Background: an optimization exercise with open tools, aiming at a short achievable clock period and few clock cycles. Do not read the settings as production practice. RTL that was checked went through simulation tests only; none was proved equivalent to the original. The series may have gaps, and a smaller design here may also do less where the tests do not look. The RTL of runs 2 and 3 was laid out without a check of its function. No activity file was given, so power comes from the tool's default toggle rates.

$ cat run.sh
#!/bin/bash
# synth_recipe.tcl (not shown) runs the flow's synth.tcl, then flattens the netlist and writes it again
# the make line also repeats each setting of config.mk as NAME=value (left out here)
make -C /OpenROAD-flow-scripts/flow DESIGN_CONFIG=/design/flow/config.mk WORK_HOME=/design/flow/orfs CLKGATE_MAP_FILE= SYNTH_SCRIPT=/design/flow/synth_recipe.tcl finish
$ cat config.mk
export PLATFORM = sky130hd
export DESIGN_NAME = PMIPS_TOP
export DESIGN_NICKNAME = PMIPS_TOP
export VERILOG_FILES = /design/flow/design.v
export SDC_FILE = /design/flow/constraint.sdc
export NUM_CORES = 4
export LEC_CHECK = 0
export ABC_CLOCK_PERIOD_IN_PS = 3000
export CAP_MARGIN = 20
export CORE_MARGIN = 2
export CORE_UTILIZATION = 30
export GPL_ROUTABILITY_DRIVEN = 1
export PLACE_DENSITY = 0.5
export SETUP_SLACK_MARGIN = 5
export SLEW_MARGIN = 20
$ cat constraint.sdc
create_clock -name core_clock -period 12.0 [get_ports {CLK}]
set_input_delay 2.4000 -clock core_clock [delete_from_list [all_inputs] [get_ports {CLK}]]
set_output_delay 2.4000 -clock core_clock [all_outputs]
set_load 0.01 [all_outputs]
$ cat design.v
module mul_tree1 (
  input  wire [31:0] a,
  input  wire [31:0] b,
  output wire [176:0] q
);
  wire pp0_0 = b[0] & a[0];
  wire pp0_1 = b[0] & a[1];
  wire pp1_0 = b[1] & a[0];
  wire pp0_2 = b[0] & a[2];
  wire pp1_1 = b[1] & a[1];
  wire pp2_0 = b[2] & a[0];
  wire pp0_3 = b[0] & a[3];
  wire pp1_2 = b[1] & a[2];
  wire pp2_1 = b[2] & a[1];
  wire pp3_0 = b[3] & a[0];
  wire pp0_4 = b[0] & a[4];
  wire pp1_3 = b[1] & a[3];
  wire pp2_2 = b[2] & a[2];
  wire pp3_1 = b[3] & a[1];
  wire pp4_0 = b[4] & a[0];
  wire pp0_5 = b[0] & a[5];
  wire pp1_4 = b[1] & a[4];
  wire pp2_3 = b[2] & a[3];
  wire pp3_2 = b[3] & a[2];
  wire pp4_1 = b[4] & a[1];
  wire pp5_0 = b[5] & a[0];
  wire pp0_6 = b[0] & a[6];
  wire pp1_5 = b[1] & a[5];
  wire pp2_4 = b[2] & a[4];
  wire pp3_3 = b[3] & a[3];
  wire pp4_2 = b[4] & a[2];
  wire pp5_1 = b[5] & a[1];
  wire pp6_0 = b[6] & a[0];
  wire pp0_7 = b[0] & a[7];
  wire pp1_6 = b[1] & a[6];
  wire pp2_5 = b[2] & a[5];
  wire pp3_4 = b[3] & a[4];
  wire pp4_3 = b[4] & a[3];
  wire pp5_2 = b[5] & a[2];
  wire pp6_1 = b[6] & a[1];
  wire pp7_0 = b[7] & a[0];
  wire pp0_8 = b[0] & a[8];
  wire pp1_7 = b[1] & a[7];
  wire pp2_6 = b[2] & a[6];
  wire pp3_5 = b[3] & a[5];
  wire pp4_4 = b[4] & a[4];
  wire pp5_3 = b[5] & a[3];
  wire pp6_2 = b[6] & a[2];
  wire pp7_1 = b[7] & a[1];
  wire pp8_0 = b[8] & a[0];
  wire pp0_9 = b[0] & a[9];
  wire pp1_8 = b[1] & a[8];
  wire pp2_7 = b[2] & a[7];
  wire pp3_6 = b[3] & a[6];
  wire pp4_5 = b[4] & a[5];
  wire pp5_4 = b[5] & a[4];
  wire pp6_3 = b[6] & a[3];
  wire pp7_2 = b[7] & a[2];
  wire pp8_1 = b[8] & a[1];
  wire pp9_0 = b[9] & a[0];
  wire pp0_10 = b[0] & a[10];
  wire pp1_9 = b[1] & a[9];
  wire pp2_8 = b[2] & a[8];
  wire pp3_7 = b[3] & a[7];
  wire pp4_6 = b[4] & a[6];
  wire pp5_5 = b[5] & a[5];
  wire pp6_4 = b[6] & a[4];
  wire pp7_3 = b[7] & a[3];
  wire pp8_2 = b[8] & a[2];
  wire pp9_1 = b[9] & a[1];
  wire pp10_0 = b[10] & a[0];
  wire pp0_11 = b[0] & a[11];
  wire pp1_10 = b[1] & a[10];
  wire pp2_9 = b[2] & a[9];
  wire pp3_8 = b[3] & a[8];
  wire pp4_7 = b[4] & a[7];
  wire pp5_6 = b[5] & a[6];
  wire pp6_5 = b[6] & a[5];
  wire pp7_4 = b[7] & a[4];
  wire pp8_3 = b[8] & a[3];
  wire pp9_2 = b[9] & a[2];
  wire pp10_1 = b[10] & a[1];
  wire pp11_0 = b[11] & a[0];
  wire pp0_12 = b[0] & a[12];
  wire pp1_11 = b[1] & a[11];
  wire pp2_10 = b[2] & a[10];
  wire pp3_9 = b[3] & a[9];
  wire pp4_8 = b[4] & a[8];
  wire pp5_7 = b[5] & a[7];
  wire pp6_6 = b[6] & a[6];
  wire pp7_5 = b[7] & a[5];
  wire pp8_4 = b[8] & a[4];
  wire pp9_3 = b[9] & a[3];
  wire pp10_2 = b[10] & a[2];
  wire pp11_1 = b[11] & a[1];
  wire pp12_0 = b[12] & a[0];
  wire pp0_13 = b[0] & a[13];
  wire pp1_12 = b[1] & a[12];
  wire pp2_11 = b[2] & a[11];
  wire pp3_10 = b[3] & a[10];
  wire pp4_9 = b[4] & a[9];
  wire pp5_8 = b[5] & a[8];
  wire pp6_7 = b[6] & a[7];
  wire pp7_6 = b[7] & a[6];
  wire pp8_5 = b[8] & a[5];
  wire pp9_4 = b[9] & a[4];
  wire pp10_3 = b[10] & a[3];
  wire pp11_2 = b[11] & a[2];
  wire pp12_1 = b[12] & a[1];
  wire pp13_0 = b[13] & a[0];
  wire pp0_14 = b[0] & a[14];
  wire pp1_13 = b[1] & a[13];
  wire pp2_12 = b[2] & a[12];
  wire pp3_11 = b[3] & a[11];
  wire pp4_10 = b[4] & a[10];
  wire pp5_9 = b[5] & a[9];
  wire pp6_8 = b[6] & a[8];
  wire pp7_7 = b[7] & a[7];
  wire pp8_6 = b[8] & a[6];
  wire pp9_5 = b[9] & a[5];
  wire pp10_4 = b[10] & a[4];
  wire pp11_3 = b[11] & a[3];
  wire pp12_2 = b[12] & a[2];
  wire pp13_1 = b[13] & a[1];
  wire pp14_0 = b[14] & a[0];
  wire pp0_15 = b[0] & a[15];
  wire pp1_14 = b[1] & a[14];
  wire pp2_13 = b[2] & a[13];
  wire pp3_12 = b[3] & a[12];
  wire pp4_11 = b[4] & a[11];
  wire pp5_10 = b[5] & a[10];
  wire pp6_9 = b[6] & a[9];
  wire pp7_8 = b[7] & a[8];
  wire pp8_7 = b[8] & a[7];
  wire pp9_6 = b[9] & a[6];
  wire pp10_5 = b[10] & a[5];
  wire pp11_4 = b[11] & a[4];
  wire pp12_3 = b[12] & a[3];
  wire pp13_2 = b[13] & a[2];
  wire pp14_1 = b[14] & a[1];
  wire pp15_0 = b[15] & a[0];
  wire pp0_16 = b[0] & a[16];
  wire pp1_15 = b[1] & a[15];
  wire pp2_14 = b[2] & a[14];
  wire pp3_13 = b[3] & a[13];
  wire pp4_12 = b[4] & a[12];
  wire pp5_11 = b[5] & a[11];
  wire pp6_10 = b[6] & a[10];
  wire pp7_9 = b[7] & a[9];
  wire pp8_8 = b[8] & a[8];
  wire pp9_7 = b[9] & a[7];
  wire pp10_6 = b[10] & a[6];
  wire pp11_5 = b[11] & a[5];
  wire pp12_4 = b[12] & a[4];
  wire pp13_3 = b[13] & a[3];
  wire pp14_2 = b[14] & a[2];
  wire pp15_1 = b[15] & a[1];
  wire pp16_0 = b[16] & a[0];
  wire pp0_17 = b[0] & a[17];
  wire pp1_16 = b[1] & a[16];
  wire pp2_15 = b[2] & a[15];
  wire pp3_14 = b[3] & a[14];
  wire pp4_13 = b[4] & a[13];
  wire pp5_12 = b[5] & a[12];
  wire pp6_11 = b[6] & a[11];
  wire pp7_10 = b[7] & a[10];
  wire pp8_9 = b[8] & a[9];
  wire pp9_8 = b[9] & a[8];
  wire pp10_7 = b[10] & a[7];
  wire pp11_6 = b[11] & a[6];
  wire pp12_5 = b[12] & a[5];
  wire pp13_4 = b[13] & a[4];
  wire pp14_3 = b[14] & a[3];
  wire pp15_2 = b[15] & a[2];
  wire pp16_1 = b[16] & a[1];
  wire pp17_0 = b[17] & a[0];
  wire pp0_18 = b[0] & a[18];
  wire pp1_17 = b[1] & a[17];
  wire pp2_16 = b[2] & a[16];
  wire pp3_15 = b[3] & a[15];
  wire pp4_14 = b[4] & a[14];
  wire pp5_13 = b[5] & a[13];
  wire pp6_12 = b[6] & a[12];
  wire pp7_11 = b[7] & a[11];
  wire pp8_10 = b[8] & a[10];
  wire pp9_9 = b[9] & a[9];
  wire pp10_8 = b[10] & a[8];
  wire pp11_7 = b[11] & a[7];
  wire pp12_6 = b[12] & a[6];
  wire pp13_5 = b[13] & a[5];
  wire pp14_4 = b[14] & a[4];
  wire pp15_3 = b[15] & a[3];
  wire pp16_2 = b[16] & a[2];
  wire pp17_1 = b[17] & a[1];
  wire pp18_0 = b[18] & a[0];
  wire pp0_19 = b[0] & a[19];
  wire pp1_18 = b[1] & a[18];
  wire pp2_17 = b[2] & a[17];
  wire pp3_16 = b[3] & a[16];
  wire pp4_15 = b[4] & a[15];
  wire pp5_14 = b[5] & a[14];
  wire pp6_13 = b[6] & a[13];
  wire pp7_12 = b[7] & a[12];
  wire pp8_11 = b[8] & a[11];
  wire pp9_10 = b[9] & a[10];
  wire pp10_9 = b[10] & a[9];
  wire pp11_8 = b[11] & a[8];
  wire pp12_7 = b[12] & a[7];
  wire pp13_6 = b[13] & a[6];
  wire pp14_5 = b[14] & a[5];
  wire pp15_4 = b[15] & a[4];
  wire pp16_3 = b[16] & a[3];
  wire pp17_2 = b[17] & a[2];
  wire pp18_1 = b[18] & a[1];
  wire pp19_0 = b[19] & a[0];
  wire pp0_20 = b[0] & a[20];
  wire pp1_19 = b[1] & a[19];
  wire pp2_18 = b[2] & a[18];
  wire pp3_17 = b[3] & a[17];
  wire pp4_16 = b[4] & a[16];
  wire pp5_15 = b[5] & a[15];
  wire pp6_14 = b[6] & a[14];
  wire pp7_13 = b[7] & a[13];
  wire pp8_12 = b[8] & a[12];
  wire pp9_11 = b[9] & a[11];
  wire pp10_10 = b[10] & a[10];
  wire pp11_9 = b[11] & a[9];
  wire pp12_8 = b[12] & a[8];
  wire pp13_7 = b[13] & a[7];
  wire pp14_6 = b[14] & a[6];
  wire pp15_5 = b[15] & a[5];
  wire pp16_4 = b[16] & a[4];
  wire pp17_3 = b[17] & a[3];
  wire pp18_2 = b[18] & a[2];
  wire pp19_1 = b[19] & a[1];
  wire pp20_0 = b[20] & a[0];
  wire pp0_21 = b[0] & a[21];
  wire pp1_20 = b[1] & a[20];
  wire pp2_19 = b[2] & a[19];
  wire pp3_18 = b[3] & a[18];
  wire pp4_17 = b[4] & a[17];
  wire pp5_16 = b[5] & a[16];
  wire pp6_15 = b[6] & a[15];
  wire pp7_14 = b[7] & a[14];
  wire pp8_13 = b[8] & a[13];
  wire pp9_12 = b[9] & a[12];
  wire pp10_11 = b[10] & a[11];
  wire pp11_10 = b[11] & a[10];
  wire pp12_9 = b[12] & a[9];
  wire pp13_8 = b[13] & a[8];
  wire pp14_7 = b[14] & a[7];
  wire pp15_6 = b[15] & a[6];
  wire pp16_5 = b[16] & a[5];
  wire pp17_4 = b[17] & a[4];
  wire pp18_3 = b[18] & a[3];
  wire pp19_2 = b[19] & a[2];
  wire pp20_1 = b[20] & a[1];
  wire pp21_0 = b[21] & a[0];
  wire pp0_22 = b[0] & a[22];
  wire pp1_21 = b[1] & a[21];
  wire pp2_20 = b[2] & a[20];
  wire pp3_19 = b[3] & a[19];
  wire pp4_18 = b[4] & a[18];
  wire pp5_17 = b[5] & a[17];
  wire pp6_16 = b[6] & a[16];
  wire pp7_15 = b[7] & a[15];
  wire pp8_14 = b[8] & a[14];
  wire pp9_13 = b[9] & a[13];
  wire pp10_12 = b[10] & a[12];
  wire pp11_11 = b[11] & a[11];
  wire pp12_10 = b[12] & a[10];
  wire pp13_9 = b[13] & a[9];
  wire pp14_8 = b[14] & a[8];
  wire pp15_7 = b[15] & a[7];
  wire pp16_6 = b[16] & a[6];
  wire pp17_5 = b[17] & a[5];
  wire pp18_4 = b[18] & a[4];
  wire pp19_3 = b[19] & a[3];
  wire pp20_2 = b[20] & a[2];
  wire pp21_1 = b[21] & a[1];
  wire pp22_0 = b[22] & a[0];
  wire pp0_23 = b[0] & a[23];
  wire pp1_22 = b[1] & a[22];
  wire pp2_21 = b[2] & a[21];
  wire pp3_20 = b[3] & a[20];
  wire pp4_19 = b[4] & a[19];
  wire pp5_18 = b[5] & a[18];
  wire pp6_17 = b[6] & a[17];
  wire pp7_16 = b[7] & a[16];
  wire pp8_15 = b[8] & a[15];
  wire pp9_14 = b[9] & a[14];
  wire pp10_13 = b[10] & a[13];
  wire pp11_12 = b[11] & a[12];
  wire pp12_11 = b[12] & a[11];
  wire pp13_10 = b[13] & a[10];
  wire pp14_9 = b[14] & a[9];
  wire pp15_8 = b[15] & a[8];
  wire pp16_7 = b[16] & a[7];
  wire pp17_6 = b[17] & a[6];
  wire pp18_5 = b[18] & a[5];
  wire pp19_4 = b[19] & a[4];
  wire pp20_3 = b[20] & a[3];
  wire pp21_2 = b[21] & a[2];
  wire pp22_1 = b[22] & a[1];
  wire pp23_0 = b[23] & a[0];
  wire pp0_24 = b[0] & a[24];
  wire pp1_23 = b[1] & a[23];
  wire pp2_22 = b[2] & a[22];
  wire pp3_21 = b[3] & a[21];
  wire pp4_20 = b[4] & a[20];
  wire pp5_19 = b[5] & a[19];
  wire pp6_18 = b[6] & a[18];
  wire pp7_17 = b[7] & a[17];
  wire pp8_16 = b[8] & a[16];
  wire pp9_15 = b[9] & a[15];
  wire pp10_14 = b[10] & a[14];
  wire pp11_13 = b[11] & a[13];
  wire pp12_12 = b[12] & a[12];
  wire pp13_11 = b[13] & a[11];
  wire pp14_10 = b[14] & a[10];
  wire pp15_9 = b[15] & a[9];
  wire pp16_8 = b[16] & a[8];
  wire pp17_7 = b[17] & a[7];
  wire pp18_6 = b[18] & a[6];
  wire pp19_5 = b[19] & a[5];
  wire pp20_4 = b[20] & a[4];
  wire pp21_3 = b[21] & a[3];
  wire pp22_2 = b[22] & a[2];
  wire pp23_1 = b[23] & a[1];
  wire pp24_0 = b[24] & a[0];
  wire pp0_25 = b[0] & a[25];
  wire pp1_24 = b[1] & a[24];
  wire pp2_23 = b[2] & a[23];
  wire pp3_22 = b[3] & a[22];
  wire pp4_21 = b[4] & a[21];
  wire pp5_20 = b[5] & a[20];
  wire pp6_19 = b[6] & a[19];
  wire pp7_18 = b[7] & a[18];
  wire pp8_17 = b[8] & a[17];
  wire pp9_16 = b[9] & a[16];
  wire pp10_15 = b[10] & a[15];
  wire pp11_14 = b[11] & a[14];
  wire pp12_13 = b[12] & a[13];
  wire pp13_12 = b[13] & a[12];
  wire pp14_11 = b[14] & a[11];
  wire pp15_10 = b[15] & a[10];
  wire pp16_9 = b[16] & a[9];
  wire pp17_8 = b[17] & a[8];
  wire pp18_7 = b[18] & a[7];
  wire pp19_6 = b[19] & a[6];
  wire pp20_5 = b[20] & a[5];
  wire pp21_4 = b[21] & a[4];
  wire pp22_3 = b[22] & a[3];
  wire pp23_2 = b[23] & a[2];
  wire pp24_1 = b[24] & a[1];
  wire pp25_0 = b[25] & a[0];
  wire pp0_26 = b[0] & a[26];
  wire pp1_25 = b[1] & a[25];
  wire pp2_24 = b[2] & a[24];
  wire pp3_23 = b[3] & a[23];
  wire pp4_22 = b[4] & a[22];
  wire pp5_21 = b[5] & a[21];
  wire pp6_20 = b[6] & a[20];
  wire pp7_19 = b[7] & a[19];
  wire pp8_18 = b[8] & a[18];
  wire pp9_17 = b[9] & a[17];
  wire pp10_16 = b[10] & a[16];
  wire pp11_15 = b[11] & a[15];
  wire pp12_14 = b[12] & a[14];
  wire pp13_13 = b[13] & a[13];
  wire pp14_12 = b[14] & a[12];
  wire pp15_11 = b[15] & a[11];
  wire pp16_10 = b[16] & a[10];
  wire pp17_9 = b[17] & a[9];
  wire pp18_8 = b[18] & a[8];
  wire pp19_7 = b[19] & a[7];
  wire pp20_6 = b[20] & a[6];
  wire pp21_5 = b[21] & a[5];
  wire pp22_4 = b[22] & a[4];
  wire pp23_3 = b[23] & a[3];
  wire pp24_2 = b[24] & a[2];
  wire pp25_1 = b[25] & a[1];
  wire pp26_0 = b[26] & a[0];
  wire pp0_27 = b[0] & a[27];
  wire pp1_26 = b[1] & a[26];
  wire pp2_25 = b[2] & a[25];
  wire pp3_24 = b[3] & a[24];
  wire pp4_23 = b[4] & a[23];
  wire pp5_22 = b[5] & a[22];
  wire pp6_21 = b[6] & a[21];
  wire pp7_20 = b[7] & a[20];
  wire pp8_19 = b[8] & a[19];
  wire pp9_18 = b[9] & a[18];
  wire pp10_17 = b[10] & a[17];
  wire pp11_16 = b[11] & a[16];
  wire pp12_15 = b[12] & a[15];
  wire pp13_14 = b[13] & a[14];
  wire pp14_13 = b[14] & a[13];
  wire pp15_12 = b[15] & a[12];
  wire pp16_11 = b[16] & a[11];
  wire pp17_10 = b[17] & a[10];
  wire pp18_9 = b[18] & a[9];
  wire pp19_8 = b[19] & a[8];
  wire pp20_7 = b[20] & a[7];
  wire pp21_6 = b[21] & a[6];
  wire pp22_5 = b[22] & a[5];
  wire pp23_4 = b[23] & a[4];
  wire pp24_3 = b[24] & a[3];
  wire pp25_2 = b[25] & a[2];
  wire pp26_1 = b[26] & a[1];
  wire pp27_0 = b[27] & a[0];
  wire pp0_28 = b[0] & a[28];
  wire pp1_27 = b[1] & a[27];
  wire pp2_26 = b[2] & a[26];
  wire pp3_25 = b[3] & a[25];
  wire pp4_24 = b[4] & a[24];
  wire pp5_23 = b[5] & a[23];
  wire pp6_22 = b[6] & a[22];
  wire pp7_21 = b[7] & a[21];
  wire pp8_20 = b[8] & a[20];
  wire pp9_19 = b[9] & a[19];
  wire pp10_18 = b[10] & a[18];
  wire pp11_17 = b[11] & a[17];
  wire pp12_16 = b[12] & a[16];
  wire pp13_15 = b[13] & a[15];
  wire pp14_14 = b[14] & a[14];
  wire pp15_13 = b[15] & a[13];
  wire pp16_12 = b[16] & a[12];
  wire pp17_11 = b[17] & a[11];
  wire pp18_10 = b[18] & a[10];
  wire pp19_9 = b[19] & a[9];
  wire pp20_8 = b[20] & a[8];
  wire pp21_7 = b[21] & a[7];
  wire pp22_6 = b[22] & a[6];
  wire pp23_5 = b[23] & a[5];
  wire pp24_4 = b[24] & a[4];
  wire pp25_3 = b[25] & a[3];
  wire pp26_2 = b[26] & a[2];
  wire pp27_1 = b[27] & a[1];
  wire pp28_0 = b[28] & a[0];
  wire pp0_29 = b[0] & a[29];
  wire pp1_28 = b[1] & a[28];
  wire pp2_27 = b[2] & a[27];
  wire pp3_26 = b[3] & a[26];
  wire pp4_25 = b[4] & a[25];
  wire pp5_24 = b[5] & a[24];
  wire pp6_23 = b[6] & a[23];
  wire pp7_22 = b[7] & a[22];
  wire pp8_21 = b[8] & a[21];
  wire pp9_20 = b[9] & a[20];
  wire pp10_19 = b[10] & a[19];
  wire pp11_18 = b[11] & a[18];
  wire pp12_17 = b[12] & a[17];
  wire pp13_16 = b[13] & a[16];
  wire pp14_15 = b[14] & a[15];
  wire pp15_14 = b[15] & a[14];
  wire pp16_13 = b[16] & a[13];
  wire pp17_12 = b[17] & a[12];
  wire pp18_11 = b[18] & a[11];
  wire pp19_10 = b[19] & a[10];
  wire pp20_9 = b[20] & a[9];
  wire pp21_8 = b[21] & a[8];
  wire pp22_7 = b[22] & a[7];
  wire pp23_6 = b[23] & a[6];
  wire pp24_5 = b[24] & a[5];
  wire pp25_4 = b[25] & a[4];
  wire pp26_3 = b[26] & a[3];
  wire pp27_2 = b[27] & a[2];
  wire pp28_1 = b[28] & a[1];
  wire pp29_0 = b[29] & a[0];
  wire pp0_30 = b[0] & a[30];
  wire pp1_29 = b[1] & a[29];
  wire pp2_28 = b[2] & a[28];
  wire pp3_27 = b[3] & a[27];
  wire pp4_26 = b[4] & a[26];
  wire pp5_25 = b[5] & a[25];
  wire pp6_24 = b[6] & a[24];
  wire pp7_23 = b[7] & a[23];
  wire pp8_22 = b[8] & a[22];
  wire pp9_21 = b[9] & a[21];
  wire pp10_20 = b[10] & a[20];
  wire pp11_19 = b[11] & a[19];
  wire pp12_18 = b[12] & a[18];
  wire pp13_17 = b[13] & a[17];
  wire pp14_16 = b[14] & a[16];
  wire pp15_15 = b[15] & a[15];
  wire pp16_14 = b[16] & a[14];
  wire pp17_13 = b[17] & a[13];
  wire pp18_12 = b[18] & a[12];
  wire pp19_11 = b[19] & a[11];
  wire pp20_10 = b[20] & a[10];
  wire pp21_9 = b[21] & a[9];
  wire pp22_8 = b[22] & a[8];
  wire pp23_7 = b[23] & a[7];
  wire pp24_6 = b[24] & a[6];
  wire pp25_5 = b[25] & a[5];
  wire pp26_4 = b[26] & a[4];
  wire pp27_3 = b[27] & a[3];
  wire pp28_2 = b[28] & a[2];
  wire pp29_1 = b[29] & a[1];
  wire pp30_0 = b[30] & a[0];
  wire pp0_31 = b[0] & a[31];
  wire pp1_30 = b[1] & a[30];
  wire pp2_29 = b[2] & a[29];
  wire pp3_28 = b[3] & a[28];
  wire pp4_27 = b[4] & a[27];
  wire pp5_26 = b[5] & a[26];
  wire pp6_25 = b[6] & a[25];
  wire pp7_24 = b[7] & a[24];
  wire pp8_23 = b[8] & a[23];
  wire pp9_22 = b[9] & a[22];
  wire pp10_21 = b[10] & a[21];
  wire pp11_20 = b[11] & a[20];
  wire pp12_19 = b[12] & a[19];
  wire pp13_18 = b[13] & a[18];
  wire pp14_17 = b[14] & a[17];
  wire pp15_16 = b[15] & a[16];
  wire pp16_15 = b[16] & a[15];
  wire pp17_14 = b[17] & a[14];
  wire pp18_13 = b[18] & a[13];
  wire pp19_12 = b[19] & a[12];
  wire pp20_11 = b[20] & a[11];
  wire pp21_10 = b[21] & a[10];
  wire pp22_9 = b[22] & a[9];
  wire pp23_8 = b[23] & a[8];
  wire pp24_7 = b[24] & a[7];
  wire pp25_6 = b[25] & a[6];
  wire pp26_5 = b[26] & a[5];
  wire pp27_4 = b[27] & a[4];
  wire pp28_3 = b[28] & a[3];
  wire pp29_2 = b[29] & a[2];
  wire pp30_1 = b[30] & a[1];
  wire pp31_0 = b[31] & a[0];
  wire p1 = pp0_28 ^ pp1_27;
  wire p2 = pp0_28 & pp1_27;
  wire p3 = pp0_29 ^ pp1_28 ^ pp2_27;
  wire p4 = (pp0_29 & pp1_28) | (pp0_29 & pp2_27) | (pp1_28 & pp2_27);
  wire p5 = pp3_26 ^ pp4_25;
  wire p6 = pp3_26 & pp4_25;
  wire p7 = pp0_30 ^ pp1_29 ^ pp2_28;
  wire p8 = (pp0_30 & pp1_29) | (pp0_30 & pp2_28) | (pp1_29 & pp2_28);
  wire p9 = pp3_27 ^ pp4_26 ^ pp5_25;
  wire p10 = (pp3_27 & pp4_26) | (pp3_27 & pp5_25) | (pp4_26 & pp5_25);
  wire p11 = pp6_24 ^ pp7_23;
  wire p12 = pp6_24 & pp7_23;
  wire p13 = pp0_31 ^ pp1_30 ^ pp2_29;
  wire p14 = (pp0_31 & pp1_30) | (pp0_31 & pp2_29) | (pp1_30 & pp2_29);
  wire p15 = pp3_28 ^ pp4_27 ^ pp5_26;
  wire p16 = (pp3_28 & pp4_27) | (pp3_28 & pp5_26) | (pp4_27 & pp5_26);
  wire p17 = pp6_25 ^ pp7_24 ^ pp8_23;
  wire p18 = (pp6_25 & pp7_24) | (pp6_25 & pp8_23) | (pp7_24 & pp8_23);
  wire p19 = pp9_22 ^ pp10_21;
  wire p20 = pp9_22 & pp10_21;
  wire p21 = pp0_19 ^ pp1_18;
  wire p22 = pp0_19 & pp1_18;
  wire p23 = pp0_20 ^ pp1_19 ^ pp2_18;
  wire p24 = (pp0_20 & pp1_19) | (pp0_20 & pp2_18) | (pp1_19 & pp2_18);
  wire p25 = pp3_17 ^ pp4_16;
  wire p26 = pp3_17 & pp4_16;
  wire p27 = pp0_21 ^ pp1_20 ^ pp2_19;
  wire p28 = (pp0_21 & pp1_20) | (pp0_21 & pp2_19) | (pp1_20 & pp2_19);
  wire p29 = pp3_18 ^ pp4_17 ^ pp5_16;
  wire p30 = (pp3_18 & pp4_17) | (pp3_18 & pp5_16) | (pp4_17 & pp5_16);
  wire p31 = pp6_15 ^ pp7_14;
  wire p32 = pp6_15 & pp7_14;
  wire p33 = pp0_22 ^ pp1_21 ^ pp2_20;
  wire p34 = (pp0_22 & pp1_21) | (pp0_22 & pp2_20) | (pp1_21 & pp2_20);
  wire p35 = pp3_19 ^ pp4_18 ^ pp5_17;
  wire p36 = (pp3_19 & pp4_18) | (pp3_19 & pp5_17) | (pp4_18 & pp5_17);
  wire p37 = pp6_16 ^ pp7_15 ^ pp8_14;
  wire p38 = (pp6_16 & pp7_15) | (pp6_16 & pp8_14) | (pp7_15 & pp8_14);
  wire p39 = pp9_13 ^ pp10_12;
  wire p40 = pp9_13 & pp10_12;
  wire p41 = pp0_23 ^ pp1_22 ^ pp2_21;
  wire p42 = (pp0_23 & pp1_22) | (pp0_23 & pp2_21) | (pp1_22 & pp2_21);
  wire p43 = pp3_20 ^ pp4_19 ^ pp5_18;
  wire p44 = (pp3_20 & pp4_19) | (pp3_20 & pp5_18) | (pp4_19 & pp5_18);
  wire p45 = pp6_17 ^ pp7_16 ^ pp8_15;
  wire p46 = (pp6_17 & pp7_16) | (pp6_17 & pp8_15) | (pp7_16 & pp8_15);
  wire p47 = pp9_14 ^ pp10_13 ^ pp11_12;
  wire p48 = (pp9_14 & pp10_13) | (pp9_14 & pp11_12) | (pp10_13 & pp11_12);
  wire p49 = pp12_11 ^ pp13_10;
  wire p50 = pp12_11 & pp13_10;
  wire p51 = pp0_24 ^ pp1_23 ^ pp2_22;
  wire p52 = (pp0_24 & pp1_23) | (pp0_24 & pp2_22) | (pp1_23 & pp2_22);
  wire p53 = pp3_21 ^ pp4_20 ^ pp5_19;
  wire p54 = (pp3_21 & pp4_20) | (pp3_21 & pp5_19) | (pp4_20 & pp5_19);
  wire p55 = pp6_18 ^ pp7_17 ^ pp8_16;
  wire p56 = (pp6_18 & pp7_17) | (pp6_18 & pp8_16) | (pp7_17 & pp8_16);
  wire p57 = pp9_15 ^ pp10_14 ^ pp11_13;
  wire p58 = (pp9_15 & pp10_14) | (pp9_15 & pp11_13) | (pp10_14 & pp11_13);
  wire p59 = pp12_12 ^ pp13_11 ^ pp14_10;
  wire p60 = (pp12_12 & pp13_11) | (pp12_12 & pp14_10) | (pp13_11 & pp14_10);
  wire p61 = pp15_9 ^ pp16_8;
  wire p62 = pp15_9 & pp16_8;
  wire p63 = pp0_25 ^ pp1_24 ^ pp2_23;
  wire p64 = (pp0_25 & pp1_24) | (pp0_25 & pp2_23) | (pp1_24 & pp2_23);
  wire p65 = pp3_22 ^ pp4_21 ^ pp5_20;
  wire p66 = (pp3_22 & pp4_21) | (pp3_22 & pp5_20) | (pp4_21 & pp5_20);
  wire p67 = pp6_19 ^ pp7_18 ^ pp8_17;
  wire p68 = (pp6_19 & pp7_18) | (pp6_19 & pp8_17) | (pp7_18 & pp8_17);
  wire p69 = pp9_16 ^ pp10_15 ^ pp11_14;
  wire p70 = (pp9_16 & pp10_15) | (pp9_16 & pp11_14) | (pp10_15 & pp11_14);
  wire p71 = pp12_13 ^ pp13_12 ^ pp14_11;
  wire p72 = (pp12_13 & pp13_12) | (pp12_13 & pp14_11) | (pp13_12 & pp14_11);
  wire p73 = pp15_10 ^ pp16_9 ^ pp17_8;
  wire p74 = (pp15_10 & pp16_9) | (pp15_10 & pp17_8) | (pp16_9 & pp17_8);
  wire p75 = pp18_7 ^ pp19_6;
  wire p76 = pp18_7 & pp19_6;
  wire p77 = pp0_26 ^ pp1_25 ^ pp2_24;
  wire p78 = (pp0_26 & pp1_25) | (pp0_26 & pp2_24) | (pp1_25 & pp2_24);
  wire p79 = pp3_23 ^ pp4_22 ^ pp5_21;
  wire p80 = (pp3_23 & pp4_22) | (pp3_23 & pp5_21) | (pp4_22 & pp5_21);
  wire p81 = pp6_20 ^ pp7_19 ^ pp8_18;
  wire p82 = (pp6_20 & pp7_19) | (pp6_20 & pp8_18) | (pp7_19 & pp8_18);
  wire p83 = pp9_17 ^ pp10_16 ^ pp11_15;
  wire p84 = (pp9_17 & pp10_16) | (pp9_17 & pp11_15) | (pp10_16 & pp11_15);
  wire p85 = pp12_14 ^ pp13_13 ^ pp14_12;
  wire p86 = (pp12_14 & pp13_13) | (pp12_14 & pp14_12) | (pp13_13 & pp14_12);
  wire p87 = pp15_11 ^ pp16_10 ^ pp17_9;
  wire p88 = (pp15_11 & pp16_10) | (pp15_11 & pp17_9) | (pp16_10 & pp17_9);
  wire p89 = pp18_8 ^ pp19_7 ^ pp20_6;
  wire p90 = (pp18_8 & pp19_7) | (pp18_8 & pp20_6) | (pp19_7 & pp20_6);
  wire p91 = pp21_5 ^ pp22_4;
  wire p92 = pp21_5 & pp22_4;
  wire p93 = pp0_27 ^ pp1_26 ^ pp2_25;
  wire p94 = (pp0_27 & pp1_26) | (pp0_27 & pp2_25) | (pp1_26 & pp2_25);
  wire p95 = pp3_24 ^ pp4_23 ^ pp5_22;
  wire p96 = (pp3_24 & pp4_23) | (pp3_24 & pp5_22) | (pp4_23 & pp5_22);
  wire p97 = pp6_21 ^ pp7_20 ^ pp8_19;
  wire p98 = (pp6_21 & pp7_20) | (pp6_21 & pp8_19) | (pp7_20 & pp8_19);
  wire p99 = pp9_18 ^ pp10_17 ^ pp11_16;
  wire p100 = (pp9_18 & pp10_17) | (pp9_18 & pp11_16) | (pp10_17 & pp11_16);
  wire p101 = pp12_15 ^ pp13_14 ^ pp14_13;
  wire p102 = (pp12_15 & pp13_14) | (pp12_15 & pp14_13) | (pp13_14 & pp14_13);
  wire p103 = pp15_12 ^ pp16_11 ^ pp17_10;
  wire p104 = (pp15_12 & pp16_11) | (pp15_12 & pp17_10) | (pp16_11 & pp17_10);
  wire p105 = pp18_9 ^ pp19_8 ^ pp20_7;
  wire p106 = (pp18_9 & pp19_8) | (pp18_9 & pp20_7) | (pp19_8 & pp20_7);
  wire p107 = pp21_6 ^ pp22_5 ^ pp23_4;
  wire p108 = (pp21_6 & pp22_5) | (pp21_6 & pp23_4) | (pp22_5 & pp23_4);
  wire p109 = pp24_3 ^ pp25_2;
  wire p110 = pp24_3 & pp25_2;
  wire p111 = pp2_26 ^ pp3_25 ^ pp4_24;
  wire p112 = (pp2_26 & pp3_25) | (pp2_26 & pp4_24) | (pp3_25 & pp4_24);
  wire p113 = pp5_23 ^ pp6_22 ^ pp7_21;
  wire p114 = (pp5_23 & pp6_22) | (pp5_23 & pp7_21) | (pp6_22 & pp7_21);
  wire p115 = pp8_20 ^ pp9_19 ^ pp10_18;
  wire p116 = (pp8_20 & pp9_19) | (pp8_20 & pp10_18) | (pp9_19 & pp10_18);
  wire p117 = pp11_17 ^ pp12_16 ^ pp13_15;
  wire p118 = (pp11_17 & pp12_16) | (pp11_17 & pp13_15) | (pp12_16 & pp13_15);
  wire p119 = pp14_14 ^ pp15_13 ^ pp16_12;
  wire p120 = (pp14_14 & pp15_13) | (pp14_14 & pp16_12) | (pp15_13 & pp16_12);
  wire p121 = pp17_11 ^ pp18_10 ^ pp19_9;
  wire p122 = (pp17_11 & pp18_10) | (pp17_11 & pp19_9) | (pp18_10 & pp19_9);
  wire p123 = pp20_8 ^ pp21_7 ^ pp22_6;
  wire p124 = (pp20_8 & pp21_7) | (pp20_8 & pp22_6) | (pp21_7 & pp22_6);
  wire p125 = pp23_5 ^ pp24_4 ^ pp25_3;
  wire p126 = (pp23_5 & pp24_4) | (pp23_5 & pp25_3) | (pp24_4 & pp25_3);
  wire p127 = pp26_2 ^ pp27_1 ^ pp28_0;
  wire p128 = (pp26_2 & pp27_1) | (pp26_2 & pp28_0) | (pp27_1 & pp28_0);
  wire p129 = pp5_24 ^ pp6_23 ^ pp7_22;
  wire p130 = (pp5_24 & pp6_23) | (pp5_24 & pp7_22) | (pp6_23 & pp7_22);
  wire p131 = pp8_21 ^ pp9_20 ^ pp10_19;
  wire p132 = (pp8_21 & pp9_20) | (pp8_21 & pp10_19) | (pp9_20 & pp10_19);
  wire p133 = pp11_18 ^ pp12_17 ^ pp13_16;
  wire p134 = (pp11_18 & pp12_17) | (pp11_18 & pp13_16) | (pp12_17 & pp13_16);
  wire p135 = pp14_15 ^ pp15_14 ^ pp16_13;
  wire p136 = (pp14_15 & pp15_14) | (pp14_15 & pp16_13) | (pp15_14 & pp16_13);
  wire p137 = pp17_12 ^ pp18_11 ^ pp19_10;
  wire p138 = (pp17_12 & pp18_11) | (pp17_12 & pp19_10) | (pp18_11 & pp19_10);
  wire p139 = pp20_9 ^ pp21_8 ^ pp22_7;
  wire p140 = (pp20_9 & pp21_8) | (pp20_9 & pp22_7) | (pp21_8 & pp22_7);
  wire p141 = pp23_6 ^ pp24_5 ^ pp25_4;
  wire p142 = (pp23_6 & pp24_5) | (pp23_6 & pp25_4) | (pp24_5 & pp25_4);
  wire p143 = pp26_3 ^ pp27_2 ^ pp28_1;
  wire p144 = (pp26_3 & pp27_2) | (pp26_3 & pp28_1) | (pp27_2 & pp28_1);
  wire p145 = pp29_0 ^ p3 ^ p5;
  wire p146 = (pp29_0 & p3) | (pp29_0 & p5) | (p3 & p5);
  wire p147 = pp8_22 ^ pp9_21 ^ pp10_20;
  wire p148 = (pp8_22 & pp9_21) | (pp8_22 & pp10_20) | (pp9_21 & pp10_20);
  wire p149 = pp11_19 ^ pp12_18 ^ pp13_17;
  wire p150 = (pp11_19 & pp12_18) | (pp11_19 & pp13_17) | (pp12_18 & pp13_17);
  wire p151 = pp14_16 ^ pp15_15 ^ pp16_14;
  wire p152 = (pp14_16 & pp15_15) | (pp14_16 & pp16_14) | (pp15_15 & pp16_14);
  wire p153 = pp17_13 ^ pp18_12 ^ pp19_11;
  wire p154 = (pp17_13 & pp18_12) | (pp17_13 & pp19_11) | (pp18_12 & pp19_11);
  wire p155 = pp20_10 ^ pp21_9 ^ pp22_8;
  wire p156 = (pp20_10 & pp21_9) | (pp20_10 & pp22_8) | (pp21_9 & pp22_8);
  wire p157 = pp23_7 ^ pp24_6 ^ pp25_5;
  wire p158 = (pp23_7 & pp24_6) | (pp23_7 & pp25_5) | (pp24_6 & pp25_5);
  wire p159 = pp26_4 ^ pp27_3 ^ pp28_2;
  wire p160 = (pp26_4 & pp27_3) | (pp26_4 & pp28_2) | (pp27_3 & pp28_2);
  wire p161 = pp29_1 ^ pp30_0 ^ p7;
  wire p162 = (pp29_1 & pp30_0) | (pp29_1 & p7) | (pp30_0 & p7);
  wire p163 = p9 ^ p11 ^ p4;
  wire p164 = (p9 & p11) | (p9 & p4) | (p11 & p4);
  wire p165 = pp11_20 ^ pp12_19 ^ pp13_18;
  wire p166 = (pp11_20 & pp12_19) | (pp11_20 & pp13_18) | (pp12_19 & pp13_18);
  wire p167 = pp14_17 ^ pp15_16 ^ pp16_15;
  wire p168 = (pp14_17 & pp15_16) | (pp14_17 & pp16_15) | (pp15_16 & pp16_15);
  wire p169 = pp17_14 ^ pp18_13 ^ pp19_12;
  wire p170 = (pp17_14 & pp18_13) | (pp17_14 & pp19_12) | (pp18_13 & pp19_12);
  wire p171 = pp20_11 ^ pp21_10 ^ pp22_9;
  wire p172 = (pp20_11 & pp21_10) | (pp20_11 & pp22_9) | (pp21_10 & pp22_9);
  wire p173 = pp23_8 ^ pp24_7 ^ pp25_6;
  wire p174 = (pp23_8 & pp24_7) | (pp23_8 & pp25_6) | (pp24_7 & pp25_6);
  wire p175 = pp26_5 ^ pp27_4 ^ pp28_3;
  wire p176 = (pp26_5 & pp27_4) | (pp26_5 & pp28_3) | (pp27_4 & pp28_3);
  wire p177 = pp29_2 ^ pp30_1 ^ pp31_0;
  wire p178 = (pp29_2 & pp30_1) | (pp29_2 & pp31_0) | (pp30_1 & pp31_0);
  wire p179 = p13 ^ p15 ^ p17;
  wire p180 = (p13 & p15) | (p13 & p17) | (p15 & p17);
  wire p181 = p19 ^ p8 ^ p10;
  wire p182 = (p19 & p8) | (p19 & p10) | (p8 & p10);
  wire p183 = pp0_13 ^ pp1_12;
  wire p184 = pp0_13 & pp1_12;
  wire p185 = pp0_14 ^ pp1_13 ^ pp2_12;
  wire p186 = (pp0_14 & pp1_13) | (pp0_14 & pp2_12) | (pp1_13 & pp2_12);
  wire p187 = pp3_11 ^ pp4_10;
  wire p188 = pp3_11 & pp4_10;
  wire p189 = pp0_15 ^ pp1_14 ^ pp2_13;
  wire p190 = (pp0_15 & pp1_14) | (pp0_15 & pp2_13) | (pp1_14 & pp2_13);
  wire p191 = pp3_12 ^ pp4_11 ^ pp5_10;
  wire p192 = (pp3_12 & pp4_11) | (pp3_12 & pp5_10) | (pp4_11 & pp5_10);
  wire p193 = pp6_9 ^ pp7_8;
  wire p194 = pp6_9 & pp7_8;
  wire p195 = pp0_16 ^ pp1_15 ^ pp2_14;
  wire p196 = (pp0_16 & pp1_15) | (pp0_16 & pp2_14) | (pp1_15 & pp2_14);
  wire p197 = pp3_13 ^ pp4_12 ^ pp5_11;
  wire p198 = (pp3_13 & pp4_12) | (pp3_13 & pp5_11) | (pp4_12 & pp5_11);
  wire p199 = pp6_10 ^ pp7_9 ^ pp8_8;
  wire p200 = (pp6_10 & pp7_9) | (pp6_10 & pp8_8) | (pp7_9 & pp8_8);
  wire p201 = pp9_7 ^ pp10_6;
  wire p202 = pp9_7 & pp10_6;
  wire p203 = pp0_17 ^ pp1_16 ^ pp2_15;
  wire p204 = (pp0_17 & pp1_16) | (pp0_17 & pp2_15) | (pp1_16 & pp2_15);
  wire p205 = pp3_14 ^ pp4_13 ^ pp5_12;
  wire p206 = (pp3_14 & pp4_13) | (pp3_14 & pp5_12) | (pp4_13 & pp5_12);
  wire p207 = pp6_11 ^ pp7_10 ^ pp8_9;
  wire p208 = (pp6_11 & pp7_10) | (pp6_11 & pp8_9) | (pp7_10 & pp8_9);
  wire p209 = pp9_8 ^ pp10_7 ^ pp11_6;
  wire p210 = (pp9_8 & pp10_7) | (pp9_8 & pp11_6) | (pp10_7 & pp11_6);
  wire p211 = pp12_5 ^ pp13_4;
  wire p212 = pp12_5 & pp13_4;
  wire p213 = pp0_18 ^ pp1_17 ^ pp2_16;
  wire p214 = (pp0_18 & pp1_17) | (pp0_18 & pp2_16) | (pp1_17 & pp2_16);
  wire p215 = pp3_15 ^ pp4_14 ^ pp5_13;
  wire p216 = (pp3_15 & pp4_14) | (pp3_15 & pp5_13) | (pp4_14 & pp5_13);
  wire p217 = pp6_12 ^ pp7_11 ^ pp8_10;
  wire p218 = (pp6_12 & pp7_11) | (pp6_12 & pp8_10) | (pp7_11 & pp8_10);
  wire p219 = pp9_9 ^ pp10_8 ^ pp11_7;
  wire p220 = (pp9_9 & pp10_8) | (pp9_9 & pp11_7) | (pp10_8 & pp11_7);
  wire p221 = pp12_6 ^ pp13_5 ^ pp14_4;
  wire p222 = (pp12_6 & pp13_5) | (pp12_6 & pp14_4) | (pp13_5 & pp14_4);
  wire p223 = pp15_3 ^ pp16_2;
  wire p224 = pp15_3 & pp16_2;
  wire p225 = pp2_17 ^ pp3_16 ^ pp4_15;
  wire p226 = (pp2_17 & pp3_16) | (pp2_17 & pp4_15) | (pp3_16 & pp4_15);
  wire p227 = pp5_14 ^ pp6_13 ^ pp7_12;
  wire p228 = (pp5_14 & pp6_13) | (pp5_14 & pp7_12) | (pp6_13 & pp7_12);
  wire p229 = pp8_11 ^ pp9_10 ^ pp10_9;
  wire p230 = (pp8_11 & pp9_10) | (pp8_11 & pp10_9) | (pp9_10 & pp10_9);
  wire p231 = pp11_8 ^ pp12_7 ^ pp13_6;
  wire p232 = (pp11_8 & pp12_7) | (pp11_8 & pp13_6) | (pp12_7 & pp13_6);
  wire p233 = pp14_5 ^ pp15_4 ^ pp16_3;
  wire p234 = (pp14_5 & pp15_4) | (pp14_5 & pp16_3) | (pp15_4 & pp16_3);
  wire p235 = pp17_2 ^ pp18_1 ^ pp19_0;
  wire p236 = (pp17_2 & pp18_1) | (pp17_2 & pp19_0) | (pp18_1 & pp19_0);
  wire p237 = pp5_15 ^ pp6_14 ^ pp7_13;
  wire p238 = (pp5_15 & pp6_14) | (pp5_15 & pp7_13) | (pp6_14 & pp7_13);
  wire p239 = pp8_12 ^ pp9_11 ^ pp10_10;
  wire p240 = (pp8_12 & pp9_11) | (pp8_12 & pp10_10) | (pp9_11 & pp10_10);
  wire p241 = pp11_9 ^ pp12_8 ^ pp13_7;
  wire p242 = (pp11_9 & pp12_8) | (pp11_9 & pp13_7) | (pp12_8 & pp13_7);
  wire p243 = pp14_6 ^ pp15_5 ^ pp16_4;
  wire p244 = (pp14_6 & pp15_5) | (pp14_6 & pp16_4) | (pp15_5 & pp16_4);
  wire p245 = pp17_3 ^ pp18_2 ^ pp19_1;
  wire p246 = (pp17_3 & pp18_2) | (pp17_3 & pp19_1) | (pp18_2 & pp19_1);
  wire p247 = pp20_0 ^ p23 ^ p25;
  wire p248 = (pp20_0 & p23) | (pp20_0 & p25) | (p23 & p25);
  wire p249 = pp8_13 ^ pp9_12 ^ pp10_11;
  wire p250 = (pp8_13 & pp9_12) | (pp8_13 & pp10_11) | (pp9_12 & pp10_11);
  wire p251 = pp11_10 ^ pp12_9 ^ pp13_8;
  wire p252 = (pp11_10 & pp12_9) | (pp11_10 & pp13_8) | (pp12_9 & pp13_8);
  wire p253 = pp14_7 ^ pp15_6 ^ pp16_5;
  wire p254 = (pp14_7 & pp15_6) | (pp14_7 & pp16_5) | (pp15_6 & pp16_5);
  wire p255 = pp17_4 ^ pp18_3 ^ pp19_2;
  wire p256 = (pp17_4 & pp18_3) | (pp17_4 & pp19_2) | (pp18_3 & pp19_2);
  wire p257 = pp20_1 ^ pp21_0 ^ p27;
  wire p258 = (pp20_1 & pp21_0) | (pp20_1 & p27) | (pp21_0 & p27);
  wire p259 = p29 ^ p31 ^ p24;
  wire p260 = (p29 & p31) | (p29 & p24) | (p31 & p24);
  wire p261 = pp11_11 ^ pp12_10 ^ pp13_9;
  wire p262 = (pp11_11 & pp12_10) | (pp11_11 & pp13_9) | (pp12_10 & pp13_9);
  wire p263 = pp14_8 ^ pp15_7 ^ pp16_6;
  wire p264 = (pp14_8 & pp15_7) | (pp14_8 & pp16_6) | (pp15_7 & pp16_6);
  wire p265 = pp17_5 ^ pp18_4 ^ pp19_3;
  wire p266 = (pp17_5 & pp18_4) | (pp17_5 & pp19_3) | (pp18_4 & pp19_3);
  wire p267 = pp20_2 ^ pp21_1 ^ pp22_0;
  wire p268 = (pp20_2 & pp21_1) | (pp20_2 & pp22_0) | (pp21_1 & pp22_0);
  wire p269 = p33 ^ p35 ^ p37;
  wire p270 = (p33 & p35) | (p33 & p37) | (p35 & p37);
  wire p271 = p39 ^ p28 ^ p30;
  wire p272 = (p39 & p28) | (p39 & p30) | (p28 & p30);
  wire p273 = pp14_9 ^ pp15_8 ^ pp16_7;
  wire p274 = (pp14_9 & pp15_8) | (pp14_9 & pp16_7) | (pp15_8 & pp16_7);
  wire p275 = pp17_6 ^ pp18_5 ^ pp19_4;
  wire p276 = (pp17_6 & pp18_5) | (pp17_6 & pp19_4) | (pp18_5 & pp19_4);
  wire p277 = pp20_3 ^ pp21_2 ^ pp22_1;
  wire p278 = (pp20_3 & pp21_2) | (pp20_3 & pp22_1) | (pp21_2 & pp22_1);
  wire p279 = pp23_0 ^ p41 ^ p43;
  wire p280 = (pp23_0 & p41) | (pp23_0 & p43) | (p41 & p43);
  wire p281 = p45 ^ p47 ^ p49;
  wire p282 = (p45 & p47) | (p45 & p49) | (p47 & p49);
  wire p283 = p34 ^ p36 ^ p38;
  wire p284 = (p34 & p36) | (p34 & p38) | (p36 & p38);
  wire p285 = pp17_7 ^ pp18_6 ^ pp19_5;
  wire p286 = (pp17_7 & pp18_6) | (pp17_7 & pp19_5) | (pp18_6 & pp19_5);
  wire p287 = pp20_4 ^ pp21_3 ^ pp22_2;
  wire p288 = (pp20_4 & pp21_3) | (pp20_4 & pp22_2) | (pp21_3 & pp22_2);
  wire p289 = pp23_1 ^ pp24_0 ^ p51;
  wire p290 = (pp23_1 & pp24_0) | (pp23_1 & p51) | (pp24_0 & p51);
  wire p291 = p53 ^ p55 ^ p57;
  wire p292 = (p53 & p55) | (p53 & p57) | (p55 & p57);
  wire p293 = p59 ^ p61 ^ p42;
  wire p294 = (p59 & p61) | (p59 & p42) | (p61 & p42);
  wire p295 = p44 ^ p46 ^ p48;
  wire p296 = (p44 & p46) | (p44 & p48) | (p46 & p48);
  wire p297 = pp20_5 ^ pp21_4 ^ pp22_3;
  wire p298 = (pp20_5 & pp21_4) | (pp20_5 & pp22_3) | (pp21_4 & pp22_3);
  wire p299 = pp23_2 ^ pp24_1 ^ pp25_0;
  wire p300 = (pp23_2 & pp24_1) | (pp23_2 & pp25_0) | (pp24_1 & pp25_0);
  wire p301 = p63 ^ p65 ^ p67;
  wire p302 = (p63 & p65) | (p63 & p67) | (p65 & p67);
  wire p303 = p69 ^ p71 ^ p73;
  wire p304 = (p69 & p71) | (p69 & p73) | (p71 & p73);
  wire p305 = p75 ^ p52 ^ p54;
  wire p306 = (p75 & p52) | (p75 & p54) | (p52 & p54);
  wire p307 = p56 ^ p58 ^ p60;
  wire p308 = (p56 & p58) | (p56 & p60) | (p58 & p60);
  wire p309 = pp23_3 ^ pp24_2 ^ pp25_1;
  wire p310 = (pp23_3 & pp24_2) | (pp23_3 & pp25_1) | (pp24_2 & pp25_1);
  wire p311 = pp26_0 ^ p77 ^ p79;
  wire p312 = (pp26_0 & p77) | (pp26_0 & p79) | (p77 & p79);
  wire p313 = p81 ^ p83 ^ p85;
  wire p314 = (p81 & p83) | (p81 & p85) | (p83 & p85);
  wire p315 = p87 ^ p89 ^ p91;
  wire p316 = (p87 & p89) | (p87 & p91) | (p89 & p91);
  wire p317 = p64 ^ p66 ^ p68;
  wire p318 = (p64 & p66) | (p64 & p68) | (p66 & p68);
  wire p319 = p70 ^ p72 ^ p74;
  wire p320 = (p70 & p72) | (p70 & p74) | (p72 & p74);
  wire p321 = pp26_1 ^ pp27_0 ^ p93;
  wire p322 = (pp26_1 & pp27_0) | (pp26_1 & p93) | (pp27_0 & p93);
  wire p323 = p95 ^ p97 ^ p99;
  wire p324 = (p95 & p97) | (p95 & p99) | (p97 & p99);
  wire p325 = p101 ^ p103 ^ p105;
  wire p326 = (p101 & p103) | (p101 & p105) | (p103 & p105);
  wire p327 = p107 ^ p109 ^ p78;
  wire p328 = (p107 & p109) | (p107 & p78) | (p109 & p78);
  wire p329 = p80 ^ p82 ^ p84;
  wire p330 = (p80 & p82) | (p80 & p84) | (p82 & p84);
  wire p331 = p86 ^ p88 ^ p90;
  wire p332 = (p86 & p88) | (p86 & p90) | (p88 & p90);
  wire p333 = p1 ^ p111 ^ p113;
  wire p334 = (p1 & p111) | (p1 & p113) | (p111 & p113);
  wire p335 = p115 ^ p117 ^ p119;
  wire p336 = (p115 & p117) | (p115 & p119) | (p117 & p119);
  wire p337 = p121 ^ p123 ^ p125;
  wire p338 = (p121 & p123) | (p121 & p125) | (p123 & p125);
  wire p339 = p127 ^ p94 ^ p96;
  wire p340 = (p127 & p94) | (p127 & p96) | (p94 & p96);
  wire p341 = p98 ^ p100 ^ p102;
  wire p342 = (p98 & p100) | (p98 & p102) | (p100 & p102);
  wire p343 = p104 ^ p106 ^ p108;
  wire p344 = (p104 & p106) | (p104 & p108) | (p106 & p108);
  wire p345 = p2 ^ p129 ^ p131;
  wire p346 = (p2 & p129) | (p2 & p131) | (p129 & p131);
  wire p347 = p133 ^ p135 ^ p137;
  wire p348 = (p133 & p135) | (p133 & p137) | (p135 & p137);
  wire p349 = p139 ^ p141 ^ p143;
  wire p350 = (p139 & p141) | (p139 & p143) | (p141 & p143);
  wire p351 = p145 ^ p112 ^ p114;
  wire p352 = (p145 & p112) | (p145 & p114) | (p112 & p114);
  wire p353 = p116 ^ p118 ^ p120;
  wire p354 = (p116 & p118) | (p116 & p120) | (p118 & p120);
  wire p355 = p122 ^ p124 ^ p126;
  wire p356 = (p122 & p124) | (p122 & p126) | (p124 & p126);
  wire p357 = p6 ^ p147 ^ p149;
  wire p358 = (p6 & p147) | (p6 & p149) | (p147 & p149);
  wire p359 = p151 ^ p153 ^ p155;
  wire p360 = (p151 & p153) | (p151 & p155) | (p153 & p155);
  wire p361 = p157 ^ p159 ^ p161;
  wire p362 = (p157 & p159) | (p157 & p161) | (p159 & p161);
  wire p363 = p163 ^ p130 ^ p132;
  wire p364 = (p163 & p130) | (p163 & p132) | (p130 & p132);
  wire p365 = p134 ^ p136 ^ p138;
  wire p366 = (p134 & p136) | (p134 & p138) | (p136 & p138);
  wire p367 = p140 ^ p142 ^ p144;
  wire p368 = (p140 & p142) | (p140 & p144) | (p142 & p144);
  wire p369 = p12 ^ p165 ^ p167;
  wire p370 = (p12 & p165) | (p12 & p167) | (p165 & p167);
  wire p371 = p169 ^ p171 ^ p173;
  wire p372 = (p169 & p171) | (p169 & p173) | (p171 & p173);
  wire p373 = p175 ^ p177 ^ p179;
  wire p374 = (p175 & p177) | (p175 & p179) | (p177 & p179);
  wire p375 = p181 ^ p148 ^ p150;
  wire p376 = (p181 & p148) | (p181 & p150) | (p148 & p150);
  wire p377 = p152 ^ p154 ^ p156;
  wire p378 = (p152 & p154) | (p152 & p156) | (p154 & p156);
  wire p379 = p158 ^ p160 ^ p162;
  wire p380 = (p158 & p160) | (p158 & p162) | (p160 & p162);
  wire p381 = pp0_9 ^ pp1_8;
  wire p382 = pp0_9 & pp1_8;
  wire p383 = pp0_10 ^ pp1_9 ^ pp2_8;
  wire p384 = (pp0_10 & pp1_9) | (pp0_10 & pp2_8) | (pp1_9 & pp2_8);
  wire p385 = pp3_7 ^ pp4_6;
  wire p386 = pp3_7 & pp4_6;
  wire p387 = pp0_11 ^ pp1_10 ^ pp2_9;
  wire p388 = (pp0_11 & pp1_10) | (pp0_11 & pp2_9) | (pp1_10 & pp2_9);
  wire p389 = pp3_8 ^ pp4_7 ^ pp5_6;
  wire p390 = (pp3_8 & pp4_7) | (pp3_8 & pp5_6) | (pp4_7 & pp5_6);
  wire p391 = pp6_5 ^ pp7_4;
  wire p392 = pp6_5 & pp7_4;
  wire p393 = pp0_12 ^ pp1_11 ^ pp2_10;
  wire p394 = (pp0_12 & pp1_11) | (pp0_12 & pp2_10) | (pp1_11 & pp2_10);
  wire p395 = pp3_9 ^ pp4_8 ^ pp5_7;
  wire p396 = (pp3_9 & pp4_8) | (pp3_9 & pp5_7) | (pp4_8 & pp5_7);
  wire p397 = pp6_6 ^ pp7_5 ^ pp8_4;
  wire p398 = (pp6_6 & pp7_5) | (pp6_6 & pp8_4) | (pp7_5 & pp8_4);
  wire p399 = pp9_3 ^ pp10_2;
  wire p400 = pp9_3 & pp10_2;
  wire p401 = pp2_11 ^ pp3_10 ^ pp4_9;
  wire p402 = (pp2_11 & pp3_10) | (pp2_11 & pp4_9) | (pp3_10 & pp4_9);
  wire p403 = pp5_8 ^ pp6_7 ^ pp7_6;
  wire p404 = (pp5_8 & pp6_7) | (pp5_8 & pp7_6) | (pp6_7 & pp7_6);
  wire p405 = pp8_5 ^ pp9_4 ^ pp10_3;
  wire p406 = (pp8_5 & pp9_4) | (pp8_5 & pp10_3) | (pp9_4 & pp10_3);
  wire p407 = pp11_2 ^ pp12_1 ^ pp13_0;
  wire p408 = (pp11_2 & pp12_1) | (pp11_2 & pp13_0) | (pp12_1 & pp13_0);
  wire p409 = pp5_9 ^ pp6_8 ^ pp7_7;
  wire p410 = (pp5_9 & pp6_8) | (pp5_9 & pp7_7) | (pp6_8 & pp7_7);
  wire p411 = pp8_6 ^ pp9_5 ^ pp10_4;
  wire p412 = (pp8_6 & pp9_5) | (pp8_6 & pp10_4) | (pp9_5 & pp10_4);
  wire p413 = pp11_3 ^ pp12_2 ^ pp13_1;
  wire p414 = (pp11_3 & pp12_2) | (pp11_3 & pp13_1) | (pp12_2 & pp13_1);
  wire p415 = pp14_0 ^ p185 ^ p187;
  wire p416 = (pp14_0 & p185) | (pp14_0 & p187) | (p185 & p187);
  wire p417 = pp8_7 ^ pp9_6 ^ pp10_5;
  wire p418 = (pp8_7 & pp9_6) | (pp8_7 & pp10_5) | (pp9_6 & pp10_5);
  wire p419 = pp11_4 ^ pp12_3 ^ pp13_2;
  wire p420 = (pp11_4 & pp12_3) | (pp11_4 & pp13_2) | (pp12_3 & pp13_2);
  wire p421 = pp14_1 ^ pp15_0 ^ p189;
  wire p422 = (pp14_1 & pp15_0) | (pp14_1 & p189) | (pp15_0 & p189);
  wire p423 = p191 ^ p193 ^ p186;
  wire p424 = (p191 & p193) | (p191 & p186) | (p193 & p186);
  wire p425 = pp11_5 ^ pp12_4 ^ pp13_3;
  wire p426 = (pp11_5 & pp12_4) | (pp11_5 & pp13_3) | (pp12_4 & pp13_3);
  wire p427 = pp14_2 ^ pp15_1 ^ pp16_0;
  wire p428 = (pp14_2 & pp15_1) | (pp14_2 & pp16_0) | (pp15_1 & pp16_0);
  wire p429 = p195 ^ p197 ^ p199;
  wire p430 = (p195 & p197) | (p195 & p199) | (p197 & p199);
  wire p431 = p201 ^ p190 ^ p192;
  wire p432 = (p201 & p190) | (p201 & p192) | (p190 & p192);
  wire p433 = pp14_3 ^ pp15_2 ^ pp16_1;
  wire p434 = (pp14_3 & pp15_2) | (pp14_3 & pp16_1) | (pp15_2 & pp16_1);
  wire p435 = pp17_0 ^ p203 ^ p205;
  wire p436 = (pp17_0 & p203) | (pp17_0 & p205) | (p203 & p205);
  wire p437 = p207 ^ p209 ^ p211;
  wire p438 = (p207 & p209) | (p207 & p211) | (p209 & p211);
  wire p439 = p196 ^ p198 ^ p200;
  wire p440 = (p196 & p198) | (p196 & p200) | (p198 & p200);
  wire p441 = pp17_1 ^ pp18_0 ^ p213;
  wire p442 = (pp17_1 & pp18_0) | (pp17_1 & p213) | (pp18_0 & p213);
  wire p443 = p215 ^ p217 ^ p219;
  wire p444 = (p215 & p217) | (p215 & p219) | (p217 & p219);
  wire p445 = p221 ^ p223 ^ p204;
  wire p446 = (p221 & p223) | (p221 & p204) | (p223 & p204);
  wire p447 = p206 ^ p208 ^ p210;
  wire p448 = (p206 & p208) | (p206 & p210) | (p208 & p210);
  wire p449 = p21 ^ p225 ^ p227;
  wire p450 = (p21 & p225) | (p21 & p227) | (p225 & p227);
  wire p451 = p229 ^ p231 ^ p233;
  wire p452 = (p229 & p231) | (p229 & p233) | (p231 & p233);
  wire p453 = p235 ^ p214 ^ p216;
  wire p454 = (p235 & p214) | (p235 & p216) | (p214 & p216);
  wire p455 = p218 ^ p220 ^ p222;
  wire p456 = (p218 & p220) | (p218 & p222) | (p220 & p222);
  wire p457 = p22 ^ p237 ^ p239;
  wire p458 = (p22 & p237) | (p22 & p239) | (p237 & p239);
  wire p459 = p241 ^ p243 ^ p245;
  wire p460 = (p241 & p243) | (p241 & p245) | (p243 & p245);
  wire p461 = p247 ^ p226 ^ p228;
  wire p462 = (p247 & p226) | (p247 & p228) | (p226 & p228);
  wire p463 = p230 ^ p232 ^ p234;
  wire p464 = (p230 & p232) | (p230 & p234) | (p232 & p234);
  wire p465 = p26 ^ p249 ^ p251;
  wire p466 = (p26 & p249) | (p26 & p251) | (p249 & p251);
  wire p467 = p253 ^ p255 ^ p257;
  wire p468 = (p253 & p255) | (p253 & p257) | (p255 & p257);
  wire p469 = p259 ^ p238 ^ p240;
  wire p470 = (p259 & p238) | (p259 & p240) | (p238 & p240);
  wire p471 = p242 ^ p244 ^ p246;
  wire p472 = (p242 & p244) | (p242 & p246) | (p244 & p246);
  wire p473 = p32 ^ p261 ^ p263;
  wire p474 = (p32 & p261) | (p32 & p263) | (p261 & p263);
  wire p475 = p265 ^ p267 ^ p269;
  wire p476 = (p265 & p267) | (p265 & p269) | (p267 & p269);
  wire p477 = p271 ^ p250 ^ p252;
  wire p478 = (p271 & p250) | (p271 & p252) | (p250 & p252);
  wire p479 = p254 ^ p256 ^ p258;
  wire p480 = (p254 & p256) | (p254 & p258) | (p256 & p258);
  wire p481 = p40 ^ p273 ^ p275;
  wire p482 = (p40 & p273) | (p40 & p275) | (p273 & p275);
  wire p483 = p277 ^ p279 ^ p281;
  wire p484 = (p277 & p279) | (p277 & p281) | (p279 & p281);
  wire p485 = p283 ^ p262 ^ p264;
  wire p486 = (p283 & p262) | (p283 & p264) | (p262 & p264);
  wire p487 = p266 ^ p268 ^ p270;
  wire p488 = (p266 & p268) | (p266 & p270) | (p268 & p270);
  wire p489 = p50 ^ p285 ^ p287;
  wire p490 = (p50 & p285) | (p50 & p287) | (p285 & p287);
  wire p491 = p289 ^ p291 ^ p293;
  wire p492 = (p289 & p291) | (p289 & p293) | (p291 & p293);
  wire p493 = p295 ^ p274 ^ p276;
  wire p494 = (p295 & p274) | (p295 & p276) | (p274 & p276);
  wire p495 = p278 ^ p280 ^ p282;
  wire p496 = (p278 & p280) | (p278 & p282) | (p280 & p282);
  wire p497 = p62 ^ p297 ^ p299;
  wire p498 = (p62 & p297) | (p62 & p299) | (p297 & p299);
  wire p499 = p301 ^ p303 ^ p305;
  wire p500 = (p301 & p303) | (p301 & p305) | (p303 & p305);
  wire p501 = p307 ^ p286 ^ p288;
  wire p502 = (p307 & p286) | (p307 & p288) | (p286 & p288);
  wire p503 = p290 ^ p292 ^ p294;
  wire p504 = (p290 & p292) | (p290 & p294) | (p292 & p294);
  wire p505 = p76 ^ p309 ^ p311;
  wire p506 = (p76 & p309) | (p76 & p311) | (p309 & p311);
  wire p507 = p313 ^ p315 ^ p317;
  wire p508 = (p313 & p315) | (p313 & p317) | (p315 & p317);
  wire p509 = p319 ^ p298 ^ p300;
  wire p510 = (p319 & p298) | (p319 & p300) | (p298 & p300);
  wire p511 = p302 ^ p304 ^ p306;
  wire p512 = (p302 & p304) | (p302 & p306) | (p304 & p306);
  wire p513 = p92 ^ p321 ^ p323;
  wire p514 = (p92 & p321) | (p92 & p323) | (p321 & p323);
  wire p515 = p325 ^ p327 ^ p329;
  wire p516 = (p325 & p327) | (p325 & p329) | (p327 & p329);
  wire p517 = p331 ^ p310 ^ p312;
  wire p518 = (p331 & p310) | (p331 & p312) | (p310 & p312);
  wire p519 = p314 ^ p316 ^ p318;
  wire p520 = (p314 & p316) | (p314 & p318) | (p316 & p318);
  wire p521 = p110 ^ p333 ^ p335;
  wire p522 = (p110 & p333) | (p110 & p335) | (p333 & p335);
  wire p523 = p337 ^ p339 ^ p341;
  wire p524 = (p337 & p339) | (p337 & p341) | (p339 & p341);
  wire p525 = p343 ^ p322 ^ p324;
  wire p526 = (p343 & p322) | (p343 & p324) | (p322 & p324);
  wire p527 = p326 ^ p328 ^ p330;
  wire p528 = (p326 & p328) | (p326 & p330) | (p328 & p330);
  wire p529 = p128 ^ p345 ^ p347;
  wire p530 = (p128 & p345) | (p128 & p347) | (p345 & p347);
  wire p531 = p349 ^ p351 ^ p353;
  wire p532 = (p349 & p351) | (p349 & p353) | (p351 & p353);
  wire p533 = p355 ^ p334 ^ p336;
  wire p534 = (p355 & p334) | (p355 & p336) | (p334 & p336);
  wire p535 = p338 ^ p340 ^ p342;
  wire p536 = (p338 & p340) | (p338 & p342) | (p340 & p342);
  wire p537 = p146 ^ p357 ^ p359;
  wire p538 = (p146 & p357) | (p146 & p359) | (p357 & p359);
  wire p539 = p361 ^ p363 ^ p365;
  wire p540 = (p361 & p363) | (p361 & p365) | (p363 & p365);
  wire p541 = p367 ^ p346 ^ p348;
  wire p542 = (p367 & p346) | (p367 & p348) | (p346 & p348);
  wire p543 = p350 ^ p352 ^ p354;
  wire p544 = (p350 & p352) | (p350 & p354) | (p352 & p354);
  wire p545 = p164 ^ p369 ^ p371;
  wire p546 = (p164 & p369) | (p164 & p371) | (p369 & p371);
  wire p547 = p373 ^ p375 ^ p377;
  wire p548 = (p373 & p375) | (p373 & p377) | (p375 & p377);
  wire p549 = p379 ^ p358 ^ p360;
  wire p550 = (p379 & p358) | (p379 & p360) | (p358 & p360);
  wire p551 = p362 ^ p364 ^ p366;
  wire p552 = (p362 & p364) | (p362 & p366) | (p364 & p366);
  wire p553 = pp0_6 ^ pp1_5;
  wire p554 = pp0_6 & pp1_5;
  wire p555 = pp0_7 ^ pp1_6 ^ pp2_5;
  wire p556 = (pp0_7 & pp1_6) | (pp0_7 & pp2_5) | (pp1_6 & pp2_5);
  wire p557 = pp3_4 ^ pp4_3;
  wire p558 = pp3_4 & pp4_3;
  wire p559 = pp0_8 ^ pp1_7 ^ pp2_6;
  wire p560 = (pp0_8 & pp1_7) | (pp0_8 & pp2_6) | (pp1_7 & pp2_6);
  wire p561 = pp3_5 ^ pp4_4 ^ pp5_3;
  wire p562 = (pp3_5 & pp4_4) | (pp3_5 & pp5_3) | (pp4_4 & pp5_3);
  wire p563 = pp6_2 ^ pp7_1;
  wire p564 = pp6_2 & pp7_1;
  wire p565 = pp2_7 ^ pp3_6 ^ pp4_5;
  wire p566 = (pp2_7 & pp3_6) | (pp2_7 & pp4_5) | (pp3_6 & pp4_5);
  wire p567 = pp5_4 ^ pp6_3 ^ pp7_2;
  wire p568 = (pp5_4 & pp6_3) | (pp5_4 & pp7_2) | (pp6_3 & pp7_2);
  wire p569 = pp8_1 ^ pp9_0 ^ p381;
  wire p570 = (pp8_1 & pp9_0) | (pp8_1 & p381) | (pp9_0 & p381);
  wire p571 = pp5_5 ^ pp6_4 ^ pp7_3;
  wire p572 = (pp5_5 & pp6_4) | (pp5_5 & pp7_3) | (pp6_4 & pp7_3);
  wire p573 = pp8_2 ^ pp9_1 ^ pp10_0;
  wire p574 = (pp8_2 & pp9_1) | (pp8_2 & pp10_0) | (pp9_1 & pp10_0);
  wire p575 = p383 ^ p385 ^ p382;
  wire p576 = (p383 & p385) | (p383 & p382) | (p385 & p382);
  wire p577 = pp8_3 ^ pp9_2 ^ pp10_1;
  wire p578 = (pp8_3 & pp9_2) | (pp8_3 & pp10_1) | (pp9_2 & pp10_1);
  wire p579 = pp11_0 ^ p387 ^ p389;
  wire p580 = (pp11_0 & p387) | (pp11_0 & p389) | (p387 & p389);
  wire p581 = p391 ^ p384 ^ p386;
  wire p582 = (p391 & p384) | (p391 & p386) | (p384 & p386);
  wire p583 = pp11_1 ^ pp12_0 ^ p393;
  wire p584 = (pp11_1 & pp12_0) | (pp11_1 & p393) | (pp12_0 & p393);
  wire p585 = p395 ^ p397 ^ p399;
  wire p586 = (p395 & p397) | (p395 & p399) | (p397 & p399);
  wire p587 = p388 ^ p390 ^ p392;
  wire p588 = (p388 & p390) | (p388 & p392) | (p390 & p392);
  wire p589 = p183 ^ p401 ^ p403;
  wire p590 = (p183 & p401) | (p183 & p403) | (p401 & p403);
  wire p591 = p405 ^ p407 ^ p394;
  wire p592 = (p405 & p407) | (p405 & p394) | (p407 & p394);
  wire p593 = p396 ^ p398 ^ p400;
  wire p594 = (p396 & p398) | (p396 & p400) | (p398 & p400);
  wire p595 = p184 ^ p409 ^ p411;
  wire p596 = (p184 & p409) | (p184 & p411) | (p409 & p411);
  wire p597 = p413 ^ p415 ^ p402;
  wire p598 = (p413 & p415) | (p413 & p402) | (p415 & p402);
  wire p599 = p404 ^ p406 ^ p408;
  wire p600 = (p404 & p406) | (p404 & p408) | (p406 & p408);
  wire p601 = p188 ^ p417 ^ p419;
  wire p602 = (p188 & p417) | (p188 & p419) | (p417 & p419);
  wire p603 = p421 ^ p423 ^ p410;
  wire p604 = (p421 & p423) | (p421 & p410) | (p423 & p410);
  wire p605 = p412 ^ p414 ^ p416;
  wire p606 = (p412 & p414) | (p412 & p416) | (p414 & p416);
  wire p607 = p194 ^ p425 ^ p427;
  wire p608 = (p194 & p425) | (p194 & p427) | (p425 & p427);
  wire p609 = p429 ^ p431 ^ p418;
  wire p610 = (p429 & p431) | (p429 & p418) | (p431 & p418);
  wire p611 = p420 ^ p422 ^ p424;
  wire p612 = (p420 & p422) | (p420 & p424) | (p422 & p424);
  wire p613 = p202 ^ p433 ^ p435;
  wire p614 = (p202 & p433) | (p202 & p435) | (p433 & p435);
  wire p615 = p437 ^ p439 ^ p426;
  wire p616 = (p437 & p439) | (p437 & p426) | (p439 & p426);
  wire p617 = p428 ^ p430 ^ p432;
  wire p618 = (p428 & p430) | (p428 & p432) | (p430 & p432);
  wire p619 = p212 ^ p441 ^ p443;
  wire p620 = (p212 & p441) | (p212 & p443) | (p441 & p443);
  wire p621 = p445 ^ p447 ^ p434;
  wire p622 = (p445 & p447) | (p445 & p434) | (p447 & p434);
  wire p623 = p436 ^ p438 ^ p440;
  wire p624 = (p436 & p438) | (p436 & p440) | (p438 & p440);
  wire p625 = p224 ^ p449 ^ p451;
  wire p626 = (p224 & p449) | (p224 & p451) | (p449 & p451);
  wire p627 = p453 ^ p455 ^ p442;
  wire p628 = (p453 & p455) | (p453 & p442) | (p455 & p442);
  wire p629 = p444 ^ p446 ^ p448;
  wire p630 = (p444 & p446) | (p444 & p448) | (p446 & p448);
  wire p631 = p236 ^ p457 ^ p459;
  wire p632 = (p236 & p457) | (p236 & p459) | (p457 & p459);
  wire p633 = p461 ^ p463 ^ p450;
  wire p634 = (p461 & p463) | (p461 & p450) | (p463 & p450);
  wire p635 = p452 ^ p454 ^ p456;
  wire p636 = (p452 & p454) | (p452 & p456) | (p454 & p456);
  wire p637 = p248 ^ p465 ^ p467;
  wire p638 = (p248 & p465) | (p248 & p467) | (p465 & p467);
  wire p639 = p469 ^ p471 ^ p458;
  wire p640 = (p469 & p471) | (p469 & p458) | (p471 & p458);
  wire p641 = p460 ^ p462 ^ p464;
  wire p642 = (p460 & p462) | (p460 & p464) | (p462 & p464);
  wire p643 = p260 ^ p473 ^ p475;
  wire p644 = (p260 & p473) | (p260 & p475) | (p473 & p475);
  wire p645 = p477 ^ p479 ^ p466;
  wire p646 = (p477 & p479) | (p477 & p466) | (p479 & p466);
  wire p647 = p468 ^ p470 ^ p472;
  wire p648 = (p468 & p470) | (p468 & p472) | (p470 & p472);
  wire p649 = p272 ^ p481 ^ p483;
  wire p650 = (p272 & p481) | (p272 & p483) | (p481 & p483);
  wire p651 = p485 ^ p487 ^ p474;
  wire p652 = (p485 & p487) | (p485 & p474) | (p487 & p474);
  wire p653 = p476 ^ p478 ^ p480;
  wire p654 = (p476 & p478) | (p476 & p480) | (p478 & p480);
  wire p655 = p284 ^ p489 ^ p491;
  wire p656 = (p284 & p489) | (p284 & p491) | (p489 & p491);
  wire p657 = p493 ^ p495 ^ p482;
  wire p658 = (p493 & p495) | (p493 & p482) | (p495 & p482);
  wire p659 = p484 ^ p486 ^ p488;
  wire p660 = (p484 & p486) | (p484 & p488) | (p486 & p488);
  wire p661 = p296 ^ p497 ^ p499;
  wire p662 = (p296 & p497) | (p296 & p499) | (p497 & p499);
  wire p663 = p501 ^ p503 ^ p490;
  wire p664 = (p501 & p503) | (p501 & p490) | (p503 & p490);
  wire p665 = p492 ^ p494 ^ p496;
  wire p666 = (p492 & p494) | (p492 & p496) | (p494 & p496);
  wire p667 = p308 ^ p505 ^ p507;
  wire p668 = (p308 & p505) | (p308 & p507) | (p505 & p507);
  wire p669 = p509 ^ p511 ^ p498;
  wire p670 = (p509 & p511) | (p509 & p498) | (p511 & p498);
  wire p671 = p500 ^ p502 ^ p504;
  wire p672 = (p500 & p502) | (p500 & p504) | (p502 & p504);
  wire p673 = p320 ^ p513 ^ p515;
  wire p674 = (p320 & p513) | (p320 & p515) | (p513 & p515);
  wire p675 = p517 ^ p519 ^ p506;
  wire p676 = (p517 & p519) | (p517 & p506) | (p519 & p506);
  wire p677 = p508 ^ p510 ^ p512;
  wire p678 = (p508 & p510) | (p508 & p512) | (p510 & p512);
  wire p679 = p332 ^ p521 ^ p523;
  wire p680 = (p332 & p521) | (p332 & p523) | (p521 & p523);
  wire p681 = p525 ^ p527 ^ p514;
  wire p682 = (p525 & p527) | (p525 & p514) | (p527 & p514);
  wire p683 = p516 ^ p518 ^ p520;
  wire p684 = (p516 & p518) | (p516 & p520) | (p518 & p520);
  wire p685 = p344 ^ p529 ^ p531;
  wire p686 = (p344 & p529) | (p344 & p531) | (p529 & p531);
  wire p687 = p533 ^ p535 ^ p522;
  wire p688 = (p533 & p535) | (p533 & p522) | (p535 & p522);
  wire p689 = p524 ^ p526 ^ p528;
  wire p690 = (p524 & p526) | (p524 & p528) | (p526 & p528);
  wire p691 = p356 ^ p537 ^ p539;
  wire p692 = (p356 & p537) | (p356 & p539) | (p537 & p539);
  wire p693 = p541 ^ p543 ^ p530;
  wire p694 = (p541 & p543) | (p541 & p530) | (p543 & p530);
  wire p695 = p532 ^ p534 ^ p536;
  wire p696 = (p532 & p534) | (p532 & p536) | (p534 & p536);
  wire p697 = p368 ^ p545 ^ p547;
  wire p698 = (p368 & p545) | (p368 & p547) | (p545 & p547);
  wire p699 = p549 ^ p551 ^ p538;
  wire p700 = (p549 & p551) | (p549 & p538) | (p551 & p538);
  wire p701 = p540 ^ p542 ^ p544;
  wire p702 = (p540 & p542) | (p540 & p544) | (p542 & p544);
  assign q[0] = pp0_0;
  assign q[1] = pp0_1;
  assign q[2] = pp1_0;
  assign q[3] = pp0_2;
  assign q[4] = pp1_1;
  assign q[5] = pp2_0;
  assign q[6] = pp0_3;
  assign q[7] = pp1_2;
  assign q[8] = pp2_1;
  assign q[9] = pp3_0;
  assign q[10] = pp0_4;
  assign q[11] = pp1_3;
  assign q[12] = pp2_2;
  assign q[13] = pp3_1;
  assign q[14] = pp4_0;
  assign q[15] = pp0_5;
  assign q[16] = pp1_4;
  assign q[17] = pp2_3;
  assign q[18] = pp3_2;
  assign q[19] = pp4_1;
  assign q[20] = pp5_0;
  assign q[21] = pp2_4;
  assign q[22] = pp3_3;
  assign q[23] = pp4_2;
  assign q[24] = pp5_1;
  assign q[25] = pp6_0;
  assign q[26] = p553;
  assign q[27] = pp5_2;
  assign q[28] = pp6_1;
  assign q[29] = pp7_0;
  assign q[30] = p555;
  assign q[31] = p557;
  assign q[32] = p554;
  assign q[33] = pp8_0;
  assign q[34] = p559;
  assign q[35] = p561;
  assign q[36] = p563;
  assign q[37] = p556;
  assign q[38] = p558;
  assign q[39] = p565;
  assign q[40] = p567;
  assign q[41] = p569;
  assign q[42] = p560;
  assign q[43] = p562;
  assign q[44] = p564;
  assign q[45] = p571;
  assign q[46] = p573;
  assign q[47] = p575;
  assign q[48] = p566;
  assign q[49] = p568;
  assign q[50] = p570;
  assign q[51] = p577;
  assign q[52] = p579;
  assign q[53] = p581;
  assign q[54] = p572;
  assign q[55] = p574;
  assign q[56] = p576;
  assign q[57] = p583;
  assign q[58] = p585;
  assign q[59] = p587;
  assign q[60] = p578;
  assign q[61] = p580;
  assign q[62] = p582;
  assign q[63] = p589;
  assign q[64] = p591;
  assign q[65] = p593;
  assign q[66] = p584;
  assign q[67] = p586;
  assign q[68] = p588;
  assign q[69] = p595;
  assign q[70] = p597;
  assign q[71] = p599;
  assign q[72] = p590;
  assign q[73] = p592;
  assign q[74] = p594;
  assign q[75] = p601;
  assign q[76] = p603;
  assign q[77] = p605;
  assign q[78] = p596;
  assign q[79] = p598;
  assign q[80] = p600;
  assign q[81] = p607;
  assign q[82] = p609;
  assign q[83] = p611;
  assign q[84] = p602;
  assign q[85] = p604;
  assign q[86] = p606;
  assign q[87] = p613;
  assign q[88] = p615;
  assign q[89] = p617;
  assign q[90] = p608;
  assign q[91] = p610;
  assign q[92] = p612;
  assign q[93] = p619;
  assign q[94] = p621;
  assign q[95] = p623;
  assign q[96] = p614;
  assign q[97] = p616;
  assign q[98] = p618;
  assign q[99] = p625;
  assign q[100] = p627;
  assign q[101] = p629;
  assign q[102] = p620;
  assign q[103] = p622;
  assign q[104] = p624;
  assign q[105] = p631;
  assign q[106] = p633;
  assign q[107] = p635;
  assign q[108] = p626;
  assign q[109] = p628;
  assign q[110] = p630;
  assign q[111] = p637;
  assign q[112] = p639;
  assign q[113] = p641;
  assign q[114] = p632;
  assign q[115] = p634;
  assign q[116] = p636;
  assign q[117] = p643;
  assign q[118] = p645;
  assign q[119] = p647;
  assign q[120] = p638;
  assign q[121] = p640;
  assign q[122] = p642;
  assign q[123] = p649;
  assign q[124] = p651;
  assign q[125] = p653;
  assign q[126] = p644;
  assign q[127] = p646;
  assign q[128] = p648;
  assign q[129] = p655;
  assign q[130] = p657;
  assign q[131] = p659;
  assign q[132] = p650;
  assign q[133] = p652;
  assign q[134] = p654;
  assign q[135] = p661;
  assign q[136] = p663;
  assign q[137] = p665;
  assign q[138] = p656;
  assign q[139] = p658;
  assign q[140] = p660;
  assign q[141] = p667;
  assign q[142] = p669;
  assign q[143] = p671;
  assign q[144] = p662;
  assign q[145] = p664;
  assign q[146] = p666;
  assign q[147] = p673;
  assign q[148] = p675;
  assign q[149] = p677;
  assign q[150] = p668;
  assign q[151] = p670;
  assign q[152] = p672;
  assign q[153] = p679;
  assign q[154] = p681;
  assign q[155] = p683;
  assign q[156] = p674;
  assign q[157] = p676;
  assign q[158] = p678;
  assign q[159] = p685;
  assign q[160] = p687;
  assign q[161] = p689;
  assign q[162] = p680;
  assign q[163] = p682;
  assign q[164] = p684;
  assign q[165] = p691;
  assign q[166] = p693;
  assign q[167] = p695;
  assign q[168] = p686;
  assign q[169] = p688;
  assign q[170] = p690;
  assign q[171] = p697;
  assign q[172] = p699;
  assign q[173] = p701;
  assign q[174] = p692;
  assign q[175] = p694;
  assign q[176] = p696;
endmodule
module mul_tree2 (
  input  wire [176:0] q,
  output wire [31:0] x,
  output wire [31:0] y
);
  wire t1 = q[10] ^ q[11];
  wire t2 = q[10] & q[11];
  wire t3 = q[15] ^ q[16] ^ q[17];
  wire t4 = (q[15] & q[16]) | (q[15] & q[17]) | (q[16] & q[17]);
  wire t5 = q[18] ^ q[19];
  wire t6 = q[18] & q[19];
  wire t7 = q[21] ^ q[22] ^ q[23];
  wire t8 = (q[21] & q[22]) | (q[21] & q[23]) | (q[22] & q[23]);
  wire t9 = q[24] ^ q[25] ^ q[26];
  wire t10 = (q[24] & q[25]) | (q[24] & q[26]) | (q[25] & q[26]);
  wire t11 = q[27] ^ q[28] ^ q[29];
  wire t12 = (q[27] & q[28]) | (q[27] & q[29]) | (q[28] & q[29]);
  wire t13 = q[30] ^ q[31] ^ q[32];
  wire t14 = (q[30] & q[31]) | (q[30] & q[32]) | (q[31] & q[32]);
  wire t15 = q[33] ^ q[34] ^ q[35];
  wire t16 = (q[33] & q[34]) | (q[33] & q[35]) | (q[34] & q[35]);
  wire t17 = q[36] ^ q[37] ^ q[38];
  wire t18 = (q[36] & q[37]) | (q[36] & q[38]) | (q[37] & q[38]);
  wire t19 = q[39] ^ q[40] ^ q[41];
  wire t20 = (q[39] & q[40]) | (q[39] & q[41]) | (q[40] & q[41]);
  wire t21 = q[42] ^ q[43] ^ q[44];
  wire t22 = (q[42] & q[43]) | (q[42] & q[44]) | (q[43] & q[44]);
  wire t23 = q[45] ^ q[46] ^ q[47];
  wire t24 = (q[45] & q[46]) | (q[45] & q[47]) | (q[46] & q[47]);
  wire t25 = q[48] ^ q[49] ^ q[50];
  wire t26 = (q[48] & q[49]) | (q[48] & q[50]) | (q[49] & q[50]);
  wire t27 = q[51] ^ q[52] ^ q[53];
  wire t28 = (q[51] & q[52]) | (q[51] & q[53]) | (q[52] & q[53]);
  wire t29 = q[54] ^ q[55] ^ q[56];
  wire t30 = (q[54] & q[55]) | (q[54] & q[56]) | (q[55] & q[56]);
  wire t31 = q[57] ^ q[58] ^ q[59];
  wire t32 = (q[57] & q[58]) | (q[57] & q[59]) | (q[58] & q[59]);
  wire t33 = q[60] ^ q[61] ^ q[62];
  wire t34 = (q[60] & q[61]) | (q[60] & q[62]) | (q[61] & q[62]);
  wire t35 = q[63] ^ q[64] ^ q[65];
  wire t36 = (q[63] & q[64]) | (q[63] & q[65]) | (q[64] & q[65]);
  wire t37 = q[66] ^ q[67] ^ q[68];
  wire t38 = (q[66] & q[67]) | (q[66] & q[68]) | (q[67] & q[68]);
  wire t39 = q[69] ^ q[70] ^ q[71];
  wire t40 = (q[69] & q[70]) | (q[69] & q[71]) | (q[70] & q[71]);
  wire t41 = q[72] ^ q[73] ^ q[74];
  wire t42 = (q[72] & q[73]) | (q[72] & q[74]) | (q[73] & q[74]);
  wire t43 = q[75] ^ q[76] ^ q[77];
  wire t44 = (q[75] & q[76]) | (q[75] & q[77]) | (q[76] & q[77]);
  wire t45 = q[78] ^ q[79] ^ q[80];
  wire t46 = (q[78] & q[79]) | (q[78] & q[80]) | (q[79] & q[80]);
  wire t47 = q[81] ^ q[82] ^ q[83];
  wire t48 = (q[81] & q[82]) | (q[81] & q[83]) | (q[82] & q[83]);
  wire t49 = q[84] ^ q[85] ^ q[86];
  wire t50 = (q[84] & q[85]) | (q[84] & q[86]) | (q[85] & q[86]);
  wire t51 = q[87] ^ q[88] ^ q[89];
  wire t52 = (q[87] & q[88]) | (q[87] & q[89]) | (q[88] & q[89]);
  wire t53 = q[90] ^ q[91] ^ q[92];
  wire t54 = (q[90] & q[91]) | (q[90] & q[92]) | (q[91] & q[92]);
  wire t55 = q[93] ^ q[94] ^ q[95];
  wire t56 = (q[93] & q[94]) | (q[93] & q[95]) | (q[94] & q[95]);
  wire t57 = q[96] ^ q[97] ^ q[98];
  wire t58 = (q[96] & q[97]) | (q[96] & q[98]) | (q[97] & q[98]);
  wire t59 = q[99] ^ q[100] ^ q[101];
  wire t60 = (q[99] & q[100]) | (q[99] & q[101]) | (q[100] & q[101]);
  wire t61 = q[102] ^ q[103] ^ q[104];
  wire t62 = (q[102] & q[103]) | (q[102] & q[104]) | (q[103] & q[104]);
  wire t63 = q[105] ^ q[106] ^ q[107];
  wire t64 = (q[105] & q[106]) | (q[105] & q[107]) | (q[106] & q[107]);
  wire t65 = q[108] ^ q[109] ^ q[110];
  wire t66 = (q[108] & q[109]) | (q[108] & q[110]) | (q[109] & q[110]);
  wire t67 = q[111] ^ q[112] ^ q[113];
  wire t68 = (q[111] & q[112]) | (q[111] & q[113]) | (q[112] & q[113]);
  wire t69 = q[114] ^ q[115] ^ q[116];
  wire t70 = (q[114] & q[115]) | (q[114] & q[116]) | (q[115] & q[116]);
  wire t71 = q[117] ^ q[118] ^ q[119];
  wire t72 = (q[117] & q[118]) | (q[117] & q[119]) | (q[118] & q[119]);
  wire t73 = q[120] ^ q[121] ^ q[122];
  wire t74 = (q[120] & q[121]) | (q[120] & q[122]) | (q[121] & q[122]);
  wire t75 = q[123] ^ q[124] ^ q[125];
  wire t76 = (q[123] & q[124]) | (q[123] & q[125]) | (q[124] & q[125]);
  wire t77 = q[126] ^ q[127] ^ q[128];
  wire t78 = (q[126] & q[127]) | (q[126] & q[128]) | (q[127] & q[128]);
  wire t79 = q[129] ^ q[130] ^ q[131];
  wire t80 = (q[129] & q[130]) | (q[129] & q[131]) | (q[130] & q[131]);
  wire t81 = q[132] ^ q[133] ^ q[134];
  wire t82 = (q[132] & q[133]) | (q[132] & q[134]) | (q[133] & q[134]);
  wire t83 = q[135] ^ q[136] ^ q[137];
  wire t84 = (q[135] & q[136]) | (q[135] & q[137]) | (q[136] & q[137]);
  wire t85 = q[138] ^ q[139] ^ q[140];
  wire t86 = (q[138] & q[139]) | (q[138] & q[140]) | (q[139] & q[140]);
  wire t87 = q[141] ^ q[142] ^ q[143];
  wire t88 = (q[141] & q[142]) | (q[141] & q[143]) | (q[142] & q[143]);
  wire t89 = q[144] ^ q[145] ^ q[146];
  wire t90 = (q[144] & q[145]) | (q[144] & q[146]) | (q[145] & q[146]);
  wire t91 = q[147] ^ q[148] ^ q[149];
  wire t92 = (q[147] & q[148]) | (q[147] & q[149]) | (q[148] & q[149]);
  wire t93 = q[150] ^ q[151] ^ q[152];
  wire t94 = (q[150] & q[151]) | (q[150] & q[152]) | (q[151] & q[152]);
  wire t95 = q[153] ^ q[154] ^ q[155];
  wire t96 = (q[153] & q[154]) | (q[153] & q[155]) | (q[154] & q[155]);
  wire t97 = q[156] ^ q[157] ^ q[158];
  wire t98 = (q[156] & q[157]) | (q[156] & q[158]) | (q[157] & q[158]);
  wire t99 = q[159] ^ q[160] ^ q[161];
  wire t100 = (q[159] & q[160]) | (q[159] & q[161]) | (q[160] & q[161]);
  wire t101 = q[162] ^ q[163] ^ q[164];
  wire t102 = (q[162] & q[163]) | (q[162] & q[164]) | (q[163] & q[164]);
  wire t103 = q[165] ^ q[166] ^ q[167];
  wire t104 = (q[165] & q[166]) | (q[165] & q[167]) | (q[166] & q[167]);
  wire t105 = q[168] ^ q[169] ^ q[170];
  wire t106 = (q[168] & q[169]) | (q[168] & q[170]) | (q[169] & q[170]);
  wire t107 = q[171] ^ q[172] ^ q[173];
  wire t108 = (q[171] & q[172]) | (q[171] & q[173]) | (q[172] & q[173]);
  wire t109 = q[174] ^ q[175] ^ q[176];
  wire t110 = (q[174] & q[175]) | (q[174] & q[176]) | (q[175] & q[176]);
  wire t111 = q[6] ^ q[7];
  wire t112 = q[6] & q[7];
  wire t113 = q[12] ^ q[13] ^ q[14];
  wire t114 = (q[12] & q[13]) | (q[12] & q[14]) | (q[13] & q[14]);
  wire t115 = q[20] ^ t3 ^ t5;
  wire t116 = (q[20] & t3) | (q[20] & t5) | (t3 & t5);
  wire t117 = t7 ^ t9 ^ t4;
  wire t118 = (t7 & t9) | (t7 & t4) | (t9 & t4);
  wire t119 = t11 ^ t13 ^ t8;
  wire t120 = (t11 & t13) | (t11 & t8) | (t13 & t8);
  wire t121 = t15 ^ t17 ^ t12;
  wire t122 = (t15 & t17) | (t15 & t12) | (t17 & t12);
  wire t123 = t19 ^ t21 ^ t16;
  wire t124 = (t19 & t21) | (t19 & t16) | (t21 & t16);
  wire t125 = t23 ^ t25 ^ t20;
  wire t126 = (t23 & t25) | (t23 & t20) | (t25 & t20);
  wire t127 = t27 ^ t29 ^ t24;
  wire t128 = (t27 & t29) | (t27 & t24) | (t29 & t24);
  wire t129 = t31 ^ t33 ^ t28;
  wire t130 = (t31 & t33) | (t31 & t28) | (t33 & t28);
  wire t131 = t35 ^ t37 ^ t32;
  wire t132 = (t35 & t37) | (t35 & t32) | (t37 & t32);
  wire t133 = t39 ^ t41 ^ t36;
  wire t134 = (t39 & t41) | (t39 & t36) | (t41 & t36);
  wire t135 = t43 ^ t45 ^ t40;
  wire t136 = (t43 & t45) | (t43 & t40) | (t45 & t40);
  wire t137 = t47 ^ t49 ^ t44;
  wire t138 = (t47 & t49) | (t47 & t44) | (t49 & t44);
  wire t139 = t51 ^ t53 ^ t48;
  wire t140 = (t51 & t53) | (t51 & t48) | (t53 & t48);
  wire t141 = t55 ^ t57 ^ t52;
  wire t142 = (t55 & t57) | (t55 & t52) | (t57 & t52);
  wire t143 = t59 ^ t61 ^ t56;
  wire t144 = (t59 & t61) | (t59 & t56) | (t61 & t56);
  wire t145 = t63 ^ t65 ^ t60;
  wire t146 = (t63 & t65) | (t63 & t60) | (t65 & t60);
  wire t147 = t67 ^ t69 ^ t64;
  wire t148 = (t67 & t69) | (t67 & t64) | (t69 & t64);
  wire t149 = t71 ^ t73 ^ t68;
  wire t150 = (t71 & t73) | (t71 & t68) | (t73 & t68);
  wire t151 = t75 ^ t77 ^ t72;
  wire t152 = (t75 & t77) | (t75 & t72) | (t77 & t72);
  wire t153 = t79 ^ t81 ^ t76;
  wire t154 = (t79 & t81) | (t79 & t76) | (t81 & t76);
  wire t155 = t83 ^ t85 ^ t80;
  wire t156 = (t83 & t85) | (t83 & t80) | (t85 & t80);
  wire t157 = t87 ^ t89 ^ t84;
  wire t158 = (t87 & t89) | (t87 & t84) | (t89 & t84);
  wire t159 = t91 ^ t93 ^ t88;
  wire t160 = (t91 & t93) | (t91 & t88) | (t93 & t88);
  wire t161 = t95 ^ t97 ^ t92;
  wire t162 = (t95 & t97) | (t95 & t92) | (t97 & t92);
  wire t163 = t99 ^ t101 ^ t96;
  wire t164 = (t99 & t101) | (t99 & t96) | (t101 & t96);
  wire t165 = t103 ^ t105 ^ t100;
  wire t166 = (t103 & t105) | (t103 & t100) | (t105 & t100);
  wire t167 = t107 ^ t109 ^ t104;
  wire t168 = (t107 & t109) | (t107 & t104) | (t109 & t104);
  wire t169 = q[3] ^ q[4];
  wire t170 = q[3] & q[4];
  wire t171 = q[8] ^ q[9] ^ t111;
  wire t172 = (q[8] & q[9]) | (q[8] & t111) | (q[9] & t111);
  wire t173 = t1 ^ t113 ^ t112;
  wire t174 = (t1 & t113) | (t1 & t112) | (t113 & t112);
  wire t175 = t2 ^ t115 ^ t114;
  wire t176 = (t2 & t115) | (t2 & t114) | (t115 & t114);
  wire t177 = t6 ^ t117 ^ t116;
  wire t178 = (t6 & t117) | (t6 & t116) | (t117 & t116);
  wire t179 = t10 ^ t119 ^ t118;
  wire t180 = (t10 & t119) | (t10 & t118) | (t119 & t118);
  wire t181 = t14 ^ t121 ^ t120;
  wire t182 = (t14 & t121) | (t14 & t120) | (t121 & t120);
  wire t183 = t18 ^ t123 ^ t122;
  wire t184 = (t18 & t123) | (t18 & t122) | (t123 & t122);
  wire t185 = t22 ^ t125 ^ t124;
  wire t186 = (t22 & t125) | (t22 & t124) | (t125 & t124);
  wire t187 = t26 ^ t127 ^ t126;
  wire t188 = (t26 & t127) | (t26 & t126) | (t127 & t126);
  wire t189 = t30 ^ t129 ^ t128;
  wire t190 = (t30 & t129) | (t30 & t128) | (t129 & t128);
  wire t191 = t34 ^ t131 ^ t130;
  wire t192 = (t34 & t131) | (t34 & t130) | (t131 & t130);
  wire t193 = t38 ^ t133 ^ t132;
  wire t194 = (t38 & t133) | (t38 & t132) | (t133 & t132);
  wire t195 = t42 ^ t135 ^ t134;
  wire t196 = (t42 & t135) | (t42 & t134) | (t135 & t134);
  wire t197 = t46 ^ t137 ^ t136;
  wire t198 = (t46 & t137) | (t46 & t136) | (t137 & t136);
  wire t199 = t50 ^ t139 ^ t138;
  wire t200 = (t50 & t139) | (t50 & t138) | (t139 & t138);
  wire t201 = t54 ^ t141 ^ t140;
  wire t202 = (t54 & t141) | (t54 & t140) | (t141 & t140);
  wire t203 = t58 ^ t143 ^ t142;
  wire t204 = (t58 & t143) | (t58 & t142) | (t143 & t142);
  wire t205 = t62 ^ t145 ^ t144;
  wire t206 = (t62 & t145) | (t62 & t144) | (t145 & t144);
  wire t207 = t66 ^ t147 ^ t146;
  wire t208 = (t66 & t147) | (t66 & t146) | (t147 & t146);
  wire t209 = t70 ^ t149 ^ t148;
  wire t210 = (t70 & t149) | (t70 & t148) | (t149 & t148);
  wire t211 = t74 ^ t151 ^ t150;
  wire t212 = (t74 & t151) | (t74 & t150) | (t151 & t150);
  wire t213 = t78 ^ t153 ^ t152;
  wire t214 = (t78 & t153) | (t78 & t152) | (t153 & t152);
  wire t215 = t82 ^ t155 ^ t154;
  wire t216 = (t82 & t155) | (t82 & t154) | (t155 & t154);
  wire t217 = t86 ^ t157 ^ t156;
  wire t218 = (t86 & t157) | (t86 & t156) | (t157 & t156);
  wire t219 = t90 ^ t159 ^ t158;
  wire t220 = (t90 & t159) | (t90 & t158) | (t159 & t158);
  wire t221 = t94 ^ t161 ^ t160;
  wire t222 = (t94 & t161) | (t94 & t160) | (t161 & t160);
  wire t223 = t98 ^ t163 ^ t162;
  wire t224 = (t98 & t163) | (t98 & t162) | (t163 & t162);
  wire t225 = t102 ^ t165 ^ t164;
  wire t226 = (t102 & t165) | (t102 & t164) | (t165 & t164);
  wire t227 = t106 ^ t167 ^ t166;
  wire t228 = (t106 & t167) | (t106 & t166) | (t167 & t166);
  assign x[0] = q[0];
  assign y[0] = 1'b0;
  assign x[1] = q[1];
  assign y[1] = q[2];
  assign x[2] = q[5];
  assign y[2] = t169;
  assign x[3] = t171;
  assign y[3] = t170;
  assign x[4] = t173;
  assign y[4] = t172;
  assign x[5] = t175;
  assign y[5] = t174;
  assign x[6] = t177;
  assign y[6] = t176;
  assign x[7] = t179;
  assign y[7] = t178;
  assign x[8] = t181;
  assign y[8] = t180;
  assign x[9] = t183;
  assign y[9] = t182;
  assign x[10] = t185;
  assign y[10] = t184;
  assign x[11] = t187;
  assign y[11] = t186;
  assign x[12] = t189;
  assign y[12] = t188;
  assign x[13] = t191;
  assign y[13] = t190;
  assign x[14] = t193;
  assign y[14] = t192;
  assign x[15] = t195;
  assign y[15] = t194;
  assign x[16] = t197;
  assign y[16] = t196;
  assign x[17] = t199;
  assign y[17] = t198;
  assign x[18] = t201;
  assign y[18] = t200;
  assign x[19] = t203;
  assign y[19] = t202;
  assign x[20] = t205;
  assign y[20] = t204;
  assign x[21] = t207;
  assign y[21] = t206;
  assign x[22] = t209;
  assign y[22] = t208;
  assign x[23] = t211;
  assign y[23] = t210;
  assign x[24] = t213;
  assign y[24] = t212;
  assign x[25] = t215;
  assign y[25] = t214;
  assign x[26] = t217;
  assign y[26] = t216;
  assign x[27] = t219;
  assign y[27] = t218;
  assign x[28] = t221;
  assign y[28] = t220;
  assign x[29] = t223;
  assign y[29] = t222;
  assign x[30] = t225;
  assign y[30] = t224;
  assign x[31] = t227;
  assign y[31] = t226;
endmodule
module PMIPS_TOP (
    input  wire CLK,RST,
    output wire [31:0] imem_addr,
    input  wire [31:0] imem_rdata,
    output wire [31:0] dmem_addr,
    output wire [31:0] dmem_wdata,
    output wire        dmem_we,
    input  wire [31:0] dmem_rdata
);
reg  [31:2] pc_f;
reg  [31:0] ins_d;
reg  [31:2] pcp4_d;
reg         v_d;
reg  [31:0] opa_e, opb_e, ops_e;
reg         fam_e, faw_e, fbm_e, fbw_e, fsm_e, fsw_e;
reg         sub_e, slt_e;
reg         we_e, slow_e, lw_e, mul_e, sw_e, br_e;
reg  [4:0]  dst_e;
reg  [31:2] btgt_e;
reg  [31:0] alu_m, st_m;
reg         we_m, slow_m, lw_m, mul_m, sw_m;
reg  [4:0]  dst_m;
reg  [31:0] res_w;
reg         we_w;
reg  [4:0]  dst_w;
wire [32*32-1:0] rf_flat;
assign rf_flat[31:0] = 32'd0;
genvar gi;
generate
  for (gi = 1; gi < 32; gi = gi + 1) begin : RF
    reg [31:0] r;
    always @(posedge CLK or negedge RST) begin
      if (!RST) r <= 32'd0;
      else if (we_w && dst_w == gi) r <= res_w;
    end
    assign rf_flat[gi*32 +: 32] = r;
  end
endgenerate
wire [31:2] pcp4_f = pc_f + 30'd1;
assign imem_addr = {pc_f, 2'b00};
wire [5:0]  op_d = ins_d[31:26];
wire [4:0]  rs_d = ins_d[25:21];
wire [4:0]  rt_d = ins_d[20:16];
wire [4:0]  rd_d = ins_d[15:11];
wire [5:0]  fn_d = ins_d[5:0];
wire [31:0] imm_d = {{16{ins_d[15]}}, ins_d[15:0]};
wire is_r    = (op_d == 6'b000000);
wire is_addi = (op_d == 6'b001000);
wire is_lw   = (op_d == 6'b100011);
wire is_sw   = (op_d == 6'b101011);
wire is_beq  = (op_d == 6'b000100);
wire is_j    = (op_d == 6'b000010);
wire same_d  = (rs_d == rt_d);
wire is_sub  = is_r && (fn_d == 6'b100010);
wire is_slt  = is_r && (fn_d == 6'b101010);
wire is_mul  = is_r && (fn_d == 6'b011100);
wire [4:0] dst_d = is_r ? rd_d : rt_d;
wire wr_d   = (is_r || is_addi || is_lw) && (dst_d != 5'd0);
wire use_rs = is_r || is_addi || is_lw || is_sw || (is_beq && !same_d);
wire use_rt = is_r || is_sw || (is_beq && !same_d);
wire use_imm = is_addi || is_lw || is_sw;
wire rs_e = we_e && (dst_e == rs_d);
wire rs_m = we_m && (dst_m == rs_d);
wire rs_w = we_w && (dst_w == rs_d);
wire rt_e = we_e && (dst_e == rt_d);
wire rt_m = we_m && (dst_m == rt_d);
wire rt_w = we_w && (dst_w == rt_d);
wire stall_d = v_d && slow_e && ((use_rs && rs_e) || (use_rt && rt_e));
wire [31:0] rf_rs = rf_flat[rs_d*32 +: 32];
wire [31:0] rf_rt = rf_flat[rt_d*32 +: 32];
wire [31:0] rsv_d = (rs_m && !slow_m) ? alu_m : rs_w ? res_w : rf_rs;
wire [31:0] rtv_d = (rt_m && !slow_m) ? alu_m : rt_w ? res_w : rf_rt;
wire [31:2] btgt_d = pcp4_d + imm_d[29:0];
wire [31:2] jtgt_d = {pcp4_d[31:28], ins_d[25:0]};
wire jmp_d   = is_j && (ins_d[25:0] != pcp4_d[27:2]);
wire bsame_d = is_beq && same_d && (ins_d[15:0] != 16'd0);
wire bdiff_d = is_beq && !same_d && (ins_d[15:0] != 16'd0);
wire [31:2] jtgt_d_sel = is_j ? jtgt_d : btgt_d;
wire [31:0] srca = fam_e ? alu_m : faw_e ? res_w : opa_e;
wire [31:0] srcb = fbm_e ? alu_m : fbw_e ? res_w : opb_e;
wire [31:0] stv  = fsm_e ? alu_m : fsw_e ? res_w : ops_e;
wire [31:0] sum_e = srca + srcb;
wire [31:0] dif_e = srca - srcb;
wire        ltu_e = srca < srcb;
wire [31:0] alu_e = sub_e ? dif_e : slt_e ? {32{ltu_e}} : sum_e;
wire redirect_e = br_e && (srca == srcb);
wire redirect_d = v_d && (jmp_d || bsame_d) && !redirect_e;
wire [176:0] mq_e;
mul_tree1 MT1 (.a(srca), .b(srcb), .q(mq_e));
reg  [176:0] mq_m;
assign dmem_addr  = alu_m;
assign dmem_wdata = st_m;
assign dmem_we    = sw_m;
wire [31:0] mx_m, my_m;
mul_tree2 MT2 (.q(mq_m), .x(mx_m), .y(my_m));
wire [31:0] mul_res_m = mx_m + my_m;
wire go_d = v_d && !stall_d && !redirect_e;    
always @(posedge CLK or negedge RST) begin
  if (!RST) begin
    pc_f <= 30'd0;
    v_d  <= 1'b0;
    we_e <= 1'b0; slow_e <= 1'b0; sw_e <= 1'b0; br_e <= 1'b0;
    we_m <= 1'b0; slow_m <= 1'b0; sw_m <= 1'b0;
    we_w <= 1'b0;
  end else begin
    if (redirect_e)      pc_f <= btgt_e;
    else if (redirect_d) pc_f <= jtgt_d_sel;
    else if (!stall_d)   pc_f <= pcp4_f;
    if (redirect_e || redirect_d) v_d <= 1'b0;
    else if (!stall_d)            v_d <= 1'b1;
    we_e   <= go_d && wr_d;
    slow_e <= go_d && wr_d && (is_lw || is_mul);
    sw_e   <= go_d && is_sw;
    br_e   <= go_d && bdiff_d;
    we_m   <= we_e;
    slow_m <= slow_e;
    sw_m   <= sw_e;
    we_w   <= we_m;
  end
end
always @(posedge CLK) begin
  if (!stall_d) begin
    ins_d  <= imem_rdata;
    pcp4_d <= pcp4_f;
  end
  opa_e  <= rsv_d;
  opb_e  <= use_imm ? imm_d : rtv_d;
  ops_e  <= rtv_d;
  fam_e  <= rs_e;
  faw_e  <= !rs_e && rs_m && slow_m;
  fbm_e  <= !use_imm && rt_e;
  fbw_e  <= !use_imm && !rt_e && rt_m && slow_m;
  fsm_e  <= rt_e;
  fsw_e  <= !rt_e && rt_m && slow_m;
  sub_e  <= is_sub || is_beq;
  slt_e  <= is_slt;
  lw_e   <= is_lw;
  mul_e  <= is_mul;
  dst_e  <= dst_d;
  btgt_e <= btgt_d;
  alu_m  <= alu_e;
  st_m   <= stv;
  lw_m   <= lw_e;
  mul_m  <= mul_e;
  dst_m  <= dst_e;
  mq_m   <= mq_e;
  res_w  <= lw_m ? dmem_rdata : mul_m ? mul_res_m : alu_m;
  dst_w  <= dst_m;
end
endmodule
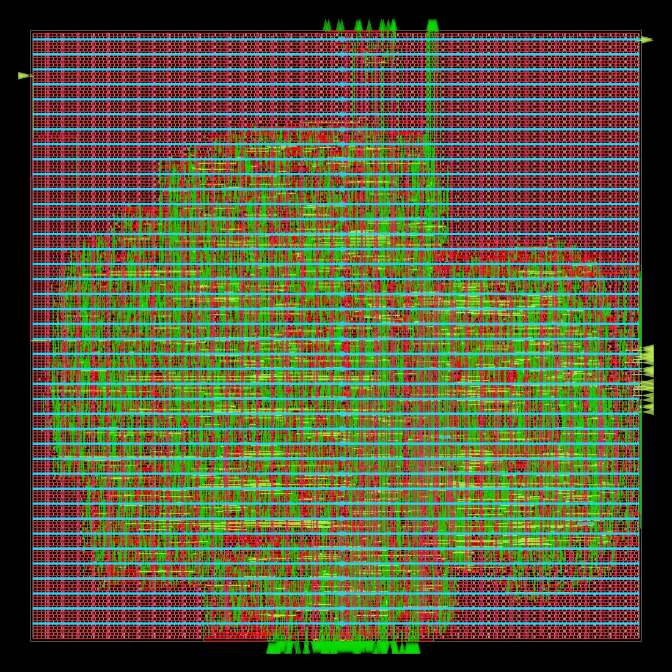
**Above:** run 1 (finished layout with every layer on).
WL final: 340.0 mm
Cell Rows: 202

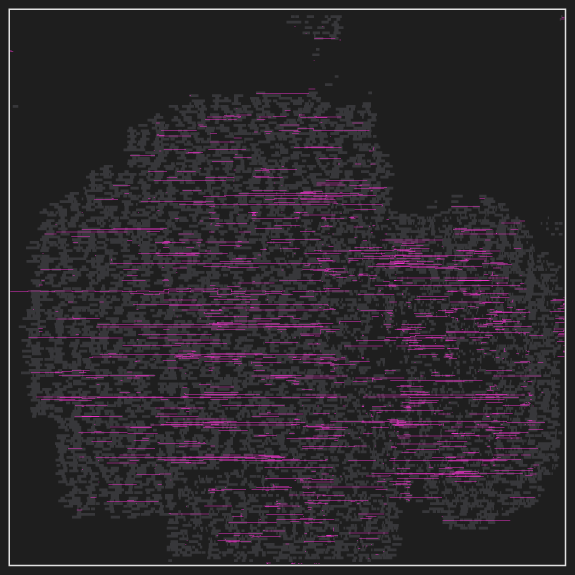
**Above:** run 1 (M3 wires).
(1 px per um) Cells faint in the background.
main direction: horizontal
nets with wire on the layer: 541
longest straight run: 235 um
wire length on this layer: 19500 um
share of all routed wire: 5.8%

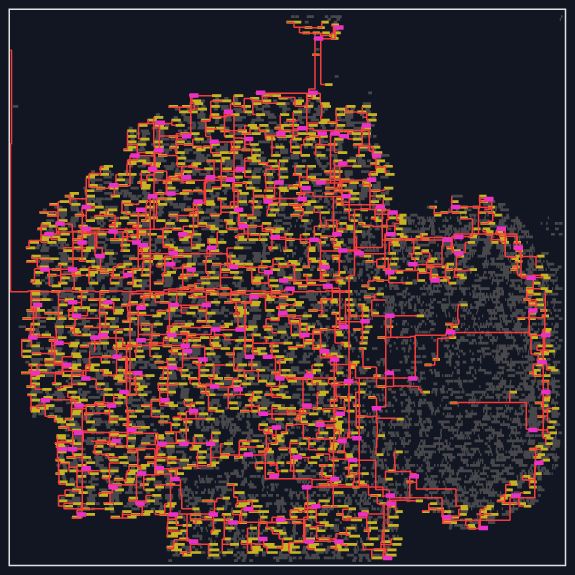
**Above:** run 1 (clock wires, drivers and flops).
(1 px per um)
[flip-flops] yellow | count: 1519
[clock wires] red | length: 23.2 mm
[cells driving clock nets] magenta | count: 182
routed clock nets: 183
flops lie: all over the die
Skew-Pair Late Insertion Delay: 0.90 ns
Clk pwr share: 44.5%

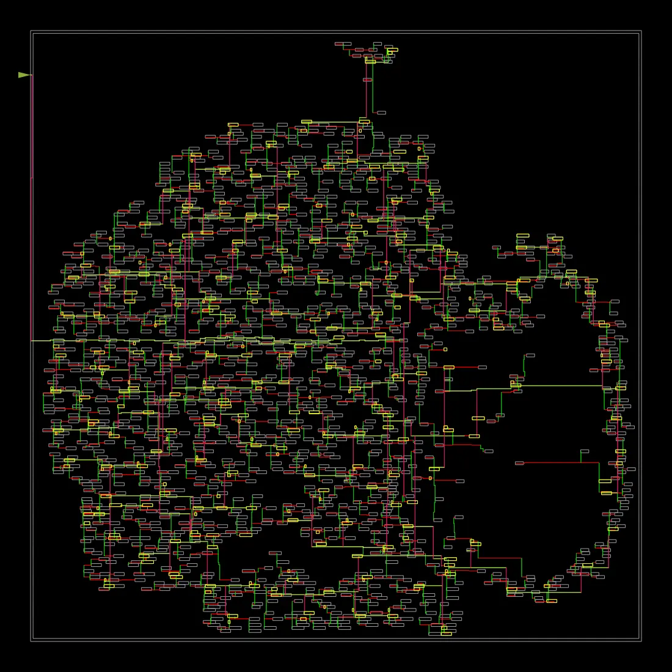
**Above:** run 1 (clock wiring as the flow saved it).
clkbuf count: 265
total number of sequential cells: 1519

==> run notes, run 1 <==
clk sinks=roughly 1500; cells along the critical path=buf_4 -> mux2i_1 -> nor2_1 -> a21oi_2 -> inv_1 -> ha_1 -> nand2_1 -> nor3_1 -> nand4_1 -> buf_4 -> nand2_1 -> buf_4 -> inv_2 -> nand2_1 -> o221ai_1 -> a31oi_1; worst r2r src=faw_e; leading area contributor after synthesis=dfrtp_1; Setup CP Type=flip-flop to flip-flop; FF-to-FF path depth=16; vias per std cell=5.410; Iter 0 DRT Violations=between 5000 and 6000; maximum vdd ir drop=approximately 0.00014 V; Synth cell types=just under 90; Initial Utilization=30.10%; min-delay worst type=flip-flop to flip-flop; unrepaired setup endpoints after global routing=false; post-synthesis xor/xnor area fraction=1.848%; #FFs+latches synth=approximately 1500; Final GP Congestion=between 0.9 and 1; CP required=around 13 ns; initial antenna violation count=15; core area=slightly above 0.3 mm2; Worst Hold Depth=0; most frequent cells in the layout=mux2_2, dfrtp_1, nor2_1; Seq/Total Area, Yosys=39.77%; Synth top area share=between 20% and 30%; most common cell after layout, fill and taps aside=mux2_2; Port-buffer cells=160; outcome=timing/DRC/antenna clean; layer with the highest usage=met2
Testbench counts for the RTL of run 1, summed over its fixed seeds: cycles 36,707.
==> run 1: where the power goes <==
part           total, mW  switching (mW)  internal (mW)
logic               1.60           0.968          0.633
clock network       5.75            2.36           3.39
registers           5.56           0.214           5.35
total               12.9            3.55           9.37
==> run 1: cell type report <==
class | instances | area [um2] | share of cell area, %
inverter | 641 | 2406 | 2.332
tap | 3978 | 4977 | 4.825
antenna | 16 | 40.04 | 0.03881
clock buffer | 265 | 5331 | 5.168
sequential | 1519 | 36200 | 35.09
timing repair buffer | 352 | 3168 | 3.071
multi-input combinational | 4734 | 50230 | 48.69
clock inverter | 65 | 812.0 | 0.7871
==> run 1: per-stage QoR <==
step | setup WS [ns] | total power [mW] | area, um2 | hold slack [ns] | instances
after global placement | 5.933 | 7.246 | 96920 | 0.3117 | 11220
after detailed placement | 6.359 | 7.250 | 96980 | 0.3149 | 11220
after global routing | 5.988 | 13.40 | 103100 | 0.3365 | 11560
after floorplan | 7.598 | 6.558 | 91000 | 0.3096 | 7520
after CTS | 6.363 | 13.04 | 103100 | 0.3281 | 11550
final | 6.285 | 12.92 | 103200 | 0.3268 | 11570
**Run 1: placement by cell class**

(1 px per um)
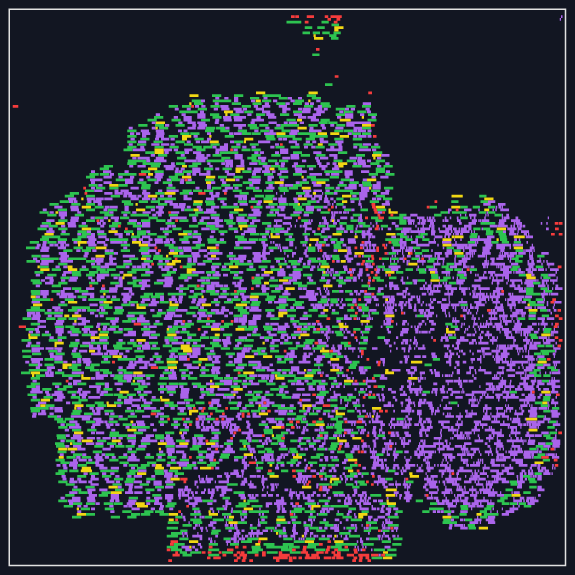

--- run 2: outline of the changes from run 1 ---
design.v: 1861 -> 2083 lines; modules unchanged: 0
  mul_tree1: edited, 1413 -> 1252 lines
  mul_tree2: edited, 298 -> 620 lines
  PMIPS_TOP: edited, 150 -> 211 lines
==> module PMIPS_TOP as of run 2 <==
module PMIPS_TOP (
    input  wire CLK,RST,
    output wire [31:0] imem_addr,
    input  wire [31:0] imem_rdata,
    output wire [31:0] dmem_addr,
    output wire [31:0] dmem_wdata,
    output wire        dmem_we,
    input  wire [31:0] dmem_rdata
);
localparam MQW = 338;    
reg  [31:2] pc_f;
reg         bv [0:3];
reg  [11:2] btag [0:3];
reg  [31:2] bdst [0:3];
reg  [1:0]  brr;
reg  [31:0] ins_d;
reg  [31:2] pc_d, pcp4_d, npc_d;
reg         v_d, hit_d;
reg  [1:0]  hidx_d;
reg  [31:0] opa_e, opb_e, ops_e;
reg         fa_e, fb_e, fs_e, na_e, nb_e, ns_e;
reg         add_e, sub_e, slt_e;
reg         we_e, lw_e, mul_e, sw_e, br_e;
reg  [4:0]  dst_e;
reg  [31:2] btgt_e, pcp4_e;
reg  [11:2] pc_e;
reg         pt_e, hit_e;
reg  [1:0]  hidx_e;
reg  [31:0] alu_m, st_m;
reg         we_m, lw_m, mul_m, sw_m;
reg  [4:0]  dst_m;
reg  [MQW-1:0] mq_m;
reg  [31:0] res_w, mx_w, my_w;
reg         we_w, mul_w;
reg  [4:0]  dst_w;
wire [31:0] mul_w_res = mx_w + my_w;
wire [31:0] wres = mul_w ? mul_w_res : res_w;
wire [32*32-1:0] rf_flat;
assign rf_flat[31:0] = 32'd0;
genvar gi;
generate
  for (gi = 1; gi < 32; gi = gi + 1) begin : RF
    reg [31:0] r;
    always @(posedge CLK or negedge RST) begin
      if (!RST) r <= 32'd0;
      else if (we_w && dst_w == gi) r <= wres;
    end
    assign rf_flat[gi*32 +: 32] = r;
  end
endgenerate
wire [31:2] pcp4_f = pc_f + 30'd1;
assign imem_addr = {pc_f, 2'b00};
wire [3:0] bhit;
genvar gb;
generate
  for (gb = 0; gb < 4; gb = gb + 1) begin : BH
    assign bhit[gb] = bv[gb] && (btag[gb] == pc_f[11:2]);
  end
endgenerate
wire        hit_f  = |bhit;
wire [1:0]  hidx_f = {bhit[3] | bhit[2], bhit[3] | bhit[1]};
wire [31:2] ptgt_f = ({30{bhit[0]}} & bdst[0]) | ({30{bhit[1]}} & bdst[1]) |
                     ({30{bhit[2]}} & bdst[2]) | ({30{bhit[3]}} & bdst[3]);
wire [31:2] npc_f  = hit_f ? ptgt_f : pcp4_f;
wire [5:0]  op_d = ins_d[31:26];
wire [4:0]  rs_d = ins_d[25:21];
wire [4:0]  rt_d = ins_d[20:16];
wire [4:0]  rd_d = ins_d[15:11];
wire [5:0]  fn_d = ins_d[5:0];
wire [31:0] imm_d = {{16{ins_d[15]}}, ins_d[15:0]};
wire is_r    = (op_d == 6'b000000);
wire is_addi = (op_d == 6'b001000);
wire is_lw   = (op_d == 6'b100011);
wire is_sw   = (op_d == 6'b101011);
wire is_beq  = (op_d == 6'b000100);
wire is_j    = (op_d == 6'b000010);
wire same_d  = (rs_d == rt_d);
wire is_sub  = is_r && (fn_d == 6'b100010);
wire is_slt  = is_r && (fn_d == 6'b101010);
wire is_mul  = is_r && (fn_d == 6'b011100);
wire [4:0] dst_d = is_r ? rd_d : rt_d;
wire wr_d   = (is_r || is_addi || is_lw) && (dst_d != 5'd0);
wire use_rs = is_r || is_addi || is_lw || is_sw || (is_beq && !same_d);
wire use_rt = is_r || is_sw || (is_beq && !same_d);
wire use_imm = is_addi || is_lw || is_sw;
wire rs_e = we_e && (dst_e == rs_d);
wire rs_m = we_m && (dst_m == rs_d);
wire rs_w = we_w && (dst_w == rs_d);
wire rt_e = we_e && (dst_e == rt_d);
wire rt_m = we_m && (dst_m == rt_d);
wire rt_w = we_w && (dst_w == rt_d);
wire slow_e = lw_e || mul_e;
wire stall_d = v_d && ((use_rs && rs_e && slow_e) || (use_rt && rt_e && slow_e) ||
                       (use_rs && rs_m && !rs_e && mul_m) || (use_rt && rt_m && !rt_e && mul_m));
wire [31:0] mval = lw_m ? dmem_rdata : alu_m;
wire [31:0] rf_rs = rf_flat[rs_d*32 +: 32];
wire [31:0] rf_rt = rf_flat[rt_d*32 +: 32];
wire [31:0] rsv_d = rs_m ? mval : rs_w ? wres : rf_rs;
wire [31:0] rtv_d = rt_m ? mval : rt_w ? wres : rf_rt;
wire [31:2] btgt_d = pcp4_d + imm_d[29:0];
wire [31:2] jtgt_d = {pcp4_d[31:28], ins_d[25:0]};
wire bsame_d = is_beq && same_d;
wire bdiff_d = is_beq && !same_d && (ins_d[15:0] != 16'd0);
wire [31:2] ca = pcp4_d, cb = imm_d[29:0], cc = npc_d;
wire [31:2] cgen = (ca & cb) | ((ca | cb) & ~cc);
wire tk_ok = ((ca ^ cb ^ cc) == {cgen[30:2], 1'b0});
wire nt_ok = (npc_d == pcp4_d);
wire jp_ok = (npc_d == jtgt_d);
wire ok_d  = is_j ? jp_ok : bsame_d ? tk_ok : bdiff_d ? (tk_ok || nt_ok) : nt_ok;
wire [31:2] rtgt_d = is_j ? jtgt_d : bsame_d ? btgt_d : pcp4_d;
wire [31:0] srca = ({32{fa_e}} & alu_m) | ({32{na_e}} & opa_e);
wire [31:0] srcb = ({32{fb_e}} & alu_m) | ({32{nb_e}} & opb_e);
wire [31:0] stv  = ({32{fs_e}} & alu_m) | ({32{ns_e}} & ops_e);
wire [31:0] sum_e = srca + srcb;
wire [32:0] dif_e = {1'b0, srca} + {1'b0, ~srcb} + 33'd1;
wire        ltu_e = !dif_e[32];
wire [31:0] alu_e = ({32{add_e}} & sum_e) | ({32{sub_e}} & dif_e[31:0]) | {32{slt_e && ltu_e}};
wire eq_e       = (srca == srcb);
wire redirect_e = br_e && (eq_e != pt_e);
wire [31:2] etgt_e = pt_e ? pcp4_e : btgt_e;
wire redirect_d = v_d && !ok_d && !redirect_e;
wire bins_e = br_e && eq_e && !pt_e;
wire bins_d = redirect_d && (is_j || bsame_d);
wire [MQW-1:0] mq_e;
mul_tree1 MT1 (.a(srca), .b(srcb), .q(mq_e));
assign dmem_addr  = alu_m;
assign dmem_wdata = st_m;
assign dmem_we    = sw_m;
wire [31:0] mx_m, my_m;
mul_tree2 MT2 (.q(mq_m), .x(mx_m), .y(my_m));
wire go_d = v_d && !stall_d && !redirect_e;    
always @(posedge CLK or negedge RST) begin
  if (!RST) begin
    pc_f <= 30'd0;
    v_d  <= 1'b0;
    bv[0] <= 1'b0; bv[1] <= 1'b0; bv[2] <= 1'b0; bv[3] <= 1'b0;
    brr  <= 2'd0;
    we_e <= 1'b0; lw_e <= 1'b0; mul_e <= 1'b0; sw_e <= 1'b0; br_e <= 1'b0;
    we_m <= 1'b0; lw_m <= 1'b0; mul_m <= 1'b0; sw_m <= 1'b0;
    we_w <= 1'b0; mul_w <= 1'b0;
  end else begin
    if (redirect_e)      pc_f <= etgt_e;
    else if (redirect_d) pc_f <= rtgt_d;
    else if (!stall_d)   pc_f <= npc_f;
    if (bins_e) begin
      bv[hit_e ? hidx_e : brr] <= 1'b1;
      if (!hit_e) brr <= brr + 2'd1;
    end else if (bins_d) begin
      bv[hit_d ? hidx_d : brr] <= 1'b1;
      if (!hit_d) brr <= brr + 2'd1;
    end
    if (redirect_e || redirect_d) v_d <= 1'b0;
    else if (!stall_d)            v_d <= 1'b1;
    we_e   <= go_d && wr_d;
    lw_e   <= go_d && wr_d && is_lw;
    mul_e  <= go_d && wr_d && is_mul;
    sw_e   <= go_d && is_sw;
    br_e   <= go_d && bdiff_d;
    we_m   <= we_e;
    lw_m   <= lw_e;
    mul_m  <= mul_e;
    sw_m   <= sw_e;
    we_w   <= we_m;
    mul_w  <= mul_m;
  end
end
always @(posedge CLK) begin
  if (!stall_d) begin
    ins_d  <= imem_rdata;
    pc_d   <= pc_f;
    pcp4_d <= pcp4_f;
    npc_d  <= npc_f;
    hit_d  <= hit_f;
    hidx_d <= hidx_f;
  end
  if (bins_e) begin
    btag[hit_e ? hidx_e : brr] <= pc_e;
    bdst[hit_e ? hidx_e : brr] <= btgt_e;
  end else if (bins_d) begin
    btag[hit_d ? hidx_d : brr] <= pc_d[11:2];
    bdst[hit_d ? hidx_d : brr] <= rtgt_d;
  end
  opa_e  <= rsv_d;
  opb_e  <= use_imm ? imm_d : rtv_d;
  ops_e  <= rtv_d;
  fa_e   <= rs_e;
  na_e   <= !rs_e;
  fb_e   <= !use_imm && rt_e;
  nb_e   <= use_imm || !rt_e;
  fs_e   <= rt_e;
  ns_e   <= !rt_e;
  add_e  <= !(is_sub || is_slt);
  sub_e  <= is_sub;
  slt_e  <= is_slt;
  dst_e  <= dst_d;
  btgt_e <= btgt_d;
  pcp4_e <= pcp4_d;
  pc_e   <= pc_d[11:2];
  pt_e   <= tk_ok;
  hit_e  <= hit_d;
  hidx_e <= hidx_d;
  alu_m  <= alu_e;
  st_m   <= stv;
  dst_m  <= dst_e;
  mq_m   <= mq_e;
  res_w  <= mval;
  mx_w   <= mx_m;
  my_w   <= my_m;
  dst_w  <= dst_m;
end
endmodule
==> flow/run.sh (new file) <==
#!/bin/bash
set -euo pipefail
MARGIN=8.4
bash standard.sh SETUP_SLACK_MARGIN=$MARGIN finish > standard.log 2>&1
==> standard.sh (new file) <==
#!/bin/bash
# synth_recipe.tcl (not shown) runs the flow's synth.tcl, then flattens the netlist and writes it again
# the make line also repeats each setting of config.mk as NAME=value (left out here)
make -C /OpenROAD-flow-scripts/flow DESIGN_CONFIG=/design/flow/config.mk WORK_HOME=/design/flow/orfs CLKGATE_MAP_FILE= SYNTH_SCRIPT=/design/flow/synth_recipe.tcl "${@:-finish}"
--- a/config.mk
+++ b/config.mk
@@ -9,7 +9,8 @@
 export CAP_MARGIN = 20
 export CORE_MARGIN = 2
-export CORE_UTILIZATION = 30
+export CORE_UTILIZATION = 45
+export CTS_CLUSTER_DIAMETER = 60
+export CTS_CLUSTER_SIZE = 30
 export GPL_ROUTABILITY_DRIVEN = 1
-export PLACE_DENSITY = 0.5
-export SETUP_SLACK_MARGIN = 5
+export PLACE_DENSITY = 0.65
 export SLEW_MARGIN = 20
removed: run.sh
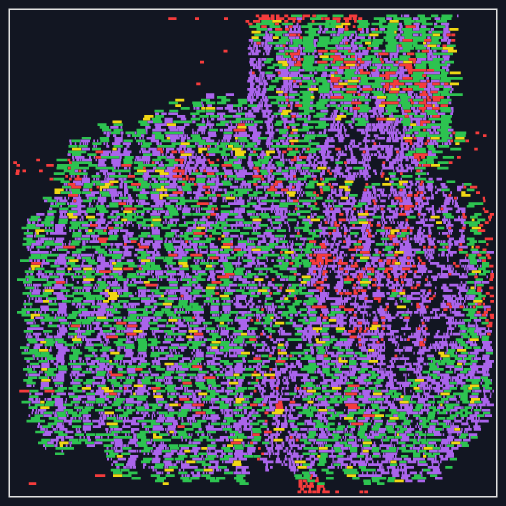
**Above:** run 2 (placement by cell class).
(1 px per um)
| class | colour | cells | share of their area |
|---|---|---|---|
| other buffers and delay cells | red | 735 | 7.6% |
| flip-flops | green | 1996 | 40% |
| clock drivers and dummy loads | yellow | 279 | 4.8% |
| all other logic | purple | 6775 | 48% |

==> run 2 against run 1 <==
Effect of this change:
- synthesized area is 15% higher
- die area is 23% lower
- global-route usage is 11 points higher
- clock skew is 0.011 ns higher
==> run notes, run 2 <==
outcome=timing/DRC/antenna clean; Final GP Congestion=1.008 (+10%); multi-input combinational area share=44.24% (-4.5 points); Port-buffer cells=160 (unchanged); layer with the highest usage=met2; Synth cell types=93 (+5.7%); ys async rst share=approximately 52%; FF-to-FF path depth=21 (+5); Initial Utilization=45.33% (+15 points); n_taps=3026 (-24%); most common cell after layout, fill and taps aside=nand2_1; Multi-input gate area=0.05484 mm2 (+9.2%); Skew-Pair Late Insertion Delay=0.89 ns (about the same); Seq/Total Area, Yosys=45.75% (+6.0 points); Setup CP Type=flip-flop to flip-flop; Biggest Area Class=multi-input gates; final count of negative-setup-slack endpoints=0; vias per std cell=6.245 (+15%); multi-input gate count=6150 (+30%); Synth Cell Area=approximately 0.10 mm2; maximum vdd ir drop=0.0001131 V (-18%); initial antenna violation count=17 (+2); most frequent cells in the layout=nand2_1, dfrtp_1, o21ai_0; Cell Rows=176 (-13%); min-delay worst type=flip-flop to flip-flop; clk sinks=1996 (+31%); unrepaired setup endpoints after global routing=true; core area=0.2306 mm2 (-24%); NonClk Buf Share=7.326% (+4.3 points); CP Depth=21; WL final=396.8 mm (+17%); Yosys warning total=2; Worst Hold Depth=0 (unchanged); Non-clock buffers=735 (+110%); Slew headroom=a little under a quarter; Reg area=0.04802 mm2 (+33%); worst r2r src=fa_e; Synth Area in Simple Gates=about a tenth; ant diodes=10 (-6); Synth top area share=24.90% (-3.5 points); Leakage=about 51 nW; WP data arrival=4.90 ns; cells along the critical path=buf_6 -> buf_16 -> a22oi_2 -> buf_12 -> clkinvlp_4 -> ha_4 -> and3_4 -> nand4_1 -> nor4_4 -> xor2_1 -> buf_4 -> buf_6 -> nand2_4 -> buf_12 -> buf_12 -> nand2_8 -> clkinvlp_4 -> nand2_8 -> buf_12 -> o22ai_1 -> a21oi_1; clkbuf count=158 (-40%); post-synthesis xor/xnor area fraction=2.422% (+0.57 points); leading area contributor after synthesis=dfrtp_1; sequential share of cell area=38.73% (+3.6 points); Hold WS=0.3407 ns (+0.01388 ns); total number of sequential cells=1996 (+31%); ClkCell Share=4.606% (-1.3 points)
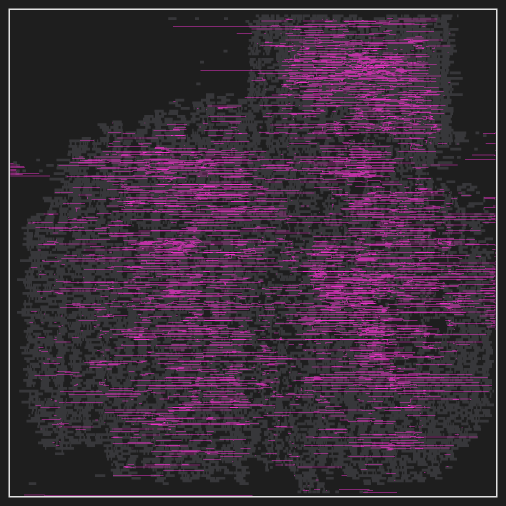
**Above:** run 2 (M3 wires).
(1 px per um) Cells faint in the background.
nets with wire on the layer: 1330
wire length on this layer: 47.0 mm
longest straight run: 208 um
share of all routed wire: 12%
main direction: horizontal

-- run 2: cell types whose count changed in the layout (fill, tap and decap cells not counted), sizes merged, moves of 44 or more --
cell / change
a22o: +65
a22oi: +83
buf: +444
clkbuf: -93
clkdlybuf4s50: -95
dfxtp: +265
edfxtp: +203
mux2: -899
mux2i: -108
nand2: +959
o21ai: +872
xnor2: +53
xor2: +44
-- run 2: per-stage QoR --
step	worst slack [ns]	std cells	instance area [um2]	power (mW)	utilization, %
final	7.890	12820	124000	17.04	53.77
after global routing	7.758	12810	123900	17.52	53.76
after CTS	7.859	12730	122100	16.81	52.96
after detailed placement	6.235	12100	109300	10.67	47.40
after global placement	6.258	12100	109300	10.63	47.40
after floorplan	7.986	9445	105200	9.464	-
-- run 2: cells by family after synthesis --
group,count (synthesis)
DFF,1996
adders and majority gates,620
and+or+nand+nor,2370
other,1
muxes,847
AOI/OAI and AO/OA,2005
xor gates and xnor gates,289
buffers and inverters,1316
-- run 2: where the power goes --
part	internal, mW	switching (mW)	total, mW
sequential	7.31	0.471	7.78
combinational	1.37	2.11	3.48
clock	2.69	3.09	5.78
total	11.4	5.68	17.0
**Run 2: clock wiring as the flow saved it**

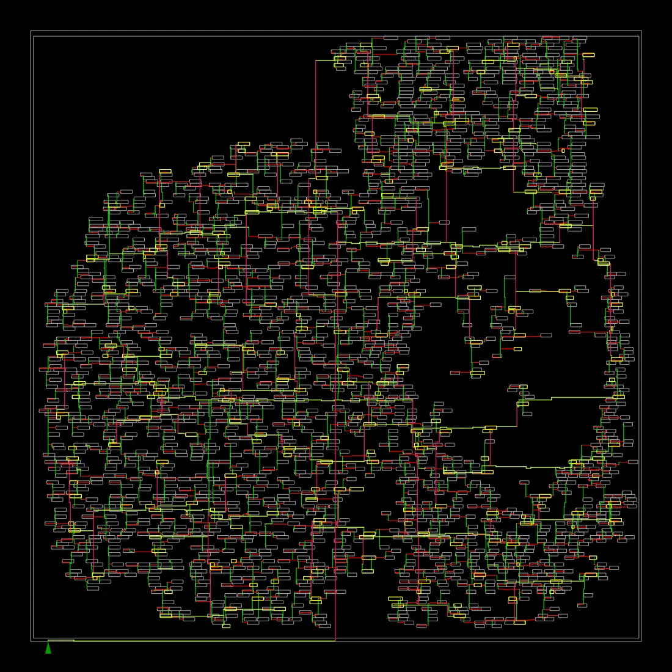

--- run 3 (diff from run 2) ---
--- a/design.v
+++ b/design.v
@@ -1880,17 +1880,23 @@
     input  wire [31:0] dmem_rdata
 );
 localparam MQW = 338;    
-reg  [31:2] pc_f;
+reg  [31:2] pc_f, pcx_f;
 reg         bv [0:3];
 reg  [11:2] btag [0:3];
 reg  [31:2] bdst [0:3];
 reg  [1:0]  brr;
+reg         bw_v;
+reg  [1:0]  bw_i;
+reg  [11:2] bw_tag;
+reg  [31:2] bw_dst;
 reg  [31:0] ins_d;
 reg  [31:2] pc_d, pcp4_d, npc_d;
 reg         v_d, hit_d;
 reg  [1:0]  hidx_d;
 reg  [31:0] opa_e, opb_e, ops_e;
 reg         fa_e, fb_e, fs_e, na_e, nb_e, ns_e;
+reg         fam_e, nam_e, fbm_e, nbm_e;      
+reg         kill_e;                          
 reg         add_e, sub_e, slt_e;
 reg         we_e, lw_e, mul_e, sw_e, br_e;
 reg  [4:0]  dst_e;
@@ -1898,7 +1904,7 @@
 reg  [11:2] pc_e;
 reg         pt_e, hit_e;
 reg  [1:0]  hidx_e;
-reg  [31:0] alu_m, st_m;
+reg  [31:0] alu_m, st_m, addr_m;
 reg         we_m, lw_m, mul_m, sw_m;
 reg  [4:0]  dst_m;
 reg  [MQW-1:0] mq_m;
@@ -1921,7 +1927,7 @@
   end
 endgenerate
 wire [31:2] pcp4_f = pc_f + 30'd1;
-assign imem_addr = {pc_f, 2'b00};
+assign imem_addr = {pcx_f, 2'b00};
 wire [3:0] bhit;
 genvar gb;
 generate
@@ -1987,24 +1993,35 @@
 wire [32:0] dif_e = {1'b0, srca} + {1'b0, ~srcb} + 33'd1;
 wire        ltu_e = !dif_e[32];
 wire [31:0] alu_e = ({32{add_e}} & sum_e) | ({32{sub_e}} & dif_e[31:0]) | {32{slt_e && ltu_e}};
-wire eq_e       = (srca == srcb);
-wire redirect_e = br_e && (eq_e != pt_e);
+wire eq_ab = (opa_e == opb_e);
+wire eq_mb = (alu_m == opb_e);
+wire eq_am = (opa_e == alu_m);
+wire eq_e  = (fa_e && fb_e) || (fa_e && nb_e && eq_mb) || (na_e && fb_e && eq_am) ||
+             (na_e && nb_e && eq_ab);
+wire redirect_e = br_e && !kill_e && (eq_e != pt_e);
 wire [31:2] etgt_e = pt_e ? pcp4_e : btgt_e;
 wire redirect_d = v_d && !ok_d && !redirect_e;
-wire bins_e = br_e && eq_e && !pt_e;
+wire bins_e = br_e && !kill_e && eq_e && !pt_e;
 wire bins_d = redirect_d && (is_j || bsame_d);
 wire [MQW-1:0] mq_e;
-mul_tree1 MT1 (.a(srca), .b(srcb), .q(mq_e));
-assign dmem_addr  = alu_m;
+wire [31:0] mula = ({32{fam_e}} & alu_m) | ({32{nam_e}} & opa_e);
+wire [31:0] mulb = ({32{fbm_e}} & alu_m) | ({32{nbm_e}} & opb_e);
+mul_tree1 MT1 (.a(mula), .b(mulb), .q(mq_e));
+assign dmem_addr  = addr_m;
 assign dmem_wdata = st_m;
 assign dmem_we    = sw_m;
 wire [31:0] mx_m, my_m;
 mul_tree2 MT2 (.q(mq_m), .x(mx_m), .y(my_m));
-wire go_d = v_d && !stall_d && !redirect_e;    
+wire go_d = v_d && !stall_d;    
+wire        redir = redirect_e || redirect_d;
+wire [31:2] rtgt  = redirect_e ? etgt_e : rtgt_d;
 always @(posedge CLK or negedge RST) begin
   if (!RST) begin
     pc_f <= 30'd0;
+    pcx_f <= 30'd0;
     v_d  <= 1'b0;
+    kill_e <= 1'b0;
+    bw_v <= 1'b0;
     bv[0] <= 1'b0; bv[1] <= 1'b0; bv[2] <= 1'b0; bv[3] <= 1'b0;
     brr  <= 2'd0;
     we_e <= 1'b0; lw_e <= 1'b0; mul_e <= 1'b0; sw_e <= 1'b0; br_e <= 1'b0;
@@ -2014,13 +2031,18 @@
     if (redirect_e)      pc_f <= etgt_e;
     else if (redirect_d) pc_f <= rtgt_d;
     else if (!stall_d)   pc_f <= npc_f;
+    if (redir)           pcx_f <= rtgt;
+    else if (!stall_d)   pcx_f <= npc_f;
+    bw_v <= bins_e || bins_d;
     if (bins_e) begin
-      bv[hit_e ? hidx_e : brr] <= 1'b1;
+      bw_i <= hit_e ? hidx_e : brr;
       if (!hit_e) brr <= brr + 2'd1;
     end else if (bins_d) begin
-      bv[hit_d ? hidx_d : brr] <= 1'b1;
+      bw_i <= hit_d ? hidx_d : brr;
       if (!hit_d) brr <= brr + 2'd1;
     end
+    if (bw_v) bv[bw_i] <= 1'b1;
+    kill_e <= redirect_e;
     if (redirect_e || redirect_d) v_d <= 1'b0;
     else if (!stall_d)            v_d <= 1'b1;
     we_e   <= go_d && wr_d;
@@ -2028,10 +2050,10 @@
     mul_e  <= go_d && wr_d && is_mul;
     sw_e   <= go_d && is_sw;
     br_e   <= go_d && bdiff_d;
-    we_m   <= we_e;
-    lw_m   <= lw_e;
-    mul_m  <= mul_e;
-    sw_m   <= sw_e;
+    we_m   <= we_e && !kill_e;
+    lw_m   <= lw_e && !kill_e;
+    mul_m  <= mul_e && !kill_e;
+    sw_m   <= sw_e && !kill_e;
     we_w   <= we_m;
     mul_w  <= mul_m;
   end
@@ -2046,11 +2068,15 @@
     hidx_d <= hidx_f;
   end
   if (bins_e) begin
-    btag[hit_e ? hidx_e : brr] <= pc_e;
-    bdst[hit_e ? hidx_e : brr] <= btgt_e;
-  end else if (bins_d) begin
-    btag[hit_d ? hidx_d : brr] <= pc_d[11:2];
-    bdst[hit_d ? hidx_d : brr] <= rtgt_d;
+    bw_tag <= pc_e;
+    bw_dst <= btgt_e;
+  end else begin
+    bw_tag <= pc_d[11:2];
+    bw_dst <= rtgt_d;
+  end
+  if (bw_v) begin
+    btag[bw_i] <= bw_tag;
+    bdst[bw_i] <= bw_dst;
   end
   opa_e  <= rsv_d;
   opb_e  <= use_imm ? imm_d : rtv_d;
@@ -2061,6 +2087,10 @@
   nb_e   <= use_imm || !rt_e;
   fs_e   <= rt_e;
   ns_e   <= !rt_e;
+  fam_e  <= is_mul && rs_e;
+  nam_e  <= is_mul && !rs_e;
+  fbm_e  <= is_mul && rt_e;
+  nbm_e  <= is_mul && !rt_e;
   add_e  <= !(is_sub || is_slt);
   sub_e  <= is_sub;
   slt_e  <= is_slt;
@@ -2072,6 +2102,7 @@
   hit_e  <= hit_d;
   hidx_e <= hidx_d;
   alu_m  <= alu_e;
+  addr_m <= sum_e;
   st_m   <= stv;
   dst_m  <= dst_e;
   mq_m   <= mq_e;
==> flow/run.sh (replaced) <==
#!/bin/bash
set -euo pipefail
MARGIN=8.3
bash standard.sh SETUP_SLACK_MARGIN=$MARGIN finish > standard.log 2>&1
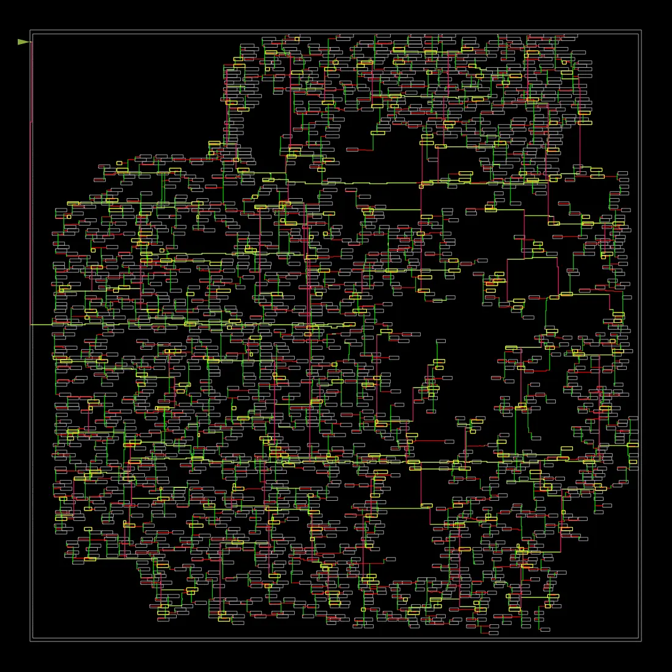
**Above:** run 3 (clock wiring as the flow saved it).
Skew-Pair Late Insertion Delay: 0.88 ns
clk sinks: 2106
clkbuf count: 175
TritonCTS buffer count: 158
total number of sequential cells: 2106

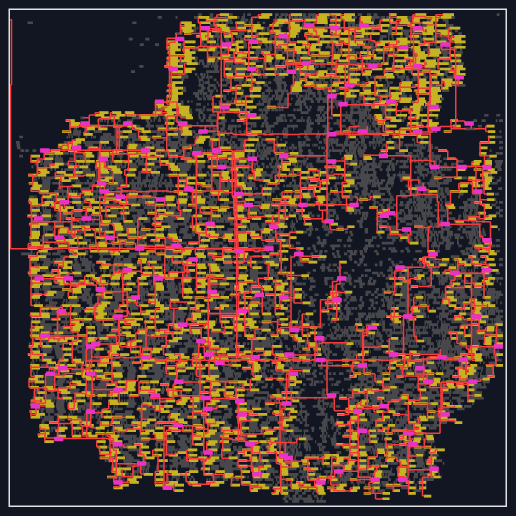
**Above:** run 3 (clock wires, drivers and flops).
(1 px per um)
clock-net power: 6.11 mW
Clk pwr share: 34.4%
skew final: 0.05812 ns

==> run 3 against run 2 <==
Effect of this change:
- final area fell by 0.31%
- synthesized cell count rose by 4.4%
- sequential share of layout area rose by 2.1 points
- flip-flop and latch count rose by 110
- critical path depth fell by 20
- critical endpoint is now imem_addr[13]
==> run notes, run 3 <==
outcome=timing/DRC/antenna clean; Main power group=sequential cells; Setup CP Type=flip-flop to output port; Seq pwr share=47.6% (+1.9 points); Synth cell types=90 (-3.2%); NonClk Buf Share=4.824% (-2.5 points); internal power=12.06 mW (+6.1%); Synth top area share=24.67% (-0.23 points); leading area contributor after synthesis=dfrtp_1; WL final=399.2 mm (+0.60%); Port-buffer cells=160 (unchanged); Initial Utilization=45.25% (-0.081 points); Hold WS=0.3364 ns (-0.004308 ns); cells along the critical path=buf_6; WP data arrival=1.55 ns (-3.35 ns); multi-input combinational area share=44.34% (+0.10 points); Seq/Total Area, Yosys=46.17% (+0.41 points); Yosys warning total=2 (unchanged); unrepaired setup endpoints after global routing=true; ys async rst share=50.90% (-1.2 points); core area=0.2403 mm2 (+4.2%); portion of total power attributed to combinational logic=18.0% (-2.4 points); Net Sw Frac=32.05% (-1.3 points); vias per std cell=6.162 (-1.3%); initial antenna violation count=23 (+6); Non-clock buffers=557 (-24%); Final GP Congestion=0.9894 (-1.9%); Comb power=3.19 mW (-8.3%); maximum vdd ir drop=0.0001755 V (+55%); ant diodes=11 (+1); layer with the highest usage=met2; most common cell after layout, fill and taps aside=nand2_1; most frequent cells in the layout=nand2_1, o21ai_0, dfrtp_1; Biggest Area Class=multi-input gates; sequential share of cell area=40.87% (+2.1 points); min-delay worst type=flip-flop to flip-flop; n_taps=3185 (+5.3%); sw power=5.688 mW (+0.23%); final count of negative-setup-slack endpoints=0 (unchanged)
==> run 3: path summary, 6_finish.rpt <==
check	end	cells past startpoint	start	slack (ns)
worst max register to register	alu_m[1]	14	nb_e	8.23
min in group asynchronous	RF[30].r[29]	1	RST	1.64
worst min-delay path	mx_w[1]	0	mq_m[1]	0.34
worst min register to register	mx_w[1]	0	mq_m[1]	0.34
worst max-delay path	imem_addr[13]	1	pcx_f[13]	8.05
max in group asynchronous	RF[2].r[5]	3	RST	8.75
==> run 3: metrics by stage <==
| stage | cell area (um2) | total power [mW] | instances | util [%] |
|---|---|---|---|---|
| 6_report | 123600 | 17.75 | 13160 | 51.42 |
| 5_1_grt | 123600 | 18.32 | 13160 | 51.42 |
| 4_1_cts | 122000 | 17.60 | 13060 | 50.75 |
| 3_5_place_dp | 113700 | 11.43 | 12660 | 47.30 |
| 3_3_place_gp | 113700 | 11.41 | 12660 | 47.30 |
| 2_1_floorplan | 109000 | 10.15 | 9858 | - |
==> run 3: cells by family after synthesis <==
family | share of synthesized area (%)
adders and majority gates | 10.17
AOI/OAI and AO/OA | 11.94
and+or+nand+nor | 9.045
other | 0.003449
DFF | 46.17
buffers and inverters | 4.808
muxes | 14.29
xor gates and xnor gates | 3.584
**Run 3: placement by cell class**

(1 px per um)
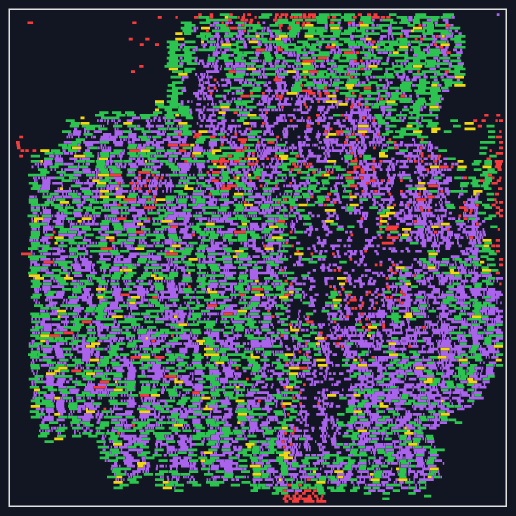

--- run 4 (diff from run 3) ---
--- a/design.v
+++ b/design.v
@@ -1939,7 +1939,9 @@
 wire [1:0]  hidx_f = {bhit[3] | bhit[2], bhit[3] | bhit[1]};
 wire [31:2] ptgt_f = ({30{bhit[0]}} & bdst[0]) | ({30{bhit[1]}} & bdst[1]) |
                      ({30{bhit[2]}} & bdst[2]) | ({30{bhit[3]}} & bdst[3]);
-wire [31:2] npc_f  = hit_f ? ptgt_f : pcp4_f;
+wire        jmp_f  = (imem_rdata[31:26] == 6'b000010);
+wire [31:2] jtgt_f = {pcp4_f[31:28], imem_rdata[25:0]};
+wire [31:2] npc_f  = jmp_f ? jtgt_f : hit_f ? ptgt_f : pcp4_f;
 wire [5:0]  op_d = ins_d[31:26];
 wire [4:0]  rs_d = ins_d[25:21];
 wire [4:0]  rt_d = ins_d[20:16];
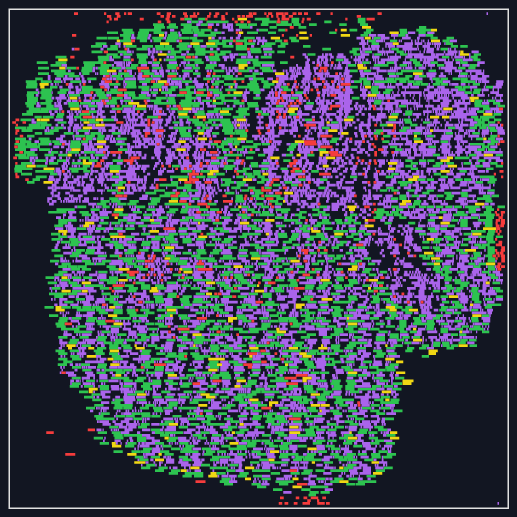
**Above:** run 4 (placement by cell class).
(1 px per um)
finished layout cell area: 0.1245 mm2
core area: 0.2425 mm2
post-route core utilization: 51.31%

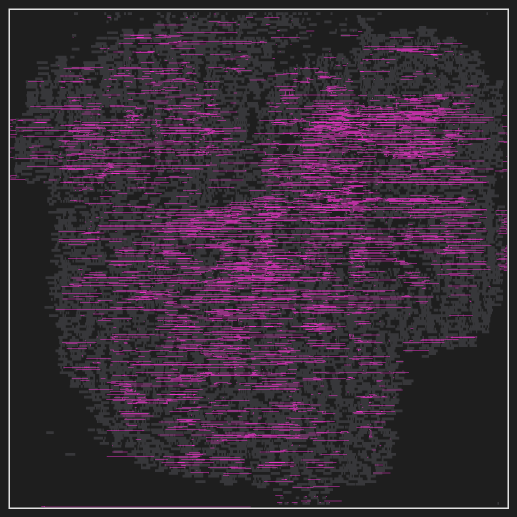
**Above:** run 4 (M3 wires).
(1 px per um) Cells faint in the background.
main direction: horizontal
share of all routed wire: 11%
nets with wire on the layer: 1214
wire length on this layer: 42.2 mm
longest straight run: 206 um
WL final: 390.1 mm
met3 usage: 7.146%
DR vias: 82540

==> run 4 against run 3 <==
Effect of this change:
- still clean
- register-to-register slack got worse by 0.20 ns
- count of clock-buffer cells in the layout shrank 5
- combinational power about the same
- fmax fell by 0.47%
- wire length shrank 2.3%
- die area rose by 0.74%
- sequential power barely moved
- non-clock buffer count up 12
- global-route usage is 1.0 points lower
- synthesized cell count is 1.3% higher
- critical path type is now flip-flop to flip-flop
- largest cell class unchanged
- largest power group unchanged
==> run notes, run 4 <==
Port-buffer cells=160 (unchanged); skew final=0.05045 ns (-0.007674 ns); Setup CP Type=flip-flop to flip-flop; clkbuf count=170 (-2.9%); Synth top area share=24.49% (-0.18 points); min-delay worst type=flip-flop to flip-flop; Non-clock buffers=569 (+2.2%); unrepaired setup endpoints after global routing=true; Clk pwr share=34.1% (-0.3 points); total number of sequential cells=2106 (unchanged); n_taps=3202 (+0.53%); outcome=timing/DRC/antenna clean; Initial Utilization=45.16% (-0.085 points); non-filler cells, final=13300 (+1.1%); multi-input combinational area share=44.87% (+0.53 points); dpl cells=12780 (+0.93%); Seq/Total Area, Yosys=45.83% (-0.34 points); Biggest Area Class=multi-input gates; ant diodes=9 (-2); clk sinks=2106 (unchanged); Seq pwr share=47.8% (+0.2 points); WP data arrival=4.77 ns (+3.22 ns); worst flop-to-flop path endpoint=alu_m[23]; ys async rst share=50.90% (unchanged); Final GP Congestion=0.9884 (-0.10%); portion of total power attributed to combinational logic=18.1% (about the same)
Testbench counts for the RTL of run 4, summed over its fixed seeds: cycles 34,777.
[run 4: cell count changes in the layout (fill, tap and decap cells not counted), moves of 19 or more]
cell     previous run  this run
a21o_1             57        38
a21oi_1           326       350
buf_2              28        48
dfxtp_1           633       697
dfxtp_2            86        64
dfxtp_4            48         6
nand2_1          1305      1274
nor2_1            598       622
o21ai_1            10        31
[run 4: worst max-delay path, delay by kind of cell (launching register included)]
kind | cells | cell delay [ns]
AO/OA/AOI/OAI | 9 | 2.12
AND/OR/NAND/NOR | 2 | 0.30
adder cells (fa/ha/maj) | 2 | 0.54
buffers and inverters | 4 | 0.53
flip-flops | 1 | 0.40
[run 4: power groups by stage]
stage	logic, mW	clock network [mW]	registers [mW]
finish	3.19	6.02	8.43
global route	3.39	6.33	8.47
CTS	2.97	6.07	8.40
detailed placement	2.76	0	8.56
global placement	2.73	0	8.54
floorplan	1.89	0	8.24
[run 4: per-layer routing]
layer,share of wire (%),up-vias,global-route usage (%)
met2,45,4896,47.08
met5,0.020,-,0
met1,38,41890,40.65
met3,11,1120,7.146
met4,6.9,12,17.89
li1,-,34630,-
**Run 4: finished layout with every layer on**

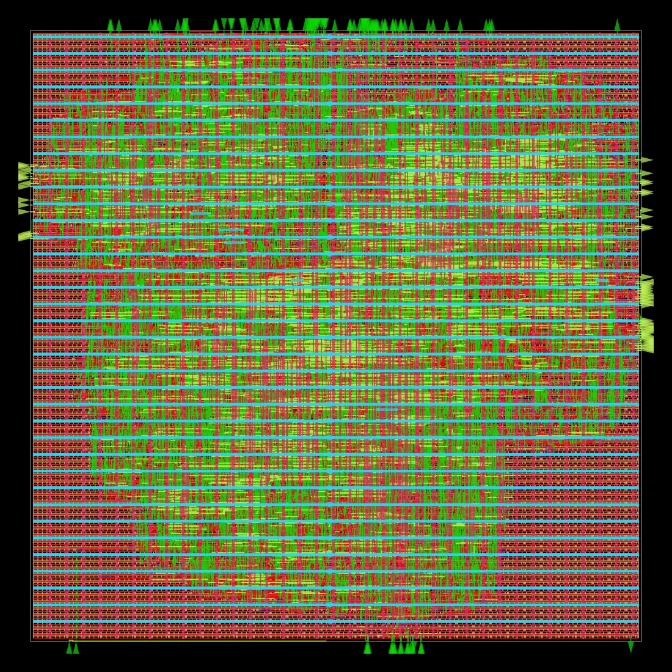

--- run 5 (diff from run 4) ---
--- a/design.v
+++ b/design.v
@@ -1890,27 +1890,37 @@
 reg  [11:2] bw_tag;
 reg  [31:2] bw_dst;
 reg  [31:0] ins_d;
-reg  [31:2] pc_d, pcp4_d, npc_d;
+reg  [31:2] pcp4_d;
+reg  [11:2] pc_d;
 reg         v_d, hit_d;
+reg  [31:0] rsoh_d, rtoh_d;      
+reg         seq_d, tk_ok_d;      
 reg  [1:0]  hidx_d;
 reg  [31:0] opa_e, opb_e, ops_e;
-reg         fa_e, fb_e, fs_e, na_e, nb_e, ns_e;
+reg         fs_e, ns_e;
+reg         c_ab, c_Ab, c_aB, c_AB;
+reg         eqab_e;                          
+reg         s_ab, s_Ab, s_aB, s_AB, d_ab, d_Ab, d_aB;
 reg         fam_e, nam_e, fbm_e, nbm_e;      
 reg         kill_e;                          
-reg         add_e, sub_e, slt_e;
-reg         we_e, lw_e, mul_e, sw_e, br_e;
+reg         slt_e;
+reg         we_e, lw_e, mul_e, sltw_e, sw_e, br_e;
 reg  [4:0]  dst_e;
 reg  [31:2] btgt_e, pcp4_e;
 reg  [11:2] pc_e;
 reg         pt_e, hit_e;
 reg  [1:0]  hidx_e;
 reg  [31:0] alu_m, st_m, addr_m;
+reg         sltv_m;              
 reg         we_m, lw_m, mul_m, sw_m;
 reg  [4:0]  dst_m;
 reg  [MQW-1:0] mq_m;
 reg  [31:0] res_w, mx_w, my_w;
 reg         we_w, mul_w;
 reg  [4:0]  dst_w;
+reg  [31:0] res_x;
+reg         we_x;
+reg  [4:0]  dst_x;
 wire [31:0] mul_w_res = mx_w + my_w;
 wire [31:0] wres = mul_w ? mul_w_res : res_w;
 wire [32*32-1:0] rf_flat;
@@ -1921,7 +1931,7 @@
     reg [31:0] r;
     always @(posedge CLK or negedge RST) begin
       if (!RST) r <= 32'd0;
-      else if (we_w && dst_w == gi) r <= wres;
+      else if (we_x && dst_x == gi) r <= res_x;
     end
     assign rf_flat[gi*32 +: 32] = r;
   end
@@ -1942,6 +1952,17 @@
 wire        jmp_f  = (imem_rdata[31:26] == 6'b000010);
 wire [31:2] jtgt_f = {pcp4_f[31:28], imem_rdata[25:0]};
 wire [31:2] npc_f  = jmp_f ? jtgt_f : hit_f ? ptgt_f : pcp4_f;
+wire [31:2] ka = pcp4_f, kb = {{14{imem_rdata[15]}}, imem_rdata[15:0]};
+wire [3:0] tk_f;
+generate
+  for (gb = 0; gb < 4; gb = gb + 1) begin : TK
+    wire [31:2] kc = bdst[gb];
+    wire [31:2] kgen = (ka & kb) | ((ka | kb) & ~kc);
+    assign tk_f[gb] = ((ka ^ kb ^ kc) == {kgen[30:2], 1'b0});
+  end
+endgenerate
+wire tk_ok_f = hit_f ? |(bhit & tk_f) : (imem_rdata[15:0] == 16'd0);
+wire seq_f   = !jmp_f && !hit_f;
 wire [5:0]  op_d = ins_d[31:26];
 wire [4:0]  rs_d = ins_d[25:21];
 wire [4:0]  rt_d = ins_d[20:16];
@@ -1963,47 +1984,62 @@
 wire use_rs = is_r || is_addi || is_lw || is_sw || (is_beq && !same_d);
 wire use_rt = is_r || is_sw || (is_beq && !same_d);
 wire use_imm = is_addi || is_lw || is_sw;
+wire add_d   = !(is_sub || is_slt);
 wire rs_e = we_e && (dst_e == rs_d);
 wire rs_m = we_m && (dst_m == rs_d);
 wire rs_w = we_w && (dst_w == rs_d);
+wire rs_x = we_x && (dst_x == rs_d);
 wire rt_e = we_e && (dst_e == rt_d);
 wire rt_m = we_m && (dst_m == rt_d);
 wire rt_w = we_w && (dst_w == rt_d);
-wire slow_e = lw_e || mul_e;
+wire rt_x = we_x && (dst_x == rt_d);
+wire fwa_d = rs_e;
+wire fwb_d = !use_imm && rt_e;
+wire slow_e = lw_e || mul_e || sltw_e;
 wire stall_d = v_d && ((use_rs && rs_e && slow_e) || (use_rt && rt_e && slow_e) ||
                        (use_rs && rs_m && !rs_e && mul_m) || (use_rt && rt_m && !rt_e && mul_m));
-wire [31:0] mval = lw_m ? dmem_rdata : alu_m;
-wire [31:0] rf_rs = rf_flat[rs_d*32 +: 32];
-wire [31:0] rf_rt = rf_flat[rt_d*32 +: 32];
-wire [31:0] rsv_d = rs_m ? mval : rs_w ? wres : rf_rs;
-wire [31:0] rtv_d = rt_m ? mval : rt_w ? wres : rf_rt;
+wire [31:0] aluv_m = alu_m | {32{sltv_m}};
+wire [31:0] mval = lw_m ? dmem_rdata : aluv_m;
+reg  [31:0] rf_rs, rf_rt;
+integer ri;
+always @(*) begin
+  rf_rs = 32'd0;
+  rf_rt = 32'd0;
+  for (ri = 1; ri < 32; ri = ri + 1) begin
+    rf_rs = rf_rs | ({32{rsoh_d[ri]}} & rf_flat[ri*32 +: 32]);
+    rf_rt = rf_rt | ({32{rtoh_d[ri]}} & rf_flat[ri*32 +: 32]);
+  end
+end
+wire [31:0] rsv_d = rs_m ? mval : rs_w ? wres : rs_x ? res_x : rf_rs;
+wire [31:0] rtv_d = rt_m ? mval : rt_w ? wres : rt_x ? res_x : rf_rt;
 wire [31:2] btgt_d = pcp4_d + imm_d[29:0];
 wire [31:2] jtgt_d = {pcp4_d[31:28], ins_d[25:0]};
 wire bsame_d = is_beq && same_d;
 wire bdiff_d = is_beq && !same_d && (ins_d[15:0] != 16'd0);
-wire [31:2] ca = pcp4_d, cb = imm_d[29:0], cc = npc_d;
-wire [31:2] cgen = (ca & cb) | ((ca | cb) & ~cc);
-wire tk_ok = ((ca ^ cb ^ cc) == {cgen[30:2], 1'b0});
-wire nt_ok = (npc_d == pcp4_d);
-wire jp_ok = (npc_d == jtgt_d);
-wire ok_d  = is_j ? jp_ok : bsame_d ? tk_ok : bdiff_d ? (tk_ok || nt_ok) : nt_ok;
+wire ok_d  = is_j || (bsame_d ? tk_ok_d : bdiff_d ? (tk_ok_d || seq_d) : seq_d);
 wire [31:2] rtgt_d = is_j ? jtgt_d : bsame_d ? btgt_d : pcp4_d;
-wire [31:0] srca = ({32{fa_e}} & alu_m) | ({32{na_e}} & opa_e);
-wire [31:0] srcb = ({32{fb_e}} & alu_m) | ({32{nb_e}} & opb_e);
 wire [31:0] stv  = ({32{fs_e}} & alu_m) | ({32{ns_e}} & ops_e);
-wire [31:0] sum_e = srca + srcb;
-wire [32:0] dif_e = {1'b0, srca} + {1'b0, ~srcb} + 33'd1;
-wire        ltu_e = !dif_e[32];
-wire [31:0] alu_e = ({32{add_e}} & sum_e) | ({32{sub_e}} & dif_e[31:0]) | {32{slt_e && ltu_e}};
-wire eq_ab = (opa_e == opb_e);
+wire [31:0] sum_ab = opa_e + opb_e;
+wire [31:0] sum_Ab = alu_m + opb_e;
+wire [31:0] sum_aB = opa_e + alu_m;
+wire [31:0] sum_AB = {alu_m[30:0], 1'b0};
+wire [32:0] dif_ab = {1'b0, opa_e} - {1'b0, opb_e};
+wire [32:0] dif_Ab = {1'b0, alu_m} - {1'b0, opb_e};
+wire [32:0] dif_aB = {1'b0, opa_e} - {1'b0, alu_m};
+wire [31:0] alu_e = ({32{s_ab}} & sum_ab) | ({32{s_Ab}} & sum_Ab) | ({32{s_aB}} & sum_aB) |
+                    ({32{s_AB}} & sum_AB) | ({32{d_ab}} & dif_ab[31:0]) |
+                    ({32{d_Ab}} & dif_Ab[31:0]) | ({32{d_aB}} & dif_aB[31:0]);
+wire [31:0] sum_e = ({32{c_ab}} & sum_ab) | ({32{c_Ab}} & sum_Ab) | ({32{c_aB}} & sum_aB) |
+                    ({32{c_AB}} & sum_AB);
+wire        ltu_e = (c_ab && dif_ab[32]) || (c_Ab && dif_Ab[32]) || (c_aB && dif_aB[32]);
 wire eq_mb = (alu_m == opb_e);
 wire eq_am = (opa_e == alu_m);
-wire eq_e  = (fa_e && fb_e) || (fa_e && nb_e && eq_mb) || (na_e && fb_e && eq_am) ||
-             (na_e && nb_e && eq_ab);
+wire eq_e  = c_AB || (c_Ab && eq_mb) || (c_aB && eq_am) || (c_ab && eqab_e);
 wire redirect_e = br_e && !kill_e && (eq_e != pt_e);
 wire [31:2] etgt_e = pt_e ? pcp4_e : btgt_e;
-wire redirect_d = v_d && !ok_d && !redirect_e;
-wire bins_e = br_e && !kill_e && eq_e && !pt_e;
+wire redirect_d = v_d && !ok_d && !redirect_e && !stall_d;
+wire esel   = br_e && !kill_e;
+wire bins_e = esel && eq_e && !pt_e;
 wire bins_d = redirect_d && (is_j || bsame_d);
 wire [MQW-1:0] mq_e;
 wire [31:0] mula = ({32{fam_e}} & alu_m) | ({32{nam_e}} & opa_e);
@@ -2020,29 +2056,22 @@
 always @(posedge CLK or negedge RST) begin
   if (!RST) begin
     pc_f <= 30'd0;
-    pcx_f <= 30'd0;
     v_d  <= 1'b0;
     kill_e <= 1'b0;
     bw_v <= 1'b0;
     bv[0] <= 1'b0; bv[1] <= 1'b0; bv[2] <= 1'b0; bv[3] <= 1'b0;
     brr  <= 2'd0;
-    we_e <= 1'b0; lw_e <= 1'b0; mul_e <= 1'b0; sw_e <= 1'b0; br_e <= 1'b0;
-    we_m <= 1'b0; lw_m <= 1'b0; mul_m <= 1'b0; sw_m <= 1'b0;
+    we_e <= 1'b0; lw_e <= 1'b0; mul_e <= 1'b0; sltw_e <= 1'b0; sw_e <= 1'b0; br_e <= 1'b0;
+    we_m <= 1'b0; lw_m <= 1'b0; mul_m <= 1'b0;
     we_w <= 1'b0; mul_w <= 1'b0;
+    we_x <= 1'b0;
   end else begin
     if (redirect_e)      pc_f <= etgt_e;
     else if (redirect_d) pc_f <= rtgt_d;
     else if (!stall_d)   pc_f <= npc_f;
-    if (redir)           pcx_f <= rtgt;
-    else if (!stall_d)   pcx_f <= npc_f;
-    bw_v <= bins_e || bins_d;
-    if (bins_e) begin
-      bw_i <= hit_e ? hidx_e : brr;
-      if (!hit_e) brr <= brr + 2'd1;
-    end else if (bins_d) begin
-      bw_i <= hit_d ? hidx_d : brr;
-      if (!hit_d) brr <= brr + 2'd1;
-    end
+    bw_v <= bins_e || (bins_d && !esel);
+    bw_i <= esel ? (hit_e ? hidx_e : brr) : (hit_d ? hidx_d : brr);
+    if ((bins_e && !hit_e) || (bins_d && !esel && !hit_d)) brr <= brr + 2'd1;
     if (bw_v) bv[bw_i] <= 1'b1;
     kill_e <= redirect_e;
     if (redirect_e || redirect_d) v_d <= 1'b0;
@@ -2050,30 +2079,43 @@
     we_e   <= go_d && wr_d;
     lw_e   <= go_d && wr_d && is_lw;
     mul_e  <= go_d && wr_d && is_mul;
+    sltw_e <= go_d && wr_d && is_slt;
     sw_e   <= go_d && is_sw;
     br_e   <= go_d && bdiff_d;
     we_m   <= we_e && !kill_e;
     lw_m   <= lw_e && !kill_e;
     mul_m  <= mul_e && !kill_e;
-    sw_m   <= sw_e && !kill_e;
     we_w   <= we_m;
     mul_w  <= mul_m;
+    we_x   <= we_w;
   end
 end
 always @(posedge CLK) begin
+  if (!RST) sw_m <= 1'b0;
+  else      sw_m <= sw_e && !kill_e;
+end
+always @(posedge CLK) begin
+  if (!RST)            pcx_f <= 30'd0;
+  else if (redir)      pcx_f <= rtgt;
+  else if (!stall_d)   pcx_f <= npc_f;
+end
+always @(posedge CLK) begin
   if (!stall_d) begin
     ins_d  <= imem_rdata;
-    pc_d   <= pc_f;
+    pc_d   <= pc_f[11:2];
     pcp4_d <= pcp4_f;
-    npc_d  <= npc_f;
     hit_d  <= hit_f;
     hidx_d <= hidx_f;
+    rsoh_d <= 32'd1 << imem_rdata[25:21];
+    rtoh_d <= 32'd1 << imem_rdata[20:16];
+    seq_d  <= seq_f;
+    tk_ok_d <= tk_ok_f;
   end
-  if (bins_e) begin
+  if (esel) begin
     bw_tag <= pc_e;
     bw_dst <= btgt_e;
   end else begin
-    bw_tag <= pc_d[11:2];
+    bw_tag <= pc_d;
     bw_dst <= rtgt_d;
   end
   if (bw_v) begin
@@ -2083,27 +2125,34 @@
   opa_e  <= rsv_d;
   opb_e  <= use_imm ? imm_d : rtv_d;
   ops_e  <= rtv_d;
-  fa_e   <= rs_e;
-  na_e   <= !rs_e;
-  fb_e   <= !use_imm && rt_e;
-  nb_e   <= use_imm || !rt_e;
+  eqab_e <= (rsv_d == rtv_d);
+  c_ab   <= !fwa_d && !fwb_d;
+  c_Ab   <=  fwa_d && !fwb_d;
+  c_aB   <= !fwa_d &&  fwb_d;
+  c_AB   <=  fwa_d &&  fwb_d;
+  s_ab   <= add_d && !fwa_d && !fwb_d;
+  s_Ab   <= add_d &&  fwa_d && !fwb_d;
+  s_aB   <= add_d && !fwa_d &&  fwb_d;
+  s_AB   <= add_d &&  fwa_d &&  fwb_d;
+  d_ab   <= is_sub && !fwa_d && !fwb_d;
+  d_Ab   <= is_sub &&  fwa_d && !fwb_d;
+  d_aB   <= is_sub && !fwa_d &&  fwb_d;
   fs_e   <= rt_e;
   ns_e   <= !rt_e;
   fam_e  <= is_mul && rs_e;
   nam_e  <= is_mul && !rs_e;
   fbm_e  <= is_mul && rt_e;
   nbm_e  <= is_mul && !rt_e;
-  add_e  <= !(is_sub || is_slt);
-  sub_e  <= is_sub;
   slt_e  <= is_slt;
   dst_e  <= dst_d;
   btgt_e <= btgt_d;
   pcp4_e <= pcp4_d;
-  pc_e   <= pc_d[11:2];
-  pt_e   <= tk_ok;
+  pc_e   <= pc_d;
+  pt_e   <= tk_ok_d;
   hit_e  <= hit_d;
   hidx_e <= hidx_d;
   alu_m  <= alu_e;
+  sltv_m <= slt_e && ltu_e;
   addr_m <= sum_e;
   st_m   <= stv;
   dst_m  <= dst_e;
@@ -2112,5 +2161,7 @@
   mx_w   <= mx_m;
   my_w   <= my_m;
   dst_w  <= dst_m;
+  res_x  <= wres;
+  dst_x  <= dst_w;
 end
 endmodule
==> flow/run.sh (replaced) <==
#!/bin/bash
set -euo pipefail
MARGIN=8.25
bash standard.sh SETUP_SLACK_MARGIN=$MARGIN POST_RESIZE_TCL=$PWD/flow/pins.tcl finish > standard.log 2>&1
==> flow/pins.tcl (new file) <==
# POST_RESIZE hook: put each flip-flop that drives an output port's buffer right next to that
# buffer, so the register-to-pin wire is short. Detailed placement legalizes afterwards.
set block [ord::get_db_block]
set die [$block getDieArea]
set dx0 [$die xMin]; set dy0 [$die yMin]; set dx1 [$die xMax]; set dy1 [$die yMax]
set moved 0
foreach bt [$block getBTerms] {
  if {[$bt getIoType] != "OUTPUT"} { continue }
  set net [$bt getNet]
  set buf ""
  foreach it [$net getITerms] { if {[$it isOutputSignal]} { set buf [$it getInst] } }
  if {$buf == ""} { continue }
  set n2 ""
  foreach it [$buf getITerms] { if {[$it isInputSignal] && [$it getNet] != "NULL" && [[$it getNet] getSigType] == "SIGNAL"} { set n2 [$it getNet] } }
  if {$n2 == ""} { continue }
  set ff ""
  set nsinks 0
  foreach it [$n2 getITerms] {
    if {[$it isOutputSignal]} { set ff [$it getInst] } else { incr nsinks }
  }
  if {$ff == "" || ![[$ff getMaster] isSequential]} { continue }
  set bl [$buf getLocation]
  set bx [lindex $bl 0]; set by [lindex $bl 1]
  # step inward from the nearest die edge
  set d [list [expr {$bx - $dx0}] [expr {$dx1 - $bx}] [expr {$by - $dy0}] [expr {$dy1 - $by}]]
  set m [lsearch $d [tcl::mathfunc::min {*}$d]]
  set off 6000
  switch $m {
    0 { set nx [expr {$bx + $off}]; set ny $by }
    1 { set nx [expr {$bx - $off}]; set ny $by }
    2 { set nx $bx; set ny [expr {$by + $off}] }
    3 { set nx $bx; set ny [expr {$by - $off}] }
  }
  $ff setLocation $nx $ny
  incr moved
  puts "pins.tcl: moved [$ff getName] next to [$buf getName] ([$bt getName]), $nsinks sinks on its net"
}
puts "pins.tcl: moved $moved flip-flops"
--- a/config.mk
+++ b/config.mk
@@ -9,8 +9,6 @@
 export CAP_MARGIN = 20
 export CORE_MARGIN = 2
 export CORE_UTILIZATION = 45
-export CTS_CLUSTER_DIAMETER = 60
-export CTS_CLUSTER_SIZE = 30
 export GPL_ROUTABILITY_DRIVEN = 1
 export PLACE_DENSITY = 0.65
 export SLEW_MARGIN = 20
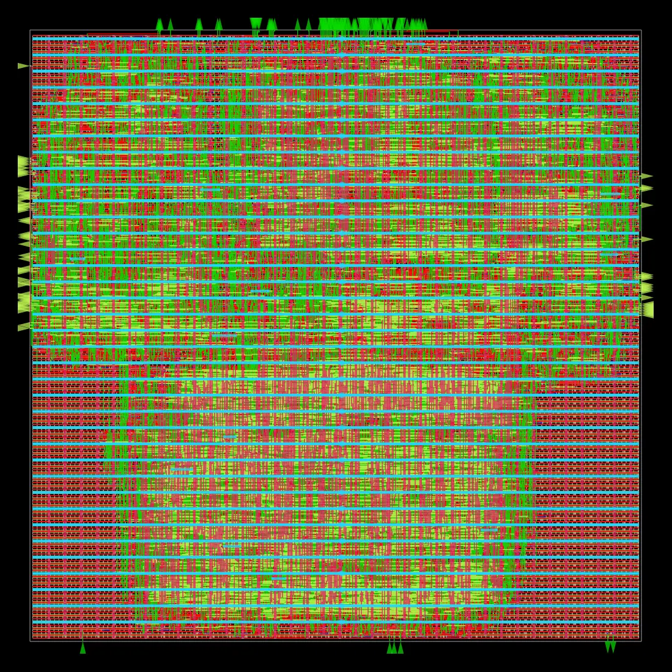
**Above:** run 5 (finished layout with every layer on).
non-filler cells, final: 14540
IO Count: 163
DIE AREA: 0.2635 mm2
finished layout cell area: 0.1375 mm2

==> run 5 against run 4 <==
Effect of this change:
- total power is 21% higher
- critical path type unchanged
- critical endpoint is now addr_m[31]
- clock skew grew 0.0026 ns
- setup slack worse by 0.28 ns
- utilization up 2.1 points
- still clean on timing, DRC and antenna
- via count up 22%
- worst hold slack better by 0.0011 ns
- non-clock buffer count up 197
- cell count up 9.3%
- final area grew 10%
- critical path depth shrank 3
==> run notes, run 5 <==
post-route core utilization=53.41% (+2.1 points); highest routing layer actually used=met5; Non-clock buffers=766 (+35%); WL final=534.6 mm (+37%); worst flop-to-flop path endpoint=addr_m[31]; grt met2 use=54.91% (+7.8 points); DR vias=100400 (+22%); Setup CP Type=flip-flop to flip-flop; met3 usage=15.61% (+8.5 points); multi-input combinational area share=45.75% (+0.87 points); dpl cells=13770 (+7.8%); portion of total power attributed to combinational logic=22.4% (+4.3 points); total number of sequential cells=2186 (+3.8%); wire length on met3=77.94 mm (+85%); n_taps=3384 (+5.7%); ys async rst share=47.71% (-3.2 points); met2 wire len=215.3 mm (+24%); Clk pwr share=36.9% (+2.8 points); Initial Utilization=45.35% (+0.19 points); min-delay worst type=flip-flop to flip-flop; Synth top area share=22.36% (-2.1 points); unrepaired setup endpoints after global routing=true; Seq pwr share=40.7% (-7.1 points); clk sinks=2186 (+3.8%); outcome=timing/DRC/antenna clean; Biggest Area Class=multi-input gates; GRT met1 Usage=49.49% (+8.8 points); skew final=0.05303 ns (+0.002588 ns)
Testbench counts for the RTL of run 5, summed over its fixed seeds: cycles 34,942.
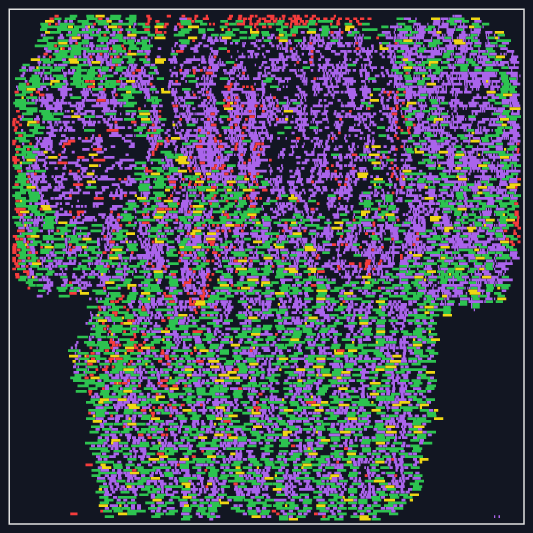
**Above:** run 5 (placement by cell class).
(1 px per um)
| class | colour | cells | share of their area |
|---|---|---|---|
| other buffers and delay cells | red | 766 | 5.3% |
| clock drivers and dummy loads | yellow | 437 | 6.3% |
| all other logic | purple | 7751 | 49% |
| flip-flops | green | 2186 | 39% |
sequential share of cell area: 38.06%
core area: 0.2574 mm2
Cell Rows: 186

==> run 5: cell count changes in the layout (fill, tap and decap cells not counted), moves of 86 or more <==
cell / before / now
a221oi_1: 0 / 273
a222oi_1: 2 / 100
a22o_1: 137 / 362
a22oi_1: 129 / 532
buf_4: 283 / 488
fa_1: 436 / 522
mux2_2: 96 / 1013
mux2i_1: 133 / 38
mux4_2: 576 / 0
nand2_1: 1274 / 557
nand4_1: 65 / 219
nor2_1: 622 / 786
o21ai_0: 1061 / 177
==> run 5: critical path, stage by stage (launching register included) <==
cell	delay, ns
dfxtp_4	0.36
inv_1	0.07
ha_4	0.33
nor2b_1	0.06
o21ai_1	0.18
o311a_4	0.25
o21ai_4	0.07
a221o_2	0.45
a2111oi_4	0.36
o31a_1	0.26
o211ai_1	0.24
a221o_1	0.45
a221o_1	0.36
xnor2_2	0.16
a221o_2	0.49
==> run 5: power groups by stage <==
stage	Combinational, mW	Sequential [mW]	Clock, mW
floorplan	2.62	8.49	0
global placement	3.94	8.80	0
detailed placement	3.98	8.83	0
global route	5.02	8.74	8.18
finish	4.78	8.69	7.88
CTS	4.44	8.67	7.89
**Run 5: wires at chosen ports, followed through buffers**

(1 px per um)
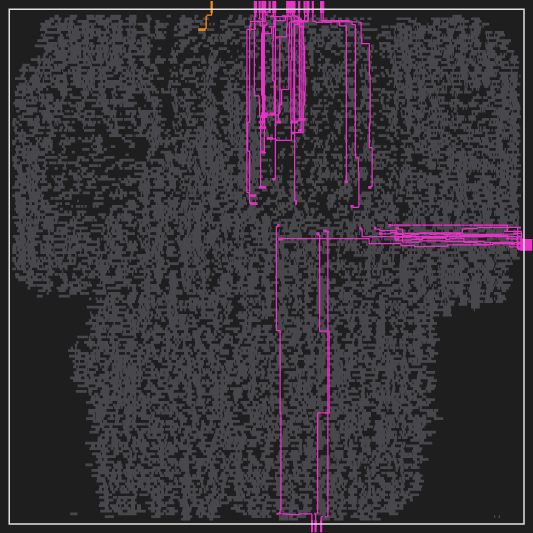

--- run 6 (diff from run 5) ---
--- a/design.v
+++ b/design.v
@@ -1905,6 +1905,7 @@
 reg         kill_e;                          
 reg         slt_e;
 reg         we_e, lw_e, mul_e, sltw_e, sw_e, br_e;
+reg         xadd_e;                          
 reg  [4:0]  dst_e;
 reg  [31:2] btgt_e, pcp4_e;
 reg  [11:2] pc_e;
@@ -1952,13 +1953,13 @@
 wire        jmp_f  = (imem_rdata[31:26] == 6'b000010);
 wire [31:2] jtgt_f = {pcp4_f[31:28], imem_rdata[25:0]};
 wire [31:2] npc_f  = jmp_f ? jtgt_f : hit_f ? ptgt_f : pcp4_f;
-wire [31:2] ka = pcp4_f, kb = {{14{imem_rdata[15]}}, imem_rdata[15:0]};
+wire [31:2] ka = pc_f, kb = {{14{imem_rdata[15]}}, imem_rdata[15:0]};
 wire [3:0] tk_f;
 generate
   for (gb = 0; gb < 4; gb = gb + 1) begin : TK
     wire [31:2] kc = bdst[gb];
     wire [31:2] kgen = (ka & kb) | ((ka | kb) & ~kc);
-    assign tk_f[gb] = ((ka ^ kb ^ kc) == {kgen[30:2], 1'b0});
+    assign tk_f[gb] = ((ka ^ kb ^ kc) == {kgen[30:2], 1'b1});
   end
 endgenerate
 wire tk_ok_f = hit_f ? |(bhit & tk_f) : (imem_rdata[15:0] == 16'd0);
@@ -2016,8 +2017,12 @@
 wire [31:2] jtgt_d = {pcp4_d[31:28], ins_d[25:0]};
 wire bsame_d = is_beq && same_d;
 wire bdiff_d = is_beq && !same_d && (ins_d[15:0] != 16'd0);
-wire ok_d  = is_j || (bsame_d ? tk_ok_d : bdiff_d ? (tk_ok_d || seq_d) : seq_d);
-wire [31:2] rtgt_d = is_j ? jtgt_d : bsame_d ? btgt_d : pcp4_d;
+wire zero_e;
+wire bz_d  = bdiff_d && xadd_e && ((rt_d == 5'd0 && rs_e) || (rs_d == 5'd0 && rt_e));
+wire bzt_d = bz_d && zero_e;
+wire ok_d  = is_j || (bsame_d ? tk_ok_d : bz_d ? (zero_e ? tk_ok_d : seq_d) :
+                      bdiff_d ? (tk_ok_d || seq_d) : seq_d);
+wire [31:2] rtgt_d = is_j ? jtgt_d : (bsame_d || bzt_d) ? btgt_d : pcp4_d;
 wire [31:0] stv  = ({32{fs_e}} & alu_m) | ({32{ns_e}} & ops_e);
 wire [31:0] sum_ab = opa_e + opb_e;
 wire [31:0] sum_Ab = alu_m + opb_e;
@@ -2032,6 +2037,11 @@
 wire [31:0] sum_e = ({32{c_ab}} & sum_ab) | ({32{c_Ab}} & sum_Ab) | ({32{c_aB}} & sum_aB) |
                     ({32{c_AB}} & sum_AB);
 wire        ltu_e = (c_ab && dif_ab[32]) || (c_Ab && dif_Ab[32]) || (c_aB && dif_aB[32]);
+wire z_ab = ((opa_e ^ opb_e) == {(opa_e[30:0] | opb_e[30:0]), 1'b0});
+wire z_Ab = ((alu_m ^ opb_e) == {(alu_m[30:0] | opb_e[30:0]), 1'b0});
+wire z_aB = ((opa_e ^ alu_m) == {(opa_e[30:0] | alu_m[30:0]), 1'b0});
+wire z_AB = (alu_m[30:0] == 31'd0);
+assign zero_e = (c_ab && z_ab) || (c_Ab && z_Ab) || (c_aB && z_aB) || (c_AB && z_AB);
 wire eq_mb = (alu_m == opb_e);
 wire eq_am = (opa_e == alu_m);
 wire eq_e  = c_AB || (c_Ab && eq_mb) || (c_aB && eq_am) || (c_ab && eqab_e);
@@ -2062,6 +2072,7 @@
     bv[0] <= 1'b0; bv[1] <= 1'b0; bv[2] <= 1'b0; bv[3] <= 1'b0;
     brr  <= 2'd0;
     we_e <= 1'b0; lw_e <= 1'b0; mul_e <= 1'b0; sltw_e <= 1'b0; sw_e <= 1'b0; br_e <= 1'b0;
+    xadd_e <= 1'b0;
     we_m <= 1'b0; lw_m <= 1'b0; mul_m <= 1'b0;
     we_w <= 1'b0; mul_w <= 1'b0;
     we_x <= 1'b0;
@@ -2081,7 +2092,8 @@
     mul_e  <= go_d && wr_d && is_mul;
     sltw_e <= go_d && wr_d && is_slt;
     sw_e   <= go_d && is_sw;
-    br_e   <= go_d && bdiff_d;
+    br_e   <= go_d && bdiff_d && !bz_d;
+    xadd_e <= go_d && wr_d && (is_addi || (is_r && !is_sub && !is_slt && !is_mul));
     we_m   <= we_e && !kill_e;
     lw_m   <= lw_e && !kill_e;
     mul_m  <= mul_e && !kill_e;
--- a/config.mk
+++ b/config.mk
@@ -8,7 +8,7 @@
 export ABC_CLOCK_PERIOD_IN_PS = 3000
 export CAP_MARGIN = 20
 export CORE_MARGIN = 2
-export CORE_UTILIZATION = 45
+export CORE_UTILIZATION = 38
 export GPL_ROUTABILITY_DRIVEN = 1
-export PLACE_DENSITY = 0.65
+export PLACE_DENSITY = 0.6
 export SLEW_MARGIN = 20
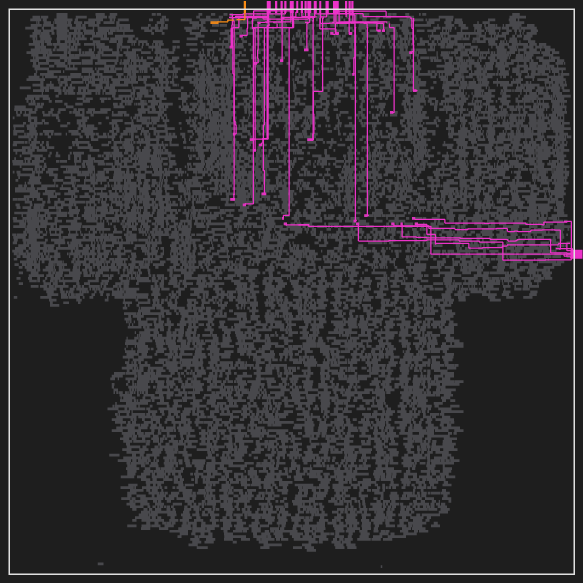
**Above:** run 6 (wires at chosen ports, followed through buffers).
(1 px per um)
| port | colour | bits | direction | edge | end cells | wire |
|---|---|---|---|---|---|---|
| dmem_rdata | magenta | 32 | input | 26 top, 6 right | 32 | 4900 um |
| dmem_we | orange | 1 | output | top | 1 | 35.5 um |

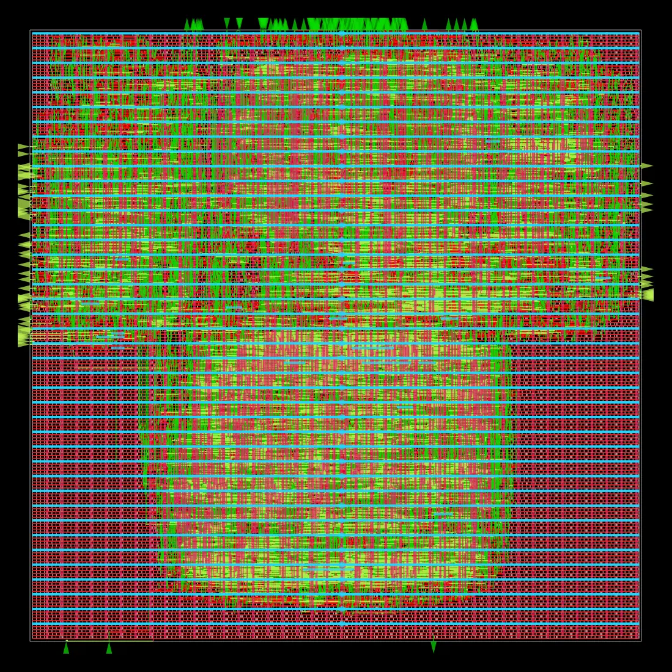
**Above:** run 6 (finished layout with every layer on).
post-route core utilization: 45.85%
Cell Rows: 205
non-filler cells, final: 15800
DIE AREA: 0.3174 mm2
Die Wd: 563.4 um

==> run 6 against run 5 <==
Effect of this change:
- utilization fell by 7.6 points
- count of clock-buffer cells in the layout rose by 11
- wire length rose by 5.0%
- combinational power fell by 27%
- die area rose by 20%
- critical path type is now primary input to flip-flop
- via count rose by 1.8%
- cell count rose by 8.7%
- register-to-register slack got worse by 0.19 ns
- critical path depth fell by 3
==> run notes, run 6 <==
outcome=timing/DRC/antenna clean; portion of total power attributed to combinational logic=17.6% (-4.8 points); IO Count=163 (unchanged); worst hold endpoint=mx_w[2]; Seq/Total Area, Yosys=a little over two fifths; worst flop-to-flop path endpoint=eqab_e; Main power group=sequential cells; clock-net power=7.77 mW (-1%); leading area contributor after synthesis=dfrtp_1; unrepaired setup endpoints after global routing=true; Leakage=~61 nW; Non-clock buffers=891 (+16%); Tcrit/Tclk final=a little under two fifths; Biggest Area Class=multi-input gates; Initial Utilization=38.16% (-7.2 points); WL final=561.1 mm (+5.0%); NonClk Buf Share=5.550%; Comb power=3.49 mW (-27%); core area=0.3116 mm2 (+21%); n_taps=4140 (+22%); DR vias=102100 (+1.8%); total number of sequential cells=2187 (+0.046%); top cells by area, synth=dfrtp_1, dfxtp_1, mux2_2; Flop+latch power=8.60 mW (-1%); ys async rst share=47.74% (about the same); Seq pwr share=43.3% (+2.6 points); clk sinks=2187 (+0.046%); multi-input combinational area share=46.40% (+0.66 points); sequential share of cell area=36.67% (-1.4 points); Compound-Gate Fraction of Synth Area=14.79%
Testbench counts for the RTL of run 6, summed over its fixed seeds: cycles 34,601.
[run 6: through the flow]
step                cell area [um2]  instances  setup slack (ns)  hold WS [ns]
finish                       142900      15800             7.525        0.3283
CTS                          138300      15540             7.644        0.3258
detailed placement           125500      14890             5.923        0.3121
global route                 142800      15780             7.562        0.3269
global placement             125500      14890             6.098        0.3111
floorplan                    119100      11080             7.786        0.3096
[run 6: critical path: stages]
cell and delay [ns]:
clkdlybuf4s50_1 0.58, o22a_1 0.39, and2_1 0.20, a221o_1 0.39, xor2_1 0.20, nor2_1 0.10
nand4_1 0.26, nor4_1 0.26, and4_1 0.25, nand4_1 0.12, nor4_2 0.15
[run 6: what timing repair did]
item | 4_1_cts | 5_1_grt
hold buffers | 0 | 0
buffers inserted | 190 | 219
setup endpoints to repair | 472 | 473
resized for setup | 1264 | 550
pin swaps | 165 | 278
gates cloned | 12 | 12
[run 6: layer usage]
layer / routed length, um / GRT usage [%] / vias up
li1: - / - / 40200
met1: 211000 / 44.29 / 51470
met2: 224900 / 47.84 / 8028
met3: 74860 / 11.45 / 2394
met4: 50050 / 22.96 / 38
met5: 323 / 0.1807 / -
**Run 6: clock wiring as the flow saved it**

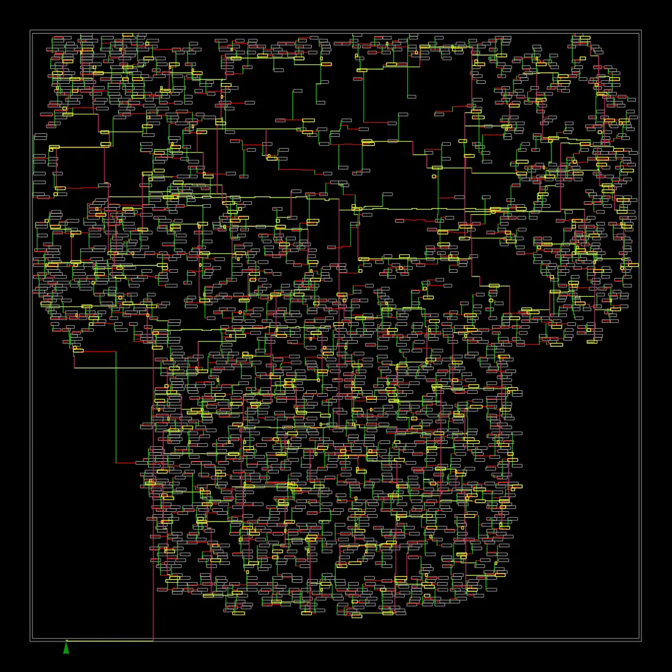

--- run 7 (diff from run 6) ---
--- a/design.v
+++ b/design.v
@@ -1897,10 +1897,8 @@
 reg         seq_d, tk_ok_d;      
 reg  [1:0]  hidx_d;
 reg  [31:0] opa_e, opb_e, ops_e;
-reg         fs_e, ns_e;
-reg         c_ab, c_Ab, c_aB, c_AB;
-reg         eqab_e;                          
-reg         s_ab, s_Ab, s_aB, s_AB, d_ab, d_Ab, d_aB;
+reg         fa_e, fb_e, fs_e, na_e, nb_e, ns_e;
+reg         add_e, sub_e;
 reg         fam_e, nam_e, fbm_e, nbm_e;      
 reg         kill_e;                          
 reg         slt_e;
@@ -2023,28 +2021,24 @@
 wire ok_d  = is_j || (bsame_d ? tk_ok_d : bz_d ? (zero_e ? tk_ok_d : seq_d) :
                       bdiff_d ? (tk_ok_d || seq_d) : seq_d);
 wire [31:2] rtgt_d = is_j ? jtgt_d : (bsame_d || bzt_d) ? btgt_d : pcp4_d;
+wire [31:0] srca = ({32{fa_e}} & alu_m) | ({32{na_e}} & opa_e);
+wire [31:0] srcb = ({32{fb_e}} & alu_m) | ({32{nb_e}} & opb_e);
 wire [31:0] stv  = ({32{fs_e}} & alu_m) | ({32{ns_e}} & ops_e);
-wire [31:0] sum_ab = opa_e + opb_e;
-wire [31:0] sum_Ab = alu_m + opb_e;
-wire [31:0] sum_aB = opa_e + alu_m;
-wire [31:0] sum_AB = {alu_m[30:0], 1'b0};
-wire [32:0] dif_ab = {1'b0, opa_e} - {1'b0, opb_e};
-wire [32:0] dif_Ab = {1'b0, alu_m} - {1'b0, opb_e};
-wire [32:0] dif_aB = {1'b0, opa_e} - {1'b0, alu_m};
-wire [31:0] alu_e = ({32{s_ab}} & sum_ab) | ({32{s_Ab}} & sum_Ab) | ({32{s_aB}} & sum_aB) |
-                    ({32{s_AB}} & sum_AB) | ({32{d_ab}} & dif_ab[31:0]) |
-                    ({32{d_Ab}} & dif_Ab[31:0]) | ({32{d_aB}} & dif_aB[31:0]);
-wire [31:0] sum_e = ({32{c_ab}} & sum_ab) | ({32{c_Ab}} & sum_Ab) | ({32{c_aB}} & sum_aB) |
-                    ({32{c_AB}} & sum_AB);
-wire        ltu_e = (c_ab && dif_ab[32]) || (c_Ab && dif_Ab[32]) || (c_aB && dif_aB[32]);
+wire [31:0] sum_e = srca + srcb;
+wire [32:0] dif_e = {1'b0, srca} - {1'b0, srcb};
+wire        ltu_e = dif_e[32];
+wire [31:0] alu_e = ({32{add_e}} & sum_e) | ({32{sub_e}} & dif_e[31:0]);
 wire z_ab = ((opa_e ^ opb_e) == {(opa_e[30:0] | opb_e[30:0]), 1'b0});
 wire z_Ab = ((alu_m ^ opb_e) == {(alu_m[30:0] | opb_e[30:0]), 1'b0});
 wire z_aB = ((opa_e ^ alu_m) == {(opa_e[30:0] | alu_m[30:0]), 1'b0});
 wire z_AB = (alu_m[30:0] == 31'd0);
-assign zero_e = (c_ab && z_ab) || (c_Ab && z_Ab) || (c_aB && z_aB) || (c_AB && z_AB);
+assign zero_e = (na_e && nb_e && z_ab) || (fa_e && nb_e && z_Ab) || (na_e && fb_e && z_aB) ||
+                (fa_e && fb_e && z_AB);
+wire eq_ab = (opa_e == opb_e);
 wire eq_mb = (alu_m == opb_e);
 wire eq_am = (opa_e == alu_m);
-wire eq_e  = c_AB || (c_Ab && eq_mb) || (c_aB && eq_am) || (c_ab && eqab_e);
+wire eq_e  = (fa_e && fb_e) || (fa_e && nb_e && eq_mb) || (na_e && fb_e && eq_am) ||
+             (na_e && nb_e && eq_ab);
 wire redirect_e = br_e && !kill_e && (eq_e != pt_e);
 wire [31:2] etgt_e = pt_e ? pcp4_e : btgt_e;
 wire redirect_d = v_d && !ok_d && !redirect_e && !stall_d;
@@ -2137,18 +2131,12 @@
   opa_e  <= rsv_d;
   opb_e  <= use_imm ? imm_d : rtv_d;
   ops_e  <= rtv_d;
-  eqab_e <= (rsv_d == rtv_d);
-  c_ab   <= !fwa_d && !fwb_d;
-  c_Ab   <=  fwa_d && !fwb_d;
-  c_aB   <= !fwa_d &&  fwb_d;
-  c_AB   <=  fwa_d &&  fwb_d;
-  s_ab   <= add_d && !fwa_d && !fwb_d;
-  s_Ab   <= add_d &&  fwa_d && !fwb_d;
-  s_aB   <= add_d && !fwa_d &&  fwb_d;
-  s_AB   <= add_d &&  fwa_d &&  fwb_d;
-  d_ab   <= is_sub && !fwa_d && !fwb_d;
-  d_Ab   <= is_sub &&  fwa_d && !fwb_d;
-  d_aB   <= is_sub && !fwa_d &&  fwb_d;
+  fa_e   <= fwa_d;
+  na_e   <= !fwa_d;
+  fb_e   <= fwb_d;
+  nb_e   <= !fwb_d;
+  add_e  <= add_d;
+  sub_e  <= is_sub;
   fs_e   <= rt_e;
   ns_e   <= !rt_e;
   fam_e  <= is_mul && rs_e;
--- a/config.mk
+++ b/config.mk
@@ -8,7 +8,7 @@
 export ABC_CLOCK_PERIOD_IN_PS = 3000
 export CAP_MARGIN = 20
 export CORE_MARGIN = 2
-export CORE_UTILIZATION = 38
+export CORE_UTILIZATION = 35
 export GPL_ROUTABILITY_DRIVEN = 1
 export PLACE_DENSITY = 0.6
 export SLEW_MARGIN = 20
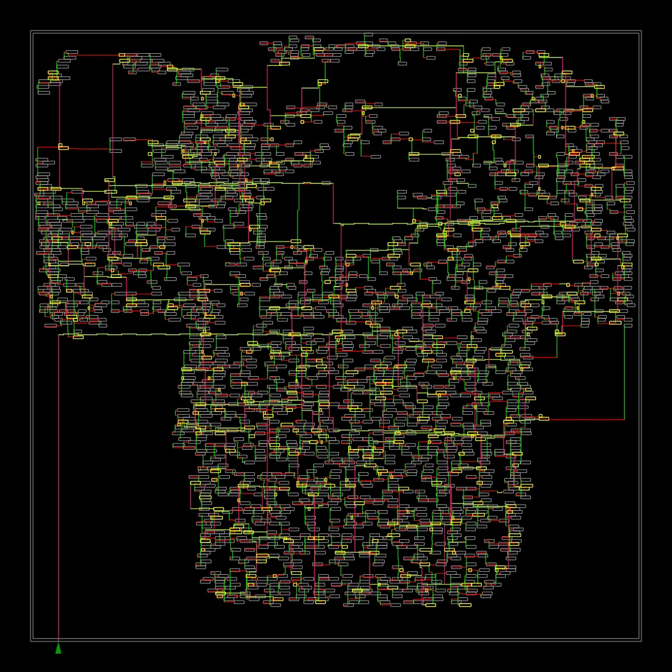
**Above:** run 7 (clock wiring as the flow saved it).
clk sinks: 2181
TritonCTS buffer count: 234

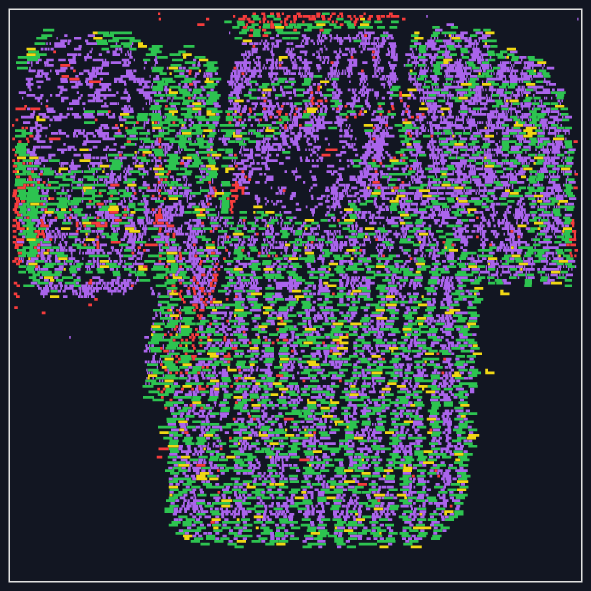
**Above:** run 7 (placement by cell class).
(1 px per um)
| class | colour | cells | share of their area |
|---|---|---|---|
| other buffers and delay cells | red | 602 | 4.3% |
| clock drivers and dummy loads | yellow | 438 | 6.6% |
| all other logic | purple | 7106 | 48% |
| flip-flops | green | 2181 | 41% |
finished layout cell area: 0.1314 mm2
core area: 0.3204 mm2
sequential share of cell area: 39.71%
post-route core utilization: 41.02%
Cell Rows: 208

==> run 7 against run 6 <==
Effect of this change:
- wire length shrank 8.1%
- highest routed layer unchanged
- combinational power shrank 18%
- clock skew shrank 0.016 ns
- via count shrank 9.9%
- sequential power shrank 2%
- synthesized cell count shrank 9.9%
==> run notes, run 7 <==
outcome=timing/DRC/antenna clean; CP bufs+invs=3 (+2); #FFs+latches synth=between 2000 and 2500; wl on met1=191.8 mm (-9.1%); non-filler cells, final=14650 (-7.3%); unrepaired setup endpoints after global routing=true; leading area contributor after synthesis=dfrtp_1; hold buffers post-CTS=0 (unchanged); Initial Utilization=35.11% (-3.1 points); Largest register FFs=992; Seq/Total Area, Yosys=46.14% (+2.4 points); grt met2 use=44.52% (-3.3 points); ys async rst share=47.87% (+0.13 points); worst setup margin=8.044 ns (+0.5187 ns); DIE AREA=0.3259 mm2 (+2.7%); worst hold endpoint=mx_w[0]; Leakage=56.34 nW (-8.0%); Largest delay share family, worst path=simple AND/OR/NAND/NOR gates; Hold WS=0.3115 ns (-0.01673 ns); Post-DP Area=0.1192 mm2 (-5.0%); Setup crit start kind=flip-flop; wire length on met3=68.55 mm (-8.4%); CP Depth=14 (+3); met3 usage=10.19% (-1.3 points); layer with the highest usage=met2; Slowest Stage Delay on Critical Path=0.50 ns (-0.08 ns); top cells by area, synth=dfrtp_1, dfxtp_1, mux2_2; highest routing layer actually used=met5; WL final=515.5 mm (-8.1%); 1st-pass router iterations=14; Worst Hold Depth=0; Final GP Congestion=around 1.0; met2 wire len=214.2 mm (-4.8%); Die Wd=570.9 um (+1.3%); DR vias=92050 (-9.9%); GRT met1 Usage=39.23% (-5.1 points); Setup WS pre-CTS=6.124 ns (+0.2005 ns); worst flop-to-flop path endpoint=pcx_f[5]; IO Count=163 (unchanged)
Testbench counts for the RTL of run 7, summed over its fixed seeds: cycles 34,601.
run 7: cell count changes after synthesis, sizes merged, moves of 86 or more:
cell,previous run,this run
xnor2,412,267
clkbuf,652,566
a22o,296,448
ha,371,245
a22oi,650,378
nor2,856,676
a21oi,344,187
nand2,681,518
run 7: area by class of cell:
class	instances	area (um2)	area share [%]
Antenna cell	16	40.04	0.03046
Clock buffer	310	6680	5.083
Clock inverter	128	1577	1.200
Inverter	745	2839	2.160
Multi-Input combinational cell	6360	57270	43.58
Sequential cell	2181	52190	39.71
Tap cell	4305	5386	4.098
Timing Repair Buffer	602	5430	4.132
Timing Repair inverter	1	8.758	0.006664
run 7: power by group:
| part | switching, mW | internal (mW) |
|---|---|---|
| clock | 3.30 | 4.57 |
| combinational | 1.74 | 1.11 |
| sequential | 0.517 | 7.93 |
run 7: logic make-up after synthesis:
logic type,synth area share [%]
simple gates,8.033
other cells,0.003334
flops,46.14
buf+inv,4.946
xor+xnor,3.823
compound gates,14.06
mux,10.90
fa+ha+maj,12.09
run 7: what timing repair did:
action,CTS,global route
setup buffers,58,94
endpoints found under the setup margin,417,632
gates cloned,13,7
resized for setup,808,279
pin swaps,52,69
**Run 7: wires at chosen ports, followed through buffers**

(1 px per um)
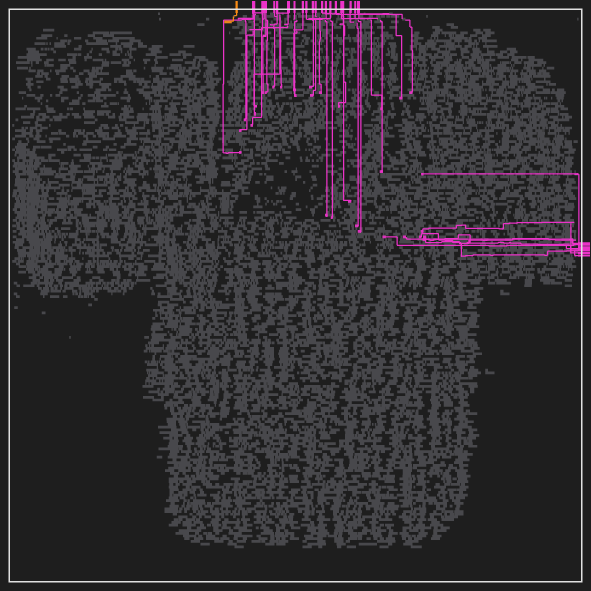

--- run 8 (diff from run 7) ---
--- a/design.v
+++ b/design.v
@@ -1894,6 +1894,7 @@
 reg  [11:2] pc_d;
 reg         v_d, hit_d;
 reg  [31:0] rsoh_d, rtoh_d;      
+reg  [4:0]  rsf_d, rtf_d;        
 reg         seq_d, tk_ok_d;      
 reg  [1:0]  hidx_d;
 reg  [31:0] opa_e, opb_e, ops_e;
@@ -1963,8 +1964,8 @@
 wire tk_ok_f = hit_f ? |(bhit & tk_f) : (imem_rdata[15:0] == 16'd0);
 wire seq_f   = !jmp_f && !hit_f;
 wire [5:0]  op_d = ins_d[31:26];
-wire [4:0]  rs_d = ins_d[25:21];
-wire [4:0]  rt_d = ins_d[20:16];
+wire [4:0]  rs_d = rsf_d;
+wire [4:0]  rt_d = rtf_d;
 wire [4:0]  rd_d = ins_d[15:11];
 wire [5:0]  fn_d = ins_d[5:0];
 wire [31:0] imm_d = {{16{ins_d[15]}}, ins_d[15:0]};
@@ -2112,8 +2113,6 @@
     pcp4_d <= pcp4_f;
     hit_d  <= hit_f;
     hidx_d <= hidx_f;
-    rsoh_d <= 32'd1 << imem_rdata[25:21];
-    rtoh_d <= 32'd1 << imem_rdata[20:16];
     seq_d  <= seq_f;
     tk_ok_d <= tk_ok_f;
   end
@@ -2128,6 +2127,10 @@
     btag[bw_i] <= bw_tag;
     bdst[bw_i] <= bw_dst;
   end
+  rsoh_d <= stall_d ? (32'd1 << ins_d[25:21]) : (32'd1 << imem_rdata[25:21]);
+  rtoh_d <= stall_d ? (32'd1 << ins_d[20:16]) : (32'd1 << imem_rdata[20:16]);
+  rsf_d  <= stall_d ? ins_d[25:21] : imem_rdata[25:21];
+  rtf_d  <= stall_d ? ins_d[20:16] : imem_rdata[20:16];
   opa_e  <= rsv_d;
   opb_e  <= use_imm ? imm_d : rtv_d;
   ops_e  <= rtv_d;
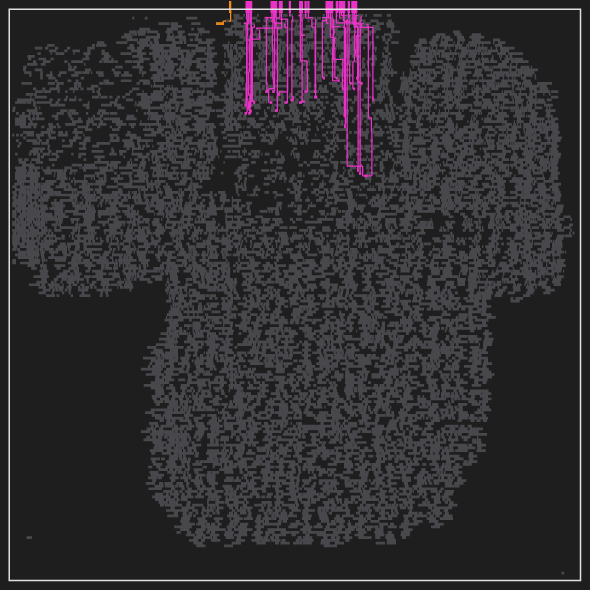
**Above:** run 8 (wires at chosen ports, followed through buffers).
(1 px per um)
| port | colour | bits | direction | edge | end cells | wire |
|---|---|---|---|---|---|---|
| dmem_we | orange | 1 | output | top | 1 | 17.5 um |
| dmem_rdata | magenta | 32 | input | top | 32 | 3430 um |
Port-buffer cells: 160

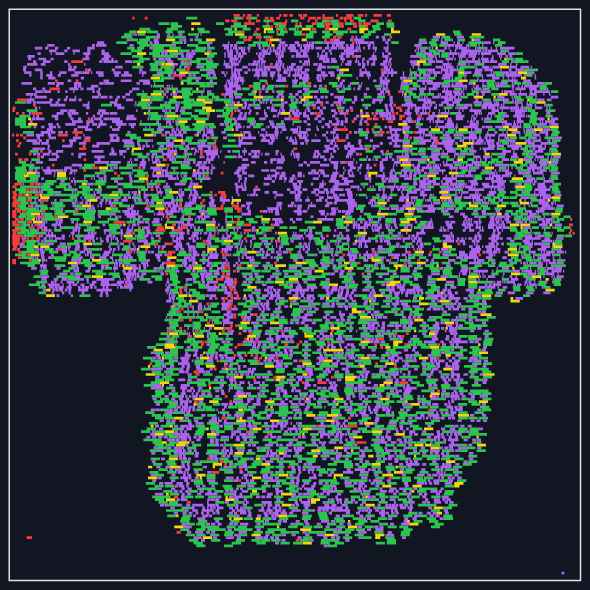
**Above:** run 8 (placement by cell class).
(1 px per um)
finished layout cell area: 0.1298 mm2
Cell Rows: 207
core area: 0.3183 mm2
post-route core utilization: 40.78%
sequential share of cell area: 39.96%

==> run 8 against run 7 <==
Effect of this change:
- critical path type unchanged
- sequential share of layout area increased by 0.25 points
- flip-flop and latch count increased by 10
- critical path depth decreased by 5
- clock skew increased by 0.026 ns
- largest cell class unchanged
- worst hold slack improved by 0.019 ns
- final area decreased by 1.2%
- synthesized cell count increased by 0.65%
- still clean
- non-clock buffer count decreased by 86
- via count about the same
==> run notes, run 8 <==
outcome=timing/DRC/antenna clean; main combinational cell family by area after synthesis=compound AO/OA/AOI/OAI gates; portion of total power attributed to combinational logic=15.0% (about the same); clk sinks=2191 (+0.46%); Post-DP Area=0.1186 mm2 (-0.53%); Final GP Congestion=0.9987 (about the same); sw power=5.598 mW (+0.78%); Synth Area in Simple Gates=8.322% (+0.29 points); CP bufs+invs=1 (-2); mux contribution to synthesized area=10.80% (-0.11 points); Synth Area in Adders=12.13% (+0.043 points); unrepaired setup endpoints after global routing=true; Seq/Total Area, Yosys=45.93% (-0.21 points); ys async rst share=47.65% (-0.22 points); Clk pwr share=40.3% (-0.7 points); Multi-input gate area=0.05702 mm2 (-0.44%); TritonCTS buffer count=233 (-0.43%); internal power=13.55 mW (-0.48%); Largest delay share family, worst path=compound AO/OA/AOI/OAI gates; #FFs+latches synth=2191 (+0.46%); Reg area=0.05187 mm2 (-0.62%); Flop+latch power=8.56 mW (+1%); Comb power=2.87 mW (about the same); Hold WS=0.3303 ns (+0.01878 ns); Leakage=55.10 nW (-2.2%); post-synthesis xor/xnor area fraction=3.767% (-0.057 points); 1st-pass router iterations=10 (-4); CP Depth=9 (-5); worst flop-to-flop path endpoint=opb_e[29]; Net Sw Frac=29.23% (+0.26 points); Initial Utilization=35.21% (+0.10 points); worst setup margin=8.044 ns (+0.00002000 ns); IO Count=163 (unchanged); worst hold endpoint=mx_w[2]; Seq pwr share=44.7% (+0.6 points); Largest register FFs=992 (unchanged); hold buffers post-CTS=0 (unchanged); top cells by area, synth=dfrtp_1, dfxtp_1, mux2_2; Main power group=sequential cells; DIE AREA=0.3248 mm2 (-0.35%); Slowest Stage Delay on Critical Path=0.91 ns (+0.41 ns)
Testbench counts for the RTL of run 8, summed over its fixed seeds: cycles 34,601.
==> run 8: cell count changes after synthesis, moves of 20 or more <==
cell | before | now
nor3_1 | 91 | 111
nand2_1 | 516 | 564
a22oi_1 | 378 | 414
o211ai_1 | 49 | 77
o21ai_0 | 246 | 192
dfxtp_1 | 836 | 908
xor2_1 | 224 | 203
buf_2 | 23 | 45
edfxtp_1 | 301 | 239
clkbuf_1 | 566 | 545
==> run 8: routing by layer <==
metal | GRT usage [%] | part of all wire (%) | up-vias
met1 | 38.18 | 37 | 46410
met2 | 44.52 | 42 | 7314
met5 | 0.07437 | 0.061 | -
met3 | 11.04 | 13 | 2179
li1 | - | - | 36050
met4 | 20.07 | 8.5 | 20
==> run 8: final cells by class <==
type | instances | area share [%]
Inverter | 757 | 2.189
Tap cell | 4180 | 4.029
Sequential cell | 2191 | 39.96
Multi-Input combinational cell | 6411 | 43.93
Clock buffer | 325 | 5.157
Antenna cell | 21 | 0.04048
Timing Repair Buffer | 516 | 3.629
Clock inverter | 111 | 1.071
==> run 8: what timing repair did <==
item | in CTS | in global routing
gates cloned | 9 | 6
setup endpoints to repair | 752 | 787
setup buffers | 61 | 32
pin swaps | 43 | 65
resized for setup | 815 | 251
**Run 8: M3 wires**

(1 px per um) Cells faint in the background.
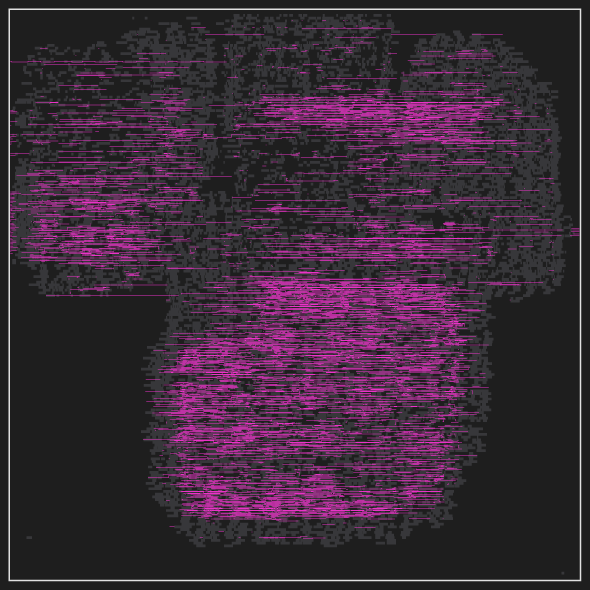

--- run 9 (diff from run 8) ---
--- a/design.v
+++ b/design.v
@@ -1870,6 +1870,32 @@
   assign x[31] = t549;
   assign y[31] = t548;
 endmodule
+module Control_Unit (
+    input  wire [31:0] ins,
+    output wire [20:0] dec       
+);
+wire [5:0] op = ins[31:26];
+wire [5:0] fn = ins[5:0];
+wire is_r    = (op == 6'b000000);
+wire is_addi = (op == 6'b001000);
+wire is_lw   = (op == 6'b100011);
+wire is_sw   = (op == 6'b101011);
+wire is_beq  = (op == 6'b000100);
+wire is_j    = (op == 6'b000010);
+wire same    = (ins[25:21] == ins[20:16]);
+wire is_sub  = is_r && (fn == 6'b100010);
+wire is_slt  = is_r && (fn == 6'b101010);
+wire is_mul  = is_r && (fn == 6'b011100);
+wire [4:0] dst = is_r ? ins[15:11] : ins[20:16];
+wire wr      = (is_r || is_addi || is_lw) && (dst != 5'd0);
+wire use_rs  = is_r || is_addi || is_lw || is_sw || (is_beq && !same);
+wire use_rt  = is_r || is_sw || (is_beq && !same);
+wire use_imm = is_addi || is_lw || is_sw;
+wire bsame   = is_beq && same;
+wire bdiff   = is_beq && !same && (ins[15:0] != 16'd0);
+assign dec = {bdiff, bsame, use_imm, use_rt, use_rs, wr, dst,
+              is_mul, is_slt, is_sub, is_j, is_beq, is_sw, is_lw, is_addi, is_r};
+endmodule
 module PMIPS_TOP (
     input  wire CLK,RST,
     output wire [31:0] imem_addr,
@@ -1895,6 +1921,7 @@
 reg         v_d, hit_d;
 reg  [31:0] rsoh_d, rtoh_d;      
 reg  [4:0]  rsf_d, rtf_d;        
+reg  [20:0] dec_d;               
 reg         seq_d, tk_ok_d;      
 reg  [1:0]  hidx_d;
 reg  [31:0] opa_e, opb_e, ops_e;
@@ -1963,27 +1990,26 @@
 endgenerate
 wire tk_ok_f = hit_f ? |(bhit & tk_f) : (imem_rdata[15:0] == 16'd0);
 wire seq_f   = !jmp_f && !hit_f;
-wire [5:0]  op_d = ins_d[31:26];
+wire [20:0] dec_f, dec_hold;
+Control_Unit DEC_F (.ins(imem_rdata), .dec(dec_f));
+Control_Unit DEC_D (.ins(ins_d), .dec(dec_hold));
 wire [4:0]  rs_d = rsf_d;
 wire [4:0]  rt_d = rtf_d;
-wire [4:0]  rd_d = ins_d[15:11];
-wire [5:0]  fn_d = ins_d[5:0];
 wire [31:0] imm_d = {{16{ins_d[15]}}, ins_d[15:0]};
-wire is_r    = (op_d == 6'b000000);
-wire is_addi = (op_d == 6'b001000);
-wire is_lw   = (op_d == 6'b100011);
-wire is_sw   = (op_d == 6'b101011);
-wire is_beq  = (op_d == 6'b000100);
-wire is_j    = (op_d == 6'b000010);
-wire same_d  = (rs_d == rt_d);
-wire is_sub  = is_r && (fn_d == 6'b100010);
-wire is_slt  = is_r && (fn_d == 6'b101010);
-wire is_mul  = is_r && (fn_d == 6'b011100);
-wire [4:0] dst_d = is_r ? rd_d : rt_d;
-wire wr_d   = (is_r || is_addi || is_lw) && (dst_d != 5'd0);
-wire use_rs = is_r || is_addi || is_lw || is_sw || (is_beq && !same_d);
-wire use_rt = is_r || is_sw || (is_beq && !same_d);
-wire use_imm = is_addi || is_lw || is_sw;
+wire is_r    = dec_d[0];
+wire is_addi = dec_d[1];
+wire is_lw   = dec_d[2];
+wire is_sw   = dec_d[3];
+wire is_beq  = dec_d[4];
+wire is_j    = dec_d[5];
+wire is_sub  = dec_d[6];
+wire is_slt  = dec_d[7];
+wire is_mul  = dec_d[8];
+wire [4:0] dst_d = dec_d[13:9];
+wire wr_d    = dec_d[14];
+wire use_rs  = dec_d[15];
+wire use_rt  = dec_d[16];
+wire use_imm = dec_d[17];
 wire add_d   = !(is_sub || is_slt);
 wire rs_e = we_e && (dst_e == rs_d);
 wire rs_m = we_m && (dst_m == rs_d);
@@ -2014,8 +2040,8 @@
 wire [31:0] rtv_d = rt_m ? mval : rt_w ? wres : rt_x ? res_x : rf_rt;
 wire [31:2] btgt_d = pcp4_d + imm_d[29:0];
 wire [31:2] jtgt_d = {pcp4_d[31:28], ins_d[25:0]};
-wire bsame_d = is_beq && same_d;
-wire bdiff_d = is_beq && !same_d && (ins_d[15:0] != 16'd0);
+wire bsame_d = dec_d[18];
+wire bdiff_d = dec_d[19];
 wire zero_e;
 wire bz_d  = bdiff_d && xadd_e && ((rt_d == 5'd0 && rs_e) || (rs_d == 5'd0 && rt_e));
 wire bzt_d = bz_d && zero_e;
@@ -2130,6 +2156,7 @@
   rsoh_d <= stall_d ? (32'd1 << ins_d[25:21]) : (32'd1 << imem_rdata[25:21]);
   rtoh_d <= stall_d ? (32'd1 << ins_d[20:16]) : (32'd1 << imem_rdata[20:16]);
   rsf_d  <= stall_d ? ins_d[25:21] : imem_rdata[25:21];
+  dec_d  <= stall_d ? dec_hold : dec_f;
   rtf_d  <= stall_d ? ins_d[20:16] : imem_rdata[20:16];
   opa_e  <= rsv_d;
   opb_e  <= use_imm ? imm_d : rtv_d;
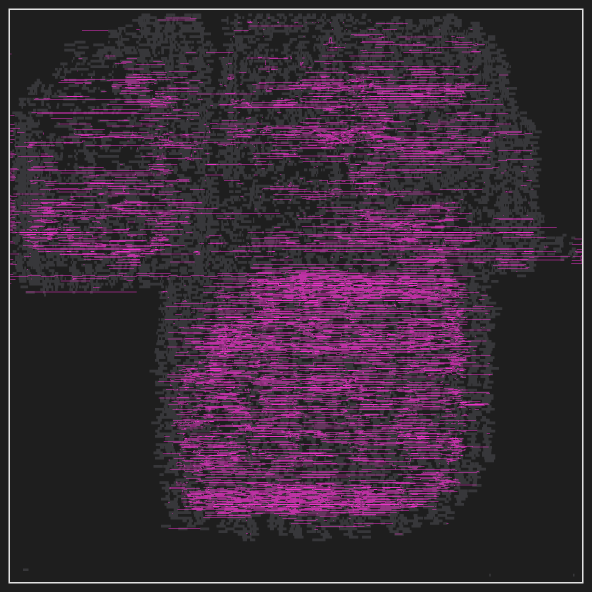
**Above:** run 9 (M3 wires).
(1 px per um) Cells faint in the background.
nets with wire on the layer: 1513
wire length on this layer: 68.6 mm

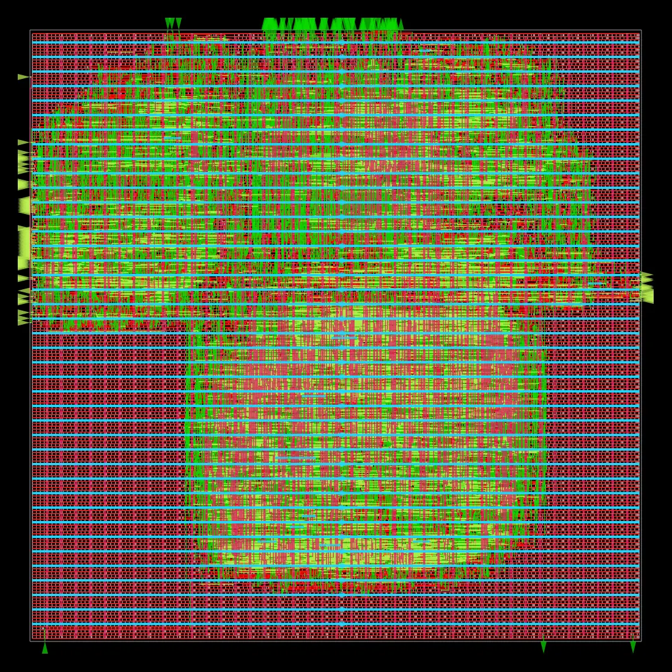
**Above:** run 9 (finished layout with every layer on).
Cell Rows: 208
Die H: 572.0 um
DIE AREA: 0.3272 mm2
non-filler cells, final: 14730

==> run 9 against run 8 <==
Effect of this change:
- still clean
- worst hold slack worse by 0.060 ns
- clock power rose by 3.5%
- setup slack better by 0.11 ns
- critical endpoint is now opb_e[15]
- largest power group unchanged
==> run notes, run 9 <==
outcome=timing/DRC/antenna clean; largest net degree at the start of global routing=slightly below 200; wl on met1=187.4 mm (about the same); clk sinks=2210 (+0.87%); Setup crit start kind=flip-flop; # nets final=between 10000 and 15000; hold buffers post-CTS=0 (unchanged); min-delay worst type=flip-flop to flip-flop; Seq/Total Area, Yosys=45.93% (about the same); setup repair bufs after CTS=81 (+33%); Final GP Congestion=0.9819 (-1.7%); worst hold endpoint=dst_e[3]; GRT met1 Usage=38.17% (about the same); met2 wire len=209.8 mm (-1.4%); layer with the highest usage=met2; Synth Area in Simple Gates=7.855% (-0.47 points); met3 usage=10.67% (-0.37 points); CP max FO=19; mux contribution to synthesized area=11.18% (+0.38 points); Post-DP Area=0.1194 mm2 (+0.74%); Iter 0 DRT Violations=between 10000 and 15000; Leakage=56.34 nW (+2.2%); highest routing layer actually used=met5; TritonCTS buffer count=239 (+2.6%); main combinational cell family by area after synthesis=compound AO/OA/AOI/OAI gates; IO Count=163 (unchanged); finished layout cell area=0.1318 mm2 (+1.5%); post-synthesis xor/xnor area fraction=3.785% (+0.019 points); unrepaired setup endpoints after global routing=true; grt met2 use=43.60% (-0.92 points); Initial Utilization=35.16% (-0.050 points); ys async rst share=47.24% (-0.41 points); wire length on met3=68.56 mm (+0.52%); core area=0.3211 mm2 (+0.89%); PostCTS Resize Cnt=856 (+5.0%); Synth Area in Adders=12.04% (-0.090 points); worst flop-to-flop path endpoint=opb_e[15]; 1st-pass router iterations=10 (unchanged); CP bufs+invs=1 (unchanged); Hold WS=0.2699 ns (-0.06044 ns); Slowest Stage Delay on Critical Path=0.96 ns (+0.05 ns)
Testbench counts for the RTL of run 9, summed over its fixed seeds: cycles 34,601.
[run 9: worst max-delay path by stage]
stage	startpoint	endpoint	cells after the start
global placement	imem_rdata[15]	tk_ok_d	10
detailed placement	imem_rdata[15]	tk_ok_d	10
CTS	pcx_f[16]	imem_addr[16]	1
finish	rtoh_d[16]	opb_e[15]	9
global route	imem_rdata[15]	tk_ok_d	10
floorplan	imem_rdata[15]	tk_ok_d	8
[run 9: cell type report]
| type | instances | area, um2 |
|---|---|---|
| antenna | 27 | 67.56 |
| multi-input combinational | 6374 | 57250 |
| clock buffer | 338 | 6944 |
| timing repair buffer | 586 | 5364 |
| clock inverter | 110 | 1450 |
| inverter | 782 | 2943 |
| sequential | 2210 | 52410 |
| fill | 30290 | 189300 |
| tap | 4305 | 5386 |
[run 9: power by group]
part | internal (mW) | total (mW) | switching, mW
combinational | 1.21 | 2.87 | 1.66
sequential | 8.01 | 8.67 | 0.658
clock | 4.64 | 7.99 | 3.34
[run 9: per-stage QoR]
stage / setup WS, ns / utilization (%)
floorplan: 7.978 / -
global placement: 5.996 / 37.19
detailed placement: 6.186 / 37.19
CTS: 8.152 / 40.34
global route: 8.134 / 41.02
finish: 8.151 / 41.04

==> notes/layouts.md <==
Pictures saved along the way, in no particular order.

M3 wires.
(1 px per um) Cells faint in the background.
picture 1
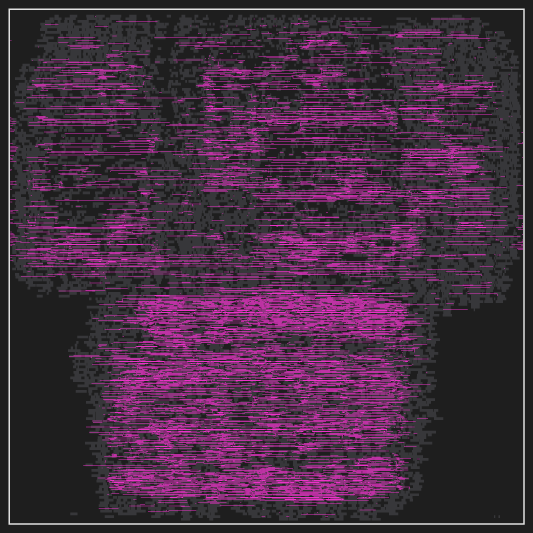
picture 2
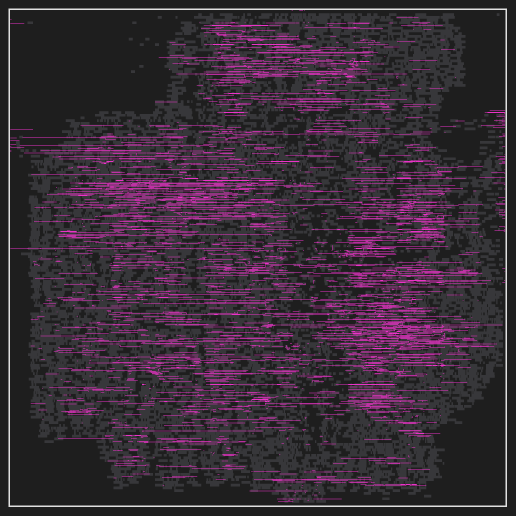
picture 3
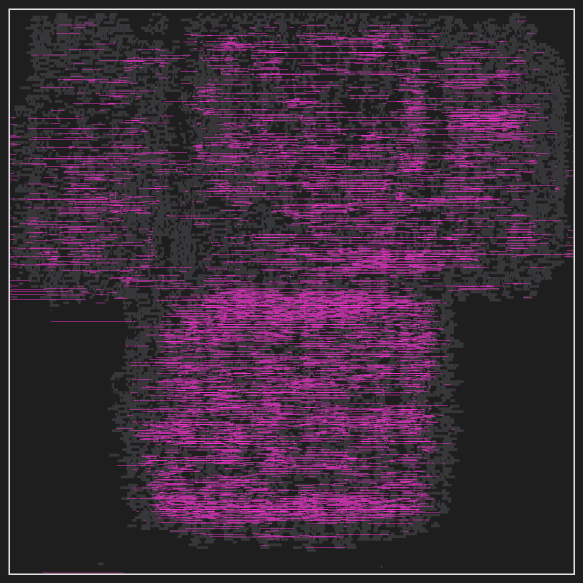
run 6: picture 3
run 3: picture 2
run 5: picture 1
- largest die: picture 3

Key to picture 2:
wire length on this layer: 40.5 mm
share of all routed wire: 10%
nets with wire on the layer: 1064


==> gallery <==
Finished layout with every layer on.
image #1
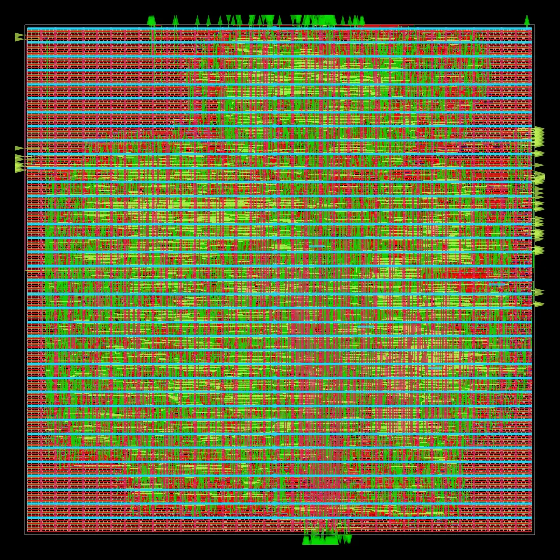
image #2
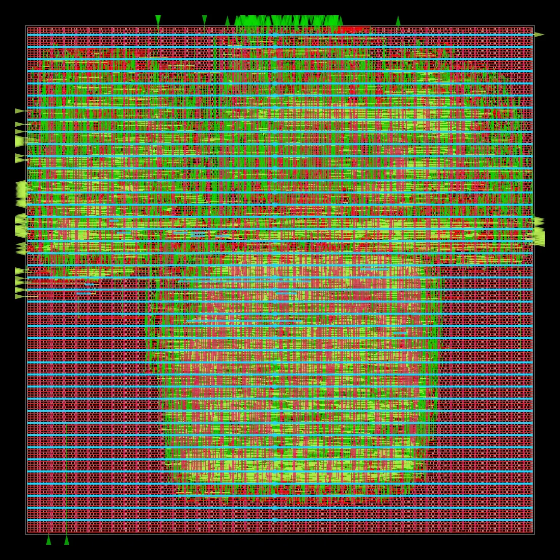
The one with the highest utilization is image #1.
The one with the most wire is image #2.
image #1: run 3
image #2: run 7

[separate check: timing with driven ports]
The results above use ideal ports. As a check the final layouts listed here were re-extracted and re-timed, cells and wires unchanged. Step 1 sets driving cells, clkbuf_16 on the clock port and buf_2 on the other inputs (assumed; they add their load-dependent delay and slew). Step 2 also shifts input and output timing later by t, the mid clock arrival at the registers, as if the neighbouring blocks saw the same clock. a / b / c = ideal ports / drivers / drivers and shift; a / b = the first two.
run | t (ns) | setup slack, ns | worst hold slack (ns) | worst setup path at the end
run 1 | 0.950 | 6.285 / 6.285 / 6.285 | 0.327 / 0.327 / 0.327 | register to register
run 2 | 0.925 | 7.890 / 7.890 / 7.438 | 0.341 / 0.341 / 0.341 | input to register
run 3 | 0.942 | 8.048 / 7.956 / 7.536 | 0.336 / 0.336 / 0.336 | input to register
run 4 | 0.934 | 8.029 / 8.003 / 7.512 | 0.330 / 0.330 / 0.330 | input to register
run 5 | 0.998 | 7.746 / 7.746 / 6.932 | 0.331 / 0.331 / 0.331 | input to register
run 6 | 1.036 | 7.525 / 7.561 / 6.553 | 0.328 / 0.328 / 0.328 | input to register
run 7 | 1.036 | 8.044 / 8.044 / 7.119 | 0.312 / 0.312 / 0.312 | input to register
run 8 | 1.037 | 8.044 / 8.044 / 7.094 | 0.330 / 0.330 / 0.330 | input to register
run 9 | 1.015 | 8.151 / 8.086 / 7.140 | 0.270 / 0.270 / 0.270 | input to register
After both steps every run listed still meets setup and hold. For run 9, which loses most, drivers alone change the setup slack by -0.065 ns; drivers and shift together by -1.011 ns.
